From an optimization exercise on the open Yosys and OpenROAD flow, aimed at small area and a short achievable clock period; shortcuts taken in it are not production practice. Where RTL was checked, it was by simulation tests only, not by an equivalence proof against the original. Some runs may be left out. An edit can pass the tests and still lose a function that they never use. Function not checked in runs 9, 10, 13 and 15: the RTL went through the layout flow alone. The flow treats the clock pin as an ideal source, which a real chip does not have.

run_1/ir_drop.png
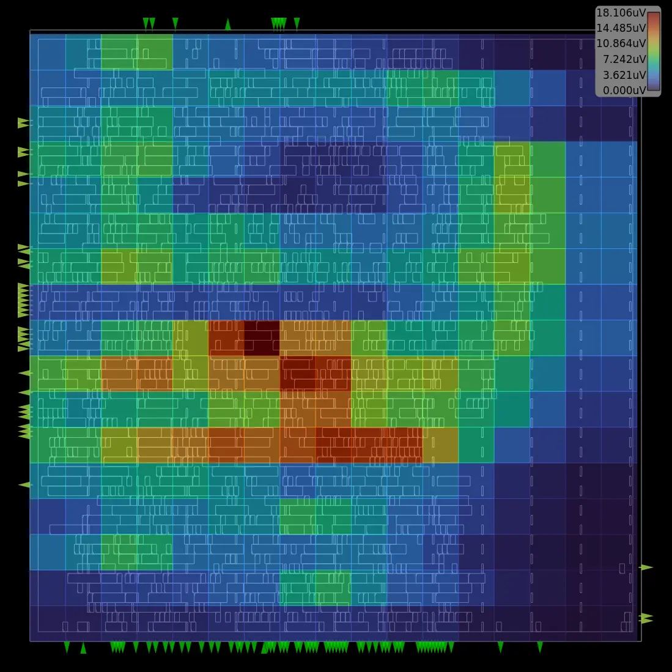
run_1/worst_path.png
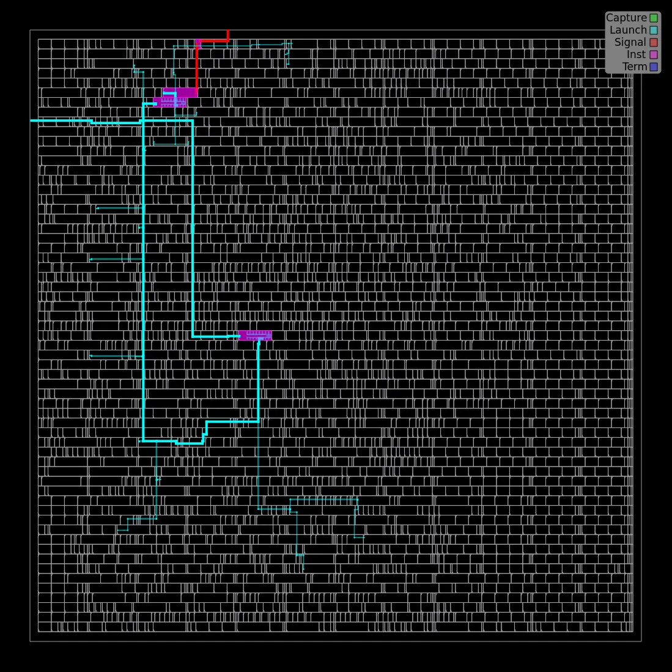
run_1/layer_met3.png
Bar = 50 um.
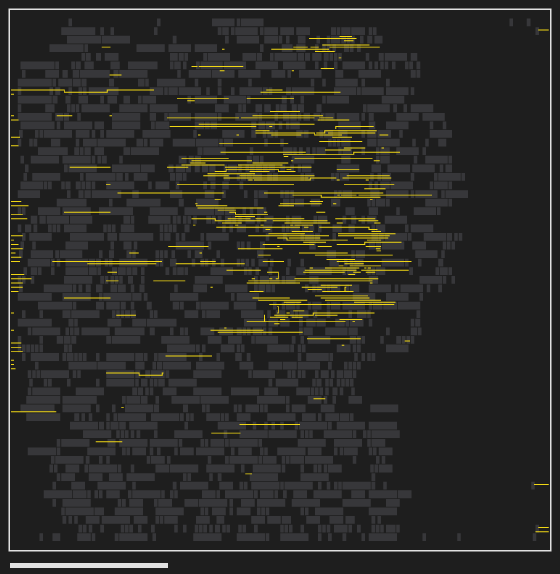
--- flow/flow/run.sh ---
#!/bin/bash
export BUFFER_PORTS_ARGS="-buffer_cell sky130_fd_sc_hd__buf_1"
export CTS_ARGS="-sink_clustering_enable -repair_clock_nets -buf_list sky130_fd_sc_hd__clkbuf_16 -sink_clustering_size 100 -sink_clustering_max_diameter 1000 -dont_use_dummy_load"
bash standard.sh > standard.log 2>&1
--- flow/standard.sh ---
#!/bin/bash
# synth_recipe.tcl (not shown) runs the flow's synth.tcl, then flattens the netlist and writes it again
# the make line also repeats each setting of config.mk as NAME=value (left out here)
make -C /OpenROAD-flow-scripts/flow DESIGN_CONFIG=/design/flow/config.mk WORK_HOME=/design/flow/orfs CLKGATE_MAP_FILE= SYNTH_SCRIPT=/design/flow/synth_recipe.tcl "${@:-finish}"
--- flow/config.mk ---
export PLATFORM = sky130hd
export DESIGN_NAME = uart_top
export DESIGN_NICKNAME = uart_top
export VERILOG_FILES = /design/flow/design.v
export SDC_FILE = /design/flow/constraint.sdc
export NUM_CORES = 8
export LEC_CHECK = 0
export ABC_AREA = 1
export CAP_MARGIN = 20
export CORE_MARGIN = 2
export CORE_UTILIZATION = 40
export CTS_BUF_LIST = sky130_fd_sc_hd__clkbuf_8
export CTS_CLUSTER_DIAMETER = 100
export CTS_CLUSTER_SIZE = 30
export SLEW_MARGIN = 20
--- flow/constraint.sdc ---
create_clock -name core_clock -period 72.0 [get_ports {clk}]
set_input_delay 14.4000 -clock core_clock [delete_from_list [all_inputs] [get_ports {clk}]]
set_output_delay 14.4000 -clock core_clock [all_outputs]
set_load 0.01 [all_outputs]
--- flow/design.v ---
`timescale 1ns / 1ps
module baud_generator (
    input wire clk,
    input wire rst_n,
    input wire [15:0] baud_cfg,
    output reg baud_tick
);
    reg [15:0] b;
    reg [15:0] c2;
    wire [17:0] m3;
    wire [16:0] mc;
    assign m3[0] = c2[0];
    assign m3[1] = c2[1] ^ c2[0];
    assign mc[1] = c2[1] & c2[0];
    assign m3[2] = c2[2] ^ c2[1] ^ mc[1];
    assign mc[2] = (c2[2] & c2[1]) | (c2[2] & mc[1]) | (c2[1] & mc[1]);
    assign m3[3] = c2[3] ^ c2[2] ^ mc[2];
    assign mc[3] = (c2[3] & c2[2]) | (c2[3] & mc[2]) | (c2[2] & mc[2]);
    assign m3[4] = c2[4] ^ c2[3] ^ mc[3];
    assign mc[4] = (c2[4] & c2[3]) | (c2[4] & mc[3]) | (c2[3] & mc[3]);
    assign m3[5] = c2[5] ^ c2[4] ^ mc[4];
    assign mc[5] = (c2[5] & c2[4]) | (c2[5] & mc[4]) | (c2[4] & mc[4]);
    assign m3[6] = c2[6] ^ c2[5] ^ mc[5];
    assign mc[6] = (c2[6] & c2[5]) | (c2[6] & mc[5]) | (c2[5] & mc[5]);
    assign m3[7] = c2[7] ^ c2[6] ^ mc[6];
    assign mc[7] = (c2[7] & c2[6]) | (c2[7] & mc[6]) | (c2[6] & mc[6]);
    assign m3[8] = c2[8] ^ c2[7] ^ mc[7];
    assign mc[8] = (c2[8] & c2[7]) | (c2[8] & mc[7]) | (c2[7] & mc[7]);
    assign m3[9] = c2[9] ^ c2[8] ^ mc[8];
    assign mc[9] = (c2[9] & c2[8]) | (c2[9] & mc[8]) | (c2[8] & mc[8]);
    assign m3[10] = c2[10] ^ c2[9] ^ mc[9];
    assign mc[10] = (c2[10] & c2[9]) | (c2[10] & mc[9]) | (c2[9] & mc[9]);
    assign m3[11] = c2[11] ^ c2[10] ^ mc[10];
    assign mc[11] = (c2[11] & c2[10]) | (c2[11] & mc[10]) | (c2[10] & mc[10]);
    assign m3[12] = c2[12] ^ c2[11] ^ mc[11];
    assign mc[12] = (c2[12] & c2[11]) | (c2[12] & mc[11]) | (c2[11] & mc[11]);
    assign m3[13] = c2[13] ^ c2[12] ^ mc[12];
    assign mc[13] = (c2[13] & c2[12]) | (c2[13] & mc[12]) | (c2[12] & mc[12]);
    assign m3[14] = c2[14] ^ c2[13] ^ mc[13];
    assign mc[14] = (c2[14] & c2[13]) | (c2[14] & mc[13]) | (c2[13] & mc[13]);
    assign m3[15] = c2[15] ^ c2[14] ^ mc[14];
    assign mc[15] = (c2[15] & c2[14]) | (c2[15] & mc[14]) | (c2[14] & mc[14]);
    assign m3[16] = c2[15] ^ mc[15];
    assign m3[17] = c2[15] & mc[15];
    localparam [31:0] KBT0 = 32'h0000a22a;
    localparam [31:0] KBT1 = 32'h00aa60c6;
    localparam [31:0] KBT2 = 32'h00ccba3e;
    localparam [31:0] KBT3 = 32'h00f0cffe;
    localparam [31:0] KBT4 = 32'h00000000;
    localparam [31:0] KBT5 = 32'h00fffffe;
    wire b_small = (b[15:6] == 10'd0) && !(b[5] && b[4]);    
    wire b_ge24 = b[5] || (b[4] && b[3]);
    wire [5:0] kb_tab = {KBT5[b[4:0]], KBT4[b[4:0]], KBT3[b[4:0]], KBT2[b[4:0]], KBT1[b[4:0]], KBT0[b[4:0]]};
    wire [5:0] kb = !b_small ? 6'd0 : b_ge24 ? b[5:0] : kb_tab;
    wire e1_0 = (b[1:0] == 2'd1);
    wire e2_0 = (b[1:0] == 2'd2);
    wire e3_0 = (b[1:0] == 2'd3);
    wire p0_0 = (e1_0 & c2[0]) | (e3_0 & m3[0]);
    wire p0_1 = (e1_0 & c2[1]) | (e2_0 & c2[0]) | (e3_0 & m3[1]);
    wire p0_2 = (e1_0 & c2[2]) | (e2_0 & c2[1]) | (e3_0 & m3[2]);
    wire p0_3 = (e1_0 & c2[3]) | (e2_0 & c2[2]) | (e3_0 & m3[3]);
    wire p0_4 = (e1_0 & c2[4]) | (e2_0 & c2[3]) | (e3_0 & m3[4]);
    wire p0_5 = (e1_0 & c2[5]) | (e2_0 & c2[4]) | (e3_0 & m3[5]);
    wire p0_6 = (e1_0 & c2[6]) | (e2_0 & c2[5]) | (e3_0 & m3[6]);
    wire p0_7 = (e1_0 & c2[7]) | (e2_0 & c2[6]) | (e3_0 & m3[7]);
    wire p0_8 = (e1_0 & c2[8]) | (e2_0 & c2[7]) | (e3_0 & m3[8]);
    wire p0_9 = (e1_0 & c2[9]) | (e2_0 & c2[8]) | (e3_0 & m3[9]);
    wire p0_10 = (e1_0 & c2[10]) | (e2_0 & c2[9]) | (e3_0 & m3[10]);
    wire p0_11 = (e1_0 & c2[11]) | (e2_0 & c2[10]) | (e3_0 & m3[11]);
    wire p0_12 = (e1_0 & c2[12]) | (e2_0 & c2[11]) | (e3_0 & m3[12]);
    wire p0_13 = (e1_0 & c2[13]) | (e2_0 & c2[12]) | (e3_0 & m3[13]);
    wire p0_14 = (e1_0 & c2[14]) | (e2_0 & c2[13]) | (e3_0 & m3[14]);
    wire p0_15 = (e1_0 & c2[15]) | (e2_0 & c2[14]) | (e3_0 & m3[15]);
    wire p0_16 = (e2_0 & c2[15]) | (e3_0 & m3[16]);
    wire p0_17 = (e3_0 & m3[17]);
    wire e1_1 = (b[3:2] == 2'd1);
    wire e2_1 = (b[3:2] == 2'd2);
    wire e3_1 = (b[3:2] == 2'd3);
    wire p1_0 = (e1_1 & c2[0]) | (e3_1 & m3[0]);
    wire p1_1 = (e1_1 & c2[1]) | (e2_1 & c2[0]) | (e3_1 & m3[1]);
    wire p1_2 = (e1_1 & c2[2]) | (e2_1 & c2[1]) | (e3_1 & m3[2]);
    wire p1_3 = (e1_1 & c2[3]) | (e2_1 & c2[2]) | (e3_1 & m3[3]);
    wire p1_4 = (e1_1 & c2[4]) | (e2_1 & c2[3]) | (e3_1 & m3[4]);
    wire p1_5 = (e1_1 & c2[5]) | (e2_1 & c2[4]) | (e3_1 & m3[5]);
    wire p1_6 = (e1_1 & c2[6]) | (e2_1 & c2[5]) | (e3_1 & m3[6]);
    wire p1_7 = (e1_1 & c2[7]) | (e2_1 & c2[6]) | (e3_1 & m3[7]);
    wire p1_8 = (e1_1 & c2[8]) | (e2_1 & c2[7]) | (e3_1 & m3[8]);
    wire p1_9 = (e1_1 & c2[9]) | (e2_1 & c2[8]) | (e3_1 & m3[9]);
    wire p1_10 = (e1_1 & c2[10]) | (e2_1 & c2[9]) | (e3_1 & m3[10]);
    wire p1_11 = (e1_1 & c2[11]) | (e2_1 & c2[10]) | (e3_1 & m3[11]);
    wire p1_12 = (e1_1 & c2[12]) | (e2_1 & c2[11]) | (e3_1 & m3[12]);
    wire p1_13 = (e1_1 & c2[13]) | (e2_1 & c2[12]) | (e3_1 & m3[13]);
    wire p1_14 = (e1_1 & c2[14]) | (e2_1 & c2[13]) | (e3_1 & m3[14]);
    wire p1_15 = (e1_1 & c2[15]) | (e2_1 & c2[14]) | (e3_1 & m3[15]);
    wire p1_16 = (e2_1 & c2[15]) | (e3_1 & m3[16]);
    wire p1_17 = (e3_1 & m3[17]);
    wire e1_2 = (b[5:4] == 2'd1);
    wire e2_2 = (b[5:4] == 2'd2);
    wire e3_2 = (b[5:4] == 2'd3);
    wire p2_0 = (e1_2 & c2[0]) | (e3_2 & m3[0]);
    wire p2_1 = (e1_2 & c2[1]) | (e2_2 & c2[0]) | (e3_2 & m3[1]);
    wire p2_2 = (e1_2 & c2[2]) | (e2_2 & c2[1]) | (e3_2 & m3[2]);
    wire p2_3 = (e1_2 & c2[3]) | (e2_2 & c2[2]) | (e3_2 & m3[3]);
    wire p2_4 = (e1_2 & c2[4]) | (e2_2 & c2[3]) | (e3_2 & m3[4]);
    wire p2_5 = (e1_2 & c2[5]) | (e2_2 & c2[4]) | (e3_2 & m3[5]);
    wire p2_6 = (e1_2 & c2[6]) | (e2_2 & c2[5]) | (e3_2 & m3[6]);
    wire p2_7 = (e1_2 & c2[7]) | (e2_2 & c2[6]) | (e3_2 & m3[7]);
    wire p2_8 = (e1_2 & c2[8]) | (e2_2 & c2[7]) | (e3_2 & m3[8]);
    wire p2_9 = (e1_2 & c2[9]) | (e2_2 & c2[8]) | (e3_2 & m3[9]);
    wire p2_10 = (e1_2 & c2[10]) | (e2_2 & c2[9]) | (e3_2 & m3[10]);
    wire p2_11 = (e1_2 & c2[11]) | (e2_2 & c2[10]) | (e3_2 & m3[11]);
    wire p2_12 = (e1_2 & c2[12]) | (e2_2 & c2[11]) | (e3_2 & m3[12]);
    wire p2_13 = (e1_2 & c2[13]) | (e2_2 & c2[12]) | (e3_2 & m3[13]);
    wire p2_14 = (e1_2 & c2[14]) | (e2_2 & c2[13]) | (e3_2 & m3[14]);
    wire p2_15 = (e1_2 & c2[15]) | (e2_2 & c2[14]) | (e3_2 & m3[15]);
    wire p2_16 = (e2_2 & c2[15]) | (e3_2 & m3[16]);
    wire p2_17 = (e3_2 & m3[17]);
    wire e1_3 = (b[7:6] == 2'd1);
    wire e2_3 = (b[7:6] == 2'd2);
    wire e3_3 = (b[7:6] == 2'd3);
    wire p3_0 = (e1_3 & c2[0]) | (e3_3 & m3[0]);
    wire p3_1 = (e1_3 & c2[1]) | (e2_3 & c2[0]) | (e3_3 & m3[1]);
    wire p3_2 = (e1_3 & c2[2]) | (e2_3 & c2[1]) | (e3_3 & m3[2]);
    wire p3_3 = (e1_3 & c2[3]) | (e2_3 & c2[2]) | (e3_3 & m3[3]);
    wire p3_4 = (e1_3 & c2[4]) | (e2_3 & c2[3]) | (e3_3 & m3[4]);
    wire p3_5 = (e1_3 & c2[5]) | (e2_3 & c2[4]) | (e3_3 & m3[5]);
    wire p3_6 = (e1_3 & c2[6]) | (e2_3 & c2[5]) | (e3_3 & m3[6]);
    wire p3_7 = (e1_3 & c2[7]) | (e2_3 & c2[6]) | (e3_3 & m3[7]);
    wire p3_8 = (e1_3 & c2[8]) | (e2_3 & c2[7]) | (e3_3 & m3[8]);
    wire p3_9 = (e1_3 & c2[9]) | (e2_3 & c2[8]) | (e3_3 & m3[9]);
    wire p3_10 = (e1_3 & c2[10]) | (e2_3 & c2[9]) | (e3_3 & m3[10]);
    wire p3_11 = (e1_3 & c2[11]) | (e2_3 & c2[10]) | (e3_3 & m3[11]);
    wire p3_12 = (e1_3 & c2[12]) | (e2_3 & c2[11]) | (e3_3 & m3[12]);
    wire p3_13 = (e1_3 & c2[13]) | (e2_3 & c2[12]) | (e3_3 & m3[13]);
    wire p3_14 = (e1_3 & c2[14]) | (e2_3 & c2[13]) | (e3_3 & m3[14]);
    wire p3_15 = (e1_3 & c2[15]) | (e2_3 & c2[14]) | (e3_3 & m3[15]);
    wire e1_4 = (b[9:8] == 2'd1);
    wire e2_4 = (b[9:8] == 2'd2);
    wire e3_4 = (b[9:8] == 2'd3);
    wire p4_0 = (e1_4 & c2[0]) | (e3_4 & m3[0]);
    wire p4_1 = (e1_4 & c2[1]) | (e2_4 & c2[0]) | (e3_4 & m3[1]);
    wire p4_2 = (e1_4 & c2[2]) | (e2_4 & c2[1]) | (e3_4 & m3[2]);
    wire p4_3 = (e1_4 & c2[3]) | (e2_4 & c2[2]) | (e3_4 & m3[3]);
    wire p4_4 = (e1_4 & c2[4]) | (e2_4 & c2[3]) | (e3_4 & m3[4]);
    wire p4_5 = (e1_4 & c2[5]) | (e2_4 & c2[4]) | (e3_4 & m3[5]);
    wire p4_6 = (e1_4 & c2[6]) | (e2_4 & c2[5]) | (e3_4 & m3[6]);
    wire p4_7 = (e1_4 & c2[7]) | (e2_4 & c2[6]) | (e3_4 & m3[7]);
    wire p4_8 = (e1_4 & c2[8]) | (e2_4 & c2[7]) | (e3_4 & m3[8]);
    wire p4_9 = (e1_4 & c2[9]) | (e2_4 & c2[8]) | (e3_4 & m3[9]);
    wire p4_10 = (e1_4 & c2[10]) | (e2_4 & c2[9]) | (e3_4 & m3[10]);
    wire p4_11 = (e1_4 & c2[11]) | (e2_4 & c2[10]) | (e3_4 & m3[11]);
    wire p4_12 = (e1_4 & c2[12]) | (e2_4 & c2[11]) | (e3_4 & m3[12]);
    wire p4_13 = (e1_4 & c2[13]) | (e2_4 & c2[12]) | (e3_4 & m3[13]);
    wire e1_5 = (b[11:10] == 2'd1);
    wire e2_5 = (b[11:10] == 2'd2);
    wire e3_5 = (b[11:10] == 2'd3);
    wire p5_0 = (e1_5 & c2[0]) | (e3_5 & m3[0]);
    wire p5_1 = (e1_5 & c2[1]) | (e2_5 & c2[0]) | (e3_5 & m3[1]);
    wire p5_2 = (e1_5 & c2[2]) | (e2_5 & c2[1]) | (e3_5 & m3[2]);
    wire p5_3 = (e1_5 & c2[3]) | (e2_5 & c2[2]) | (e3_5 & m3[3]);
    wire p5_4 = (e1_5 & c2[4]) | (e2_5 & c2[3]) | (e3_5 & m3[4]);
    wire p5_5 = (e1_5 & c2[5]) | (e2_5 & c2[4]) | (e3_5 & m3[5]);
    wire p5_6 = (e1_5 & c2[6]) | (e2_5 & c2[5]) | (e3_5 & m3[6]);
    wire p5_7 = (e1_5 & c2[7]) | (e2_5 & c2[6]) | (e3_5 & m3[7]);
    wire p5_8 = (e1_5 & c2[8]) | (e2_5 & c2[7]) | (e3_5 & m3[8]);
    wire p5_9 = (e1_5 & c2[9]) | (e2_5 & c2[8]) | (e3_5 & m3[9]);
    wire p5_10 = (e1_5 & c2[10]) | (e2_5 & c2[9]) | (e3_5 & m3[10]);
    wire p5_11 = (e1_5 & c2[11]) | (e2_5 & c2[10]) | (e3_5 & m3[11]);
    wire e1_6 = (b[13:12] == 2'd1);
    wire e2_6 = (b[13:12] == 2'd2);
    wire e3_6 = (b[13:12] == 2'd3);
    wire p6_0 = (e1_6 & c2[0]) | (e3_6 & m3[0]);
    wire p6_1 = (e1_6 & c2[1]) | (e2_6 & c2[0]) | (e3_6 & m3[1]);
    wire p6_2 = (e1_6 & c2[2]) | (e2_6 & c2[1]) | (e3_6 & m3[2]);
    wire p6_3 = (e1_6 & c2[3]) | (e2_6 & c2[2]) | (e3_6 & m3[3]);
    wire p6_4 = (e1_6 & c2[4]) | (e2_6 & c2[3]) | (e3_6 & m3[4]);
    wire p6_5 = (e1_6 & c2[5]) | (e2_6 & c2[4]) | (e3_6 & m3[5]);
    wire p6_6 = (e1_6 & c2[6]) | (e2_6 & c2[5]) | (e3_6 & m3[6]);
    wire p6_7 = (e1_6 & c2[7]) | (e2_6 & c2[6]) | (e3_6 & m3[7]);
    wire p6_8 = (e1_6 & c2[8]) | (e2_6 & c2[7]) | (e3_6 & m3[8]);
    wire p6_9 = (e1_6 & c2[9]) | (e2_6 & c2[8]) | (e3_6 & m3[9]);
    wire e1_7 = (b[15:14] == 2'd1);
    wire e2_7 = (b[15:14] == 2'd2);
    wire e3_7 = (b[15:14] == 2'd3);
    wire p7_0 = (e1_7 & c2[0]) | (e3_7 & m3[0]);
    wire p7_1 = (e1_7 & c2[1]) | (e2_7 & c2[0]) | (e3_7 & m3[1]);
    wire p7_2 = (e1_7 & c2[2]) | (e2_7 & c2[1]) | (e3_7 & m3[2]);
    wire p7_3 = (e1_7 & c2[3]) | (e2_7 & c2[2]) | (e3_7 & m3[3]);
    wire p7_4 = (e1_7 & c2[4]) | (e2_7 & c2[3]) | (e3_7 & m3[4]);
    wire p7_5 = (e1_7 & c2[5]) | (e2_7 & c2[4]) | (e3_7 & m3[5]);
    wire p7_6 = (e1_7 & c2[6]) | (e2_7 & c2[5]) | (e3_7 & m3[6]);
    wire p7_7 = (e1_7 & c2[7]) | (e2_7 & c2[6]) | (e3_7 & m3[7]);
    wire s1;
    wire k2;
    wire s3;
    wire k4;
    wire s5;
    wire k6;
    wire s7;
    wire k8;
    wire s9;
    wire k10;
    wire s11;
    wire k12;
    wire s13;
    wire k14;
    wire s15;
    wire k16;
    wire s17;
    wire k18;
    wire s19;
    wire k20;
    wire s21;
    wire k22;
    wire s23;
    wire k24;
    wire s25;
    wire k26;
    wire s27;
    wire k28;
    wire s29;
    wire k30;
    wire s31;
    wire k32;
    wire s33;
    wire k34;
    wire s35;
    wire k36;
    wire s37;
    wire k38;
    wire s39;
    wire k40;
    wire s41;
    wire k42;
    wire s43;
    wire k44;
    wire s45;
    wire k46;
    wire s47;
    wire k48;
    wire s49;
    wire k50;
    wire s51;
    wire k52;
    wire s53;
    wire k54;
    wire s55;
    wire k56;
    wire s57;
    wire k58;
    wire s59;
    wire k60;
    wire s61;
    wire k62;
    wire s63;
    wire k64;
    wire s65;
    wire k66;
    wire s67;
    wire k68;
    wire s69;
    wire k70;
    wire s71;
    wire k72;
    wire s73;
    wire k74;
    wire s75;
    wire k76;
    wire s77;
    wire k78;
    wire s79;
    wire k80;
    wire s81;
    wire k82;
    wire s83;
    wire k84;
    wire s85;
    wire k86;
    wire s87;
    wire k88;
    wire s89;
    wire k90;
    wire s91;
    wire k92;
    wire s93;
    wire k94;
    wire s95;
    wire k96;
    wire s97;
    wire k98;
    wire s99;
    wire k100;
    wire s101;
    wire k102;
    wire s103;
    wire k104;
    wire s105;
    wire k106;
    wire s107;
    wire k108;
    wire s109;
    wire k110;
    wire s111;
    wire k112;
    wire s113;
    wire k114;
    wire s115;
    wire k116;
    wire s117;
    wire k118;
    wire s119;
    wire k120;
    wire s121;
    wire k122;
    wire s123;
    wire k124;
    wire s125;
    wire k126;
    wire s127;
    wire k128;
    wire s129;
    wire k130;
    wire s131;
    wire k132;
    wire s133;
    wire k134;
    wire s135;
    wire k136;
    wire s137;
    wire k138;
    wire s139;
    wire k140;
    wire s141;
    wire k142;
    wire s143;
    wire k144;
    wire s145;
    wire k146;
    wire s147;
    wire k148;
    wire s149;
    wire k150;
    wire s151;
    wire k152;
    wire s153;
    wire k154;
    wire s155;
    wire k156;
    wire s157;
    wire k158;
    wire s159;
    wire k160;
    wire s161;
    wire k162;
    wire s163;
    wire k164;
    wire s165;
    wire k166;
    wire s167;
    wire k168;
    wire s169;
    wire k170;
    wire s171;
    wire k172;
    wire s173;
    wire k174;
    wire s175;
    wire k176;
    wire s177;
    wire k178;
    wire r179;
    wire r180;
    wire r181;
    wire r182;
    wire r183;
    wire r184;
    wire r185;
    wire r186;
    wire r187;
    wire r188;
    wire r189;
    wire r190;
    wire r191;
    wire r192;
    wire r193;
    wire r194;
    wire r195;
    wire r196;
    wire r197;
    wire r198;
    wire r199;
    wire r200;
    assign s1 = p0_12 ^ p1_10 ^ p2_8;
    assign k2 = (p0_12 & p1_10) | (p0_12 & p2_8) | (p1_10 & p2_8);
    assign s3 = p0_13 ^ p1_11 ^ p2_9;
    assign k4 = (p0_13 & p1_11) | (p0_13 & p2_9) | (p1_11 & p2_9);
    assign s5 = p0_14 ^ p1_12 ^ p2_10;
    assign k6 = (p0_14 & p1_12) | (p0_14 & p2_10) | (p1_12 & p2_10);
    assign s7 = p3_8 ^ p4_6 ^ p5_4;
    assign k8 = (p3_8 & p4_6) | (p3_8 & p5_4) | (p4_6 & p5_4);
    assign s9 = p0_15 ^ p1_13 ^ p2_11;
    assign k10 = (p0_15 & p1_13) | (p0_15 & p2_11) | (p1_13 & p2_11);
    assign s11 = p3_9 ^ p4_7 ^ p5_5;
    assign k12 = (p3_9 & p4_7) | (p3_9 & p5_5) | (p4_7 & p5_5);
    assign s13 = p0_16 ^ p1_14 ^ p2_12;
    assign k14 = (p0_16 & p1_14) | (p0_16 & p2_12) | (p1_14 & p2_12);
    assign s15 = p3_10 ^ p4_8 ^ p5_6;
    assign k16 = (p3_10 & p4_8) | (p3_10 & p5_6) | (p4_8 & p5_6);
    assign s17 = p6_4 ^ p7_2;
    assign k18 = p6_4 & p7_2;
    assign s19 = p0_17 ^ p1_15 ^ p2_13;
    assign k20 = (p0_17 & p1_15) | (p0_17 & p2_13) | (p1_15 & p2_13);
    assign s21 = p3_11 ^ p4_9 ^ p5_7;
    assign k22 = (p3_11 & p4_9) | (p3_11 & p5_7) | (p4_9 & p5_7);
    assign s23 = p6_5 ^ p7_3 ^ kb[1];
    assign k24 = (p6_5 & p7_3) | (p6_5 & kb[1]) | (p7_3 & kb[1]);
    assign s25 = p1_16 ^ p2_14 ^ p3_12;
    assign k26 = (p1_16 & p2_14) | (p1_16 & p3_12) | (p2_14 & p3_12);
    assign s27 = p4_10 ^ p5_8 ^ p6_6;
    assign k28 = (p4_10 & p5_8) | (p4_10 & p6_6) | (p5_8 & p6_6);
    assign s29 = p7_4 ^ kb[2];
    assign k30 = p7_4 & kb[2];
    assign s31 = p1_17 ^ p2_15 ^ p3_13;
    assign k32 = (p1_17 & p2_15) | (p1_17 & p3_13) | (p2_15 & p3_13);
    assign s33 = p4_11 ^ p5_9 ^ p6_7;
    assign k34 = (p4_11 & p5_9) | (p4_11 & p6_7) | (p5_9 & p6_7);
    assign s35 = p7_5 ^ kb[3];
    assign k36 = p7_5 & kb[3];
    assign s37 = p2_16 ^ p3_14 ^ p4_12;
    assign k38 = (p2_16 & p3_14) | (p2_16 & p4_12) | (p3_14 & p4_12);
    assign s39 = p5_10 ^ p6_8 ^ p7_6;
    assign k40 = (p5_10 & p6_8) | (p5_10 & p7_6) | (p6_8 & p7_6);
    assign s43 = p2_17 ^ p3_15 ^ p4_13;
    assign k44 = (p2_17 & p3_15) | (p2_17 & p4_13) | (p3_15 & p4_13);
    assign s45 = p5_11 ^ p6_9 ^ p7_7;
    assign k46 = (p5_11 & p6_9) | (p5_11 & p7_7) | (p6_9 & p7_7);
    assign s47 = p0_6 ^ p1_4;
    assign k48 = p0_6 & p1_4;
    assign s49 = p0_7 ^ p1_5 ^ p2_3;
    assign k50 = (p0_7 & p1_5) | (p0_7 & p2_3) | (p1_5 & p2_3);
    assign s51 = p0_8 ^ p1_6 ^ p2_4;
    assign k52 = (p0_8 & p1_6) | (p0_8 & p2_4) | (p1_6 & p2_4);
    assign s53 = p0_9 ^ p1_7 ^ p2_5;
    assign k54 = (p0_9 & p1_7) | (p0_9 & p2_5) | (p1_7 & p2_5);
    assign s55 = p0_10 ^ p1_8 ^ p2_6;
    assign k56 = (p0_10 & p1_8) | (p0_10 & p2_6) | (p1_8 & p2_6);
    assign s57 = p3_4 ^ p4_2;
    assign k58 = p3_4 & p4_2;
    assign s59 = p0_11 ^ p1_9 ^ p2_7;
    assign k60 = (p0_11 & p1_9) | (p0_11 & p2_7) | (p1_9 & p2_7);
    assign s61 = p3_5 ^ p4_3 ^ p5_1;
    assign k62 = (p3_5 & p4_3) | (p3_5 & p5_1) | (p4_3 & p5_1);
    assign s63 = s1 ^ p3_6 ^ p4_4;
    assign k64 = (s1 & p3_6) | (s1 & p4_4) | (p3_6 & p4_4);
    assign s65 = p5_2 ^ p6_0 ^ 1'b1;
    assign k66 = (p5_2 & p6_0) | (p5_2 & 1'b1) | (p6_0 & 1'b1);
    assign s67 = s3 ^ p3_7 ^ p4_5;
    assign k68 = (s3 & p3_7) | (s3 & p4_5) | (p3_7 & p4_5);
    assign s69 = p5_3 ^ p6_1 ^ k2;
    assign k70 = (p5_3 & p6_1) | (p5_3 & k2) | (p6_1 & k2);
    assign s71 = s5 ^ s7 ^ p6_2;
    assign k72 = (s5 & s7) | (s5 & p6_2) | (s7 & p6_2);
    assign s73 = p7_0 ^ 1'b1 ^ k4;
    assign k74 = (p7_0 & 1'b1) | (p7_0 & k4) | (1'b1 & k4);
    assign s75 = s9 ^ s11 ^ p6_3;
    assign k76 = (s9 & s11) | (s9 & p6_3) | (s11 & p6_3);
    assign s77 = p7_1 ^ k6 ^ k8;
    assign k78 = (p7_1 & k6) | (p7_1 & k8) | (k6 & k8);
    assign s79 = s13 ^ s15 ^ s17;
    assign k80 = (s13 & s15) | (s13 & s17) | (s15 & s17);
    assign s81 = kb[0] ^ k10 ^ k12;
    assign k82 = (kb[0] & k10) | (kb[0] & k12) | (k10 & k12);
    assign s83 = s19 ^ s21 ^ s23;
    assign k84 = (s19 & s21) | (s19 & s23) | (s21 & s23);
    assign s85 = k14 ^ k16 ^ k18;
    assign k86 = (k14 & k16) | (k14 & k18) | (k16 & k18);
    assign s87 = s25 ^ s27 ^ s29;
    assign k88 = (s25 & s27) | (s25 & s29) | (s27 & s29);
    assign s89 = k20 ^ k22 ^ k24;
    assign k90 = (k20 & k22) | (k20 & k24) | (k22 & k24);
    assign s91 = s31 ^ s33 ^ s35;
    assign k92 = (s31 & s33) | (s31 & s35) | (s33 & s35);
    assign s93 = k26 ^ k28 ^ k30;
    assign k94 = (k26 & k28) | (k26 & k30) | (k28 & k30);
    assign s95 = s37 ^ s39 ^ ~kb[4];
    assign k96 = (s37 & s39) | (s37 & ~kb[4]) | (s39 & ~kb[4]);
    assign s97 = k32 ^ k34 ^ k36;
    assign k98 = (k32 & k34) | (k32 & k36) | (k34 & k36);
    assign s99 = s43 ^ s45 ^ kb[5];
    assign k100 = (s43 & s45) | (s43 & kb[5]) | (s45 & kb[5]);
    assign s101 = k38 ^ k40 ^ kb[4];
    assign k102 = (k38 & k40) | (k38 & kb[4]) | (k40 & kb[4]);
    assign s103 = p0_4 ^ p1_2;
    assign k104 = p0_4 & p1_2;
    assign s105 = p0_5 ^ p1_3 ^ p2_1;
    assign k106 = (p0_5 & p1_3) | (p0_5 & p2_1) | (p1_3 & p2_1);
    assign s107 = s47 ^ p2_2 ^ p3_0;
    assign k108 = (s47 & p2_2) | (s47 & p3_0) | (p2_2 & p3_0);
    assign s109 = s49 ^ p3_1 ^ 1'b1;
    assign k110 = (s49 & p3_1) | (s49 & 1'b1) | (p3_1 & 1'b1);
    assign s111 = s51 ^ p3_2 ^ p4_0;
    assign k112 = (s51 & p3_2) | (s51 & p4_0) | (p3_2 & p4_0);
    assign s113 = s53 ^ p3_3 ^ p4_1;
    assign k114 = (s53 & p3_3) | (s53 & p4_1) | (p3_3 & p4_1);
    assign s115 = s55 ^ s57 ^ p5_0;
    assign k116 = (s55 & s57) | (s55 & p5_0) | (s57 & p5_0);
    assign s117 = s59 ^ s61 ^ k56;
    assign k118 = (s59 & s61) | (s59 & k56) | (s61 & k56);
    assign s119 = s63 ^ s65 ^ k60;
    assign k120 = (s63 & s65) | (s63 & k60) | (s65 & k60);
    assign s121 = s67 ^ s69 ^ k64;
    assign k122 = (s67 & s69) | (s67 & k64) | (s69 & k64);
    assign s123 = s71 ^ s73 ^ k68;
    assign k124 = (s71 & s73) | (s71 & k68) | (s73 & k68);
    assign s125 = s75 ^ s77 ^ k72;
    assign k126 = (s75 & s77) | (s75 & k72) | (s77 & k72);
    assign s127 = s79 ^ s81 ^ k76;
    assign k128 = (s79 & s81) | (s79 & k76) | (s81 & k76);
    assign s129 = s83 ^ s85 ^ k80;
    assign k130 = (s83 & s85) | (s83 & k80) | (s85 & k80);
    assign s131 = s87 ^ s89 ^ k84;
    assign k132 = (s87 & s89) | (s87 & k84) | (s89 & k84);
    assign s133 = s91 ^ s93 ^ k88;
    assign k134 = (s91 & s93) | (s91 & k88) | (s93 & k88);
    assign s135 = s95 ^ s97 ^ k92;
    assign k136 = (s95 & s97) | (s95 & k92) | (s97 & k92);
    assign s137 = s99 ^ s101 ^ k96;
    assign k138 = (s99 & s101) | (s99 & k96) | (s101 & k96);
    assign s139 = p0_2 ^ p1_0;
    assign k140 = p0_2 & p1_0;
    assign s141 = p0_3 ^ p1_1;
    assign k142 = p0_3 & p1_1;
    assign s143 = s103 ^ p2_0 ^ 1'b1;
    assign k144 = (s103 & p2_0) | (s103 & 1'b1) | (p2_0 & 1'b1);
    assign s145 = s105 ^ 1'b1 ^ k104;
    assign k146 = (s105 & 1'b1) | (s105 & k104) | (1'b1 & k104);
    assign s147 = s107 ^ 1'b1 ^ k106;
    assign k148 = (s107 & 1'b1) | (s107 & k106) | (1'b1 & k106);
    assign s149 = s109 ^ k48 ^ k108;
    assign k150 = (s109 & k48) | (s109 & k108) | (k48 & k108);
    assign s151 = s111 ^ k50 ^ k110;
    assign k152 = (s111 & k50) | (s111 & k110) | (k50 & k110);
    assign s153 = s113 ^ k52 ^ k112;
    assign k154 = (s113 & k52) | (s113 & k112) | (k52 & k112);
    assign s155 = s115 ^ k54 ^ k114;
    assign k156 = (s115 & k54) | (s115 & k114) | (k54 & k114);
    assign s157 = s117 ^ k58 ^ k116;
    assign k158 = (s117 & k58) | (s117 & k116) | (k58 & k116);
    assign s159 = s119 ^ k62 ^ k118;
    assign k160 = (s119 & k62) | (s119 & k118) | (k62 & k118);
    assign s161 = s121 ^ k66 ^ k120;
    assign k162 = (s121 & k66) | (s121 & k120) | (k66 & k120);
    assign s163 = s123 ^ k70 ^ k122;
    assign k164 = (s123 & k70) | (s123 & k122) | (k70 & k122);
    assign s165 = s125 ^ k74 ^ k124;
    assign k166 = (s125 & k74) | (s125 & k124) | (k74 & k124);
    assign s167 = s127 ^ k78 ^ k126;
    assign k168 = (s127 & k78) | (s127 & k126) | (k78 & k126);
    assign s169 = s129 ^ k82 ^ k128;
    assign k170 = (s129 & k82) | (s129 & k128) | (k82 & k128);
    assign s171 = s131 ^ k86 ^ k130;
    assign k172 = (s131 & k86) | (s131 & k130) | (k86 & k130);
    assign s173 = s133 ^ k90 ^ k132;
    assign k174 = (s133 & k90) | (s133 & k132) | (k90 & k132);
    assign s175 = s135 ^ k94 ^ k134;
    assign k176 = (s135 & k94) | (s135 & k134) | (k94 & k134);
    assign s177 = s137 ^ k98 ^ k136;
    assign k178 = (s137 & k98) | (s137 & k136) | (k98 & k136);
    assign r179 = p0_0 & 1'b1;
    assign r180 = (p0_1 & 1'b1) | (p0_1 & r179) | (1'b1 & r179);
    assign r181 = (s139 & 1'b1) | (s139 & r180) | (1'b1 & r180);
    assign r182 = (s141 & k140) | (s141 & r181) | (k140 & r181);
    assign r183 = (s143 & k142) | (s143 & r182) | (k142 & r182);
    assign r184 = (s145 & k144) | (s145 & r183) | (k144 & r183);
    assign r185 = (s147 & k146) | (s147 & r184) | (k146 & r184);
    assign r186 = (s149 & k148) | (s149 & r185) | (k148 & r185);
    assign r187 = (s151 & k150) | (s151 & r186) | (k150 & r186);
    assign r188 = (s153 & k152) | (s153 & r187) | (k152 & r187);
    assign r189 = (s155 & k154) | (s155 & r188) | (k154 & r188);
    assign r190 = (s157 & k156) | (s157 & r189) | (k156 & r189);
    assign r191 = (s159 & k158) | (s159 & r190) | (k158 & r190);
    assign r192 = (s161 & k160) | (s161 & r191) | (k160 & r191);
    assign r193 = (s163 & k162) | (s163 & r192) | (k162 & r192);
    assign r194 = (s165 & k164) | (s165 & r193) | (k164 & r193);
    assign r195 = (s167 & k166) | (s167 & r194) | (k166 & r194);
    assign r196 = (s169 & k168) | (s169 & r195) | (k168 & r195);
    assign r197 = (s171 & k170) | (s171 & r196) | (k170 & r196);
    assign r198 = (s173 & k172) | (s173 & r197) | (k172 & r197);
    assign r199 = (s175 & k174) | (s175 & r198) | (k174 & r198);
    assign r200 = (s177 & k176) | (s177 & r199) | (k176 & r199);
    wire gt = r200;
    wire hi = ((e2_3 & c2[15]) | (e3_3 & m3[16])) | ((e3_3 & m3[17])) | ((e1_4 & c2[14]) | (e2_4 & c2[13]) | (e3_4 & m3[14])) | ((e1_4 & c2[15]) | (e2_4 & c2[14]) | (e3_4 & m3[15])) | ((e2_4 & c2[15]) | (e3_4 & m3[16])) | ((e3_4 & m3[17])) | ((e1_5 & c2[12]) | (e2_5 & c2[11]) | (e3_5 & m3[12])) | ((e1_5 & c2[13]) | (e2_5 & c2[12]) | (e3_5 & m3[13])) | ((e1_5 & c2[14]) | (e2_5 & c2[13]) | (e3_5 & m3[14])) | ((e1_5 & c2[15]) | (e2_5 & c2[14]) | (e3_5 & m3[15])) | ((e2_5 & c2[15]) | (e3_5 & m3[16])) | ((e3_5 & m3[17])) | ((e1_6 & c2[10]) | (e2_6 & c2[9]) | (e3_6 & m3[10])) | ((e1_6 & c2[11]) | (e2_6 & c2[10]) | (e3_6 & m3[11])) | ((e1_6 & c2[12]) | (e2_6 & c2[11]) | (e3_6 & m3[12])) | ((e1_6 & c2[13]) | (e2_6 & c2[12]) | (e3_6 & m3[13])) | ((e1_6 & c2[14]) | (e2_6 & c2[13]) | (e3_6 & m3[14])) | ((e1_6 & c2[15]) | (e2_6 & c2[14]) | (e3_6 & m3[15])) | ((e2_6 & c2[15]) | (e3_6 & m3[16])) | ((e3_6 & m3[17])) | ((e1_7 & c2[8]) | (e2_7 & c2[7]) | (e3_7 & m3[8])) | ((e1_7 & c2[9]) | (e2_7 & c2[8]) | (e3_7 & m3[9])) | ((e1_7 & c2[10]) | (e2_7 & c2[9]) | (e3_7 & m3[10])) | ((e1_7 & c2[11]) | (e2_7 & c2[10]) | (e3_7 & m3[11])) | ((e1_7 & c2[12]) | (e2_7 & c2[11]) | (e3_7 & m3[12])) | ((e1_7 & c2[13]) | (e2_7 & c2[12]) | (e3_7 & m3[13])) | ((e1_7 & c2[14]) | (e2_7 & c2[13]) | (e3_7 & m3[14])) | ((e1_7 & c2[15]) | (e2_7 & c2[14]) | (e3_7 & m3[15])) | ((e2_7 & c2[15]) | (e3_7 & m3[16])) | ((e3_7 & m3[17])) | k44 | k46 | k100 | k102 | k138 | k178;
    wire cond = hi | gt;
    wire [16:0] c2_t;
    wire [15:0] c2_inc;
    assign c2_t[0] = 1'b1;
    genvar gi;
    generate for (gi = 0; gi < 16; gi = gi + 1) begin : g_inc
        assign c2_inc[gi] = c2[gi] ^ c2_t[gi];
        assign c2_t[gi + 1] = c2[gi] & c2_t[gi];
    end endgenerate
    always @(posedge clk) b <= (baud_cfg == 16'd0) ? 16'd9600 : baud_cfg;
    always @(posedge clk or negedge rst_n) begin
        if (!rst_n) begin
            c2 <= 16'd2;
            baud_tick <= 1'b0;
        end else begin
            baud_tick <= cond;
            c2 <= cond ? 16'd2 : c2_inc;
        end
    end
endmodule
`timescale 1ns / 1ps
module uart_tx (
    input wire clk,
    input wire rst_n,
    input wire tx_start,
    input wire [7:0] tx_data,
    input wire baud_tick,
    output reg tx,
    output reg tx_busy,
    output reg tx_done
);
    localparam [3:0] IDLE = 4'd6, START = 4'd7, STOP = 4'd0;
    reg [3:0] state;
    reg [7:0] data;            
    wire idle = (state == IDLE);
    wire stop = (state == STOP);
    wire [3:0] state_inc = {state[3] ^ (state[2] & state[1] & state[0]),
                            state[2] ^ (state[1] & state[0]),
                            state[1] ^ state[0],
                            ~state[0]};
    always @(posedge clk)
        if (idle && tx_start) data <= tx_data;
    always @(posedge clk or negedge rst_n) begin
        if (!rst_n) begin
            state   <= IDLE;
            tx      <= 1'b1;
            tx_busy <= 1'b0;
            tx_done <= 1'b0;
        end else begin
            tx_busy <= !idle || tx_start;
            tx_done <= stop && baud_tick;
            tx      <= state[3] ? data[state[2:0]] : (state != START);
            if (idle) begin
                if (tx_start) state <= START;
            end else if (baud_tick) begin
                state <= stop ? IDLE : state_inc;
            end
        end
    end
endmodule
`timescale 1ns / 1ps
module uart_rx (
    input wire clk,
    input wire rst_n,
    input wire rx,
    input wire baud_tick,
    output reg [7:0] rx_data,
    output reg rx_valid,
    output reg frame_error,
    output wire parity_error,
    output reg overrun_error
);
    localparam [3:0] IDLE = 4'd6, START = 4'd7, STOP = 4'd0;
    assign parity_error = 1'b0;
    reg rx_sync1, rx_sync2;
    reg [2:0] rx_filter;
    reg rx_filtered;
    reg [3:0] div16;           
    reg [3:0] sample_count;    
    reg [3:0] state;
    reg [6:0] shift_lo;        
    reg shift_hi;
    wire baud_pulse = baud_tick && (div16 == 4'd0);
    wire mid = baud_tick && (sample_count == 4'd7);
    wire idle = (state == IDLE);
    wire stop = (state == STOP);
    wire data_st = state[3];
    function [3:0] inc4;
        input [3:0] x;
        inc4 = {x[3] ^ (x[2] & x[1] & x[0]), x[2] ^ (x[1] & x[0]), x[1] ^ x[0], ~x[0]};
    endfunction
    always @(posedge clk) begin
        rx_sync1 <= rx;
        rx_sync2 <= rx_sync1;
        if (baud_tick)
            sample_count <= idle ? 4'd0 : inc4(sample_count);
        if (data_st && mid)
            shift_lo <= {shift_hi, shift_lo[6:1]};
    end
    always @(posedge clk or negedge rst_n) begin
        if (!rst_n) begin
            rx_filter     <= 3'b111;
            rx_filtered   <= 1'b1;
            div16         <= 4'd0;
            state         <= IDLE;
            shift_hi      <= 1'b0;
            rx_data       <= 8'd0;
            rx_valid      <= 1'b0;
            frame_error   <= 1'b0;
            overrun_error <= 1'b0;
        end else begin
            if (baud_tick) begin
                div16       <= inc4(div16);
                rx_filter   <= {rx_filter[1:0], rx_sync2};
                rx_filtered <= (rx_filter[2] & rx_filter[1]) |
                               (rx_filter[2] & rx_filter[0]) |
                               (rx_filter[1] & rx_filter[0]);
            end
            if (data_st && mid)
                shift_hi <= rx_filtered;
            rx_valid <= stop && baud_pulse;
            if (stop && baud_pulse) begin
                rx_data       <= {shift_hi, shift_lo};
                overrun_error <= 1'b0;
            end else if (rx_valid) begin
                overrun_error <= 1'b1;
            end
            if (idle)
                frame_error <= 1'b0;
            else if (stop && mid && !rx_filtered)
                frame_error <= 1'b1;
            case (state)
                IDLE:    if (baud_tick && !rx_filtered) state <= START;
                START:   if (mid) state <= rx_filtered ? IDLE : 4'd8;
                STOP:    if (baud_pulse) state <= IDLE;
                default: if (baud_pulse) state <= inc4(state);    
            endcase
        end
    end
endmodule
`timescale 1ns / 1ps
module uart_protocol_checker (
    input wire clk,
    input wire rst_n,
    input wire rx_valid,
    input wire [7:0] rx_data,
    input wire frame_error,
    input wire overrun_error,
    output reg [7:0] frame_error_count,
    output wire [7:0] parity_error_count,
    output reg [7:0] overrun_error_count,
    output reg [7:0] break_count,
    output reg break_detected,
    output reg [15:0] bytes_received,
    output reg [15:0] packets_received,
    input wire clear_stats
);
    assign parity_error_count = 8'd0;
    function [7:0] inc8;
        input [7:0] x;
        input en;
        integer i;
        reg c;
        begin
            c = en;
            for (i = 0; i < 8; i = i + 1) begin
                inc8[i] = x[i] ^ c;
                c = c & x[i];
            end
        end
    endfunction
    function [15:0] inc16;
        input [15:0] x;
        input en;
        integer i;
        reg c;
        begin
            c = en;
            for (i = 0; i < 16; i = i + 1) begin
                inc16[i] = x[i] ^ c;
                c = c & x[i];
            end
        end
    endfunction
    reg [3:0] zeros;
    reg [1:0] idle_count;      
    reg prev_rx_valid, prev_frame_error, prev_overrun_error;
    wire zero_frame = (rx_data == 8'd0) && frame_error;
    wire ff_frame = (rx_data == 8'hFF);
    always @(posedge clk or negedge rst_n) begin
        if (!rst_n) begin
            zeros          <= 4'd0;
            break_detected <= 1'b0;
        end else begin
            break_detected <= rx_valid && zero_frame && (zeros == 4'd9);
            if (rx_valid) begin
                if (!zero_frame)
                    zeros <= 4'd0;
                else if (zeros != 4'd10)
                    zeros <= {zeros[3] ^ (zeros[2] & zeros[1] & zeros[0]),
                              zeros[2] ^ (zeros[1] & zeros[0]),
                              zeros[1] ^ zeros[0],
                              ~zeros[0]};
            end
        end
    end
    wire pkt_inc = rx_valid && !ff_frame && (idle_count == 2'd3);
    always @(posedge clk or negedge rst_n) begin
        if (!rst_n) begin
            idle_count          <= 2'd0;
            packets_received    <= 16'd0;
            frame_error_count   <= 8'd0;
            overrun_error_count <= 8'd0;
            break_count         <= 8'd0;
            bytes_received      <= 16'd0;
            prev_rx_valid       <= 1'b0;
            prev_frame_error    <= 1'b0;
            prev_overrun_error  <= 1'b0;
        end else if (clear_stats) begin
            packets_received    <= 16'd0;
            frame_error_count   <= 8'd0;
            overrun_error_count <= 8'd0;
            break_count         <= 8'd0;
            bytes_received      <= 16'd0;
        end else begin
            if (rx_valid) begin
                if (ff_frame)
                    idle_count <= {idle_count[1] | idle_count[0], idle_count[1] | ~idle_count[0]};
                else
                    idle_count <= 2'd0;
            end
            packets_received    <= inc16(packets_received, pkt_inc);
            bytes_received      <= inc16(bytes_received, rx_valid && !prev_rx_valid);
            frame_error_count   <= inc8(frame_error_count, frame_error && !prev_frame_error);
            overrun_error_count <= inc8(overrun_error_count, overrun_error && !prev_overrun_error);
            break_count         <= inc8(break_count, break_detected);
            prev_rx_valid      <= rx_valid;
            prev_frame_error   <= frame_error;
            prev_overrun_error <= overrun_error;
        end
    end
endmodule
`timescale 1ns / 1ps
module uart_top #(
    parameter CLOCK_FREQ = 50000000,
    parameter DEFAULT_BAUD = 9600,
    parameter DATA_WIDTH = 8,
    parameter STOP_BITS = 1,
    parameter PARITY_EN = 0,
    parameter OVERSAMPLING = 16
) (
    input wire clk,
    input wire rst_n,
    input wire rx,
    output wire tx,
    input wire tx_start,
    input wire [DATA_WIDTH-1:0] tx_data,
    output wire tx_busy,
    output wire tx_done,
    output wire [DATA_WIDTH-1:0] rx_data,
    output wire rx_valid,
    input wire [15:0] baud_cfg,
    output wire frame_error,
    output wire parity_error,
    output wire overrun_error,
    output wire break_detected,
    output wire [7:0] frame_error_count,
    output wire [7:0] parity_error_count,
    output wire [7:0] overrun_error_count,
    output wire [7:0] break_count,
    output wire [15:0] bytes_received,
    output wire [15:0] packets_received,
    input wire clear_stats
);
    wire baud_tick;
    baud_generator baud_gen (
        .clk(clk),
        .rst_n(rst_n),
        .baud_cfg(baud_cfg),
        .baud_tick(baud_tick)
    );
    uart_tx uart_transmitter (
        .clk(clk),
        .rst_n(rst_n),
        .tx_start(tx_start),
        .tx_data(tx_data),
        .baud_tick(baud_tick),
        .tx(tx),
        .tx_busy(tx_busy),
        .tx_done(tx_done)
    );
    uart_rx uart_receiver (
        .clk(clk),
        .rst_n(rst_n),
        .rx(rx),
        .baud_tick(baud_tick),
        .rx_data(rx_data),
        .rx_valid(rx_valid),
        .frame_error(frame_error),
        .parity_error(parity_error),
        .overrun_error(overrun_error)
    );
    uart_protocol_checker protocol_checker (
        .clk(clk),
        .rst_n(rst_n),
        .rx_valid(rx_valid),
        .rx_data(rx_data),
        .frame_error(frame_error),
        .overrun_error(overrun_error),
        .frame_error_count(frame_error_count),
        .parity_error_count(parity_error_count),
        .overrun_error_count(overrun_error_count),
        .break_count(break_count),
        .break_detected(break_detected),
        .bytes_received(bytes_received),
        .packets_received(packets_received),
        .clear_stats(clear_stats)
    );
endmodule
==> flow_summary.ini, run 1 <==
[synthesis]
synth_compound_area_frac = 0.132
synth-async-reset-ratio = 0.755
synth_fa_ha_area_frac = 0.266
synth_top_cell_by_area = sky130_fd_sc_hd__dfrtp_1
mappedNetlistArea_sq_um = 11200
largest_family_of_logic_cells_by_synthesized_area = adder cells
yosysSeqAreaShare = 0.339
yosysMostFrequentCell = sky130_fd_sc_hd__inv_1
post_synth_mux_area_share = 0
synth_cell_type_count = 44
synth_top_area_share = 0.233
synth_top_flop_cell = sky130_fd_sc_hd__dfrtp_1
seq_cells_post_synth = 151
synth.avg_cell_area_sq_um = 8.84
synth_top_cells_by_area = sky130_fd_sc_hd__dfrtp_1, sky130_fd_sc_hd__fa_1, sky130_fd_sc_hd__ha_1
synthTopCellsByCount = sky130_fd_sc_hd__inv_1, sky130_fd_sc_hd__nand2_1, sky130_fd_sc_hd__nor2_1
simple_gate_area_share_of_the_yosys_netlist = 0.137
post_synth_inst_count = 1266
synth_warnings = 4
area_share_of_xor_xnor_cells_in_the_synthesized_design = 0.0102
synth-edff-count = 19

[cts]
clockRootBuffer = sky130_fd_sc_hd__clkbuf_16
cts_repair_resize_count = 0
hold_buffers = 0
cts_post_setup_buffers_inserted = 0
cts.path.max_buffers = 2
cts_made_buffers = 17
cts_max_level = 4
clkSinkCount = 151
clkSlewWorstSetupHoldPaths_ps = 50
cts_tree = yes
clk_latency_ps = 420

[route]
remaining_drc_errors = 0
final_antenna_net_count = 0
met3WireLength_um = 2450
routed-wl-met2_um = 13300
drt-initial-drc-count = 926
routedWlPerCell_um = 17.5
highest-signal-layer = met4
avgViaCountPerCell = 5.31
detail_route.first_pass.iterations = 5
routedLengthMet1_um = 12700

[final_layout]
layoutNonFillerInstCount = 1704
commonest_non_fill_non_tap_cells_in_the_layout = sky130_fd_sc_hd__inv_1, sky130_fd_sc_hd__nand2_1, sky130_fd_sc_hd__nor2_1
final_area_sq_um = 12200
fin_util = 0.443
design.seq.count = 151
layout.filler_cells = 2762
fraction_of_standard_cell_area_in_multi_input_logic = 0.502
post_route_cells_drive_above_1_share = 0.0377
mostFrequentLayoutCell = sky130_fd_sc_hd__inv_1
layout-area-overhead-vs-synth_pct = 9.31
inv_count = 257
clkbuf_count = 17
seq_area_frac = 0.310
seqCellArea_sq_um = 3800
multiInputGateArea_sq_um = 6140
layout.comb_gates.multi_input = 795
antenna_cells_inserted = 0
clkCellAreaFrac = 0.0348
layout.buffer.nonclock.area_share = 0.0351
layout.non_clock_buffers = 106
largestClassByArea = multi-input combinational cells
nets = 1543

[timing]
worst_hold_slack_ps = 330
final_min_period_over_clock_period = 0.215
final.min_clock_period_ps = 15480
worstMarginPinSlew_ps = 1110
clock-skew-final_ps = 20.5
hold_viol_final = 0
grt_setup_unrepaired = no
final_setup_violation_count = 0
final-max-slew-violation-count = 0
max_freq_ghz = 0.0646
relSlewSlack = 0.254

[grt]
grt_busiest_layer = met2
largest_net_degree_at_the_start_of_global_routing = 72
grt_antenna_before_repair = 0
vias_in_the_first_global_route = 8659
grtUsageMet1 = 0.287
groute.usage.overall = 0.209
first_pass_grt_wire_length_um = 46900
grt_overflow = 0
met2_resource_use_gr = 0.319

[worst_setup_path]
crit_start = uart_transmitter.tx
timing.critical_path.depth = 1
count_of_cells_along_the_worst_register_to_register_path = 38
worst-endpoint-required_ps = 57600
worstPathArrival_ps = 1080
critical_path.n_buffers_inverters = 1
crit_path_cell_trace = buf_1
reg2reg_from = baud_gen.c2[0]
criticalPathCategory = reg -> out
worst_setup_path_end_kind = output pin
crit_path_end = tx
critPathSlowestCell = sky130_fd_sc_hd__dfstp_2
reg2reg_slack_ps = 61200
crit_path_max_incr_delay_ps = 510
worst_r2r_endpoint = baud_gen.c2[0]
critical-path-top-delay-family = flip-flops
crit_path_start_kind = flop
worst-path-max-fanout = 1

[job]
cap_violations = 0

[placement]
port-buffer-count = 99
dpl.hpwl_um = 22600
place_inst = 1687
pre_cts_ws_ps = 56090
post_placement_cell_area_sq_um = 11800
gp_congestion = 1.01

[die]
core_region_area_sq_um = 27600
start_util = 0.405
dieHeight_um = 171
design.die.area_sq_um = 29300
die_x_um = 171
n_tap_cell = 378
io_pins = 109
fp-row-count = 61

[worst_hold_path]
min_delay_path_depth = 0
hold_start = uart_receiver.rx_sync1
holdPathEnd = uart_receiver.rx_sync2
holdCritPathClass = reg -> reg

[status]
outcome = finished clean
About ir_drop.png:

About worst_path.png:
post-route setup slack: 56,520 ps
total negative slack: 0 ps

About layer_met3.png:
longest straight run	39.3 um
main direction	horizontal
nets with wire on the layer	156
wire length on this layer	2,450 um
share of all routed wire	8.2%
met3 global-route usage: 0.0396
wire length after detailed routing: 29,800 um
via count: 9,040

## Run 2: what changed since run 1
==> flow/flow/run.sh (replaced) <==
#!/bin/bash
export BUFFER_PORTS_ARGS="-buffer_cell sky130_fd_sc_hd__buf_1"
export CTS_ARGS="-sink_clustering_enable -repair_clock_nets -buf_list sky130_fd_sc_hd__clkbuf_8 -root_buf sky130_fd_sc_hd__clkbuf_16 -sink_clustering_size 20 -sink_clustering_max_diameter 200 -sink_clustering_levels 1 -dont_use_dummy_load"
bash standard.sh > standard.log 2>&1
run_2/cell_density.png
17 x 17 tiles, from white (low) to dark blue (high), 0 to 100% covered.
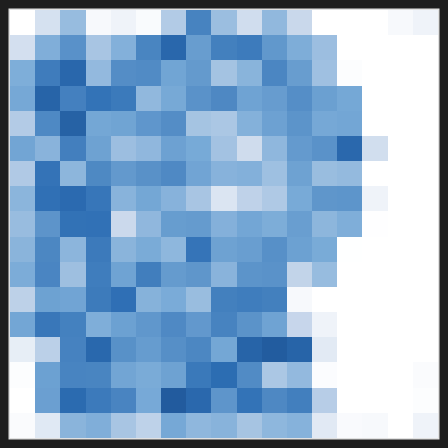
mean over tiles	40%
tiles over 75% full	4.8%
fullest tile	83%
emptiest ninth of the die	south-east
nearly empty tiles	21%
core occupancy in the finished layout: 0.436
Core Region: 27,600 sq um
starting density of the core: 0.405

==> flow_summary.ini, run 2 <==
[status]
outcome = finished clean

[cts]
hold_buffers = 0
clkSinkCount = 151
clkSlewWorstSetupHoldPaths_ps = 60
clockRootBuffer = sky130_fd_sc_hd__clkbuf_16
clk_latency_ps = 380
cts_tree = yes
cts_made_buffers = 17
cts_repair_resize_count = 0
cts_post_setup_buffers_inserted = 0
cts_max_level = 4

[final_layout]
seqCellArea_sq_um = 3800
seq_area_frac = 0.315
mostFrequentLayoutCell = sky130_fd_sc_hd__inv_1
layout-area-overhead-vs-synth_pct = 7.69
inv_count = 257
clkCellAreaFrac = 0.0204
post_route_cells_drive_above_1_share = 0.0377
clkbuf_count = 17
layout.filler_cells = 2784
layout.non_clock_buffers = 106
largestClassByArea = multi-input combinational cells
fraction_of_standard_cell_area_in_multi_input_logic = 0.510
multiInputGateArea_sq_um = 6140

[grt]
vias_in_the_first_global_route = 8616
met2_resource_use_gr = 0.316
groute.usage.overall = 0.208
grt_antenna_before_repair = 0
grt_busiest_layer = met2
grt_overflow = 0
grt.met3_usage = 0.0458
largest_net_degree_at_the_start_of_global_routing = 72

[timing]
grt_setup_unrepaired = no
final_min_period_over_clock_period = 0.215
setup_total_negative_slack_ps = 0
relSlewSlack = 0.262
hold_viol_final = 0
final_setup_violation_count = 0
worst_hold_slack_ps = 332
max_freq_ghz = 0.0645
worstMarginPinSlew_ps = 1100

[synthesis]
synth_warnings = 4
yosysSeqAreaShare = 0.339
mappedNetlistArea_sq_um = 11200
area_share_of_xor_xnor_cells_in_the_synthesized_design = 0.0102
post_synth_inst_count = 1266
post_synth_mux_area_share = 0
synth_top_area_share = 0.233
synth_top_flop_cell = sky130_fd_sc_hd__dfrtp_1
synth_fa_ha_area_frac = 0.266
synth_top_cell_by_area = sky130_fd_sc_hd__dfrtp_1
synth_compound_area_frac = 0.132
synth_top_cells_by_area = sky130_fd_sc_hd__dfrtp_1, sky130_fd_sc_hd__fa_1, sky130_fd_sc_hd__ha_1
synth-edff-count = 19
synth-async-reset-ratio = 0.755
synthTopCellsByCount = sky130_fd_sc_hd__inv_1, sky130_fd_sc_hd__nand2_1, sky130_fd_sc_hd__nor2_1
simple_gate_area_share_of_the_yosys_netlist = 0.137

[route]
routedLengthMet1_um = 12600
dr_total_vias = 9080
detail_route.first_pass.iterations = 6
routedWlPerCell_um = 17.4
avgViaCountPerCell = 5.33
final_antenna_net_count = 0
remaining_drc_errors = 0
drt-initial-drc-count = 1038
met3WireLength_um = 2670

[worst_setup_path]
crit_path_end = baud_gen.b[10]
crit_path_cell_trace = buf_1, nor4_1, nand4_1, nand2_1
critical-path-top-delay-family = simple AND/OR/NAND/NOR gates
worst-path-max-fanout = 4
worst_setup_path_end_kind = flop
crit_path_max_incr_delay_ps = 840
crit_path_start_kind = primary input
count_of_cells_along_the_worst_register_to_register_path = 38
critical_path.n_buffers_inverters = 1
critPathSlowestCell = sky130_fd_sc_hd__nor4_1

[die]
die_x_um = 171
dieHeight_um = 171
n_tap_cell = 378
io_pins = 109

[job]
cap_violations = 0

[placement]
post_placement_cell_area_sq_um = 11800
pre_cts_ws_ps = 56090
place_inst = 1687
dpl.hpwl_um = 22600
port-buffer-count = 99

[worst_hold_path]
min_delay_path_depth = 0
holdPathEnd = uart_receiver.rx_sync2
run_2/worst_path.png
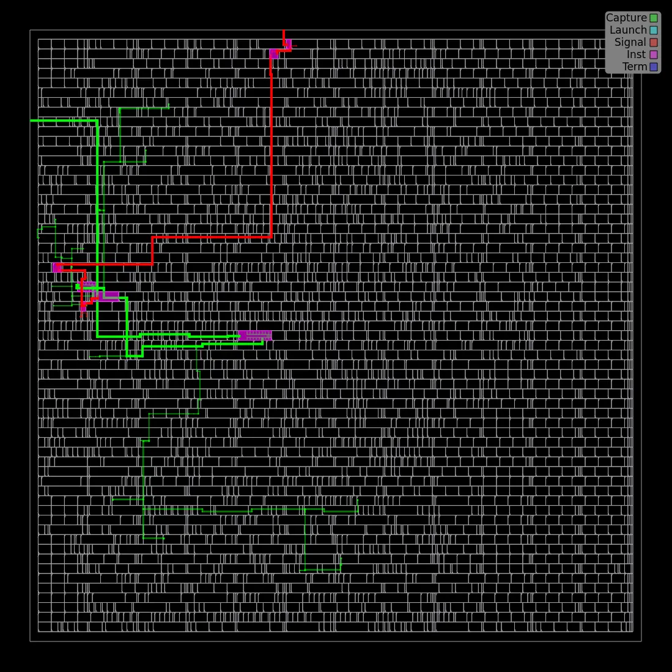
final period demand of the worst path: 15,500 ps
post-route setup slack: 56,500 ps
Final Non-Filler Cells: 1,704

## Run 3: what changed since run 2
==> flow/flow/run.sh (replaced) <==
#!/bin/bash
# Own flow: the standard flow (standard.sh: unchanged synthesis and steps) with
#  - the port buffers that buffer_ports inserts chosen as the smallest buffer, and
#  - clock tree synthesis without dummy loads.
# make's full output goes to standard.log; ORFS keeps each step's log under orfs/logs.
export BUFFER_PORTS_ARGS="-buffer_cell sky130_fd_sc_hd__buf_1"
export CTS_ARGS="-sink_clustering_enable -repair_clock_nets -buf_list sky130_fd_sc_hd__clkbuf_8 -sink_clustering_size 30 -sink_clustering_max_diameter 100 -dont_use_dummy_load"
bash standard.sh > standard.log 2>&1
--- a/flow/config.mk
+++ b/flow/config.mk
@@ -9,5 +9,5 @@
 export CAP_MARGIN = 20
 export CORE_MARGIN = 2
-export CORE_UTILIZATION = 40
+export CORE_UTILIZATION = 60
 export CTS_BUF_LIST = sky130_fd_sc_hd__clkbuf_8
 export CTS_CLUSTER_DIAMETER = 100
run_3/placement_by_type.png
Fill, decap, tap and diode cells in gray.
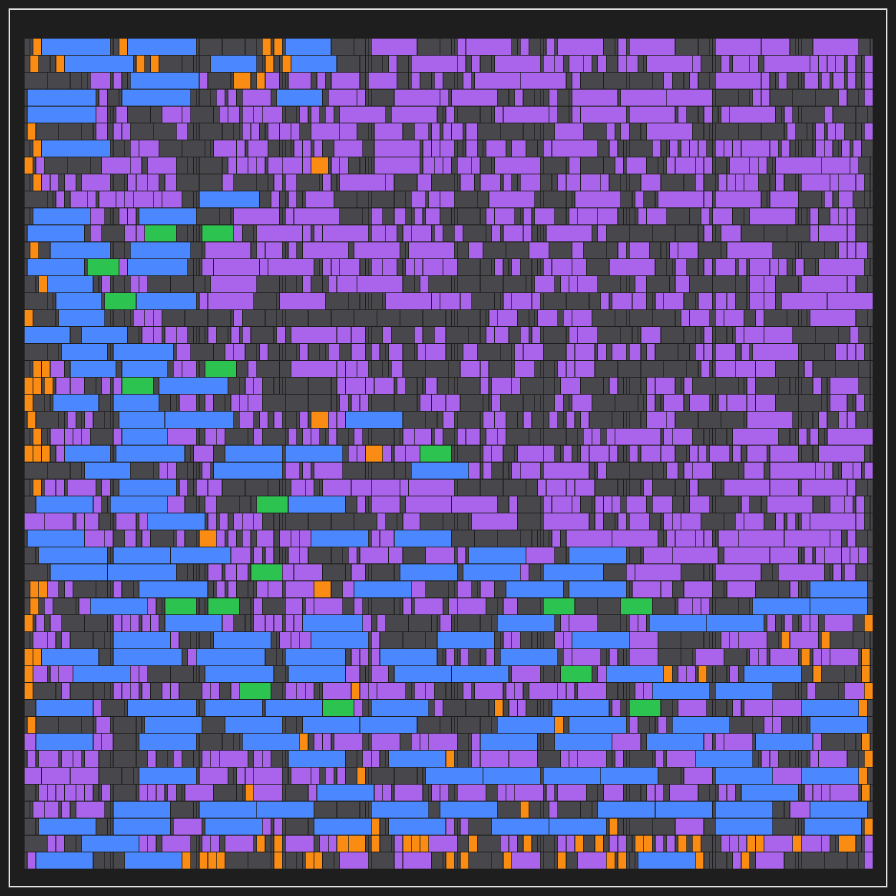
color	class	cells
green	clock drivers	17
blue	sequential cells	151
purple	combinational and other logic	1,052
orange	remaining buffers and delay cells	106
Core Region: 18,100 sq um
sequential portion of the cell area: 0.320
Layout Cell Area excl Fill: 11,900 sq um

==> flow_summary.ini, run 3 <==
[status]
outcome = finished clean

[timing]
grt_setup_unrepaired = no
clock-skew-final_ps = 38.9
worstMarginPinSlew_ps = 1240
relSlewSlack = 0.174
worst_hold_slack_ps = 333
max_freq_ghz = 0.0645
final_critical_path_setup_slack_ps = 56500
hold_viol_final = 0
final_setup_violation_count = 0
final_min_period_over_clock_period = 0.215
final-max-slew-violation-count = 0
final.min_clock_period_ps = 15500

[worst_setup_path]
crit_start = uart_transmitter.tx
criticalPathCategory = reg -> out
critical_path.n_buffers_inverters = 1
critPathSlowestCell = sky130_fd_sc_hd__dfstp_2
reg2reg_slack_ps = 61040
crit_path_max_incr_delay_ps = 520
count_of_cells_along_the_worst_register_to_register_path = 30
worstPathArrival_ps = 1100
worst_setup_path_end_kind = output pin
reg2reg_from = baud_gen.c2[0]
timing.critical_path.depth = 1
crit_path_cell_trace = buf_1
crit_path_end = tx
critical-path-top-delay-family = flip-flops
worst-path-max-fanout = 1

[synthesis]
synth_fa_ha_area_frac = 0.266
yosysSeqAreaShare = 0.339
simple_gate_area_share_of_the_yosys_netlist = 0.137
yosysMostFrequentCell = sky130_fd_sc_hd__inv_1
post_synth_inst_count = 1266
synth_top_cells_by_area = sky130_fd_sc_hd__dfrtp_1, sky130_fd_sc_hd__fa_1, sky130_fd_sc_hd__ha_1
largest_family_of_logic_cells_by_synthesized_area = adder cells
seq_cells_post_synth = 151
synth_warnings = 4
synth_top_cell_by_area = sky130_fd_sc_hd__dfrtp_1
synth_top_flop_cell = sky130_fd_sc_hd__dfrtp_1
synth_top_area_share = 0.233
synth-async-reset-ratio = 0.755
area_share_of_xor_xnor_cells_in_the_synthesized_design = 0.0102
post_synth_mux_area_share = 0
synth_compound_area_frac = 0.132
mappedNetlistArea_sq_um = 11200
synth_cell_type_count = 44

[worst_hold_path]
holdCritPathClass = reg -> reg
holdPathEnd = uart_receiver.rx_sync2
min_delay_path_depth = 0
hold_start = uart_receiver.rx_sync1

[die]
fp-row-count = 49
dieHeight_um = 141
io_pins = 109
n_tap_cell = 229
start_util = 0.616

[grt]
grt_overflow = 0
first_pass_grt_wire_length_um = 47200
grt_antenna_before_repair = 0
groute.usage.overall = 0.308
largest_net_degree_at_the_start_of_global_routing = 69
grt_busiest_layer = met2
grtUsageMet1 = 0.441

[placement]
port-buffer-count = 99
place_inst = 1538
post_placement_cell_area_sq_um = 11600
gp_congestion = 1.07
dpl.hpwl_um = 22000
pre_cts_ws_ps = 56130

[final_layout]
nets = 1543
layout.buffer.nonclock.area_share = 0.0362
commonest_non_fill_non_tap_cells_in_the_layout = sky130_fd_sc_hd__inv_1, sky130_fd_sc_hd__nand2_1, sky130_fd_sc_hd__nor2_1
mostFrequentLayoutCell = sky130_fd_sc_hd__inv_1
layout.non_clock_buffers = 106
layoutNonFillerInstCount = 1555
layout-area-overhead-vs-synth_pct = 5.94
post_route_cells_drive_above_1_share = 0.0377
fin_util = 0.653
layout.comb_gates.multi_input = 795
multiInputGateArea_sq_um = 6140
seqCellArea_sq_um = 3800
clkbuf_count = 17
layout.filler_cells = 1612
antenna_cells_inserted = 0
design.seq.count = 151
clkCellAreaFrac = 0.0197

[cts]
cts_repair_resize_count = 0
cts_made_buffers = 17
clockRootBuffer = sky130_fd_sc_hd__clkbuf_8
clkSinkCount = 151
clkSlewWorstSetupHoldPaths_ps = 60
clk_latency_ps = 450
cts_max_level = 4
cts_tree = yes
cts_post_setup_buffers_inserted = 0

[route]
met3WireLength_um = 3310
routedWlPerCell_um = 18.8
final_antenna_net_count = 0
drt-total-wl_um = 29300
dr_total_vias = 9072
detail_route.first_pass.iterations = 5
avgViaCountPerCell = 5.83
drt-initial-drc-count = 937
routed-wl-met2_um = 12500
remaining_drc_errors = 0

[job]
cap_violations = 0
run_3/ir_drop.png
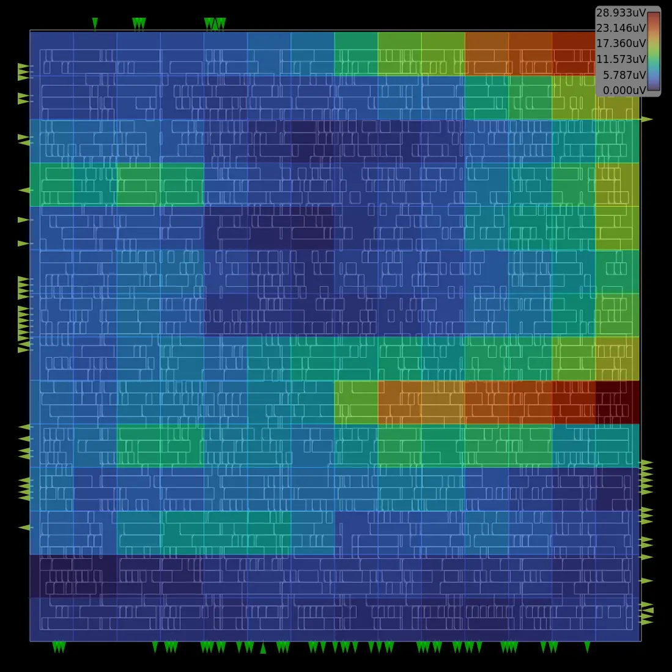

## Run 4: what changed since run 3
--- a/flow/config.mk
+++ b/flow/config.mk
@@ -9,5 +9,5 @@
 export CAP_MARGIN = 20
 export CORE_MARGIN = 2
-export CORE_UTILIZATION = 60
+export CORE_UTILIZATION = 75
 export CTS_BUF_LIST = sky130_fd_sc_hd__clkbuf_8
 export CTS_CLUSTER_DIAMETER = 100
run_4/cell_density.png
13 x 13 tiles, from white (low) to dark blue (high), 0 to 100% covered.
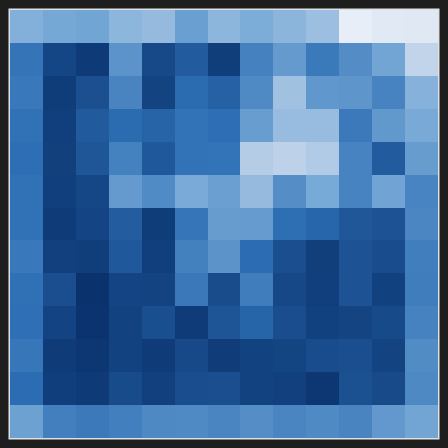
fullest tile	99%
tiles over 75% full	47%
mean over tiles	73%
core occupancy in the finished layout: 0.812
starting density of the core: 0.770
Core Region: 14,500 sq um

==> flow_summary.ini, run 4 <==
[placement]
port-buffer-count = 99
post_placement_cell_area_sq_um = 11600
dpl.hpwl_um = 23800

[worst_setup_path]
worst-endpoint-required_ps = 57600
crit_path_start_kind = flop
critical-path-top-delay-family = flip-flops
reg2reg_slack_ps = 60850
crit_start = uart_transmitter.tx
worst_r2r_endpoint = baud_gen.c2[0]
crit_path_max_incr_delay_ps = 520
worst-path-max-fanout = 1
critPathSlowestCell = sky130_fd_sc_hd__dfstp_2
crit_path_end = tx
reg2reg_from = baud_gen.c2[0]
count_of_cells_along_the_worst_register_to_register_path = 30

[worst_hold_path]
holdPathEnd = uart_receiver.rx_sync2
holdCritPathClass = reg -> reg
hold_start = uart_receiver.rx_sync1

[synthesis]
synth-edff-count = 19
largest_family_of_logic_cells_by_synthesized_area = adder cells
synth_compound_area_frac = 0.132
simple_gate_area_share_of_the_yosys_netlist = 0.137
post_synth_mux_area_share = 0
synthTopCellsByCount = sky130_fd_sc_hd__inv_1, sky130_fd_sc_hd__nand2_1, sky130_fd_sc_hd__nor2_1
synth_top_cells_by_area = sky130_fd_sc_hd__dfrtp_1, sky130_fd_sc_hd__fa_1, sky130_fd_sc_hd__ha_1
synth.avg_cell_area_sq_um = 8.84
synth_fa_ha_area_frac = 0.266
yosysMostFrequentCell = sky130_fd_sc_hd__inv_1
synth-async-reset-ratio = 0.755
mappedNetlistArea_sq_um = 11200

[final_layout]
commonest_non_fill_non_tap_cells_in_the_layout = sky130_fd_sc_hd__inv_1, sky130_fd_sc_hd__nand2_1, sky130_fd_sc_hd__nor2_1
nets = 1543
post_route_cells_drive_above_1_share = 0.0385
clkCellAreaFrac = 0.0198
layout.comb_gates.multi_input = 795
layout-area-overhead-vs-synth_pct = 5.45
seq_area_frac = 0.322
mostFrequentLayoutCell = sky130_fd_sc_hd__inv_1
inv_count = 257
fraction_of_standard_cell_area_in_multi_input_logic = 0.521

[cts]
cts_repair_resize_count = 0
clockRootBuffer = sky130_fd_sc_hd__clkbuf_8
clkSinkCount = 151

[die]
design.die.area_sq_um = 15900
fp-row-count = 44
n_tap_cell = 184
io_pins = 109

[timing]
max_freq_ghz = 0.0645
final_min_period_over_clock_period = 0.215
clock-skew-final_ps = 38.2
grt_setup_unrepaired = no

[grt]
grt.met3_usage = 0.124
grt_busiest_layer = met2
first_pass_grt_wire_length_um = 52000
grtUsageMet1 = 0.526

[route]
routed-wl-met2_um = 14800
dr_total_vias = 9815
drt-total-wl_um = 32300

[status]
outcome = finished clean

[job]
cap_violations = 0
run_4/worst_path.png
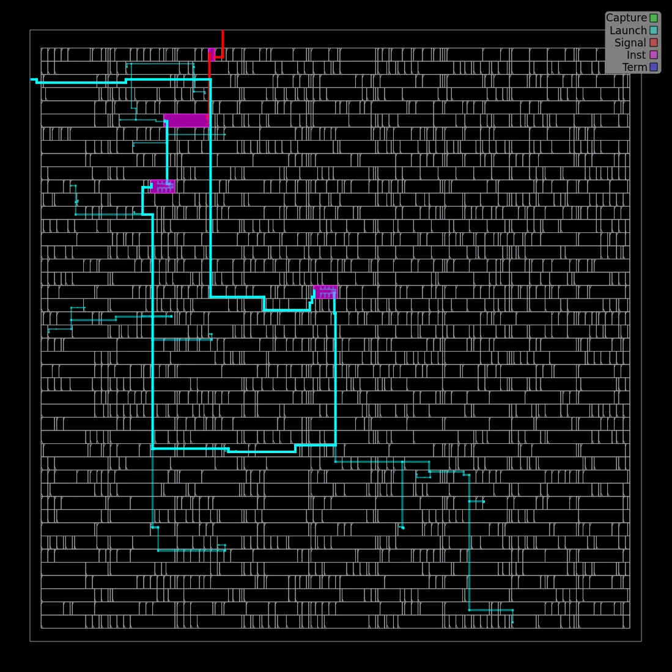
final period demand of the worst path: 15,500 ps
post-route setup slack: 56,500 ps

## Run 5: what changed since run 4
--- a/flow/config.mk
+++ b/flow/config.mk
@@ -9,5 +9,5 @@
 export CAP_MARGIN = 20
 export CORE_MARGIN = 2
-export CORE_UTILIZATION = 75
+export CORE_UTILIZATION = 40
 export CTS_BUF_LIST = sky130_fd_sc_hd__clkbuf_8
 export CTS_CLUSTER_DIAMETER = 100
run_5/worst_path.png
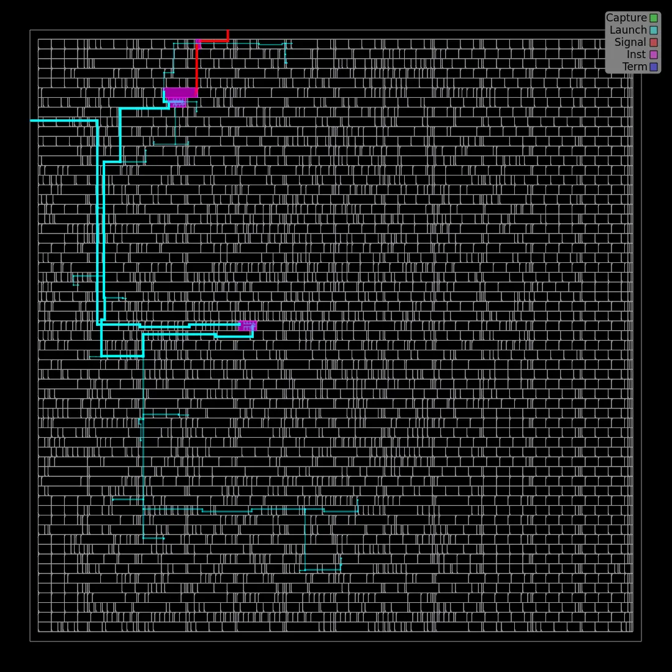
post-route setup slack: 56,500 ps
final period demand of the worst path: 15,500 ps
core occupancy in the finished layout: 0.436

==> flow_summary.ini, run 5 <==
[status]
outcome = finished clean

[placement]
gp_congestion = 1.01
port-buffer-count = 99
pre_cts_ws_ps = 56090

[synthesis]
synth_fa_ha_area_frac = 0.266
synth_compound_area_frac = 0.132
synth_cell_type_count = 44
mappedNetlistArea_sq_um = 11200
simple_gate_area_share_of_the_yosys_netlist = 0.137
post_synth_mux_area_share = 0
synth_warnings = 4

[route]
routedWlPerCell_um = 17.4
drt-initial-drc-count = 1069
routedLengthMet1_um = 12800
avgViaCountPerCell = 5.33
final_antenna_net_count = 0
met3WireLength_um = 2460

[cts]
cts_tree = yes
cts_repair_resize_count = 0
cts.path.max_buffers = 2
clkSlewWorstSetupHoldPaths_ps = 70
clockRootBuffer = sky130_fd_sc_hd__clkbuf_8
cts_max_level = 4
cts_made_buffers = 17

[final_layout]
layout.comb_gates.multi_input = 795
layout-area-overhead-vs-synth_pct = 7.59
antenna_cells_inserted = 0
layout.buffer.nonclock.area_share = 0.0357
nets = 1543
layout.filler_cells = 2784
inv_count = 257
layoutNonFillerInstCount = 1704
seq_area_frac = 0.315
final_area_sq_um = 12000
multiInputGateArea_sq_um = 6140

[timing]
max_freq_ghz = 0.0645
worst_hold_slack_ps = 333
grt_setup_unrepaired = no
final_setup_violation_count = 0
setup_total_negative_slack_ps = 0
clock-skew-final_ps = 26.5
relSlewSlack = 0.302
final-max-slew-violation-count = 0
worstMarginPinSlew_ps = 1040
hold_viol_final = 0

[die]
design.die.area_sq_um = 29300
die_x_um = 171
io_pins = 109
dieHeight_um = 171
fp-row-count = 61

[worst_setup_path]
worst-path-max-fanout = 1
crit_path_cell_trace = buf_1
count_of_cells_along_the_worst_register_to_register_path = 30
worst_r2r_endpoint = baud_gen.c2[15]
worst-endpoint-required_ps = 57600
crit_path_start_kind = flop
crit_path_end = tx

[worst_hold_path]
min_delay_path_depth = 0
hold_start = uart_receiver.rx_sync1
holdCritPathClass = reg -> reg

[grt]
largest_net_degree_at_the_start_of_global_routing = 72
grt_antenna_before_repair = 0
grt_busiest_layer = met2

[job]
cap_violations = 0
run_5/cell_density.png
17 x 17 tiles, from white (low) to dark blue (high), 0 to 100% covered.
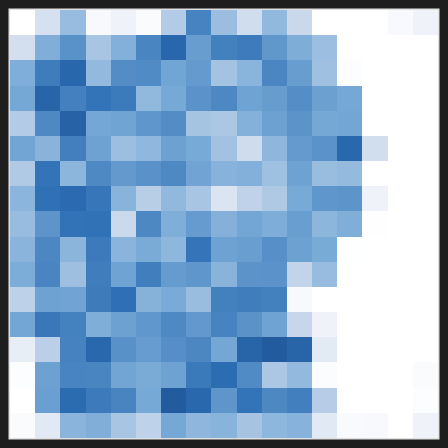
nearly empty tiles	21%
emptiest ninth of the die	south-east
mean over tiles	39%
tiles over 75% full	4.8%
fullest tile	83%
starting density of the core: 0.405
Core Region: 27,600 sq um

## Run 6: what changed since run 5
--- a/flow/design.v
+++ b/flow/design.v
@@ -601,5 +601,5 @@
     end endgenerate
     always @(posedge clk) b <= (baud_cfg == 16'd0) ? 16'd9600 : baud_cfg;
-    always @(posedge clk or negedge rst_n) begin
+    always @(posedge clk) begin
         if (!rst_n) begin
             c2 <= 16'd2;
@@ -633,5 +633,5 @@
     always @(posedge clk)
         if (idle && tx_start) data <= tx_data;
-    always @(posedge clk or negedge rst_n) begin
+    always @(posedge clk) begin
         if (!rst_n) begin
             state   <= IDLE;
@@ -690,5 +690,5 @@
             shift_lo <= {shift_hi, shift_lo[6:1]};
     end
-    always @(posedge clk or negedge rst_n) begin
+    always @(posedge clk) begin
         if (!rst_n) begin
             rx_filter     <= 3'b111;
@@ -780,5 +780,5 @@
     wire zero_frame = (rx_data == 8'd0) && frame_error;
     wire ff_frame = (rx_data == 8'hFF);
-    always @(posedge clk or negedge rst_n) begin
+    always @(posedge clk) begin
         if (!rst_n) begin
             zeros          <= 4'd0;
@@ -798,5 +798,5 @@
     end
     wire pkt_inc = rx_valid && !ff_frame && (idle_count == 2'd3);
-    always @(posedge clk or negedge rst_n) begin
+    always @(posedge clk) begin
         if (!rst_n) begin
             idle_count          <= 2'd0;
--- a/flow/flow/run.sh
+++ b/flow/flow/run.sh
@@ -6,3 +6,4 @@
 export BUFFER_PORTS_ARGS="-buffer_cell sky130_fd_sc_hd__buf_1"
 export CTS_ARGS="-sink_clustering_enable -repair_clock_nets -buf_list sky130_fd_sc_hd__clkbuf_8 -sink_clustering_size 30 -sink_clustering_max_diameter 100 -dont_use_dummy_load"
+export SKIP_REPAIR_TIE_FANOUT=1
 bash standard.sh > standard.log 2>&1
run_6/ir_drop.png
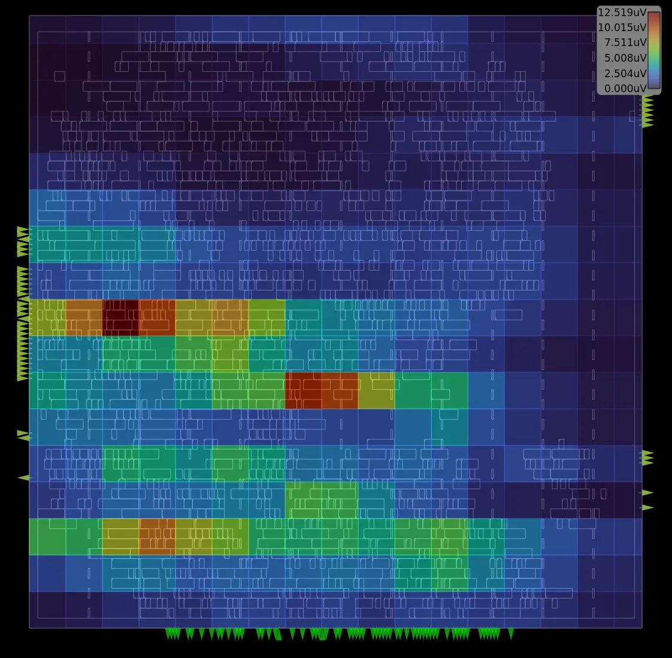

==> flow_summary.ini, run 6 <==
[status]
outcome = finished clean

[synthesis]
mappedNetlistArea_sq_um = 10700
simple_gate_area_share_of_the_yosys_netlist = 0.150
synth_compound_area_frac = 0.145
yosysMostFrequentCell = sky130_fd_sc_hd__inv_1
seq_cells_post_synth = 151
synth_fa_ha_area_frac = 0.278
synth_cell_type_count = 44
yosysSeqAreaShare = 0.300
synth_top_cell_by_area = sky130_fd_sc_hd__dfxtp_1
synth-async-reset-ratio = 0
synth_warnings = 4
largest_family_of_logic_cells_by_synthesized_area = adder cells
synth-edff-count = 19
synth_top_area_share = 0.247
post_synth_mux_area_share = 0
post_synth_inst_count = 1281
synth.avg_cell_area_sq_um = 8.36
area_share_of_xor_xnor_cells_in_the_synthesized_design = 0.00736
synthTopCellsByCount = sky130_fd_sc_hd__inv_1, sky130_fd_sc_hd__nand2_1, sky130_fd_sc_hd__dfxtp_1

[grt]
grtUsageMet1 = 0.281
grt_busiest_layer = met2
vias_in_the_first_global_route = 8459
grt_antenna_before_repair = 0
grt.met3_usage = 0.0596
grt_overflow = 0
first_pass_grt_wire_length_um = 45500
met2_resource_use_gr = 0.318
groute.usage.overall = 0.206
largest_net_degree_at_the_start_of_global_routing = 57

[worst_setup_path]
crit_start = uart_receiver.rx_valid
worst_setup_path_end_kind = output pin
reg2reg_slack_ps = 60830
criticalPathCategory = reg -> out
reg2reg_from = baud_gen.c2[0]
worstPathArrival_ps = 1030
crit_path_cell_trace = buf_1
critical-path-top-delay-family = flip-flops
crit_path_max_incr_delay_ps = 420
worst_r2r_endpoint = baud_gen.c2[2]
critPathSlowestCell = sky130_fd_sc_hd__dfxtp_1
worst-endpoint-required_ps = 57600
count_of_cells_along_the_worst_register_to_register_path = 30
timing.critical_path.depth = 1
critical_path.n_buffers_inverters = 1

[placement]
place_inst = 1647
port-buffer-count = 99
pre_cts_ws_ps = 56120
dpl.hpwl_um = 22200
post_placement_cell_area_sq_um = 11200
gp_congestion = 0.960

[die]
core_region_area_sq_um = 26200
n_tap_cell = 335
start_util = 0.409
design.die.area_sq_um = 28100
fp-row-count = 59
io_pins = 109
dieHeight_um = 168
die_x_um = 168

[cts]
hold_buffers = 0
clkSlewWorstSetupHoldPaths_ps = 80
clockRootBuffer = sky130_fd_sc_hd__clkbuf_8
cts_post_setup_buffers_inserted = 0
cts_made_buffers = 17
cts_repair_resize_count = 0
cts_max_level = 4
cts_tree = yes
clkSinkCount = 151
cts.path.max_buffers = 2
clk_latency_ps = 460

[route]
remaining_drc_errors = 0
met3WireLength_um = 2730
drt-initial-drc-count = 865
final_antenna_net_count = 0
routedLengthMet1_um = 12700
drt-total-wl_um = 28500
dr_total_vias = 8883
highest-signal-layer = met4
avgViaCountPerCell = 5.34
routedWlPerCell_um = 17.1
detail_route.first_pass.iterations = 6
routed-wl-met2_um = 12600

[final_layout]
final_area_sq_um = 11500
layoutNonFillerInstCount = 1664
post_route_cells_drive_above_1_share = 0.0331
seqCellArea_sq_um = 3210
clkbuf_count = 17
largestClassByArea = multi-input combinational cells
fin_util = 0.437
nets = 1546
design.seq.count = 151
layout-area-overhead-vs-synth_pct = 6.96
layout.filler_cells = 2596
layout.comb_gates.multi_input = 803
inv_count = 254
layout.non_clock_buffers = 104
layout.buffer.nonclock.area_share = 0.0357
seq_area_frac = 0.281
clkCellAreaFrac = 0.0204
commonest_non_fill_non_tap_cells_in_the_layout = sky130_fd_sc_hd__inv_1, sky130_fd_sc_hd__nand2_1, sky130_fd_sc_hd__dfxtp_1
multiInputGateArea_sq_um = 6230
mostFrequentLayoutCell = sky130_fd_sc_hd__inv_1
fraction_of_standard_cell_area_in_multi_input_logic = 0.544

[timing]
final-max-slew-violation-count = 0
max_freq_ghz = 0.0648
hold_viol_final = 0
final_setup_violation_count = 0
worst_hold_slack_ps = 334
grt_setup_unrepaired = no
final.min_clock_period_ps = 15430
final_min_period_over_clock_period = 0.214
clock-skew-final_ps = 55.3
final_critical_path_setup_slack_ps = 56570
worstMarginPinSlew_ps = 1100

[worst_hold_path]
holdCritPathClass = reg -> reg
min_delay_path_depth = 0
hold_start = uart_receiver.rx_sync1
holdPathEnd = uart_receiver.rx_sync2

[job]
cap_violations = 0
run_6/detail.png
Bar = 10 um. Region (71, 105) to (96, 130) um. Cells in gray, sequential cells in the stronger gray; small squares are vias.
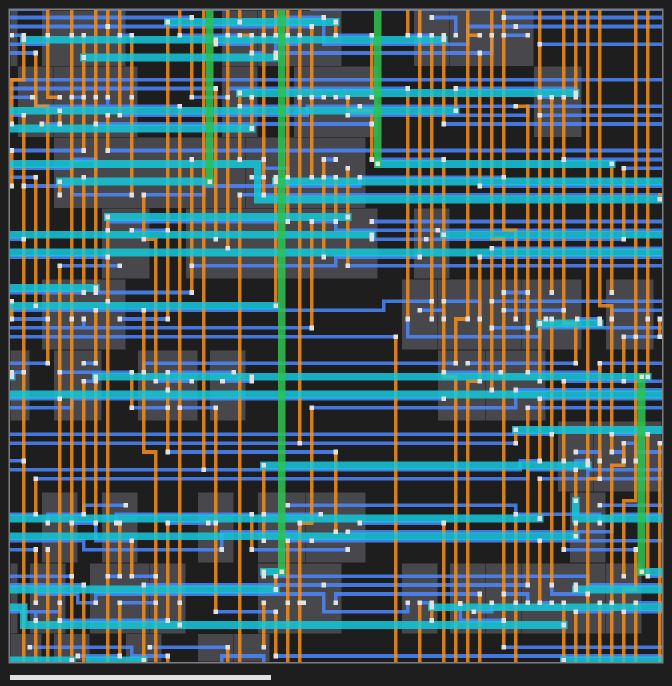
color	layer
cyan	metal 3
blue	metal 1
orange	metal 2
green	metal 4
sequential cells in the window	0
most frequent	nand2_1 (11), o221ai_1 (11), inv_1 (6)
cells with their middle in the window	43

## Run 7: what changed since run 6
--- a/flow/flow/run.sh
+++ b/flow/flow/run.sh
@@ -6,4 +6,3 @@
 export BUFFER_PORTS_ARGS="-buffer_cell sky130_fd_sc_hd__buf_1"
 export CTS_ARGS="-sink_clustering_enable -repair_clock_nets -buf_list sky130_fd_sc_hd__clkbuf_8 -sink_clustering_size 30 -sink_clustering_max_diameter 100 -dont_use_dummy_load"
-export SKIP_REPAIR_TIE_FANOUT=1
 bash standard.sh > standard.log 2>&1
run_7/detail.png
Bar = 10 um. Region (71, 105) to (96, 130) um. Cells in gray, sequential cells in the stronger gray; small squares are vias.
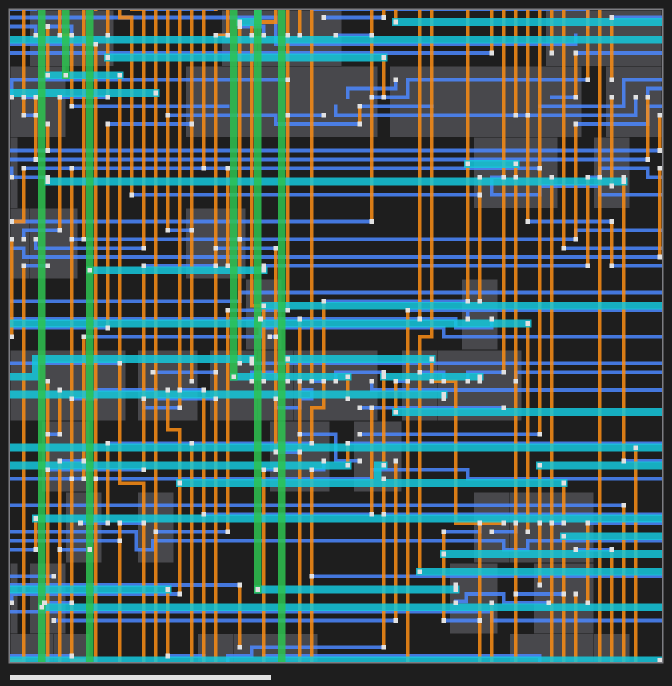

==> flow_summary.ini, run 7 <==
[grt]
grt_busiest_layer = met2
largest_net_degree_at_the_start_of_global_routing = 57
groute.usage.overall = 0.208
grt_overflow = 0
first_pass_grt_wire_length_um = 45900
met2_resource_use_gr = 0.321
vias_in_the_first_global_route = 8510

[placement]
post_placement_cell_area_sq_um = 11300
pre_cts_ws_ps = 56160
gp_congestion = 0.987
place_inst = 1656

[cts]
cts.path.max_buffers = 2
cts_post_setup_buffers_inserted = 0
cts_max_level = 4
clk_latency_ps = 450
cts_repair_resize_count = 0
cts_tree = yes

[worst_setup_path]
critical-path-top-delay-family = flip-flops
critical_path.n_buffers_inverters = 1
criticalPathCategory = reg -> out
crit_path_max_incr_delay_ps = 400
reg2reg_slack_ps = 60940
crit_path_end = rx_valid
crit_path_start_kind = flop
worst-endpoint-required_ps = 57600
worst_setup_path_end_kind = output pin
timing.critical_path.depth = 1

[synthesis]
synth_warnings = 4
synth_cell_type_count = 44
synth_fa_ha_area_frac = 0.278
synth_compound_area_frac = 0.145
synth_top_area_share = 0.247
area_share_of_xor_xnor_cells_in_the_synthesized_design = 0.00736
synth-edff-count = 19
largest_family_of_logic_cells_by_synthesized_area = adder cells
synthTopCellsByCount = sky130_fd_sc_hd__inv_1, sky130_fd_sc_hd__nand2_1, sky130_fd_sc_hd__dfxtp_1
seq_cells_post_synth = 151
simple_gate_area_share_of_the_yosys_netlist = 0.150
synth_top_cells_by_area = sky130_fd_sc_hd__dfxtp_1, sky130_fd_sc_hd__fa_1, sky130_fd_sc_hd__ha_1

[final_layout]
antenna_cells_inserted = 0
layout-area-overhead-vs-synth_pct = 7.29
inv_count = 254
post_route_cells_drive_above_1_share = 0.0329
fraction_of_standard_cell_area_in_multi_input_logic = 0.544

[timing]
final_setup_violation_count = 0
final_critical_path_setup_slack_ps = 56580
relSlewSlack = 0.162
max_freq_ghz = 0.0649
final_min_period_over_clock_period = 0.214
hold_viol_final = 0
clock-skew-final_ps = 56.2
worstMarginPinSlew_ps = 1250
worst_hold_slack_ps = 333

[worst_hold_path]
hold_start = uart_receiver.rx_sync1
holdCritPathClass = reg -> reg
holdPathEnd = uart_receiver.rx_sync2
min_delay_path_depth = 0

[route]
final_antenna_net_count = 0
dr_total_vias = 8935
routedLengthMet1_um = 12800
routed-wl-met2_um = 12600
remaining_drc_errors = 0

[die]
design.die.area_sq_um = 28100
die_x_um = 168

[status]
outcome = finished clean

[job]
cap_violations = 0
run_7/placement_by_type.png
Fill, decap, tap and diode cells in gray.
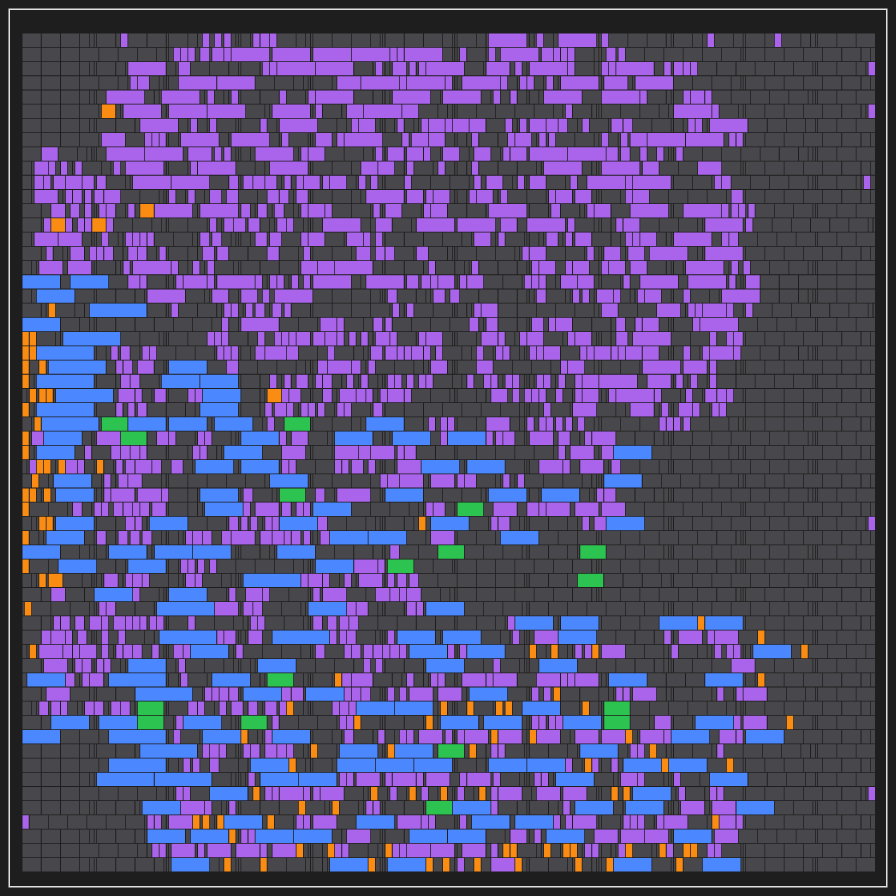
color	class	cells
orange	remaining buffers and delay cells	105
green	clock drivers	17
purple	combinational and other logic	1,065
blue	sequential cells	151
Layout Cell Area excl Fill: 11,500 sq um
sequential portion of the cell area: 0.280
core occupancy in the finished layout: 0.438
Core Region: 26,200 sq um
row count: 59

## Run 8: what changed since run 7
--- a/flow/flow/run.sh
+++ b/flow/flow/run.sh
@@ -6,3 +6,4 @@
 export BUFFER_PORTS_ARGS="-buffer_cell sky130_fd_sc_hd__buf_1"
 export CTS_ARGS="-sink_clustering_enable -repair_clock_nets -buf_list sky130_fd_sc_hd__clkbuf_8 -sink_clustering_size 30 -sink_clustering_max_diameter 100 -dont_use_dummy_load"
+export SKIP_REPAIR_TIE_FANOUT=1
 bash standard.sh > standard.log 2>&1
--- a/flow/config.mk
+++ b/flow/config.mk
@@ -7,5 +7,5 @@
 export LEC_CHECK = 0
 export ABC_AREA = 1
-export CAP_MARGIN = 20
+export CAP_MARGIN = 0
 export CORE_MARGIN = 2
 export CORE_UTILIZATION = 40
@@ -13,3 +13,3 @@
 export CTS_CLUSTER_DIAMETER = 100
 export CTS_CLUSTER_SIZE = 30
-export SLEW_MARGIN = 20
+export SLEW_MARGIN = 0
run_8/worst_path.png
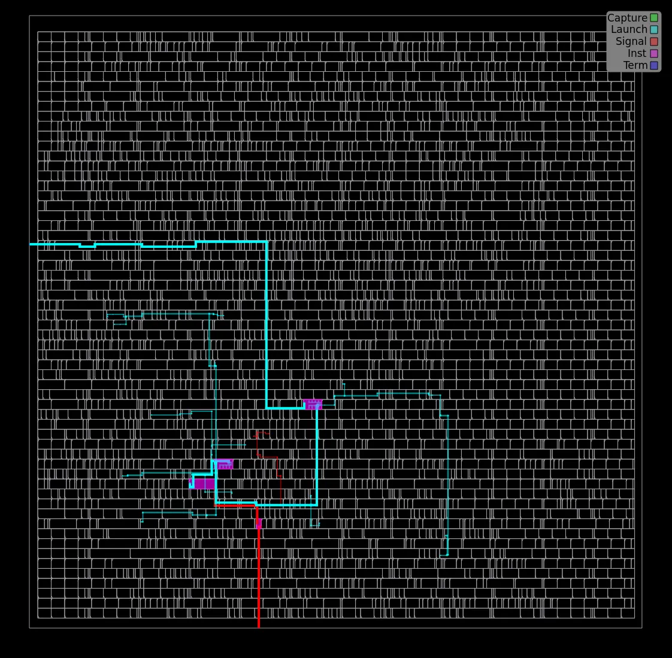
Final Non-Filler Cells: 1,664
core occupancy in the finished layout: 0.437
post-route setup slack: 56,570 ps
final period demand of the worst path: 15,430 ps

==> flow_summary.ini, run 8 <==
[synthesis]
synth_top_cells_by_area = sky130_fd_sc_hd__dfxtp_1, sky130_fd_sc_hd__fa_1, sky130_fd_sc_hd__ha_1
largest_family_of_logic_cells_by_synthesized_area = adder cells
synth_top_area_share = 0.247
synth_cell_type_count = 44
yosysSeqAreaShare = 0.300
synth-async-reset-ratio = 0
post_synth_mux_area_share = 0
synth_top_flop_cell = sky130_fd_sc_hd__dfxtp_1
synth_fa_ha_area_frac = 0.278
synth_warnings = 4
synth.avg_cell_area_sq_um = 8.36
simple_gate_area_share_of_the_yosys_netlist = 0.150
post_synth_inst_count = 1281
mappedNetlistArea_sq_um = 10700
synthTopCellsByCount = sky130_fd_sc_hd__inv_1, sky130_fd_sc_hd__nand2_1, sky130_fd_sc_hd__dfxtp_1
seq_cells_post_synth = 151

[cts]
clkSlewWorstSetupHoldPaths_ps = 80
clockRootBuffer = sky130_fd_sc_hd__clkbuf_8
cts_post_setup_buffers_inserted = 0
hold_buffers = 0
clk_latency_ps = 460
cts.path.max_buffers = 2

[timing]
relSlewSlack = 0.188
hold_viol_final = 0
setup_total_negative_slack_ps = 0
grt_setup_unrepaired = no
max_freq_ghz = 0.0648

[final_layout]
clkbuf_count = 17
largestClassByArea = multi-input combinational cells
commonest_non_fill_non_tap_cells_in_the_layout = sky130_fd_sc_hd__inv_1, sky130_fd_sc_hd__nand2_1, sky130_fd_sc_hd__dfxtp_1
nets = 1546
seqCellArea_sq_um = 3210
final_area_sq_um = 11400
design.seq.count = 151
clkCellAreaFrac = 0.0204
fraction_of_standard_cell_area_in_multi_input_logic = 0.543
post_route_cells_drive_above_1_share = 0.0324
layout.non_clock_buffers = 104
multiInputGateArea_sq_um = 6220

[worst_setup_path]
timing.critical_path.depth = 1
worst_r2r_endpoint = baud_gen.c2[2]
crit_path_max_incr_delay_ps = 420
crit_path_cell_trace = buf_1
crit_path_start_kind = flop
worstPathArrival_ps = 1030
critPathSlowestCell = sky130_fd_sc_hd__dfxtp_1
critical_path.n_buffers_inverters = 1
worst_setup_path_end_kind = output pin
crit_start = uart_receiver.rx_valid
critical-path-top-delay-family = flip-flops
worst-endpoint-required_ps = 57600

[die]
dieHeight_um = 168
design.die.area_sq_um = 28100
n_tap_cell = 335

[grt]
largest_net_degree_at_the_start_of_global_routing = 57
first_pass_grt_wire_length_um = 45500
grtUsageMet1 = 0.281
grt_antenna_before_repair = 0
vias_in_the_first_global_route = 8459
grt_busiest_layer = met2
grt_overflow = 0

[placement]
port-buffer-count = 99
pre_cts_ws_ps = 56120
gp_congestion = 0.960
post_placement_cell_area_sq_um = 11200

[route]
avgViaCountPerCell = 5.37
routedWlPerCell_um = 17.1
drt-total-wl_um = 28400
dr_total_vias = 8928
routed-wl-met2_um = 12500
met3WireLength_um = 2680

[status]
outcome = finished clean

[worst_hold_path]
min_delay_path_depth = 0
hold_start = uart_receiver.rx_sync1
run_8/ir_drop.png
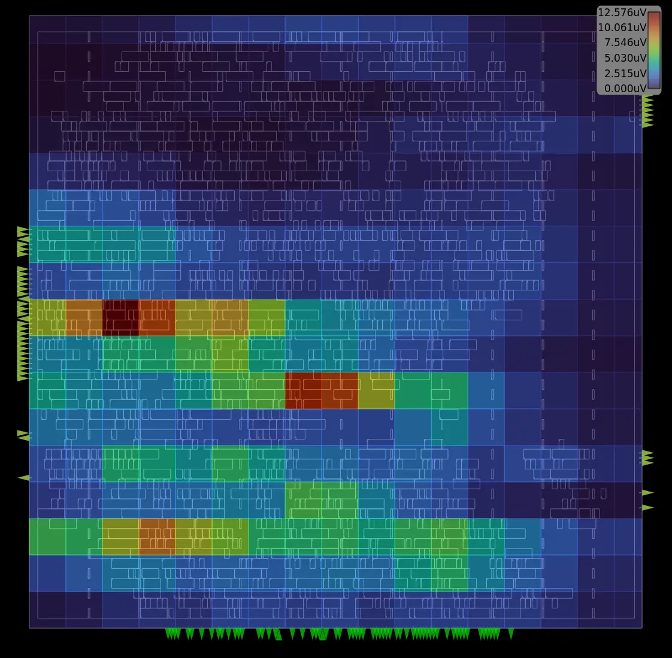

## Run 9: what changed since run 8
--- a/flow/design.v
+++ b/flow/design.v
@@ -6,5 +6,6 @@
     output reg baud_tick
 );
-    reg [15:0] b;
+    reg [15:0] br;             
+    wire [15:0] b = br | ((br == 16'd0) ? 16'd9600 : 16'd0);
     reg [15:0] c2;
     wire [17:0] m3;
@@ -600,6 +601,6 @@
         assign c2_t[gi + 1] = c2[gi] & c2_t[gi];
     end endgenerate
-    always @(posedge clk) b <= (baud_cfg == 16'd0) ? 16'd9600 : baud_cfg;
-    always @(posedge clk) begin
+    always @(posedge clk) br <= baud_cfg;
+    always @(posedge clk or negedge rst_n) begin
         if (!rst_n) begin
             c2 <= 16'd2;
@@ -633,5 +634,5 @@
     always @(posedge clk)
         if (idle && tx_start) data <= tx_data;
-    always @(posedge clk) begin
+    always @(posedge clk or negedge rst_n) begin
         if (!rst_n) begin
             state   <= IDLE;
@@ -690,5 +691,5 @@
             shift_lo <= {shift_hi, shift_lo[6:1]};
     end
-    always @(posedge clk) begin
+    always @(posedge clk or negedge rst_n) begin
         if (!rst_n) begin
             rx_filter     <= 3'b111;
@@ -780,5 +781,5 @@
     wire zero_frame = (rx_data == 8'd0) && frame_error;
     wire ff_frame = (rx_data == 8'hFF);
-    always @(posedge clk) begin
+    always @(posedge clk or negedge rst_n) begin
         if (!rst_n) begin
             zeros          <= 4'd0;
@@ -798,5 +799,5 @@
     end
     wire pkt_inc = rx_valid && !ff_frame && (idle_count == 2'd3);
-    always @(posedge clk) begin
+    always @(posedge clk or negedge rst_n) begin
         if (!rst_n) begin
             idle_count          <= 2'd0;
--- a/flow/flow/run.sh
+++ b/flow/flow/run.sh
@@ -6,4 +6,3 @@
 export BUFFER_PORTS_ARGS="-buffer_cell sky130_fd_sc_hd__buf_1"
 export CTS_ARGS="-sink_clustering_enable -repair_clock_nets -buf_list sky130_fd_sc_hd__clkbuf_8 -sink_clustering_size 30 -sink_clustering_max_diameter 100 -dont_use_dummy_load"
-export SKIP_REPAIR_TIE_FANOUT=1
 bash standard.sh > standard.log 2>&1
--- a/flow/config.mk
+++ b/flow/config.mk
@@ -7,5 +7,5 @@
 export LEC_CHECK = 0
 export ABC_AREA = 1
-export CAP_MARGIN = 0
+export CAP_MARGIN = 20
 export CORE_MARGIN = 2
 export CORE_UTILIZATION = 40
@@ -13,3 +13,3 @@
 export CTS_CLUSTER_DIAMETER = 100
 export CTS_CLUSTER_SIZE = 30
-export SLEW_MARGIN = 0
+export SLEW_MARGIN = 20
run_9/ir_drop.png
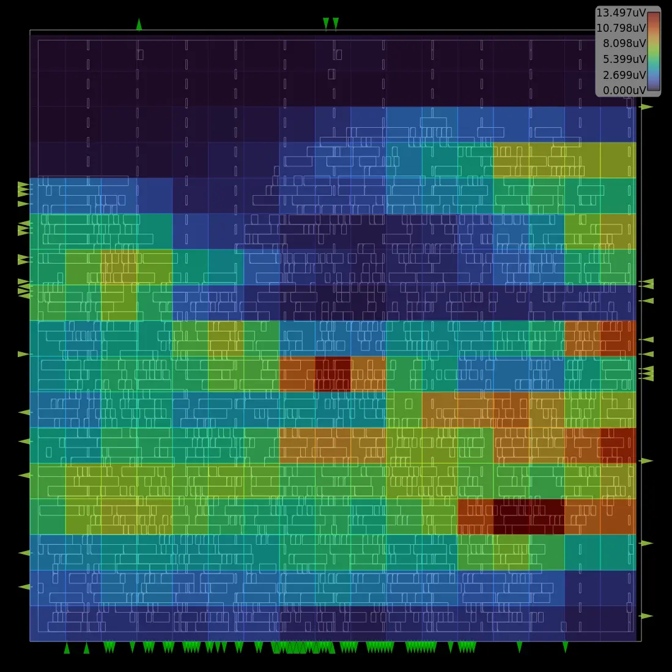

==> flow_summary.ini, run 9 <==
[status]
outcome = finished clean

[cts]
cts_repair_resize_count = 0
cts_max_level = 4
cts_post_setup_buffers_inserted = 0
cts_made_buffers = 17
cts.path.max_buffers = 2
hold_buffers = 0
clkSinkCount = 151
clockRootBuffer = sky130_fd_sc_hd__clkbuf_8
clkSlewWorstSetupHoldPaths_ps = 90
clk_latency_ps = 450
cts_tree = yes

[final_layout]
layout.buffer.nonclock.area_share = 0.0364
layout.non_clock_buffers = 107
antenna_cells_inserted = 0
inv_count = 260
mostFrequentLayoutCell = sky130_fd_sc_hd__inv_1
largestClassByArea = multi-input combinational cells
seqCellArea_sq_um = 3800
clkbuf_count = 17
final_area_sq_um = 12100
layoutNonFillerInstCount = 1712
layout.filler_cells = 2775
fraction_of_standard_cell_area_in_multi_input_logic = 0.511
commonest_non_fill_non_tap_cells_in_the_layout = sky130_fd_sc_hd__inv_1, sky130_fd_sc_hd__nand2_1, sky130_fd_sc_hd__nor2_1
post_route_cells_drive_above_1_share = 0.0435
design.seq.count = 151
nets = 1551
clkCellAreaFrac = 0.0193
multiInputGateArea_sq_um = 6180
layout-area-overhead-vs-synth_pct = 7.80
layout.comb_gates.multi_input = 799

[worst_setup_path]
worst_r2r_endpoint = baud_gen.c2[2]
crit_start = uart_transmitter.tx
crit_path_start_kind = flop
crit_path_cell_trace = buf_1
critical-path-top-delay-family = flip-flops
worst_setup_path_end_kind = output pin
worstPathArrival_ps = 1130
timing.critical_path.depth = 1
criticalPathCategory = reg -> out
critPathSlowestCell = sky130_fd_sc_hd__dfstp_2
crit_path_end = tx
critical_path.n_buffers_inverters = 1
worst-path-max-fanout = 1
count_of_cells_along_the_worst_register_to_register_path = 32
reg2reg_from = baud_gen.c2[0]
worst-endpoint-required_ps = 57600
crit_path_max_incr_delay_ps = 530
reg2reg_slack_ps = 61480

[timing]
hold_viol_final = 0
final-max-slew-violation-count = 0
max_freq_ghz = 0.0644
clock-skew-final_ps = 32.4
worstMarginPinSlew_ps = 882
final_min_period_over_clock_period = 0.216
setup_total_negative_slack_ps = 0
relSlewSlack = 0.410
grt_setup_unrepaired = no
final_critical_path_setup_slack_ps = 56470
final.min_clock_period_ps = 15530
worst_hold_slack_ps = 332
final_setup_violation_count = 0

[synthesis]
synth_cell_type_count = 48
post_synth_inst_count = 1262
synth-async-reset-ratio = 0.755
synth_top_cell_by_area = sky130_fd_sc_hd__dfrtp_1
synth_warnings = 4
synth_top_cells_by_area = sky130_fd_sc_hd__dfrtp_1, sky130_fd_sc_hd__fa_1, sky130_fd_sc_hd__ha_1
synth.avg_cell_area_sq_um = 8.89
synth_compound_area_frac = 0.131
synth-edff-count = 19
seq_cells_post_synth = 151
area_share_of_xor_xnor_cells_in_the_synthesized_design = 0.0109
yosysMostFrequentCell = sky130_fd_sc_hd__inv_1
synth_top_flop_cell = sky130_fd_sc_hd__dfrtp_1
mappedNetlistArea_sq_um = 11200
simple_gate_area_share_of_the_yosys_netlist = 0.140
synth_fa_ha_area_frac = 0.266
yosysSeqAreaShare = 0.338
largest_family_of_logic_cells_by_synthesized_area = adder cells
post_synth_mux_area_share = 0
synth_top_area_share = 0.232
synthTopCellsByCount = sky130_fd_sc_hd__inv_1, sky130_fd_sc_hd__nand2_1, sky130_fd_sc_hd__nor2_1

[route]
routedLengthMet1_um = 12300
drt-total-wl_um = 28900
highest-signal-layer = met4
routedWlPerCell_um = 16.9
detail_route.first_pass.iterations = 6
avgViaCountPerCell = 5.25
dr_total_vias = 8986
final_antenna_net_count = 0
drt-initial-drc-count = 938
routed-wl-met2_um = 13200
met3WireLength_um = 2270
remaining_drc_errors = 0

[die]
io_pins = 109
design.die.area_sq_um = 29400
fp-row-count = 61
die_x_um = 172
start_util = 0.405
n_tap_cell = 378
dieHeight_um = 172

[grt]
met2_resource_use_gr = 0.322
vias_in_the_first_global_route = 8750
grtUsageMet1 = 0.281
grt_overflow = 0
grt_busiest_layer = met2
grt.met3_usage = 0.0433
groute.usage.overall = 0.207
first_pass_grt_wire_length_um = 47100
largest_net_degree_at_the_start_of_global_routing = 83
grt_antenna_before_repair = 0

[worst_hold_path]
holdCritPathClass = reg -> reg
hold_start = uart_receiver.rx_sync1
holdPathEnd = uart_receiver.rx_sync2
min_delay_path_depth = 0

[placement]
pre_cts_ws_ps = 56100
gp_congestion = 0.966
dpl.hpwl_um = 21800
place_inst = 1695
post_placement_cell_area_sq_um = 11900
port-buffer-count = 99

[job]
cap_violations = 0
run_9/placement_by_type.png
Fill, decap, tap and diode cells in gray.
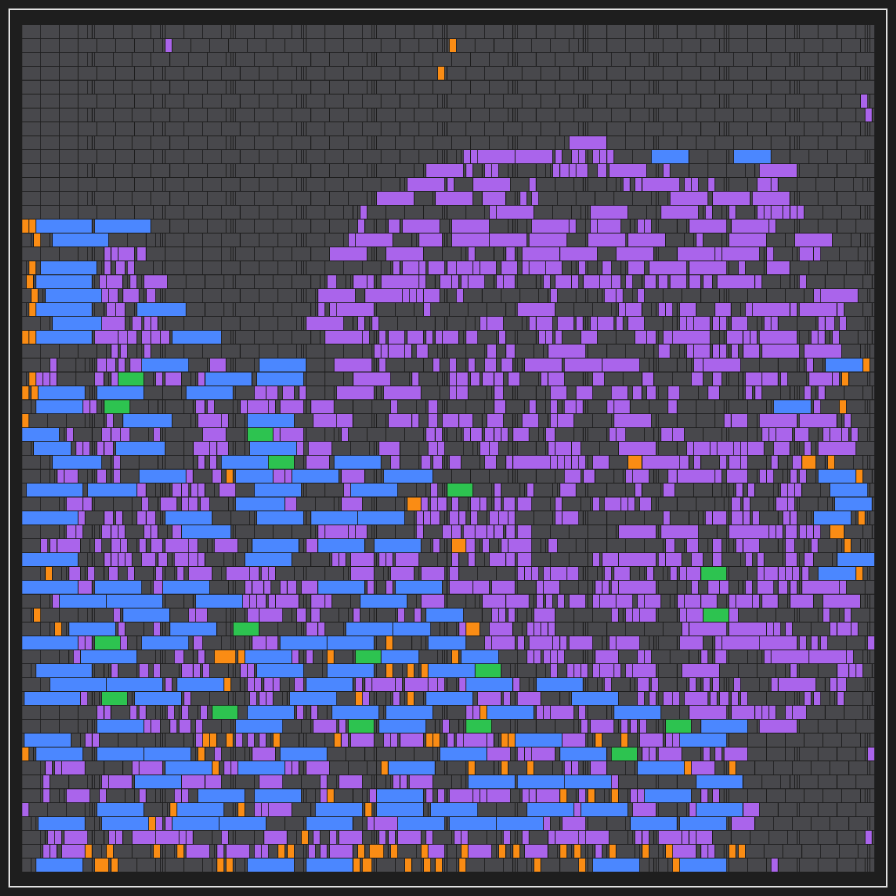
color	class	cells
green	clock drivers	17
purple	combinational and other logic	1,059
blue	sequential cells	151
orange	remaining buffers and delay cells	107
sequential portion of the cell area: 0.314
core occupancy in the finished layout: 0.437
Core Region: 27,700 sq um

## Run 10: what changed since run 9
--- a/flow/design.v
+++ b/flow/design.v
@@ -6,6 +6,5 @@
     output reg baud_tick
 );
-    reg [15:0] br;             
-    wire [15:0] b = br | ((br == 16'd0) ? 16'd9600 : 16'd0);
+    reg [15:0] b;
     reg [15:0] c2;
     wire [17:0] m3;
@@ -601,6 +600,6 @@
         assign c2_t[gi + 1] = c2[gi] & c2_t[gi];
     end endgenerate
-    always @(posedge clk) br <= baud_cfg;
-    always @(posedge clk or negedge rst_n) begin
+    always @(posedge clk) b <= (baud_cfg == 16'd0) ? 16'd9600 : baud_cfg;
+    always @(posedge clk) begin
         if (!rst_n) begin
             c2 <= 16'd2;
@@ -634,5 +633,5 @@
     always @(posedge clk)
         if (idle && tx_start) data <= tx_data;
-    always @(posedge clk or negedge rst_n) begin
+    always @(posedge clk) begin
         if (!rst_n) begin
             state   <= IDLE;
@@ -683,4 +682,9 @@
         inc4 = {x[3] ^ (x[2] & x[1] & x[0]), x[2] ^ (x[1] & x[0]), x[1] ^ x[0], ~x[0]};
     endfunction
+    always @(posedge clk or negedge rst_n)
+        if (!rst_n)
+            rx_data <= 8'd0;
+        else if (stop && baud_pulse)
+            rx_data <= {shift_hi, shift_lo};
     always @(posedge clk) begin
         rx_sync1 <= rx;
@@ -691,5 +695,5 @@
             shift_lo <= {shift_hi, shift_lo[6:1]};
     end
-    always @(posedge clk or negedge rst_n) begin
+    always @(posedge clk) begin
         if (!rst_n) begin
             rx_filter     <= 3'b111;
@@ -698,5 +702,4 @@
             state         <= IDLE;
             shift_hi      <= 1'b0;
-            rx_data       <= 8'd0;
             rx_valid      <= 1'b0;
             frame_error   <= 1'b0;
@@ -714,5 +717,4 @@
             rx_valid <= stop && baud_pulse;
             if (stop && baud_pulse) begin
-                rx_data       <= {shift_hi, shift_lo};
                 overrun_error <= 1'b0;
             end else if (rx_valid) begin
@@ -781,5 +783,5 @@
     wire zero_frame = (rx_data == 8'd0) && frame_error;
     wire ff_frame = (rx_data == 8'hFF);
-    always @(posedge clk or negedge rst_n) begin
+    always @(posedge clk) begin
         if (!rst_n) begin
             zeros          <= 4'd0;
@@ -799,5 +801,5 @@
     end
     wire pkt_inc = rx_valid && !ff_frame && (idle_count == 2'd3);
-    always @(posedge clk or negedge rst_n) begin
+    always @(posedge clk) begin
         if (!rst_n) begin
             idle_count          <= 2'd0;
run_10/placement_by_type.png
Fill, decap, tap and diode cells in gray.
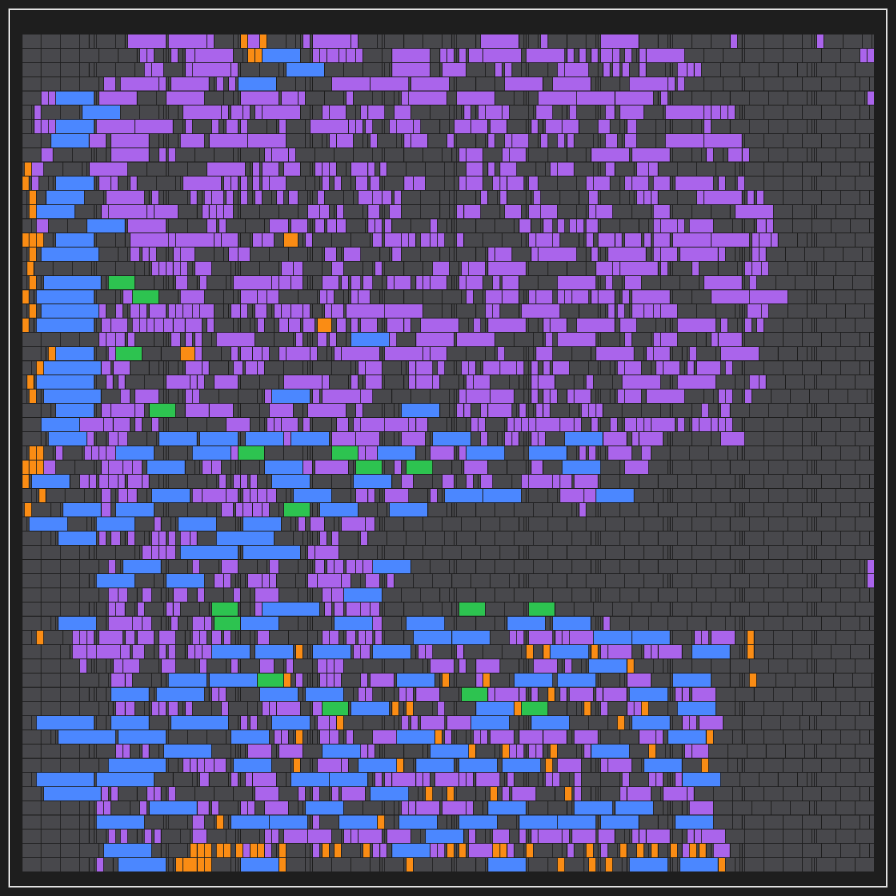
color	class	cells
blue	sequential cells	151
purple	combinational and other logic	1,062
orange	remaining buffers and delay cells	103
green	clock drivers	17
Core Region: 26,200 sq um
sequential portion of the cell area: 0.283
Layout Cell Area excl Fill: 11,500 sq um

==> flow_summary.ini, run 10 <==
[final_layout]
clkbuf_count = 17
layoutNonFillerInstCount = 1668
antenna_cells_inserted = 0
nets = 1550
mostFrequentLayoutCell = sky130_fd_sc_hd__inv_1
multiInputGateArea_sq_um = 6260
layout.comb_gates.multi_input = 814
fraction_of_standard_cell_area_in_multi_input_logic = 0.544
post_route_cells_drive_above_1_share = 0.0315
seqCellArea_sq_um = 3250
commonest_non_fill_non_tap_cells_in_the_layout = sky130_fd_sc_hd__inv_1, sky130_fd_sc_hd__nand2_1, sky130_fd_sc_hd__dfxtp_1

[worst_setup_path]
timing.critical_path.depth = 1
worst-endpoint-required_ps = 57600
crit_path_end = rx_data[4]
critical-path-top-delay-family = flip-flops
crit_path_max_incr_delay_ps = 410
crit_start = uart_receiver.rx_data[4]
critical_path.n_buffers_inverters = 1
count_of_cells_along_the_worst_register_to_register_path = 30
reg2reg_from = baud_gen.c2[0]
worst_setup_path_end_kind = output pin

[route]
routedLengthMet1_um = 11900
dr_total_vias = 8924
drt-initial-drc-count = 763
detail_route.first_pass.iterations = 7

[timing]
final_min_period_over_clock_period = 0.214
final.min_clock_period_ps = 15430
max_freq_ghz = 0.0648
relSlewSlack = 0.317
final_critical_path_setup_slack_ps = 56570
final_setup_violation_count = 0

[cts]
hold_buffers = 0
clockRootBuffer = sky130_fd_sc_hd__clkbuf_8
cts_post_setup_buffers_inserted = 0
cts_repair_resize_count = 0
clkSinkCount = 151

[placement]
gp_congestion = 0.973
place_inst = 1650
pre_cts_ws_ps = 56100

[grt]
grt.met3_usage = 0.0472
grt_overflow = 0
grt_antenna_before_repair = 1
vias_in_the_first_global_route = 8488
grt_busiest_layer = met2
first_pass_grt_wire_length_um = 45500

[job]
cap_violations = 0

[worst_hold_path]
holdPathEnd = uart_receiver.rx_sync2
holdCritPathClass = reg -> reg

[synthesis]
synth_top_flop_cell = sky130_fd_sc_hd__dfxtp_1
yosysSeqAreaShare = 0.303
post_synth_inst_count = 1280
post_synth_mux_area_share = 0
largest_family_of_logic_cells_by_synthesized_area = adder cells
synth_compound_area_frac = 0.144
synth-async-reset-ratio = 0.0530
synth_warnings = 4
synth_fa_ha_area_frac = 0.278
synth_top_area_share = 0.231

[die]
fp-row-count = 59
start_util = 0.410

[status]
outcome = finished clean
run_10/ir_drop.png
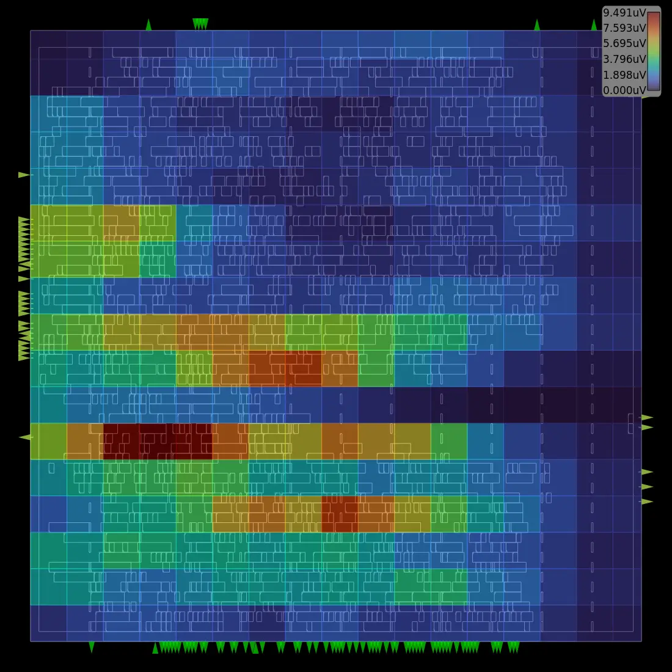

## Run 11: what changed since run 10
--- a/flow/design.v
+++ b/flow/design.v
@@ -682,9 +682,4 @@
         inc4 = {x[3] ^ (x[2] & x[1] & x[0]), x[2] ^ (x[1] & x[0]), x[1] ^ x[0], ~x[0]};
     endfunction
-    always @(posedge clk or negedge rst_n)
-        if (!rst_n)
-            rx_data <= 8'd0;
-        else if (stop && baud_pulse)
-            rx_data <= {shift_hi, shift_lo};
     always @(posedge clk) begin
         rx_sync1 <= rx;
@@ -702,4 +697,5 @@
             state         <= IDLE;
             shift_hi      <= 1'b0;
+            rx_data       <= 8'd0;
             rx_valid      <= 1'b0;
             frame_error   <= 1'b0;
@@ -717,4 +713,5 @@
             rx_valid <= stop && baud_pulse;
             if (stop && baud_pulse) begin
+                rx_data       <= {shift_hi, shift_lo};
                 overrun_error <= 1'b0;
             end else if (rx_valid) begin
==> flow/flow/run.sh (replaced) <==
#!/bin/bash
# Own flow: the standard flow (standard.sh: unchanged synthesis and steps) with
#  - the port buffers that buffer_ports inserts chosen as the smallest buffer,
#  - clock tree synthesis without dummy loads, and
#  - the single tie-low cell from synthesis kept (it drives the constant outputs'
#    port buffers) instead of one tie cell per load.
# make's full output goes to standard.log; ORFS keeps each step's log under orfs/logs.
export BUFFER_PORTS_ARGS="-buffer_cell sky130_fd_sc_hd__buf_1"
export CTS_ARGS="-sink_clustering_enable -repair_clock_nets -buf_list sky130_fd_sc_hd__clkbuf_8 -sink_clustering_size 30 -sink_clustering_max_diameter 100 -dont_use_dummy_load"
export SKIP_REPAIR_TIE_FANOUT=1
bash standard.sh > standard.log 2>&1
run_11/layer_met3.png
Bar = 50 um.
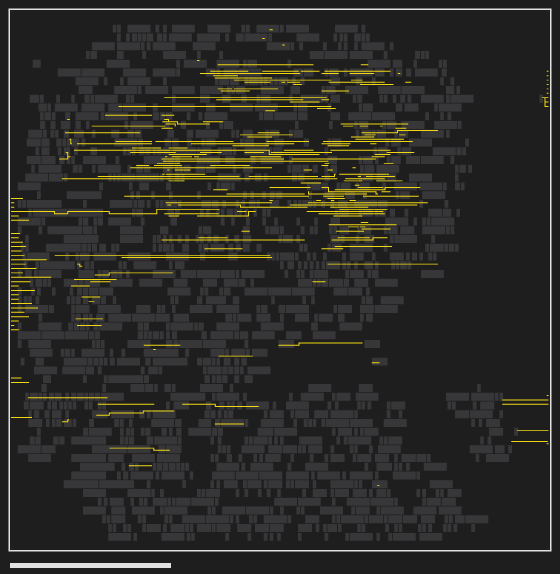
via count: 8,883
wire length after detailed routing: 28,500 um
met3 global-route usage: 0.0596

==> flow_summary.ini, run 11 <==
[status]
outcome = finished clean

[timing]
max_freq_ghz = 0.0648
final_critical_path_setup_slack_ps = 56570
relSlewSlack = 0.263
clock-skew-final_ps = 55.3
final_setup_violation_count = 0
setup_total_negative_slack_ps = 0
grt_setup_unrepaired = no
worst_hold_slack_ps = 334
final.min_clock_period_ps = 15430
hold_viol_final = 0
final_min_period_over_clock_period = 0.214
worstMarginPinSlew_ps = 1100
final-max-slew-violation-count = 0

[worst_setup_path]
reg2reg_slack_ps = 60830
reg2reg_from = baud_gen.c2[0]
worst_r2r_endpoint = baud_gen.c2[2]
crit_path_max_incr_delay_ps = 420
worst-endpoint-required_ps = 57600
worst_setup_path_end_kind = output pin
crit_path_cell_trace = buf_1
crit_start = uart_receiver.rx_valid
crit_path_end = rx_valid
timing.critical_path.depth = 1
worstPathArrival_ps = 1030
crit_path_start_kind = flop
critical-path-top-delay-family = flip-flops
count_of_cells_along_the_worst_register_to_register_path = 30
worst-path-max-fanout = 5
criticalPathCategory = reg -> out
critPathSlowestCell = sky130_fd_sc_hd__dfxtp_1
critical_path.n_buffers_inverters = 1

[final_layout]
layout-area-overhead-vs-synth_pct = 6.96
commonest_non_fill_non_tap_cells_in_the_layout = sky130_fd_sc_hd__inv_1, sky130_fd_sc_hd__nand2_1, sky130_fd_sc_hd__dfxtp_1
clkCellAreaFrac = 0.0204
design.seq.count = 151
fraction_of_standard_cell_area_in_multi_input_logic = 0.544
final_area_sq_um = 11500
seqCellArea_sq_um = 3210
layout.non_clock_buffers = 104
layout.buffer.nonclock.area_share = 0.0357
inv_count = 254
nets = 1546
layout.comb_gates.multi_input = 803
layout.filler_cells = 2596
multiInputGateArea_sq_um = 6230
seq_area_frac = 0.281
largestClassByArea = multi-input combinational cells
mostFrequentLayoutCell = sky130_fd_sc_hd__inv_1
layoutNonFillerInstCount = 1664
antenna_cells_inserted = 0
clkbuf_count = 17
post_route_cells_drive_above_1_share = 0.0331

[grt]
largest_net_degree_at_the_start_of_global_routing = 57
vias_in_the_first_global_route = 8459
grt_antenna_before_repair = 0
first_pass_grt_wire_length_um = 45500
grt_busiest_layer = met2
groute.usage.overall = 0.206
grtUsageMet1 = 0.281
grt_overflow = 0
met2_resource_use_gr = 0.318

[synthesis]
yosysMostFrequentCell = sky130_fd_sc_hd__inv_1
synthTopCellsByCount = sky130_fd_sc_hd__inv_1, sky130_fd_sc_hd__nand2_1, sky130_fd_sc_hd__dfxtp_1
synth-edff-count = 19
post_synth_inst_count = 1281
yosysSeqAreaShare = 0.300
seq_cells_post_synth = 151
synth-async-reset-ratio = 0
synth_cell_type_count = 44
area_share_of_xor_xnor_cells_in_the_synthesized_design = 0.00736
synth_top_flop_cell = sky130_fd_sc_hd__dfxtp_1
synth_compound_area_frac = 0.145
synth.avg_cell_area_sq_um = 8.36
synth_fa_ha_area_frac = 0.278
synth_top_cell_by_area = sky130_fd_sc_hd__dfxtp_1
mappedNetlistArea_sq_um = 10700
synth_warnings = 4
synth_top_cells_by_area = sky130_fd_sc_hd__dfxtp_1, sky130_fd_sc_hd__fa_1, sky130_fd_sc_hd__ha_1
simple_gate_area_share_of_the_yosys_netlist = 0.150
post_synth_mux_area_share = 0
largest_family_of_logic_cells_by_synthesized_area = adder cells
synth_top_area_share = 0.247

[cts]
hold_buffers = 0
cts_repair_resize_count = 0
clockRootBuffer = sky130_fd_sc_hd__clkbuf_8
clkSlewWorstSetupHoldPaths_ps = 80
cts_max_level = 4
cts_post_setup_buffers_inserted = 0
cts_tree = yes
cts_made_buffers = 17
clkSinkCount = 151
clk_latency_ps = 460
cts.path.max_buffers = 2

[placement]
gp_congestion = 0.960
dpl.hpwl_um = 22200
place_inst = 1647
post_placement_cell_area_sq_um = 11200
pre_cts_ws_ps = 56120
port-buffer-count = 99

[worst_hold_path]
holdPathEnd = uart_receiver.rx_sync2
min_delay_path_depth = 0
holdCritPathClass = reg -> reg
hold_start = uart_receiver.rx_sync1

[route]
drt-initial-drc-count = 865
routed-wl-met2_um = 12600
routedWlPerCell_um = 17.1
highest-signal-layer = met4
remaining_drc_errors = 0
routedLengthMet1_um = 12700
detail_route.first_pass.iterations = 6
met3WireLength_um = 2730
final_antenna_net_count = 0
avgViaCountPerCell = 5.34

[die]
design.die.area_sq_um = 28100
core_region_area_sq_um = 26200
dieHeight_um = 168
n_tap_cell = 335
fp-row-count = 59
io_pins = 109
die_x_um = 168

[job]
cap_violations = 0
run_11/cell_density.png
17 x 17 tiles, from white (low) to dark blue (high), 0 to 100% covered.
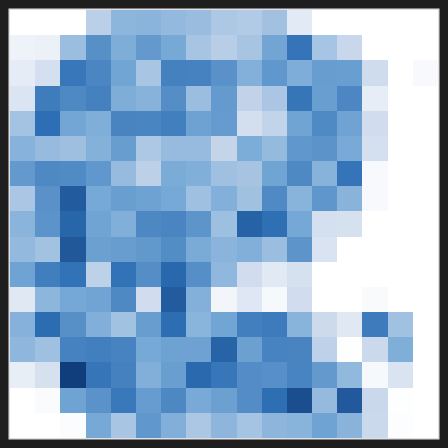
core occupancy in the finished layout: 0.437
starting density of the core: 0.409

## Run 12: what changed since run 11
--- a/flow/design.v
+++ b/flow/design.v
@@ -601,5 +601,5 @@
     end endgenerate
     always @(posedge clk) b <= (baud_cfg == 16'd0) ? 16'd9600 : baud_cfg;
-    always @(posedge clk) begin
+    always @(posedge clk or negedge rst_n) begin
         if (!rst_n) begin
             c2 <= 16'd2;
@@ -633,5 +633,5 @@
     always @(posedge clk)
         if (idle && tx_start) data <= tx_data;
-    always @(posedge clk) begin
+    always @(posedge clk or negedge rst_n) begin
         if (!rst_n) begin
             state   <= IDLE;
@@ -690,5 +690,5 @@
             shift_lo <= {shift_hi, shift_lo[6:1]};
     end
-    always @(posedge clk) begin
+    always @(posedge clk or negedge rst_n) begin
         if (!rst_n) begin
             rx_filter     <= 3'b111;
@@ -780,5 +780,5 @@
     wire zero_frame = (rx_data == 8'd0) && frame_error;
     wire ff_frame = (rx_data == 8'hFF);
-    always @(posedge clk) begin
+    always @(posedge clk or negedge rst_n) begin
         if (!rst_n) begin
             zeros          <= 4'd0;
@@ -798,5 +798,5 @@
     end
     wire pkt_inc = rx_valid && !ff_frame && (idle_count == 2'd3);
-    always @(posedge clk) begin
+    always @(posedge clk or negedge rst_n) begin
         if (!rst_n) begin
             idle_count          <= 2'd0;
run_12/cell_density.png
17 x 17 tiles, from white (low) to dark blue (high), 0 to 100% covered.
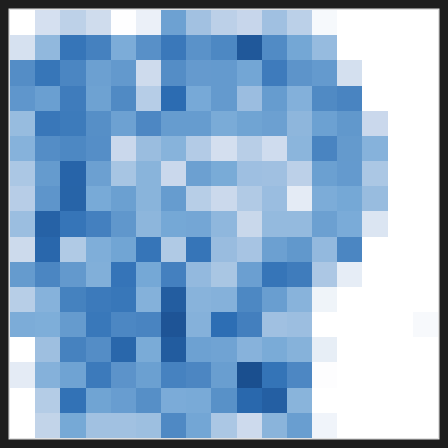
tiles over 75% full	4.5%
fullest tile	88%
emptiest ninth of the die	south-east
Core Region: 27,600 sq um
core occupancy in the finished layout: 0.435
starting density of the core: 0.405

==> flow_summary.ini, run 12 <==
[final_layout]
clkCellAreaFrac = 0.0195
layout.filler_cells = 2813
largestClassByArea = multi-input combinational cells
layout.buffer.nonclock.area_share = 0.0363
clkbuf_count = 17
nets = 1536
mostFrequentLayoutCell = sky130_fd_sc_hd__inv_1
post_route_cells_drive_above_1_share = 0.0387
multiInputGateArea_sq_um = 6110
inv_count = 257
layout.non_clock_buffers = 107
layoutNonFillerInstCount = 1697

[cts]
hold_buffers = 0
cts_repair_resize_count = 0
cts_tree = yes
clkSinkCount = 151

[worst_hold_path]
holdPathEnd = uart_receiver.rx_sync2
holdCritPathClass = reg -> reg
hold_start = uart_receiver.rx_sync1

[worst_setup_path]
critPathSlowestCell = sky130_fd_sc_hd__dfstp_2
worstPathArrival_ps = 1120
crit_path_cell_trace = buf_1
crit_start = uart_transmitter.tx
criticalPathCategory = reg -> out
count_of_cells_along_the_worst_register_to_register_path = 30
timing.critical_path.depth = 1
critical-path-top-delay-family = flip-flops
critical_path.n_buffers_inverters = 1
crit_path_max_incr_delay_ps = 530

[status]
outcome = finished clean

[timing]
final_setup_violation_count = 0
worstMarginPinSlew_ps = 987
grt_setup_unrepaired = no
setup_total_negative_slack_ps = 0
final_min_period_over_clock_period = 0.216

[route]
routedWlPerCell_um = 17.9
met3WireLength_um = 2610
avgViaCountPerCell = 5.30
drt-initial-drc-count = 857
highest-signal-layer = met4
routedLengthMet1_um = 13000
final_antenna_net_count = 0

[die]
io_pins = 109
fp-row-count = 61
die_x_um = 171

[synthesis]
synth_top_cells_by_area = sky130_fd_sc_hd__dfrtp_1, sky130_fd_sc_hd__fa_1, sky130_fd_sc_hd__ha_1
simple_gate_area_share_of_the_yosys_netlist = 0.137
synth_fa_ha_area_frac = 0.266
synth-async-reset-ratio = 0.755
yosysSeqAreaShare = 0.339
synth_top_area_share = 0.233
mappedNetlistArea_sq_um = 11200

[placement]
gp_congestion = 0.993

[grt]
largest_net_degree_at_the_start_of_global_routing = 63
run_12/placement_by_type.png
Fill, decap, tap and diode cells in gray.
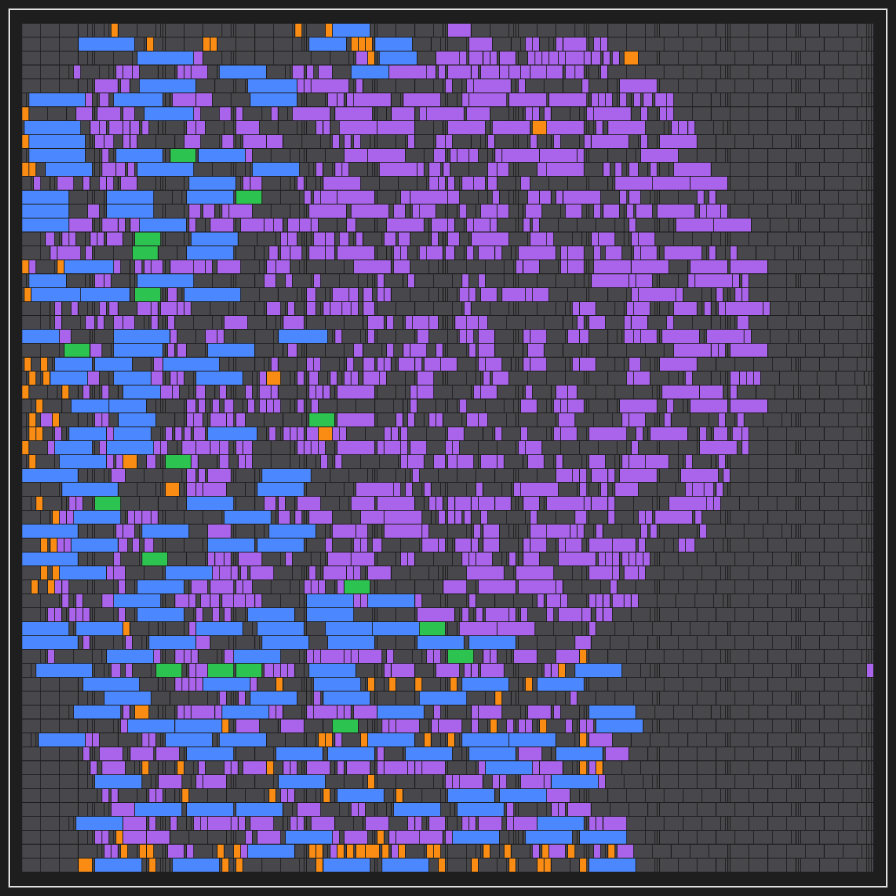
color	class	cells
orange	remaining buffers and delay cells	107
blue	sequential cells	151
purple	combinational and other logic	1,044
green	clock drivers	17
Layout Cell Area excl Fill: 12,000 sq um
sequential portion of the cell area: 0.316

## Run 13: what changed since run 12
--- a/flow/design.v
+++ b/flow/design.v
@@ -590,5 +590,5 @@
     assign r200 = (s177 & k176) | (s177 & r199) | (k176 & r199);
     wire gt = r200;
-    wire hi = ((e2_3 & c2[15]) | (e3_3 & m3[16])) | ((e3_3 & m3[17])) | ((e1_4 & c2[14]) | (e2_4 & c2[13]) | (e3_4 & m3[14])) | ((e1_4 & c2[15]) | (e2_4 & c2[14]) | (e3_4 & m3[15])) | ((e2_4 & c2[15]) | (e3_4 & m3[16])) | ((e3_4 & m3[17])) | ((e1_5 & c2[12]) | (e2_5 & c2[11]) | (e3_5 & m3[12])) | ((e1_5 & c2[13]) | (e2_5 & c2[12]) | (e3_5 & m3[13])) | ((e1_5 & c2[14]) | (e2_5 & c2[13]) | (e3_5 & m3[14])) | ((e1_5 & c2[15]) | (e2_5 & c2[14]) | (e3_5 & m3[15])) | ((e2_5 & c2[15]) | (e3_5 & m3[16])) | ((e3_5 & m3[17])) | ((e1_6 & c2[10]) | (e2_6 & c2[9]) | (e3_6 & m3[10])) | ((e1_6 & c2[11]) | (e2_6 & c2[10]) | (e3_6 & m3[11])) | ((e1_6 & c2[12]) | (e2_6 & c2[11]) | (e3_6 & m3[12])) | ((e1_6 & c2[13]) | (e2_6 & c2[12]) | (e3_6 & m3[13])) | ((e1_6 & c2[14]) | (e2_6 & c2[13]) | (e3_6 & m3[14])) | ((e1_6 & c2[15]) | (e2_6 & c2[14]) | (e3_6 & m3[15])) | ((e2_6 & c2[15]) | (e3_6 & m3[16])) | ((e3_6 & m3[17])) | ((e1_7 & c2[8]) | (e2_7 & c2[7]) | (e3_7 & m3[8])) | ((e1_7 & c2[9]) | (e2_7 & c2[8]) | (e3_7 & m3[9])) | ((e1_7 & c2[10]) | (e2_7 & c2[9]) | (e3_7 & m3[10])) | ((e1_7 & c2[11]) | (e2_7 & c2[10]) | (e3_7 & m3[11])) | ((e1_7 & c2[12]) | (e2_7 & c2[11]) | (e3_7 & m3[12])) | ((e1_7 & c2[13]) | (e2_7 & c2[12]) | (e3_7 & m3[13])) | ((e1_7 & c2[14]) | (e2_7 & c2[13]) | (e3_7 & m3[14])) | ((e1_7 & c2[15]) | (e2_7 & c2[14]) | (e3_7 & m3[15])) | ((e2_7 & c2[15]) | (e3_7 & m3[16])) | ((e3_7 & m3[17])) | k44 | k46 | k100 | k102 | k138 | k178;
+    wire hi = ((e2_3 & (|c2[15:15])) | (e3_3 & (|m3[17:16]))) | ((e1_4 & (|c2[15:14])) | (e2_4 & (|c2[15:13])) | (e3_4 & (|m3[17:14]))) | ((e1_5 & (|c2[15:12])) | (e2_5 & (|c2[15:11])) | (e3_5 & (|m3[17:12]))) | ((e1_6 & (|c2[15:10])) | (e2_6 & (|c2[15:9])) | (e3_6 & (|m3[17:10]))) | ((e1_7 & (|c2[15:8])) | (e2_7 & (|c2[15:7])) | (e3_7 & (|m3[17:8]))) | k44 | k46 | k100 | k102 | k138 | k178;
     wire cond = hi | gt;
     wire [16:0] c2_t;
==> flow/flow/run.sh (replaced) <==
#!/bin/bash
# Own flow: the standard flow (standard.sh: unchanged synthesis and steps) with
#  - the port buffers that buffer_ports inserts chosen as the smallest buffer, and
#  - clock tree synthesis without dummy loads.
# make's full output goes to standard.log; ORFS keeps each step's log under orfs/logs.
export BUFFER_PORTS_ARGS="-buffer_cell sky130_fd_sc_hd__buf_1"
export CTS_ARGS="-sink_clustering_enable -repair_clock_nets -buf_list sky130_fd_sc_hd__clkbuf_8 -sink_clustering_size 30 -sink_clustering_max_diameter 100 -dont_use_dummy_load"
bash standard.sh > standard.log 2>&1
run_13/detail.png
Bar = 10 um. Region (73, 107) to (98, 132) um. Cells in gray, sequential cells in the stronger gray; small squares are vias.
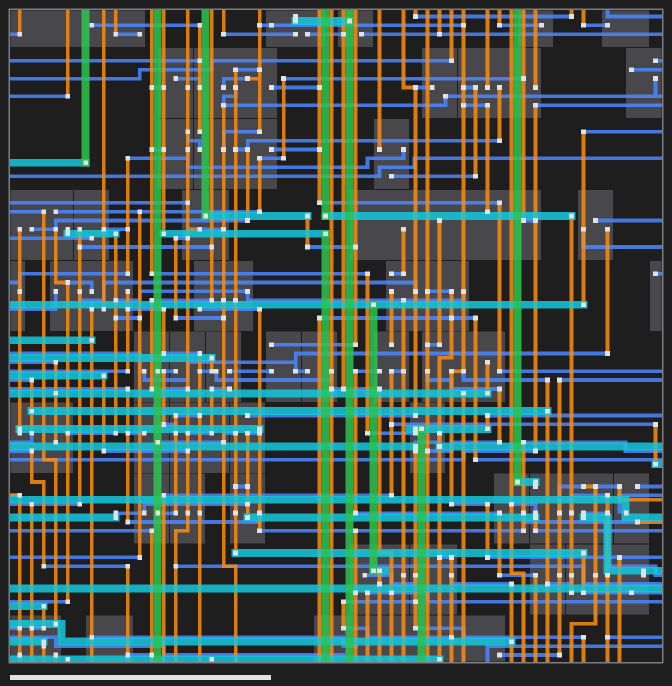
color	layer
blue	metal 1
orange	metal 2
green	metal 4
cyan	metal 3
sequential cells in the window	0
cells with their middle in the window	46
most frequent	nand2_1 (11), o221ai_1 (11), inv_1 (8)

==> flow_summary.ini, run 13 <==
[die]
design.die.area_sq_um = 29400
start_util = 0.404
fp-row-count = 61
n_tap_cell = 378
io_pins = 109
die_x_um = 171
core_region_area_sq_um = 27700

[worst_setup_path]
worst-path-max-fanout = 1
reg2reg_from = baud_gen.c2[0]
count_of_cells_along_the_worst_register_to_register_path = 35
crit_path_end = tx
worst-endpoint-required_ps = 57600
critPathSlowestCell = sky130_fd_sc_hd__dfstp_2
crit_path_start_kind = flop
worst_setup_path_end_kind = output pin
timing.critical_path.depth = 1
critical-path-top-delay-family = flip-flops
crit_start = uart_transmitter.tx
worstPathArrival_ps = 1100
reg2reg_slack_ps = 60680
criticalPathCategory = reg -> out

[synthesis]
yosysSeqAreaShare = 0.339
synthTopCellsByCount = sky130_fd_sc_hd__inv_1, sky130_fd_sc_hd__nand2_1, sky130_fd_sc_hd__nor2_1
yosysMostFrequentCell = sky130_fd_sc_hd__inv_1
area_share_of_xor_xnor_cells_in_the_synthesized_design = 0.0102
post_synth_inst_count = 1254
largest_family_of_logic_cells_by_synthesized_area = adder cells
synth-edff-count = 19
mappedNetlistArea_sq_um = 11200
synth_cell_type_count = 45
synth-async-reset-ratio = 0.755
synth.avg_cell_area_sq_um = 8.93
synth_compound_area_frac = 0.131
synth_top_cells_by_area = sky130_fd_sc_hd__dfrtp_1, sky130_fd_sc_hd__fa_1, sky130_fd_sc_hd__ha_1
seq_cells_post_synth = 151
simple_gate_area_share_of_the_yosys_netlist = 0.131
synth_warnings = 4
synth_top_area_share = 0.232

[worst_hold_path]
holdCritPathClass = reg -> reg
min_delay_path_depth = 0

[grt]
grt.met3_usage = 0.0387
grt_overflow = 0
met2_resource_use_gr = 0.332
first_pass_grt_wire_length_um = 46900
grt_busiest_layer = met2
grtUsageMet1 = 0.280
groute.usage.overall = 0.208
vias_in_the_first_global_route = 8645
largest_net_degree_at_the_start_of_global_routing = 70

[timing]
hold_viol_final = 0
relSlewSlack = 0.310
max_freq_ghz = 0.0645
clock-skew-final_ps = 43.1
final-max-slew-violation-count = 0
worstMarginPinSlew_ps = 1010
setup_total_negative_slack_ps = 0
final_critical_path_setup_slack_ps = 56500
worst_hold_slack_ps = 335
final_min_period_over_clock_period = 0.215
grt_setup_unrepaired = no
final_setup_violation_count = 0

[cts]
cts_made_buffers = 17
cts_max_level = 4
cts_tree = yes
clockRootBuffer = sky130_fd_sc_hd__clkbuf_8
cts.path.max_buffers = 2
cts_post_setup_buffers_inserted = 0
clkSlewWorstSetupHoldPaths_ps = 70
cts_repair_resize_count = 0
clk_latency_ps = 470

[final_layout]
clkbuf_count = 17
layout-area-overhead-vs-synth_pct = 7.93
multiInputGateArea_sq_um = 6180
layout.comb_gates.multi_input = 790
mostFrequentLayoutCell = sky130_fd_sc_hd__inv_1
layout.buffer.nonclock.area_share = 0.0355
seq_area_frac = 0.314
layout.non_clock_buffers = 106
fraction_of_standard_cell_area_in_multi_input_logic = 0.511
commonest_non_fill_non_tap_cells_in_the_layout = sky130_fd_sc_hd__inv_1, sky130_fd_sc_hd__nand2_1, sky130_fd_sc_hd__nor2_1
design.seq.count = 151
clkCellAreaFrac = 0.0194
final_area_sq_um = 12100
largestClassByArea = multi-input combinational cells
seqCellArea_sq_um = 3800
antenna_cells_inserted = 0
nets = 1551

[route]
dr_total_vias = 8849
met3WireLength_um = 2300
highest-signal-layer = met4
final_antenna_net_count = 0
routedLengthMet1_um = 12300
detail_route.first_pass.iterations = 7
remaining_drc_errors = 0
routed-wl-met2_um = 13600
drt-initial-drc-count = 877
routedWlPerCell_um = 17.1
drt-total-wl_um = 29100
avgViaCountPerCell = 5.20

[placement]
gp_congestion = 1.00
place_inst = 1686
port-buffer-count = 99
post_placement_cell_area_sq_um = 11900
pre_cts_ws_ps = 56100
dpl.hpwl_um = 22300

[status]
outcome = finished clean

[job]
cap_violations = 0
run_13/worst_path.png
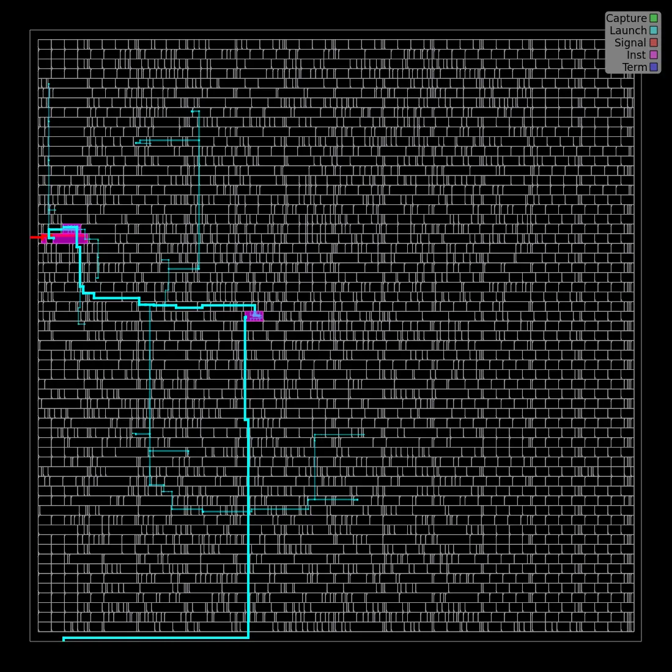
Final Non-Filler Cells: 1,703
core occupancy in the finished layout: 0.436
final period demand of the worst path: 15,500 ps

## Run 14: what changed since run 13
--- a/flow/design.v
+++ b/flow/design.v
@@ -590,5 +590,5 @@
     assign r200 = (s177 & k176) | (s177 & r199) | (k176 & r199);
     wire gt = r200;
-    wire hi = ((e2_3 & (|c2[15:15])) | (e3_3 & (|m3[17:16]))) | ((e1_4 & (|c2[15:14])) | (e2_4 & (|c2[15:13])) | (e3_4 & (|m3[17:14]))) | ((e1_5 & (|c2[15:12])) | (e2_5 & (|c2[15:11])) | (e3_5 & (|m3[17:12]))) | ((e1_6 & (|c2[15:10])) | (e2_6 & (|c2[15:9])) | (e3_6 & (|m3[17:10]))) | ((e1_7 & (|c2[15:8])) | (e2_7 & (|c2[15:7])) | (e3_7 & (|m3[17:8]))) | k44 | k46 | k100 | k102 | k138 | k178;
+    wire hi = ((e2_3 & c2[15]) | (e3_3 & m3[16])) | ((e3_3 & m3[17])) | ((e1_4 & c2[14]) | (e2_4 & c2[13]) | (e3_4 & m3[14])) | ((e1_4 & c2[15]) | (e2_4 & c2[14]) | (e3_4 & m3[15])) | ((e2_4 & c2[15]) | (e3_4 & m3[16])) | ((e3_4 & m3[17])) | ((e1_5 & c2[12]) | (e2_5 & c2[11]) | (e3_5 & m3[12])) | ((e1_5 & c2[13]) | (e2_5 & c2[12]) | (e3_5 & m3[13])) | ((e1_5 & c2[14]) | (e2_5 & c2[13]) | (e3_5 & m3[14])) | ((e1_5 & c2[15]) | (e2_5 & c2[14]) | (e3_5 & m3[15])) | ((e2_5 & c2[15]) | (e3_5 & m3[16])) | ((e3_5 & m3[17])) | ((e1_6 & c2[10]) | (e2_6 & c2[9]) | (e3_6 & m3[10])) | ((e1_6 & c2[11]) | (e2_6 & c2[10]) | (e3_6 & m3[11])) | ((e1_6 & c2[12]) | (e2_6 & c2[11]) | (e3_6 & m3[12])) | ((e1_6 & c2[13]) | (e2_6 & c2[12]) | (e3_6 & m3[13])) | ((e1_6 & c2[14]) | (e2_6 & c2[13]) | (e3_6 & m3[14])) | ((e1_6 & c2[15]) | (e2_6 & c2[14]) | (e3_6 & m3[15])) | ((e2_6 & c2[15]) | (e3_6 & m3[16])) | ((e3_6 & m3[17])) | ((e1_7 & c2[8]) | (e2_7 & c2[7]) | (e3_7 & m3[8])) | ((e1_7 & c2[9]) | (e2_7 & c2[8]) | (e3_7 & m3[9])) | ((e1_7 & c2[10]) | (e2_7 & c2[9]) | (e3_7 & m3[10])) | ((e1_7 & c2[11]) | (e2_7 & c2[10]) | (e3_7 & m3[11])) | ((e1_7 & c2[12]) | (e2_7 & c2[11]) | (e3_7 & m3[12])) | ((e1_7 & c2[13]) | (e2_7 & c2[12]) | (e3_7 & m3[13])) | ((e1_7 & c2[14]) | (e2_7 & c2[13]) | (e3_7 & m3[14])) | ((e1_7 & c2[15]) | (e2_7 & c2[14]) | (e3_7 & m3[15])) | ((e2_7 & c2[15]) | (e3_7 & m3[16])) | ((e3_7 & m3[17])) | k44 | k46 | k100 | k102 | k138 | k178;
     wire cond = hi | gt;
     wire [16:0] c2_t;
@@ -601,5 +601,5 @@
     end endgenerate
     always @(posedge clk) b <= (baud_cfg == 16'd0) ? 16'd9600 : baud_cfg;
-    always @(posedge clk or negedge rst_n) begin
+    always @(posedge clk) begin
         if (!rst_n) begin
             c2 <= 16'd2;
@@ -633,5 +633,5 @@
     always @(posedge clk)
         if (idle && tx_start) data <= tx_data;
-    always @(posedge clk or negedge rst_n) begin
+    always @(posedge clk) begin
         if (!rst_n) begin
             state   <= IDLE;
@@ -690,5 +690,5 @@
             shift_lo <= {shift_hi, shift_lo[6:1]};
     end
-    always @(posedge clk or negedge rst_n) begin
+    always @(posedge clk) begin
         if (!rst_n) begin
             rx_filter     <= 3'b111;
@@ -780,5 +780,5 @@
     wire zero_frame = (rx_data == 8'd0) && frame_error;
     wire ff_frame = (rx_data == 8'hFF);
-    always @(posedge clk or negedge rst_n) begin
+    always @(posedge clk) begin
         if (!rst_n) begin
             zeros          <= 4'd0;
@@ -798,5 +798,5 @@
     end
     wire pkt_inc = rx_valid && !ff_frame && (idle_count == 2'd3);
-    always @(posedge clk or negedge rst_n) begin
+    always @(posedge clk) begin
         if (!rst_n) begin
             idle_count          <= 2'd0;
==> flow/flow/run.sh (replaced) <==
#!/bin/bash
export BUFFER_PORTS_ARGS="-buffer_cell sky130_fd_sc_hd__buf_1"
export PRE_CTS_TCL="$PWD/flow/cts_tree.tcl"
export CTS_ARGS="-sink_clustering_enable -repair_clock_nets -buf_list sky130_fd_sc_hd__clkbuf_8 -dont_use_dummy_load"
bash standard.sh > standard.log 2>&1
==> flow/flow/cts_tree.tcl (new file) <==
# Build a two-level clock tree by hand: K leaf buffers at k-means cluster centres of
# the flip-flops, one root buffer at their centre, driven by the clock port.
proc my_cts {K leafcell rootcell} {
  set db [ord::get_db]
  set block [ord::get_db_block]
  set clknet [$block findNet clk]
  set sinks {}
  foreach it [$clknet getITerms] {
    set inst [$it getInst]
    lappend sinks [list $it {*}[$inst getLocation]]
  }
  set n [llength $sinks]
  # k-means on (x, y)
  set cent {}
  set sorted [lsort -real -index 1 $sinks]
  for {set k 0} {$k < $K} {incr k} {
    set s [lindex $sorted [expr {int(($k + 0.5) * $n / $K)}]]
    lappend cent [list [lindex $s 1] [lindex $s 2]]
  }
  for {set iter 0} {$iter < 50} {incr iter} {
    set assign {}
    foreach s $sinks {
      set best -1; set bd 1e30
      for {set k 0} {$k < $K} {incr k} {
        lassign [lindex $cent $k] cx cy
        set d [expr {abs([lindex $s 1] - $cx) + abs([lindex $s 2] - $cy)}]
        if {$d < $bd} { set bd $d; set best $k }
      }
      lappend assign $best
    }
    set newc {}
    for {set k 0} {$k < $K} {incr k} {
      set sx 0; set sy 0; set c 0
      foreach s $sinks a $assign { if {$a == $k} { set sx [expr {$sx + [lindex $s 1]}]; set sy [expr {$sy + [lindex $s 2]}]; incr c } }
      if {$c > 0} { lappend newc [list [expr {$sx / $c}] [expr {$sy / $c}]] } else { lappend newc [lindex $cent $k] }
    }
    set cent $newc
  }
  set leafm [$db findMaster $leafcell]
  set rootm [$db findMaster $rootcell]
  set rootnet [odb::dbNet_create $block "clk_root"]
  $rootnet setSigType CLOCK
  set names [list clk_root]
  set rx 0; set ry 0
  for {set k 0} {$k < $K} {incr k} {
    lassign [lindex $cent $k] cx cy
    set rx [expr {$rx + $cx / $K}]; set ry [expr {$ry + $cy / $K}]
    set inst [odb::dbInst_create $block $leafm "clk_leaf_$k"]
    $inst setLocation [expr {int($cx)}] [expr {int($cy)}]
    $inst setPlacementStatus PLACED
    set net [odb::dbNet_create $block "clk_leaf_net_$k"]
    $net setSigType CLOCK
    lappend names "clk_leaf_net_$k"
    [$inst findITerm A] connect $rootnet
    [$inst findITerm X] connect $net
    set cnt 0
    foreach s $sinks a $assign {
      if {$a == $k} { set it [lindex $s 0]; $it disconnect; $it connect $net; incr cnt }
    }
    puts "leaf $k: $cnt sinks"
  }
  set root [odb::dbInst_create $block $rootm "clk_root_buf"]
  $root setLocation [expr {int($rx)}] [expr {int($ry)}]
  $root setPlacementStatus PLACED
  [$root findITerm A] connect $clknet
  [$root findITerm X] connect $rootnet
  return $names
}

set nsinks [llength [[[ord::get_db_block] findNet clk] getITerms]]
set K [expr {($nsinks + 13) / 14}]
set tree_nets [my_cts $K sky130_fd_sc_hd__clkbuf_8 sky130_fd_sc_hd__clkbuf_16]
set_cts_config -skip_nets $tree_nets
run_14/detail.png
Bar = 10 um. Region (71, 105) to (96, 130) um. Cells in gray, sequential cells in the stronger gray; small squares are vias.
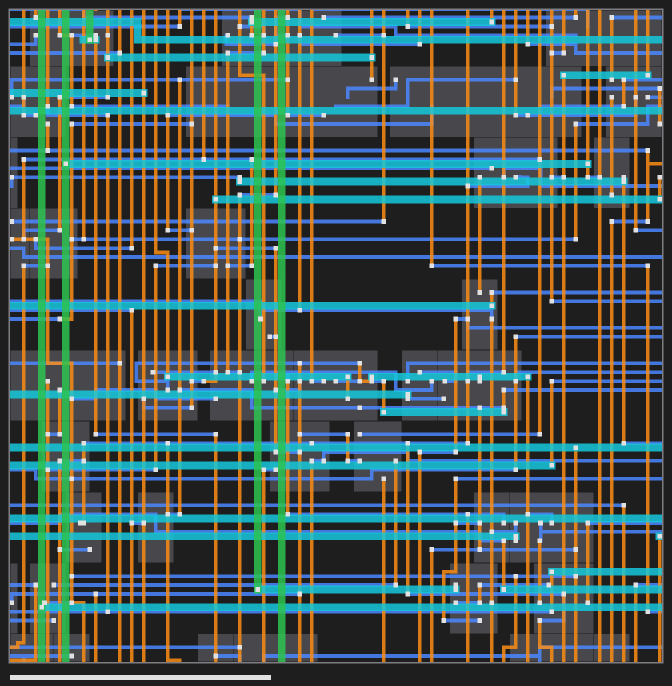
color	layer
green	metal 4
orange	metal 2
blue	metal 1
cyan	metal 3
cells with their middle in the window	31
most frequent	o221ai_1 (8), nand2_1 (6)
sequential cells in the window	0

==> flow_summary.ini, run 14 <==
[synthesis]
seq_cells_post_synth = 151
synth_compound_area_frac = 0.145
mappedNetlistArea_sq_um = 10700
synth_top_cells_by_area = sky130_fd_sc_hd__dfxtp_1, sky130_fd_sc_hd__fa_1, sky130_fd_sc_hd__ha_1
synth_top_flop_cell = sky130_fd_sc_hd__dfxtp_1
yosysSeqAreaShare = 0.300
post_synth_mux_area_share = 0
synth-edff-count = 19
synthTopCellsByCount = sky130_fd_sc_hd__inv_1, sky130_fd_sc_hd__nand2_1, sky130_fd_sc_hd__dfxtp_1
yosysMostFrequentCell = sky130_fd_sc_hd__inv_1
synth_top_cell_by_area = sky130_fd_sc_hd__dfxtp_1
synth-async-reset-ratio = 0
synth_top_area_share = 0.247
area_share_of_xor_xnor_cells_in_the_synthesized_design = 0.00736
largest_family_of_logic_cells_by_synthesized_area = adder cells
simple_gate_area_share_of_the_yosys_netlist = 0.150
synth.avg_cell_area_sq_um = 8.36
synth_cell_type_count = 44
synth_fa_ha_area_frac = 0.278
synth_warnings = 4
post_synth_inst_count = 1281

[placement]
place_inst = 1656
port-buffer-count = 99
pre_cts_ws_ps = 56160
dpl.hpwl_um = 22200
post_placement_cell_area_sq_um = 11300
gp_congestion = 0.987

[final_layout]
layoutNonFillerInstCount = 1668
layout-area-overhead-vs-synth_pct = 6.75
multiInputGateArea_sq_um = 6250
antenna_cells_inserted = 0
layout.filler_cells = 2620
design.seq.count = 151
final_area_sq_um = 11400
seqCellArea_sq_um = 3210
seq_area_frac = 0.281
nets = 1550
commonest_non_fill_non_tap_cells_in_the_layout = sky130_fd_sc_hd__inv_1, sky130_fd_sc_hd__nand2_1, sky130_fd_sc_hd__dfxtp_1
fraction_of_standard_cell_area_in_multi_input_logic = 0.547
layout.comb_gates.multi_input = 811
inv_count = 254
largestClassByArea = multi-input combinational cells
post_route_cells_drive_above_1_share = 0.0293
mostFrequentLayoutCell = sky130_fd_sc_hd__inv_1

[timing]
final.min_clock_period_ps = 15450
worst_hold_slack_ps = 329
final-max-slew-violation-count = 0
hold_viol_final = 0
worstMarginPinSlew_ps = 1250
relSlewSlack = 0.167
final_setup_violation_count = 0
final_min_period_over_clock_period = 0.215
final_critical_path_setup_slack_ps = 56550
clock-skew-final_ps = 34.5
grt_setup_unrepaired = no
setup_total_negative_slack_ps = 0
max_freq_ghz = 0.0647

[route]
routedWlPerCell_um = 17.0
drt-total-wl_um = 28400
met3WireLength_um = 2610
routedLengthMet1_um = 12500
routed-wl-met2_um = 12700
highest-signal-layer = met4
remaining_drc_errors = 0
final_antenna_net_count = 0
detail_route.first_pass.iterations = 6
dr_total_vias = 8832
drt-initial-drc-count = 992
avgViaCountPerCell = 5.29

[worst_setup_path]
reg2reg_from = baud_gen.c2[0]
worstPathArrival_ps = 15740
worst_setup_path_end_kind = flop
crit_start = rst_n
crit_path_cell_trace = buf_1, buf_4, inv_1, nor2_1, nand2_1, o21ai_0
crit_path_max_incr_delay_ps = 480
worst-endpoint-required_ps = 72290
critical-path-top-delay-family = buffers and inverters
worst_r2r_endpoint = baud_gen.c2[2]
crit_path_start_kind = primary input
crit_path_end = uart_receiver.rx_data[0]
count_of_cells_along_the_worst_register_to_register_path = 30
critical_path.n_buffers_inverters = 3
critPathSlowestCell = sky130_fd_sc_hd__nor2_1
reg2reg_slack_ps = 60960
criticalPathCategory = in -> reg
timing.critical_path.depth = 6
worst-path-max-fanout = 26

[cts]
hold_buffers = 0
clkSlewWorstSetupHoldPaths_ps = 90
clk_latency_ps = 380
cts_repair_resize_count = 0
cts_post_setup_buffers_inserted = 0

[status]
outcome = finished clean

[grt]
met2_resource_use_gr = 0.320
grt_antenna_before_repair = 0
grt_busiest_layer = met2
grtUsageMet1 = 0.289
first_pass_grt_wire_length_um = 45500
vias_in_the_first_global_route = 8459
largest_net_degree_at_the_start_of_global_routing = 57
grt.met3_usage = 0.0303
grt_overflow = 0
groute.usage.overall = 0.201

[job]
cap_violations = 0

[worst_hold_path]
holdPathEnd = uart_receiver.rx_sync2
min_delay_path_depth = 0
hold_start = uart_receiver.rx_sync1
holdCritPathClass = reg -> reg

[die]
n_tap_cell = 335
fp-row-count = 59
io_pins = 109
dieHeight_um = 168
die_x_um = 168
design.die.area_sq_um = 28100
run_14/cell_density.png
17 x 17 tiles, from white (low) to dark blue (high), 0 to 100% covered.
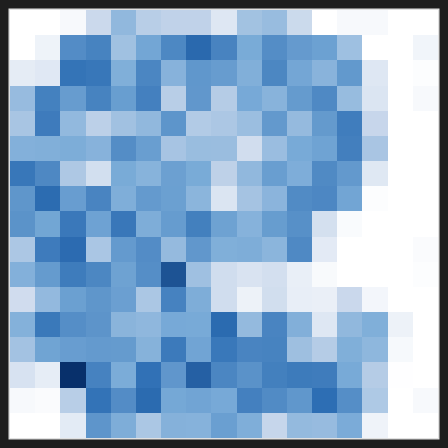
mean over tiles	39%
tiles over 75% full	3.1%
fullest tile	100%
nearly empty tiles	14%
emptiest ninth of the die	east
Core Region: 26,200 sq um
core occupancy in the finished layout: 0.436
starting density of the core: 0.409

--- run 15 (changed files replaced; the others as in run 14) ---
removed: flow/flow/cts_tree.tcl
==> flow/design.v <==
`timescale 1ns / 1ps
module baud_generator (
    input wire clk,
    input wire rst_n,
    input wire [15:0] baud_cfg,
    output reg baud_tick
);
    reg [15:0] b;
    reg [15:0] c2;
    wire [17:0] m3;
    wire [16:0] mc;
    assign m3[0] = c2[0];
    assign m3[1] = c2[1] ^ c2[0];
    assign mc[1] = c2[1] & c2[0];
    assign m3[2] = c2[2] ^ c2[1] ^ mc[1];
    assign mc[2] = (c2[2] & c2[1]) | (c2[2] & mc[1]) | (c2[1] & mc[1]);
    assign m3[3] = c2[3] ^ c2[2] ^ mc[2];
    assign mc[3] = (c2[3] & c2[2]) | (c2[3] & mc[2]) | (c2[2] & mc[2]);
    assign m3[4] = c2[4] ^ c2[3] ^ mc[3];
    assign mc[4] = (c2[4] & c2[3]) | (c2[4] & mc[3]) | (c2[3] & mc[3]);
    assign m3[5] = c2[5] ^ c2[4] ^ mc[4];
    assign mc[5] = (c2[5] & c2[4]) | (c2[5] & mc[4]) | (c2[4] & mc[4]);
    assign m3[6] = c2[6] ^ c2[5] ^ mc[5];
    assign mc[6] = (c2[6] & c2[5]) | (c2[6] & mc[5]) | (c2[5] & mc[5]);
    assign m3[7] = c2[7] ^ c2[6] ^ mc[6];
    assign mc[7] = (c2[7] & c2[6]) | (c2[7] & mc[6]) | (c2[6] & mc[6]);
    assign m3[8] = c2[8] ^ c2[7] ^ mc[7];
    assign mc[8] = (c2[8] & c2[7]) | (c2[8] & mc[7]) | (c2[7] & mc[7]);
    assign m3[9] = c2[9] ^ c2[8] ^ mc[8];
    assign mc[9] = (c2[9] & c2[8]) | (c2[9] & mc[8]) | (c2[8] & mc[8]);
    assign m3[10] = c2[10] ^ c2[9] ^ mc[9];
    assign mc[10] = (c2[10] & c2[9]) | (c2[10] & mc[9]) | (c2[9] & mc[9]);
    assign m3[11] = c2[11] ^ c2[10] ^ mc[10];
    assign mc[11] = (c2[11] & c2[10]) | (c2[11] & mc[10]) | (c2[10] & mc[10]);
    assign m3[12] = c2[12] ^ c2[11] ^ mc[11];
    assign mc[12] = (c2[12] & c2[11]) | (c2[12] & mc[11]) | (c2[11] & mc[11]);
    assign m3[13] = c2[13] ^ c2[12] ^ mc[12];
    assign mc[13] = (c2[13] & c2[12]) | (c2[13] & mc[12]) | (c2[12] & mc[12]);
    assign m3[14] = c2[14] ^ c2[13] ^ mc[13];
    assign mc[14] = (c2[14] & c2[13]) | (c2[14] & mc[13]) | (c2[13] & mc[13]);
    assign m3[15] = c2[15] ^ c2[14] ^ mc[14];
    assign mc[15] = (c2[15] & c2[14]) | (c2[15] & mc[14]) | (c2[14] & mc[14]);
    assign m3[16] = c2[15] ^ mc[15];
    assign m3[17] = c2[15] & mc[15];
    localparam [31:0] KBT0 = 32'h0000a22a;
    localparam [31:0] KBT1 = 32'h00aa60c6;
    localparam [31:0] KBT2 = 32'h00ccba3e;
    localparam [31:0] KBT3 = 32'h00f0cffe;
    localparam [31:0] KBT4 = 32'h00000000;
    localparam [31:0] KBT5 = 32'h00fffffe;
    wire b_small = (b[15:6] == 10'd0) && !(b[5] && b[4]);    
    wire b_ge24 = b[5] || (b[4] && b[3]);
    wire [5:0] kb_tab = {KBT5[b[4:0]], KBT4[b[4:0]], KBT3[b[4:0]], KBT2[b[4:0]], KBT1[b[4:0]], KBT0[b[4:0]]};
    wire [5:0] kb = !b_small ? 6'd0 : b_ge24 ? b[5:0] : kb_tab;
    wire e1_0 = (b[1:0] == 2'd1);
    wire e2_0 = (b[1:0] == 2'd2);
    wire e3_0 = (b[1:0] == 2'd3);
    wire p0_0 = (e1_0 & c2[0]) | (e3_0 & m3[0]);
    wire p0_1 = (e1_0 & c2[1]) | (e2_0 & c2[0]) | (e3_0 & m3[1]);
    wire p0_2 = (e1_0 & c2[2]) | (e2_0 & c2[1]) | (e3_0 & m3[2]);
    wire p0_3 = (e1_0 & c2[3]) | (e2_0 & c2[2]) | (e3_0 & m3[3]);
    wire p0_4 = (e1_0 & c2[4]) | (e2_0 & c2[3]) | (e3_0 & m3[4]);
    wire p0_5 = (e1_0 & c2[5]) | (e2_0 & c2[4]) | (e3_0 & m3[5]);
    wire p0_6 = (e1_0 & c2[6]) | (e2_0 & c2[5]) | (e3_0 & m3[6]);
    wire p0_7 = (e1_0 & c2[7]) | (e2_0 & c2[6]) | (e3_0 & m3[7]);
    wire p0_8 = (e1_0 & c2[8]) | (e2_0 & c2[7]) | (e3_0 & m3[8]);
    wire p0_9 = (e1_0 & c2[9]) | (e2_0 & c2[8]) | (e3_0 & m3[9]);
    wire p0_10 = (e1_0 & c2[10]) | (e2_0 & c2[9]) | (e3_0 & m3[10]);
    wire p0_11 = (e1_0 & c2[11]) | (e2_0 & c2[10]) | (e3_0 & m3[11]);
    wire p0_12 = (e1_0 & c2[12]) | (e2_0 & c2[11]) | (e3_0 & m3[12]);
    wire p0_13 = (e1_0 & c2[13]) | (e2_0 & c2[12]) | (e3_0 & m3[13]);
    wire p0_14 = (e1_0 & c2[14]) | (e2_0 & c2[13]) | (e3_0 & m3[14]);
    wire p0_15 = (e1_0 & c2[15]) | (e2_0 & c2[14]) | (e3_0 & m3[15]);
    wire p0_16 = (e2_0 & c2[15]) | (e3_0 & m3[16]);
    wire p0_17 = (e3_0 & m3[17]);
    wire e1_1 = (b[3:2] == 2'd1);
    wire e2_1 = (b[3:2] == 2'd2);
    wire e3_1 = (b[3:2] == 2'd3);
    wire p1_0 = (e1_1 & c2[0]) | (e3_1 & m3[0]);
    wire p1_1 = (e1_1 & c2[1]) | (e2_1 & c2[0]) | (e3_1 & m3[1]);
    wire p1_2 = (e1_1 & c2[2]) | (e2_1 & c2[1]) | (e3_1 & m3[2]);
    wire p1_3 = (e1_1 & c2[3]) | (e2_1 & c2[2]) | (e3_1 & m3[3]);
    wire p1_4 = (e1_1 & c2[4]) | (e2_1 & c2[3]) | (e3_1 & m3[4]);
    wire p1_5 = (e1_1 & c2[5]) | (e2_1 & c2[4]) | (e3_1 & m3[5]);
    wire p1_6 = (e1_1 & c2[6]) | (e2_1 & c2[5]) | (e3_1 & m3[6]);
    wire p1_7 = (e1_1 & c2[7]) | (e2_1 & c2[6]) | (e3_1 & m3[7]);
    wire p1_8 = (e1_1 & c2[8]) | (e2_1 & c2[7]) | (e3_1 & m3[8]);
    wire p1_9 = (e1_1 & c2[9]) | (e2_1 & c2[8]) | (e3_1 & m3[9]);
    wire p1_10 = (e1_1 & c2[10]) | (e2_1 & c2[9]) | (e3_1 & m3[10]);
    wire p1_11 = (e1_1 & c2[11]) | (e2_1 & c2[10]) | (e3_1 & m3[11]);
    wire p1_12 = (e1_1 & c2[12]) | (e2_1 & c2[11]) | (e3_1 & m3[12]);
    wire p1_13 = (e1_1 & c2[13]) | (e2_1 & c2[12]) | (e3_1 & m3[13]);
    wire p1_14 = (e1_1 & c2[14]) | (e2_1 & c2[13]) | (e3_1 & m3[14]);
    wire p1_15 = (e1_1 & c2[15]) | (e2_1 & c2[14]) | (e3_1 & m3[15]);
    wire p1_16 = (e2_1 & c2[15]) | (e3_1 & m3[16]);
    wire p1_17 = (e3_1 & m3[17]);
    wire e1_2 = (b[5:4] == 2'd1);
    wire e2_2 = (b[5:4] == 2'd2);
    wire e3_2 = (b[5:4] == 2'd3);
    wire p2_0 = (e1_2 & c2[0]) | (e3_2 & m3[0]);
    wire p2_1 = (e1_2 & c2[1]) | (e2_2 & c2[0]) | (e3_2 & m3[1]);
    wire p2_2 = (e1_2 & c2[2]) | (e2_2 & c2[1]) | (e3_2 & m3[2]);
    wire p2_3 = (e1_2 & c2[3]) | (e2_2 & c2[2]) | (e3_2 & m3[3]);
    wire p2_4 = (e1_2 & c2[4]) | (e2_2 & c2[3]) | (e3_2 & m3[4]);
    wire p2_5 = (e1_2 & c2[5]) | (e2_2 & c2[4]) | (e3_2 & m3[5]);
    wire p2_6 = (e1_2 & c2[6]) | (e2_2 & c2[5]) | (e3_2 & m3[6]);
    wire p2_7 = (e1_2 & c2[7]) | (e2_2 & c2[6]) | (e3_2 & m3[7]);
    wire p2_8 = (e1_2 & c2[8]) | (e2_2 & c2[7]) | (e3_2 & m3[8]);
    wire p2_9 = (e1_2 & c2[9]) | (e2_2 & c2[8]) | (e3_2 & m3[9]);
    wire p2_10 = (e1_2 & c2[10]) | (e2_2 & c2[9]) | (e3_2 & m3[10]);
    wire p2_11 = (e1_2 & c2[11]) | (e2_2 & c2[10]) | (e3_2 & m3[11]);
    wire p2_12 = (e1_2 & c2[12]) | (e2_2 & c2[11]) | (e3_2 & m3[12]);
    wire p2_13 = (e1_2 & c2[13]) | (e2_2 & c2[12]) | (e3_2 & m3[13]);
    wire p2_14 = (e1_2 & c2[14]) | (e2_2 & c2[13]) | (e3_2 & m3[14]);
    wire p2_15 = (e1_2 & c2[15]) | (e2_2 & c2[14]) | (e3_2 & m3[15]);
    wire p2_16 = (e2_2 & c2[15]) | (e3_2 & m3[16]);
    wire p2_17 = (e3_2 & m3[17]);
    wire e1_3 = (b[7:6] == 2'd1);
    wire e2_3 = (b[7:6] == 2'd2);
    wire e3_3 = (b[7:6] == 2'd3);
    wire p3_0 = (e1_3 & c2[0]) | (e3_3 & m3[0]);
    wire p3_1 = (e1_3 & c2[1]) | (e2_3 & c2[0]) | (e3_3 & m3[1]);
    wire p3_2 = (e1_3 & c2[2]) | (e2_3 & c2[1]) | (e3_3 & m3[2]);
    wire p3_3 = (e1_3 & c2[3]) | (e2_3 & c2[2]) | (e3_3 & m3[3]);
    wire p3_4 = (e1_3 & c2[4]) | (e2_3 & c2[3]) | (e3_3 & m3[4]);
    wire p3_5 = (e1_3 & c2[5]) | (e2_3 & c2[4]) | (e3_3 & m3[5]);
    wire p3_6 = (e1_3 & c2[6]) | (e2_3 & c2[5]) | (e3_3 & m3[6]);
    wire p3_7 = (e1_3 & c2[7]) | (e2_3 & c2[6]) | (e3_3 & m3[7]);
    wire p3_8 = (e1_3 & c2[8]) | (e2_3 & c2[7]) | (e3_3 & m3[8]);
    wire p3_9 = (e1_3 & c2[9]) | (e2_3 & c2[8]) | (e3_3 & m3[9]);
    wire p3_10 = (e1_3 & c2[10]) | (e2_3 & c2[9]) | (e3_3 & m3[10]);
    wire p3_11 = (e1_3 & c2[11]) | (e2_3 & c2[10]) | (e3_3 & m3[11]);
    wire p3_12 = (e1_3 & c2[12]) | (e2_3 & c2[11]) | (e3_3 & m3[12]);
    wire p3_13 = (e1_3 & c2[13]) | (e2_3 & c2[12]) | (e3_3 & m3[13]);
    wire p3_14 = (e1_3 & c2[14]) | (e2_3 & c2[13]) | (e3_3 & m3[14]);
    wire p3_15 = (e1_3 & c2[15]) | (e2_3 & c2[14]) | (e3_3 & m3[15]);
    wire p3_16 = (e2_3 & c2[15]) | (e3_3 & m3[16]);
    wire e1_4 = (b[9:8] == 2'd1);
    wire e2_4 = (b[9:8] == 2'd2);
    wire e3_4 = (b[9:8] == 2'd3);
    wire p4_0 = (e1_4 & c2[0]) | (e3_4 & m3[0]);
    wire p4_1 = (e1_4 & c2[1]) | (e2_4 & c2[0]) | (e3_4 & m3[1]);
    wire p4_2 = (e1_4 & c2[2]) | (e2_4 & c2[1]) | (e3_4 & m3[2]);
    wire p4_3 = (e1_4 & c2[3]) | (e2_4 & c2[2]) | (e3_4 & m3[3]);
    wire p4_4 = (e1_4 & c2[4]) | (e2_4 & c2[3]) | (e3_4 & m3[4]);
    wire p4_5 = (e1_4 & c2[5]) | (e2_4 & c2[4]) | (e3_4 & m3[5]);
    wire p4_6 = (e1_4 & c2[6]) | (e2_4 & c2[5]) | (e3_4 & m3[6]);
    wire p4_7 = (e1_4 & c2[7]) | (e2_4 & c2[6]) | (e3_4 & m3[7]);
    wire p4_8 = (e1_4 & c2[8]) | (e2_4 & c2[7]) | (e3_4 & m3[8]);
    wire p4_9 = (e1_4 & c2[9]) | (e2_4 & c2[8]) | (e3_4 & m3[9]);
    wire p4_10 = (e1_4 & c2[10]) | (e2_4 & c2[9]) | (e3_4 & m3[10]);
    wire p4_11 = (e1_4 & c2[11]) | (e2_4 & c2[10]) | (e3_4 & m3[11]);
    wire p4_12 = (e1_4 & c2[12]) | (e2_4 & c2[11]) | (e3_4 & m3[12]);
    wire p4_13 = (e1_4 & c2[13]) | (e2_4 & c2[12]) | (e3_4 & m3[13]);
    wire p4_14 = (e1_4 & c2[14]) | (e2_4 & c2[13]) | (e3_4 & m3[14]);
    wire e1_5 = (b[11:10] == 2'd1);
    wire e2_5 = (b[11:10] == 2'd2);
    wire e3_5 = (b[11:10] == 2'd3);
    wire p5_0 = (e1_5 & c2[0]) | (e3_5 & m3[0]);
    wire p5_1 = (e1_5 & c2[1]) | (e2_5 & c2[0]) | (e3_5 & m3[1]);
    wire p5_2 = (e1_5 & c2[2]) | (e2_5 & c2[1]) | (e3_5 & m3[2]);
    wire p5_3 = (e1_5 & c2[3]) | (e2_5 & c2[2]) | (e3_5 & m3[3]);
    wire p5_4 = (e1_5 & c2[4]) | (e2_5 & c2[3]) | (e3_5 & m3[4]);
    wire p5_5 = (e1_5 & c2[5]) | (e2_5 & c2[4]) | (e3_5 & m3[5]);
    wire p5_6 = (e1_5 & c2[6]) | (e2_5 & c2[5]) | (e3_5 & m3[6]);
    wire p5_7 = (e1_5 & c2[7]) | (e2_5 & c2[6]) | (e3_5 & m3[7]);
    wire p5_8 = (e1_5 & c2[8]) | (e2_5 & c2[7]) | (e3_5 & m3[8]);
    wire p5_9 = (e1_5 & c2[9]) | (e2_5 & c2[8]) | (e3_5 & m3[9]);
    wire p5_10 = (e1_5 & c2[10]) | (e2_5 & c2[9]) | (e3_5 & m3[10]);
    wire p5_11 = (e1_5 & c2[11]) | (e2_5 & c2[10]) | (e3_5 & m3[11]);
    wire p5_12 = (e1_5 & c2[12]) | (e2_5 & c2[11]) | (e3_5 & m3[12]);
    wire e1_6 = (b[13:12] == 2'd1);
    wire e2_6 = (b[13:12] == 2'd2);
    wire e3_6 = (b[13:12] == 2'd3);
    wire p6_0 = (e1_6 & c2[0]) | (e3_6 & m3[0]);
    wire p6_1 = (e1_6 & c2[1]) | (e2_6 & c2[0]) | (e3_6 & m3[1]);
    wire p6_2 = (e1_6 & c2[2]) | (e2_6 & c2[1]) | (e3_6 & m3[2]);
    wire p6_3 = (e1_6 & c2[3]) | (e2_6 & c2[2]) | (e3_6 & m3[3]);
    wire p6_4 = (e1_6 & c2[4]) | (e2_6 & c2[3]) | (e3_6 & m3[4]);
    wire p6_5 = (e1_6 & c2[5]) | (e2_6 & c2[4]) | (e3_6 & m3[5]);
    wire p6_6 = (e1_6 & c2[6]) | (e2_6 & c2[5]) | (e3_6 & m3[6]);
    wire p6_7 = (e1_6 & c2[7]) | (e2_6 & c2[6]) | (e3_6 & m3[7]);
    wire p6_8 = (e1_6 & c2[8]) | (e2_6 & c2[7]) | (e3_6 & m3[8]);
    wire p6_9 = (e1_6 & c2[9]) | (e2_6 & c2[8]) | (e3_6 & m3[9]);
    wire p6_10 = (e1_6 & c2[10]) | (e2_6 & c2[9]) | (e3_6 & m3[10]);
    wire e1_7 = (b[15:14] == 2'd1);
    wire e2_7 = (b[15:14] == 2'd2);
    wire e3_7 = (b[15:14] == 2'd3);
    wire p7_0 = (e1_7 & c2[0]) | (e3_7 & m3[0]);
    wire p7_1 = (e1_7 & c2[1]) | (e2_7 & c2[0]) | (e3_7 & m3[1]);
    wire p7_2 = (e1_7 & c2[2]) | (e2_7 & c2[1]) | (e3_7 & m3[2]);
    wire p7_3 = (e1_7 & c2[3]) | (e2_7 & c2[2]) | (e3_7 & m3[3]);
    wire p7_4 = (e1_7 & c2[4]) | (e2_7 & c2[3]) | (e3_7 & m3[4]);
    wire p7_5 = (e1_7 & c2[5]) | (e2_7 & c2[4]) | (e3_7 & m3[5]);
    wire p7_6 = (e1_7 & c2[6]) | (e2_7 & c2[5]) | (e3_7 & m3[6]);
    wire p7_7 = (e1_7 & c2[7]) | (e2_7 & c2[6]) | (e3_7 & m3[7]);
    wire p7_8 = (e1_7 & c2[8]) | (e2_7 & c2[7]) | (e3_7 & m3[8]);
    wire s1;
    wire k2;
    wire s3;
    wire k4;
    wire s5;
    wire k6;
    wire s7;
    wire k8;
    wire s9;
    wire k10;
    wire s11;
    wire k12;
    wire s13;
    wire k14;
    wire s15;
    wire k16;
    wire s17;
    wire k18;
    wire s19;
    wire k20;
    wire s21;
    wire k22;
    wire s23;
    wire k24;
    wire s25;
    wire k26;
    wire s27;
    wire k28;
    wire s29;
    wire k30;
    wire s31;
    wire k32;
    wire s33;
    wire k34;
    wire s35;
    wire k36;
    wire s37;
    wire k38;
    wire s39;
    wire k40;
    wire s41;
    wire k42;
    wire s43;
    wire k44;
    wire s45;
    wire k46;
    wire s47;
    wire k48;
    wire s49;
    wire k50;
    wire s51;
    wire k52;
    wire s53;
    wire k54;
    wire s55;
    wire k56;
    wire s57;
    wire k58;
    wire s59;
    wire k60;
    wire s61;
    wire k62;
    wire s63;
    wire k64;
    wire s65;
    wire k66;
    wire s67;
    wire k68;
    wire s69;
    wire k70;
    wire s71;
    wire k72;
    wire s73;
    wire k74;
    wire s75;
    wire k76;
    wire s77;
    wire k78;
    wire s79;
    wire k80;
    wire s81;
    wire k82;
    wire s83;
    wire k84;
    wire s85;
    wire k86;
    wire s87;
    wire k88;
    wire s89;
    wire k90;
    wire s91;
    wire k92;
    wire s93;
    wire k94;
    wire s95;
    wire k96;
    wire s97;
    wire k98;
    wire s99;
    wire k100;
    wire s101;
    wire k102;
    wire s103;
    wire k104;
    wire s105;
    wire k106;
    wire s107;
    wire k108;
    wire s109;
    wire k110;
    wire s111;
    wire k112;
    wire s113;
    wire k114;
    wire s115;
    wire k116;
    wire s117;
    wire k118;
    wire s119;
    wire k120;
    wire s121;
    wire k122;
    wire s123;
    wire k124;
    wire s125;
    wire k126;
    wire s127;
    wire k128;
    wire s129;
    wire k130;
    wire s131;
    wire k132;
    wire s133;
    wire k134;
    wire s135;
    wire k136;
    wire s137;
    wire k138;
    wire s139;
    wire k140;
    wire s141;
    wire k142;
    wire s143;
    wire k144;
    wire s145;
    wire k146;
    wire s147;
    wire k148;
    wire s149;
    wire k150;
    wire s151;
    wire k152;
    wire s153;
    wire k154;
    wire s155;
    wire k156;
    wire s157;
    wire k158;
    wire s159;
    wire k160;
    wire s161;
    wire k162;
    wire s163;
    wire k164;
    wire s165;
    wire k166;
    wire s167;
    wire k168;
    wire s169;
    wire k170;
    wire s171;
    wire k172;
    wire s173;
    wire k174;
    wire s175;
    wire k176;
    wire s177;
    wire k178;
    wire s179;
    wire k180;
    wire s181;
    wire k182;
    wire s183;
    wire k184;
    wire s185;
    wire k186;
    wire s187;
    wire k188;
    wire r189;
    wire r190;
    wire r191;
    wire r192;
    wire r193;
    wire r194;
    wire r195;
    wire r196;
    wire r197;
    wire r198;
    wire r199;
    wire r200;
    wire r201;
    wire r202;
    wire r203;
    wire r204;
    wire r205;
    wire r206;
    wire r207;
    wire r208;
    wire r209;
    wire r210;
    wire r211;
    assign s1 = p0_12 ^ p1_10 ^ p2_8;
    assign k2 = (p0_12 & p1_10) | (p0_12 & p2_8) | (p1_10 & p2_8);
    assign s3 = p0_13 ^ p1_11 ^ p2_9;
    assign k4 = (p0_13 & p1_11) | (p0_13 & p2_9) | (p1_11 & p2_9);
    assign s5 = p0_14 ^ p1_12 ^ p2_10;
    assign k6 = (p0_14 & p1_12) | (p0_14 & p2_10) | (p1_12 & p2_10);
    assign s7 = p3_8 ^ p4_6 ^ p5_4;
    assign k8 = (p3_8 & p4_6) | (p3_8 & p5_4) | (p4_6 & p5_4);
    assign s9 = p0_15 ^ p1_13 ^ p2_11;
    assign k10 = (p0_15 & p1_13) | (p0_15 & p2_11) | (p1_13 & p2_11);
    assign s11 = p3_9 ^ p4_7 ^ p5_5;
    assign k12 = (p3_9 & p4_7) | (p3_9 & p5_5) | (p4_7 & p5_5);
    assign s13 = p0_16 ^ p1_14 ^ p2_12;
    assign k14 = (p0_16 & p1_14) | (p0_16 & p2_12) | (p1_14 & p2_12);
    assign s15 = p3_10 ^ p4_8 ^ p5_6;
    assign k16 = (p3_10 & p4_8) | (p3_10 & p5_6) | (p4_8 & p5_6);
    assign s17 = p6_4 ^ p7_2;
    assign k18 = p6_4 & p7_2;
    assign s19 = p0_17 ^ p1_15 ^ p2_13;
    assign k20 = (p0_17 & p1_15) | (p0_17 & p2_13) | (p1_15 & p2_13);
    assign s21 = p3_11 ^ p4_9 ^ p5_7;
    assign k22 = (p3_11 & p4_9) | (p3_11 & p5_7) | (p4_9 & p5_7);
    assign s23 = p6_5 ^ p7_3 ^ kb[1];
    assign k24 = (p6_5 & p7_3) | (p6_5 & kb[1]) | (p7_3 & kb[1]);
    assign s25 = p1_16 ^ p2_14 ^ p3_12;
    assign k26 = (p1_16 & p2_14) | (p1_16 & p3_12) | (p2_14 & p3_12);
    assign s27 = p4_10 ^ p5_8 ^ p6_6;
    assign k28 = (p4_10 & p5_8) | (p4_10 & p6_6) | (p5_8 & p6_6);
    assign s29 = p7_4 ^ kb[2];
    assign k30 = p7_4 & kb[2];
    assign s31 = p1_17 ^ p2_15 ^ p3_13;
    assign k32 = (p1_17 & p2_15) | (p1_17 & p3_13) | (p2_15 & p3_13);
    assign s33 = p4_11 ^ p5_9 ^ p6_7;
    assign k34 = (p4_11 & p5_9) | (p4_11 & p6_7) | (p5_9 & p6_7);
    assign s35 = p7_5 ^ kb[3];
    assign k36 = p7_5 & kb[3];
    assign s37 = p2_16 ^ p3_14 ^ p4_12;
    assign k38 = (p2_16 & p3_14) | (p2_16 & p4_12) | (p3_14 & p4_12);
    assign s39 = p5_10 ^ p6_8 ^ p7_6;
    assign k40 = (p5_10 & p6_8) | (p5_10 & p7_6) | (p6_8 & p7_6);
    assign s43 = p2_17 ^ p3_15 ^ p4_13;
    assign k44 = (p2_17 & p3_15) | (p2_17 & p4_13) | (p3_15 & p4_13);
    assign s45 = p5_11 ^ p6_9 ^ p7_7;
    assign k46 = (p5_11 & p6_9) | (p5_11 & p7_7) | (p6_9 & p7_7);
    assign s47 = p3_16 ^ p4_14 ^ p5_12;
    assign k48 = (p3_16 & p4_14) | (p3_16 & p5_12) | (p4_14 & p5_12);
    assign s49 = p0_6 ^ p1_4;
    assign k50 = p0_6 & p1_4;
    assign s51 = p0_7 ^ p1_5 ^ p2_3;
    assign k52 = (p0_7 & p1_5) | (p0_7 & p2_3) | (p1_5 & p2_3);
    assign s53 = p0_8 ^ p1_6 ^ p2_4;
    assign k54 = (p0_8 & p1_6) | (p0_8 & p2_4) | (p1_6 & p2_4);
    assign s55 = p0_9 ^ p1_7 ^ p2_5;
    assign k56 = (p0_9 & p1_7) | (p0_9 & p2_5) | (p1_7 & p2_5);
    assign s57 = p0_10 ^ p1_8 ^ p2_6;
    assign k58 = (p0_10 & p1_8) | (p0_10 & p2_6) | (p1_8 & p2_6);
    assign s59 = p3_4 ^ p4_2;
    assign k60 = p3_4 & p4_2;
    assign s61 = p0_11 ^ p1_9 ^ p2_7;
    assign k62 = (p0_11 & p1_9) | (p0_11 & p2_7) | (p1_9 & p2_7);
    assign s63 = p3_5 ^ p4_3 ^ p5_1;
    assign k64 = (p3_5 & p4_3) | (p3_5 & p5_1) | (p4_3 & p5_1);
    assign s65 = s1 ^ p3_6 ^ p4_4;
    assign k66 = (s1 & p3_6) | (s1 & p4_4) | (p3_6 & p4_4);
    assign s67 = p5_2 ^ p6_0 ^ 1'b1;
    assign k68 = (p5_2 & p6_0) | (p5_2 & 1'b1) | (p6_0 & 1'b1);
    assign s69 = s3 ^ p3_7 ^ p4_5;
    assign k70 = (s3 & p3_7) | (s3 & p4_5) | (p3_7 & p4_5);
    assign s71 = p5_3 ^ p6_1 ^ k2;
    assign k72 = (p5_3 & p6_1) | (p5_3 & k2) | (p6_1 & k2);
    assign s73 = s5 ^ s7 ^ p6_2;
    assign k74 = (s5 & s7) | (s5 & p6_2) | (s7 & p6_2);
    assign s75 = p7_0 ^ 1'b1 ^ k4;
    assign k76 = (p7_0 & 1'b1) | (p7_0 & k4) | (1'b1 & k4);
    assign s77 = s9 ^ s11 ^ p6_3;
    assign k78 = (s9 & s11) | (s9 & p6_3) | (s11 & p6_3);
    assign s79 = p7_1 ^ k6 ^ k8;
    assign k80 = (p7_1 & k6) | (p7_1 & k8) | (k6 & k8);
    assign s81 = s13 ^ s15 ^ s17;
    assign k82 = (s13 & s15) | (s13 & s17) | (s15 & s17);
    assign s83 = kb[0] ^ k10 ^ k12;
    assign k84 = (kb[0] & k10) | (kb[0] & k12) | (k10 & k12);
    assign s85 = s19 ^ s21 ^ s23;
    assign k86 = (s19 & s21) | (s19 & s23) | (s21 & s23);
    assign s87 = k14 ^ k16 ^ k18;
    assign k88 = (k14 & k16) | (k14 & k18) | (k16 & k18);
    assign s89 = s25 ^ s27 ^ s29;
    assign k90 = (s25 & s27) | (s25 & s29) | (s27 & s29);
    assign s91 = k20 ^ k22 ^ k24;
    assign k92 = (k20 & k22) | (k20 & k24) | (k22 & k24);
    assign s93 = s31 ^ s33 ^ s35;
    assign k94 = (s31 & s33) | (s31 & s35) | (s33 & s35);
    assign s95 = k26 ^ k28 ^ k30;
    assign k96 = (k26 & k28) | (k26 & k30) | (k28 & k30);
    assign s97 = s37 ^ s39 ^ ~kb[4];
    assign k98 = (s37 & s39) | (s37 & ~kb[4]) | (s39 & ~kb[4]);
    assign s99 = k32 ^ k34 ^ k36;
    assign k100 = (k32 & k34) | (k32 & k36) | (k34 & k36);
    assign s101 = s43 ^ s45 ^ kb[5];
    assign k102 = (s43 & s45) | (s43 & kb[5]) | (s45 & kb[5]);
    assign s103 = k38 ^ k40 ^ kb[4];
    assign k104 = (k38 & k40) | (k38 & kb[4]) | (k40 & kb[4]);
    assign s105 = s47 ^ p6_10 ^ p7_8;
    assign k106 = (s47 & p6_10) | (s47 & p7_8) | (p6_10 & p7_8);
    assign s107 = 1'b1 ^ k44 ^ k46;
    assign k108 = (1'b1 & k44) | (1'b1 & k46) | (k44 & k46);
    assign s109 = p0_4 ^ p1_2;
    assign k110 = p0_4 & p1_2;
    assign s111 = p0_5 ^ p1_3 ^ p2_1;
    assign k112 = (p0_5 & p1_3) | (p0_5 & p2_1) | (p1_3 & p2_1);
    assign s113 = s49 ^ p2_2 ^ p3_0;
    assign k114 = (s49 & p2_2) | (s49 & p3_0) | (p2_2 & p3_0);
    assign s115 = s51 ^ p3_1 ^ 1'b1;
    assign k116 = (s51 & p3_1) | (s51 & 1'b1) | (p3_1 & 1'b1);
    assign s117 = s53 ^ p3_2 ^ p4_0;
    assign k118 = (s53 & p3_2) | (s53 & p4_0) | (p3_2 & p4_0);
    assign s119 = s55 ^ p3_3 ^ p4_1;
    assign k120 = (s55 & p3_3) | (s55 & p4_1) | (p3_3 & p4_1);
    assign s121 = s57 ^ s59 ^ p5_0;
    assign k122 = (s57 & s59) | (s57 & p5_0) | (s59 & p5_0);
    assign s123 = s61 ^ s63 ^ k58;
    assign k124 = (s61 & s63) | (s61 & k58) | (s63 & k58);
    assign s125 = s65 ^ s67 ^ k62;
    assign k126 = (s65 & s67) | (s65 & k62) | (s67 & k62);
    assign s127 = s69 ^ s71 ^ k66;
    assign k128 = (s69 & s71) | (s69 & k66) | (s71 & k66);
    assign s129 = s73 ^ s75 ^ k70;
    assign k130 = (s73 & s75) | (s73 & k70) | (s75 & k70);
    assign s131 = s77 ^ s79 ^ k74;
    assign k132 = (s77 & s79) | (s77 & k74) | (s79 & k74);
    assign s133 = s81 ^ s83 ^ k78;
    assign k134 = (s81 & s83) | (s81 & k78) | (s83 & k78);
    assign s135 = s85 ^ s87 ^ k82;
    assign k136 = (s85 & s87) | (s85 & k82) | (s87 & k82);
    assign s137 = s89 ^ s91 ^ k86;
    assign k138 = (s89 & s91) | (s89 & k86) | (s91 & k86);
    assign s139 = s93 ^ s95 ^ k90;
    assign k140 = (s93 & s95) | (s93 & k90) | (s95 & k90);
    assign s141 = s97 ^ s99 ^ k94;
    assign k142 = (s97 & s99) | (s97 & k94) | (s99 & k94);
    assign s143 = s101 ^ s103 ^ k98;
    assign k144 = (s101 & s103) | (s101 & k98) | (s103 & k98);
    assign s145 = s105 ^ s107 ^ k102;
    assign k146 = (s105 & s107) | (s105 & k102) | (s107 & k102);
    assign s147 = p0_2 ^ p1_0;
    assign k148 = p0_2 & p1_0;
    assign s149 = p0_3 ^ p1_1;
    assign k150 = p0_3 & p1_1;
    assign s151 = s109 ^ p2_0 ^ 1'b1;
    assign k152 = (s109 & p2_0) | (s109 & 1'b1) | (p2_0 & 1'b1);
    assign s153 = s111 ^ 1'b1 ^ k110;
    assign k154 = (s111 & 1'b1) | (s111 & k110) | (1'b1 & k110);
    assign s155 = s113 ^ 1'b1 ^ k112;
    assign k156 = (s113 & 1'b1) | (s113 & k112) | (1'b1 & k112);
    assign s157 = s115 ^ k50 ^ k114;
    assign k158 = (s115 & k50) | (s115 & k114) | (k50 & k114);
    assign s159 = s117 ^ k52 ^ k116;
    assign k160 = (s117 & k52) | (s117 & k116) | (k52 & k116);
    assign s161 = s119 ^ k54 ^ k118;
    assign k162 = (s119 & k54) | (s119 & k118) | (k54 & k118);
    assign s163 = s121 ^ k56 ^ k120;
    assign k164 = (s121 & k56) | (s121 & k120) | (k56 & k120);
    assign s165 = s123 ^ k60 ^ k122;
    assign k166 = (s123 & k60) | (s123 & k122) | (k60 & k122);
    assign s167 = s125 ^ k64 ^ k124;
    assign k168 = (s125 & k64) | (s125 & k124) | (k64 & k124);
    assign s169 = s127 ^ k68 ^ k126;
    assign k170 = (s127 & k68) | (s127 & k126) | (k68 & k126);
    assign s171 = s129 ^ k72 ^ k128;
    assign k172 = (s129 & k72) | (s129 & k128) | (k72 & k128);
    assign s173 = s131 ^ k76 ^ k130;
    assign k174 = (s131 & k76) | (s131 & k130) | (k76 & k130);
    assign s175 = s133 ^ k80 ^ k132;
    assign k176 = (s133 & k80) | (s133 & k132) | (k80 & k132);
    assign s177 = s135 ^ k84 ^ k134;
    assign k178 = (s135 & k84) | (s135 & k134) | (k84 & k134);
    assign s179 = s137 ^ k88 ^ k136;
    assign k180 = (s137 & k88) | (s137 & k136) | (k88 & k136);
    assign s181 = s139 ^ k92 ^ k138;
    assign k182 = (s139 & k92) | (s139 & k138) | (k92 & k138);
    assign s183 = s141 ^ k96 ^ k140;
    assign k184 = (s141 & k96) | (s141 & k140) | (k96 & k140);
    assign s185 = s143 ^ k100 ^ k142;
    assign k186 = (s143 & k100) | (s143 & k142) | (k100 & k142);
    assign s187 = s145 ^ k104 ^ k144;
    assign k188 = (s145 & k104) | (s145 & k144) | (k104 & k144);
    assign r189 = p0_0 & 1'b1;
    assign r190 = (p0_1 & 1'b1) | (p0_1 & r189) | (1'b1 & r189);
    assign r191 = (s147 & 1'b1) | (s147 & r190) | (1'b1 & r190);
    assign r192 = (s149 & k148) | (s149 & r191) | (k148 & r191);
    assign r193 = (s151 & k150) | (s151 & r192) | (k150 & r192);
    assign r194 = (s153 & k152) | (s153 & r193) | (k152 & r193);
    assign r195 = (s155 & k154) | (s155 & r194) | (k154 & r194);
    assign r196 = (s157 & k156) | (s157 & r195) | (k156 & r195);
    assign r197 = (s159 & k158) | (s159 & r196) | (k158 & r196);
    assign r198 = (s161 & k160) | (s161 & r197) | (k160 & r197);
    assign r199 = (s163 & k162) | (s163 & r198) | (k162 & r198);
    assign r200 = (s165 & k164) | (s165 & r199) | (k164 & r199);
    assign r201 = (s167 & k166) | (s167 & r200) | (k166 & r200);
    assign r202 = (s169 & k168) | (s169 & r201) | (k168 & r201);
    assign r203 = (s171 & k170) | (s171 & r202) | (k170 & r202);
    assign r204 = (s173 & k172) | (s173 & r203) | (k172 & r203);
    assign r205 = (s175 & k174) | (s175 & r204) | (k174 & r204);
    assign r206 = (s177 & k176) | (s177 & r205) | (k176 & r205);
    assign r207 = (s179 & k178) | (s179 & r206) | (k178 & r206);
    assign r208 = (s181 & k180) | (s181 & r207) | (k180 & r207);
    assign r209 = (s183 & k182) | (s183 & r208) | (k182 & r208);
    assign r210 = (s185 & k184) | (s185 & r209) | (k184 & r209);
    assign r211 = (s187 & k186) | (s187 & r210) | (k186 & r210);
    wire gt = r211;
    wire hi = (c2[7] & (|b[15:15])) | (c2[8] & (|b[15:14])) | (c2[9] & (|b[15:13])) | (c2[10] & (|b[15:12])) | (c2[11] & (|b[15:11])) | (c2[12] & (|b[15:10])) | (c2[13] & (|b[15:9])) | (c2[14] & (|b[15:8])) | (c2[15] & (|b[15:7])) | k48 | k106 | k108 | k146 | k188;
    wire cond = hi | gt;
    wire [16:0] c2_t;
    wire [15:0] c2_inc;
    assign c2_t[0] = 1'b1;
    genvar gi;
    generate for (gi = 0; gi < 16; gi = gi + 1) begin : g_inc
        assign c2_inc[gi] = c2[gi] ^ c2_t[gi];
        assign c2_t[gi + 1] = c2[gi] & c2_t[gi];
    end endgenerate
    always @(posedge clk) b <= (baud_cfg == 16'd0) ? 16'd9600 : baud_cfg;
    always @(posedge clk or negedge rst_n) begin
        if (!rst_n) begin
            c2 <= 16'd2;
            baud_tick <= 1'b0;
        end else begin
            baud_tick <= cond;
            c2 <= cond ? 16'd2 : c2_inc;
        end
    end
endmodule
`timescale 1ns / 1ps
module uart_tx (
    input wire clk,
    input wire rst_n,
    input wire tx_start,
    input wire [7:0] tx_data,
    input wire baud_tick,
    output reg tx,
    output reg tx_busy,
    output reg tx_done
);
    localparam [3:0] IDLE = 4'd6, START = 4'd7, STOP = 4'd0;
    reg [3:0] state;
    reg [7:0] data;            
    wire idle = (state == IDLE);
    wire stop = (state == STOP);
    wire [3:0] state_inc = {state[3] ^ (state[2] & state[1] & state[0]),
                            state[2] ^ (state[1] & state[0]),
                            state[1] ^ state[0],
                            ~state[0]};
    always @(posedge clk)
        if (idle && tx_start) data <= tx_data;
    always @(posedge clk or negedge rst_n) begin
        if (!rst_n) begin
            state   <= IDLE;
            tx      <= 1'b1;
            tx_busy <= 1'b0;
            tx_done <= 1'b0;
        end else begin
            tx_busy <= !idle || tx_start;
            tx_done <= stop && baud_tick;
            tx      <= state[3] ? data[state[2:0]] : (state != START);
            if (idle) begin
                if (tx_start) state <= START;
            end else if (baud_tick) begin
                state <= stop ? IDLE : state_inc;
            end
        end
    end
endmodule
`timescale 1ns / 1ps
module uart_rx (
    input wire clk,
    input wire rst_n,
    input wire rx,
    input wire baud_tick,
    output reg [7:0] rx_data,
    output reg rx_valid,
    output reg frame_error,
    output wire parity_error,
    output reg overrun_error
);
    localparam [3:0] IDLE = 4'd6, START = 4'd7, STOP = 4'd0;
    assign parity_error = 1'b0;
    reg rx_sync1, rx_sync2;
    reg [2:0] rx_filter;
    reg rx_filtered;
    reg [3:0] div16;           
    reg [3:0] sample_count;    
    reg [3:0] state;
    reg [6:0] shift_lo;        
    reg shift_hi;
    wire baud_pulse = baud_tick && (div16 == 4'd0);
    wire mid = baud_tick && (sample_count == 4'd7);
    wire idle = (state == IDLE);
    wire stop = (state == STOP);
    wire data_st = state[3];
    function [3:0] inc4;
        input [3:0] x;
        inc4 = {x[3] ^ (x[2] & x[1] & x[0]), x[2] ^ (x[1] & x[0]), x[1] ^ x[0], ~x[0]};
    endfunction
    always @(posedge clk) begin
        rx_sync1 <= rx;
        rx_sync2 <= rx_sync1;
        if (baud_tick)
            sample_count <= idle ? 4'd0 : inc4(sample_count);
        if (data_st && mid)
            shift_lo <= {shift_hi, shift_lo[6:1]};
    end
    always @(posedge clk or negedge rst_n) begin
        if (!rst_n) begin
            rx_filter     <= 3'b111;
            rx_filtered   <= 1'b1;
            div16         <= 4'd0;
            state         <= IDLE;
            shift_hi      <= 1'b0;
            rx_data       <= 8'd0;
            rx_valid      <= 1'b0;
            frame_error   <= 1'b0;
            overrun_error <= 1'b0;
        end else begin
            if (baud_tick) begin
                div16       <= inc4(div16);
                rx_filter   <= {rx_filter[1:0], rx_sync2};
                rx_filtered <= (rx_filter[2] & rx_filter[1]) |
                               (rx_filter[2] & rx_filter[0]) |
                               (rx_filter[1] & rx_filter[0]);
            end
            if (data_st && mid)
                shift_hi <= rx_filtered;
            rx_valid <= stop && baud_pulse;
            if (stop && baud_pulse) begin
                rx_data       <= {shift_hi, shift_lo};
                overrun_error <= 1'b0;
            end else if (rx_valid) begin
                overrun_error <= 1'b1;
            end
            if (idle)
                frame_error <= 1'b0;
            else if (stop && mid && !rx_filtered)
                frame_error <= 1'b1;
            case (state)
                IDLE:    if (baud_tick && !rx_filtered) state <= START;
                START:   if (mid) state <= rx_filtered ? IDLE : 4'd8;
                STOP:    if (baud_pulse) state <= IDLE;
                default: if (baud_pulse) state <= inc4(state);    
            endcase
        end
    end
endmodule
`timescale 1ns / 1ps
module uart_protocol_checker (
    input wire clk,
    input wire rst_n,
    input wire rx_valid,
    input wire [7:0] rx_data,
    input wire frame_error,
    input wire overrun_error,
    output reg [7:0] frame_error_count,
    output wire [7:0] parity_error_count,
    output reg [7:0] overrun_error_count,
    output reg [7:0] break_count,
    output reg break_detected,
    output reg [15:0] bytes_received,
    output reg [15:0] packets_received,
    input wire clear_stats
);
    assign parity_error_count = 8'd0;
    function [7:0] inc8;
        input [7:0] x;
        input en;
        integer i;
        reg c;
        begin
            c = en;
            for (i = 0; i < 8; i = i + 1) begin
                inc8[i] = x[i] ^ c;
                c = c & x[i];
            end
        end
    endfunction
    function [15:0] inc16;
        input [15:0] x;
        input en;
        integer i;
        reg c;
        begin
            c = en;
            for (i = 0; i < 16; i = i + 1) begin
                inc16[i] = x[i] ^ c;
                c = c & x[i];
            end
        end
    endfunction
    reg [3:0] zeros;
    reg [1:0] idle_count;      
    reg prev_rx_valid, prev_frame_error, prev_overrun_error;
    wire zero_frame = (rx_data == 8'd0) && frame_error;
    wire ff_frame = (rx_data == 8'hFF);
    always @(posedge clk or negedge rst_n) begin
        if (!rst_n) begin
            zeros          <= 4'd0;
            break_detected <= 1'b0;
        end else begin
            break_detected <= rx_valid && zero_frame && (zeros == 4'd9);
            if (rx_valid) begin
                if (!zero_frame)
                    zeros <= 4'd0;
                else if (zeros != 4'd10)
                    zeros <= {zeros[3] ^ (zeros[2] & zeros[1] & zeros[0]),
                              zeros[2] ^ (zeros[1] & zeros[0]),
                              zeros[1] ^ zeros[0],
                              ~zeros[0]};
            end
        end
    end
    wire pkt_inc = rx_valid && !ff_frame && (idle_count == 2'd3);
    always @(posedge clk or negedge rst_n) begin
        if (!rst_n) begin
            idle_count          <= 2'd0;
            packets_received    <= 16'd0;
            frame_error_count   <= 8'd0;
            overrun_error_count <= 8'd0;
            break_count         <= 8'd0;
            bytes_received      <= 16'd0;
            prev_rx_valid       <= 1'b0;
            prev_frame_error    <= 1'b0;
            prev_overrun_error  <= 1'b0;
        end else if (clear_stats) begin
            packets_received    <= 16'd0;
            frame_error_count   <= 8'd0;
            overrun_error_count <= 8'd0;
            break_count         <= 8'd0;
            bytes_received      <= 16'd0;
        end else begin
            if (rx_valid) begin
                if (ff_frame)
                    idle_count <= {idle_count[1] | idle_count[0], idle_count[1] | ~idle_count[0]};
                else
                    idle_count <= 2'd0;
            end
            packets_received    <= inc16(packets_received, pkt_inc);
            bytes_received      <= inc16(bytes_received, rx_valid && !prev_rx_valid);
            frame_error_count   <= inc8(frame_error_count, frame_error && !prev_frame_error);
            overrun_error_count <= inc8(overrun_error_count, overrun_error && !prev_overrun_error);
            break_count         <= inc8(break_count, break_detected);
            prev_rx_valid      <= rx_valid;
            prev_frame_error   <= frame_error;
            prev_overrun_error <= overrun_error;
        end
    end
endmodule
`timescale 1ns / 1ps
module uart_top #(
    parameter CLOCK_FREQ = 50000000,
    parameter DEFAULT_BAUD = 9600,
    parameter DATA_WIDTH = 8,
    parameter STOP_BITS = 1,
    parameter PARITY_EN = 0,
    parameter OVERSAMPLING = 16
) (
    input wire clk,
    input wire rst_n,
    input wire rx,
    output wire tx,
    input wire tx_start,
    input wire [DATA_WIDTH-1:0] tx_data,
    output wire tx_busy,
    output wire tx_done,
    output wire [DATA_WIDTH-1:0] rx_data,
    output wire rx_valid,
    input wire [15:0] baud_cfg,
    output wire frame_error,
    output wire parity_error,
    output wire overrun_error,
    output wire break_detected,
    output wire [7:0] frame_error_count,
    output wire [7:0] parity_error_count,
    output wire [7:0] overrun_error_count,
    output wire [7:0] break_count,
    output wire [15:0] bytes_received,
    output wire [15:0] packets_received,
    input wire clear_stats
);
    wire baud_tick;
    baud_generator baud_gen (
        .clk(clk),
        .rst_n(rst_n),
        .baud_cfg(baud_cfg),
        .baud_tick(baud_tick)
    );
    uart_tx uart_transmitter (
        .clk(clk),
        .rst_n(rst_n),
        .tx_start(tx_start),
        .tx_data(tx_data),
        .baud_tick(baud_tick),
        .tx(tx),
        .tx_busy(tx_busy),
        .tx_done(tx_done)
    );
    uart_rx uart_receiver (
        .clk(clk),
        .rst_n(rst_n),
        .rx(rx),
        .baud_tick(baud_tick),
        .rx_data(rx_data),
        .rx_valid(rx_valid),
        .frame_error(frame_error),
        .parity_error(parity_error),
        .overrun_error(overrun_error)
    );
    uart_protocol_checker protocol_checker (
        .clk(clk),
        .rst_n(rst_n),
        .rx_valid(rx_valid),
        .rx_data(rx_data),
        .frame_error(frame_error),
        .overrun_error(overrun_error),
        .frame_error_count(frame_error_count),
        .parity_error_count(parity_error_count),
        .overrun_error_count(overrun_error_count),
        .break_count(break_count),
        .break_detected(break_detected),
        .bytes_received(bytes_received),
        .packets_received(packets_received),
        .clear_stats(clear_stats)
    );
endmodule
==> flow/flow/run.sh <==
#!/bin/bash
# Own flow: the standard flow (standard.sh: unchanged synthesis and steps) with
#  - the port buffers that buffer_ports inserts chosen as the smallest buffer, and
#  - clock tree synthesis without dummy loads.
# make's full output goes to standard.log; ORFS keeps each step's log under orfs/logs.
export BUFFER_PORTS_ARGS="-buffer_cell sky130_fd_sc_hd__buf_1"
export CTS_ARGS="-sink_clustering_enable -repair_clock_nets -buf_list sky130_fd_sc_hd__clkbuf_8 -sink_clustering_size 30 -sink_clustering_max_diameter 100 -dont_use_dummy_load"
bash standard.sh > standard.log 2>&1
run_15/detail.png
Bar = 10 um. Region (74, 108) to (99, 133) um. Cells in gray, sequential cells in the stronger gray; small squares are vias.
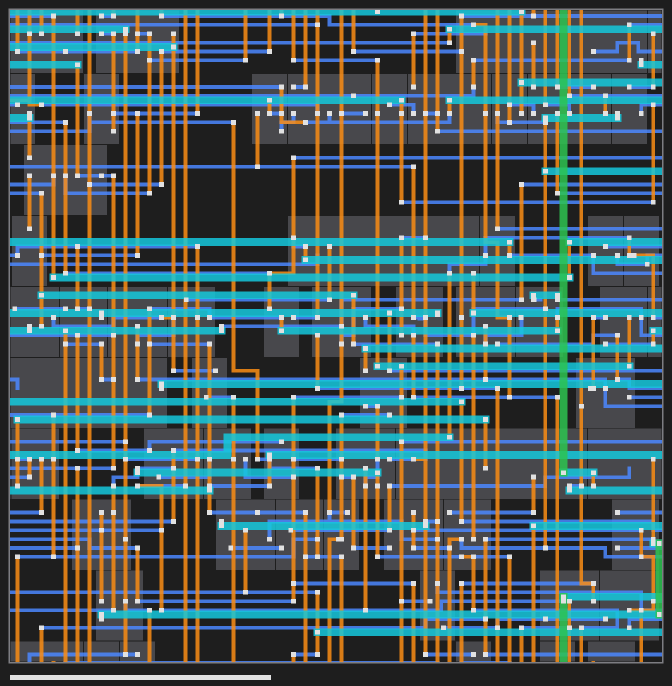
color	layer
orange	metal 2
green	metal 4
cyan	metal 3
blue	metal 1
sequential cells in the window	0
most frequent	o22ai_1 (12), a21oi_1 (12), nand2_1 (9)
cells with their middle in the window	49

==> flow_summary.ini, run 15 <==
[route]
avgViaCountPerCell = 5.18
routedLengthMet1_um = 12100
routed-wl-met2_um = 12700
dr_total_vias = 8884
met3WireLength_um = 2480
final_antenna_net_count = 0
remaining_drc_errors = 0
routedWlPerCell_um = 16.5
drt-total-wl_um = 28200
detail_route.first_pass.iterations = 6
drt-initial-drc-count = 751

[final_layout]
mostFrequentLayoutCell = sky130_fd_sc_hd__inv_1
clkbuf_count = 17
commonest_non_fill_non_tap_cells_in_the_layout = sky130_fd_sc_hd__inv_1, sky130_fd_sc_hd__nand2_1, sky130_fd_sc_hd__nor2_1
seq_area_frac = 0.312
layout.filler_cells = 2770
fraction_of_standard_cell_area_in_multi_input_logic = 0.513
nets = 1558
antenna_cells_inserted = 0
final_area_sq_um = 12200
multiInputGateArea_sq_um = 6250
design.seq.count = 151
layout.comb_gates.multi_input = 795
post_route_cells_drive_above_1_share = 0.0457
largestClassByArea = multi-input combinational cells
seqCellArea_sq_um = 3800
layout.non_clock_buffers = 107
layout.buffer.nonclock.area_share = 0.0358

[grt]
grtUsageMet1 = 0.271
first_pass_grt_wire_length_um = 46000
groute.usage.overall = 0.200
grt_busiest_layer = met2
grt.met3_usage = 0.0515
grt_overflow = 0
vias_in_the_first_global_route = 8548
grt_antenna_before_repair = 0
largest_net_degree_at_the_start_of_global_routing = 63

[synthesis]
synth_top_flop_cell = sky130_fd_sc_hd__dfrtp_1
synth_top_cell_by_area = sky130_fd_sc_hd__dfrtp_1
synth_warnings = 4
synth.avg_cell_area_sq_um = 8.93
synth-edff-count = 19
area_share_of_xor_xnor_cells_in_the_synthesized_design = 0.00930
post_synth_mux_area_share = 0
synth_fa_ha_area_frac = 0.272
synth_top_cells_by_area = sky130_fd_sc_hd__dfrtp_1, sky130_fd_sc_hd__fa_1, sky130_fd_sc_hd__ha_1
post_synth_inst_count = 1266
yosysMostFrequentCell = sky130_fd_sc_hd__inv_1
synthTopCellsByCount = sky130_fd_sc_hd__inv_1, sky130_fd_sc_hd__nand2_1, sky130_fd_sc_hd__nor2_1
synth_compound_area_frac = 0.132
simple_gate_area_share_of_the_yosys_netlist = 0.137
synth-async-reset-ratio = 0.755
synth_cell_type_count = 46
seq_cells_post_synth = 151

[worst_setup_path]
timing.critical_path.depth = 1
critical_path.n_buffers_inverters = 1
reg2reg_slack_ps = 61130
critPathSlowestCell = sky130_fd_sc_hd__dfstp_2
worst_r2r_endpoint = baud_gen.c2[15]
worst-endpoint-required_ps = 57600
reg2reg_from = baud_gen.c2[0]
worst-path-max-fanout = 1
crit_path_max_incr_delay_ps = 530
worst_setup_path_end_kind = output pin
worstPathArrival_ps = 1100
crit_path_end = tx
count_of_cells_along_the_worst_register_to_register_path = 35
crit_start = uart_transmitter.tx
critical-path-top-delay-family = flip-flops

[placement]
dpl.hpwl_um = 22000
port-buffer-count = 99
place_inst = 1697
pre_cts_ws_ps = 56110
post_placement_cell_area_sq_um = 12000

[die]
core_region_area_sq_um = 27800
start_util = 0.407
design.die.area_sq_um = 29600
dieHeight_um = 172
fp-row-count = 61
n_tap_cell = 378

[cts]
clk_latency_ps = 440
cts_tree = yes
cts_post_setup_buffers_inserted = 0
cts_made_buffers = 17
clkSlewWorstSetupHoldPaths_ps = 70
clockRootBuffer = sky130_fd_sc_hd__clkbuf_8
clkSinkCount = 151
hold_buffers = 0
cts.path.max_buffers = 2
cts_repair_resize_count = 0

[timing]
setup_total_negative_slack_ps = 0
grt_setup_unrepaired = no
clock-skew-final_ps = 37.1
final_min_period_over_clock_period = 0.215
final_setup_violation_count = 0
worst_hold_slack_ps = 327
hold_viol_final = 0
worstMarginPinSlew_ps = 993

[worst_hold_path]
holdCritPathClass = reg -> reg
hold_start = uart_receiver.rx_sync1
min_delay_path_depth = 0
holdPathEnd = uart_receiver.rx_sync2

[status]
outcome = finished clean
run_15/worst_path.png
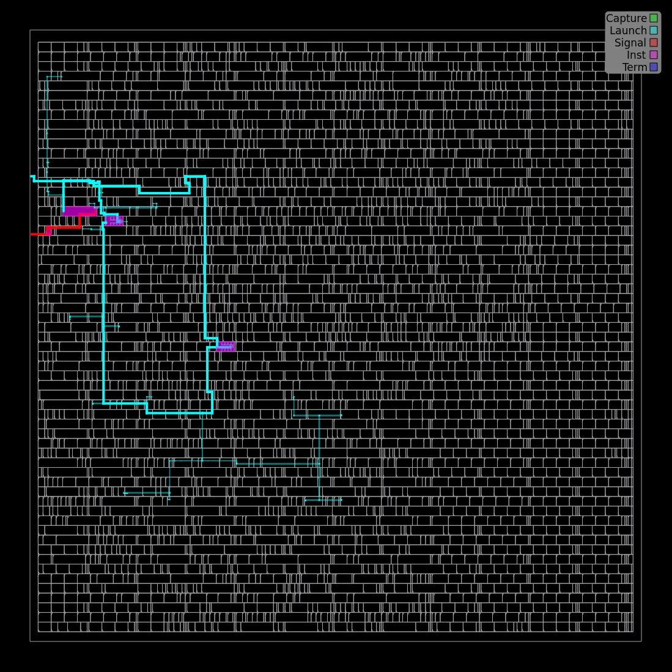
core occupancy in the finished layout: 0.439
final period demand of the worst path: 15,500 ps
Final Non-Filler Cells: 1,714
post-route setup slack: 56,500 ps

separate check: timing with driven ports:
No port has a modelled driver above. Below, the same layouts with a new extraction and two added sets of constraints.
Step 1 assumes that a clkbuf_16 drives the clock port and a buf_2 every other input.
Step 2 moves the port delays by t, midway between the first and last clock arrival at a register: inputs arrive t later, outputs are due t later. That takes back most of the time a late clock gives input paths.
Three values: ideal ports, drivers, drivers and shift; two values: the first two.
| run | shift t [ns] | slack for setup (ns) | worst slew at a driven data input, ns |
|---|---|---|---|
| run 1 | 0.456 | 56.525 / 56.482 / 56.099 | 0.05 |
| run 2 | 0.409 | 56.504 / 56.526 / 56.116 | 0.04 |
| run 3 | 0.471 | 56.497 / 56.455 / 56.210 | 0.03 |
| run 4 | 0.487 | 56.497 / 56.456 / 56.211 | 0.03 |
| run 5 | 0.481 | 56.495 / 56.457 / 56.127 | 0.04 |
| run 6 | 0.469 | 56.570 / 56.529 / 56.146 | 0.08 |
| run 7 | 0.464 | 56.580 / 56.540 / 56.149 | 0.06 |
| run 8 | 0.473 | 56.571 / 56.530 / 56.143 | 0.08 |
| run 9 | 0.479 | 56.467 / 56.425 / 56.380 | 0.06 |
| run 10 | 0.463 | 56.574 / 56.535 / 56.144 | 0.05 |
| run 11 | 0.469 | 56.570 / 56.529 / 56.146 | 0.08 |
| run 12 | 0.471 | 56.484 / 56.445 / 56.228 | 0.04 |
| run 13 | 0.484 | 56.503 / 56.462 / 56.240 | 0.04 |
| run 14 | 0.397 | 56.547 / 56.563 / 56.165 | 0.06 |
| run 15 | 0.463 | 56.504 / 56.465 / 56.143 | 0.04 |
After both steps setup and hold are still met in every run listed. The setup slack of run 7, which loses most, moves by -0.040 ns with the drivers and by -0.431 ns with both steps. Setup slack includes reset recovery checks.
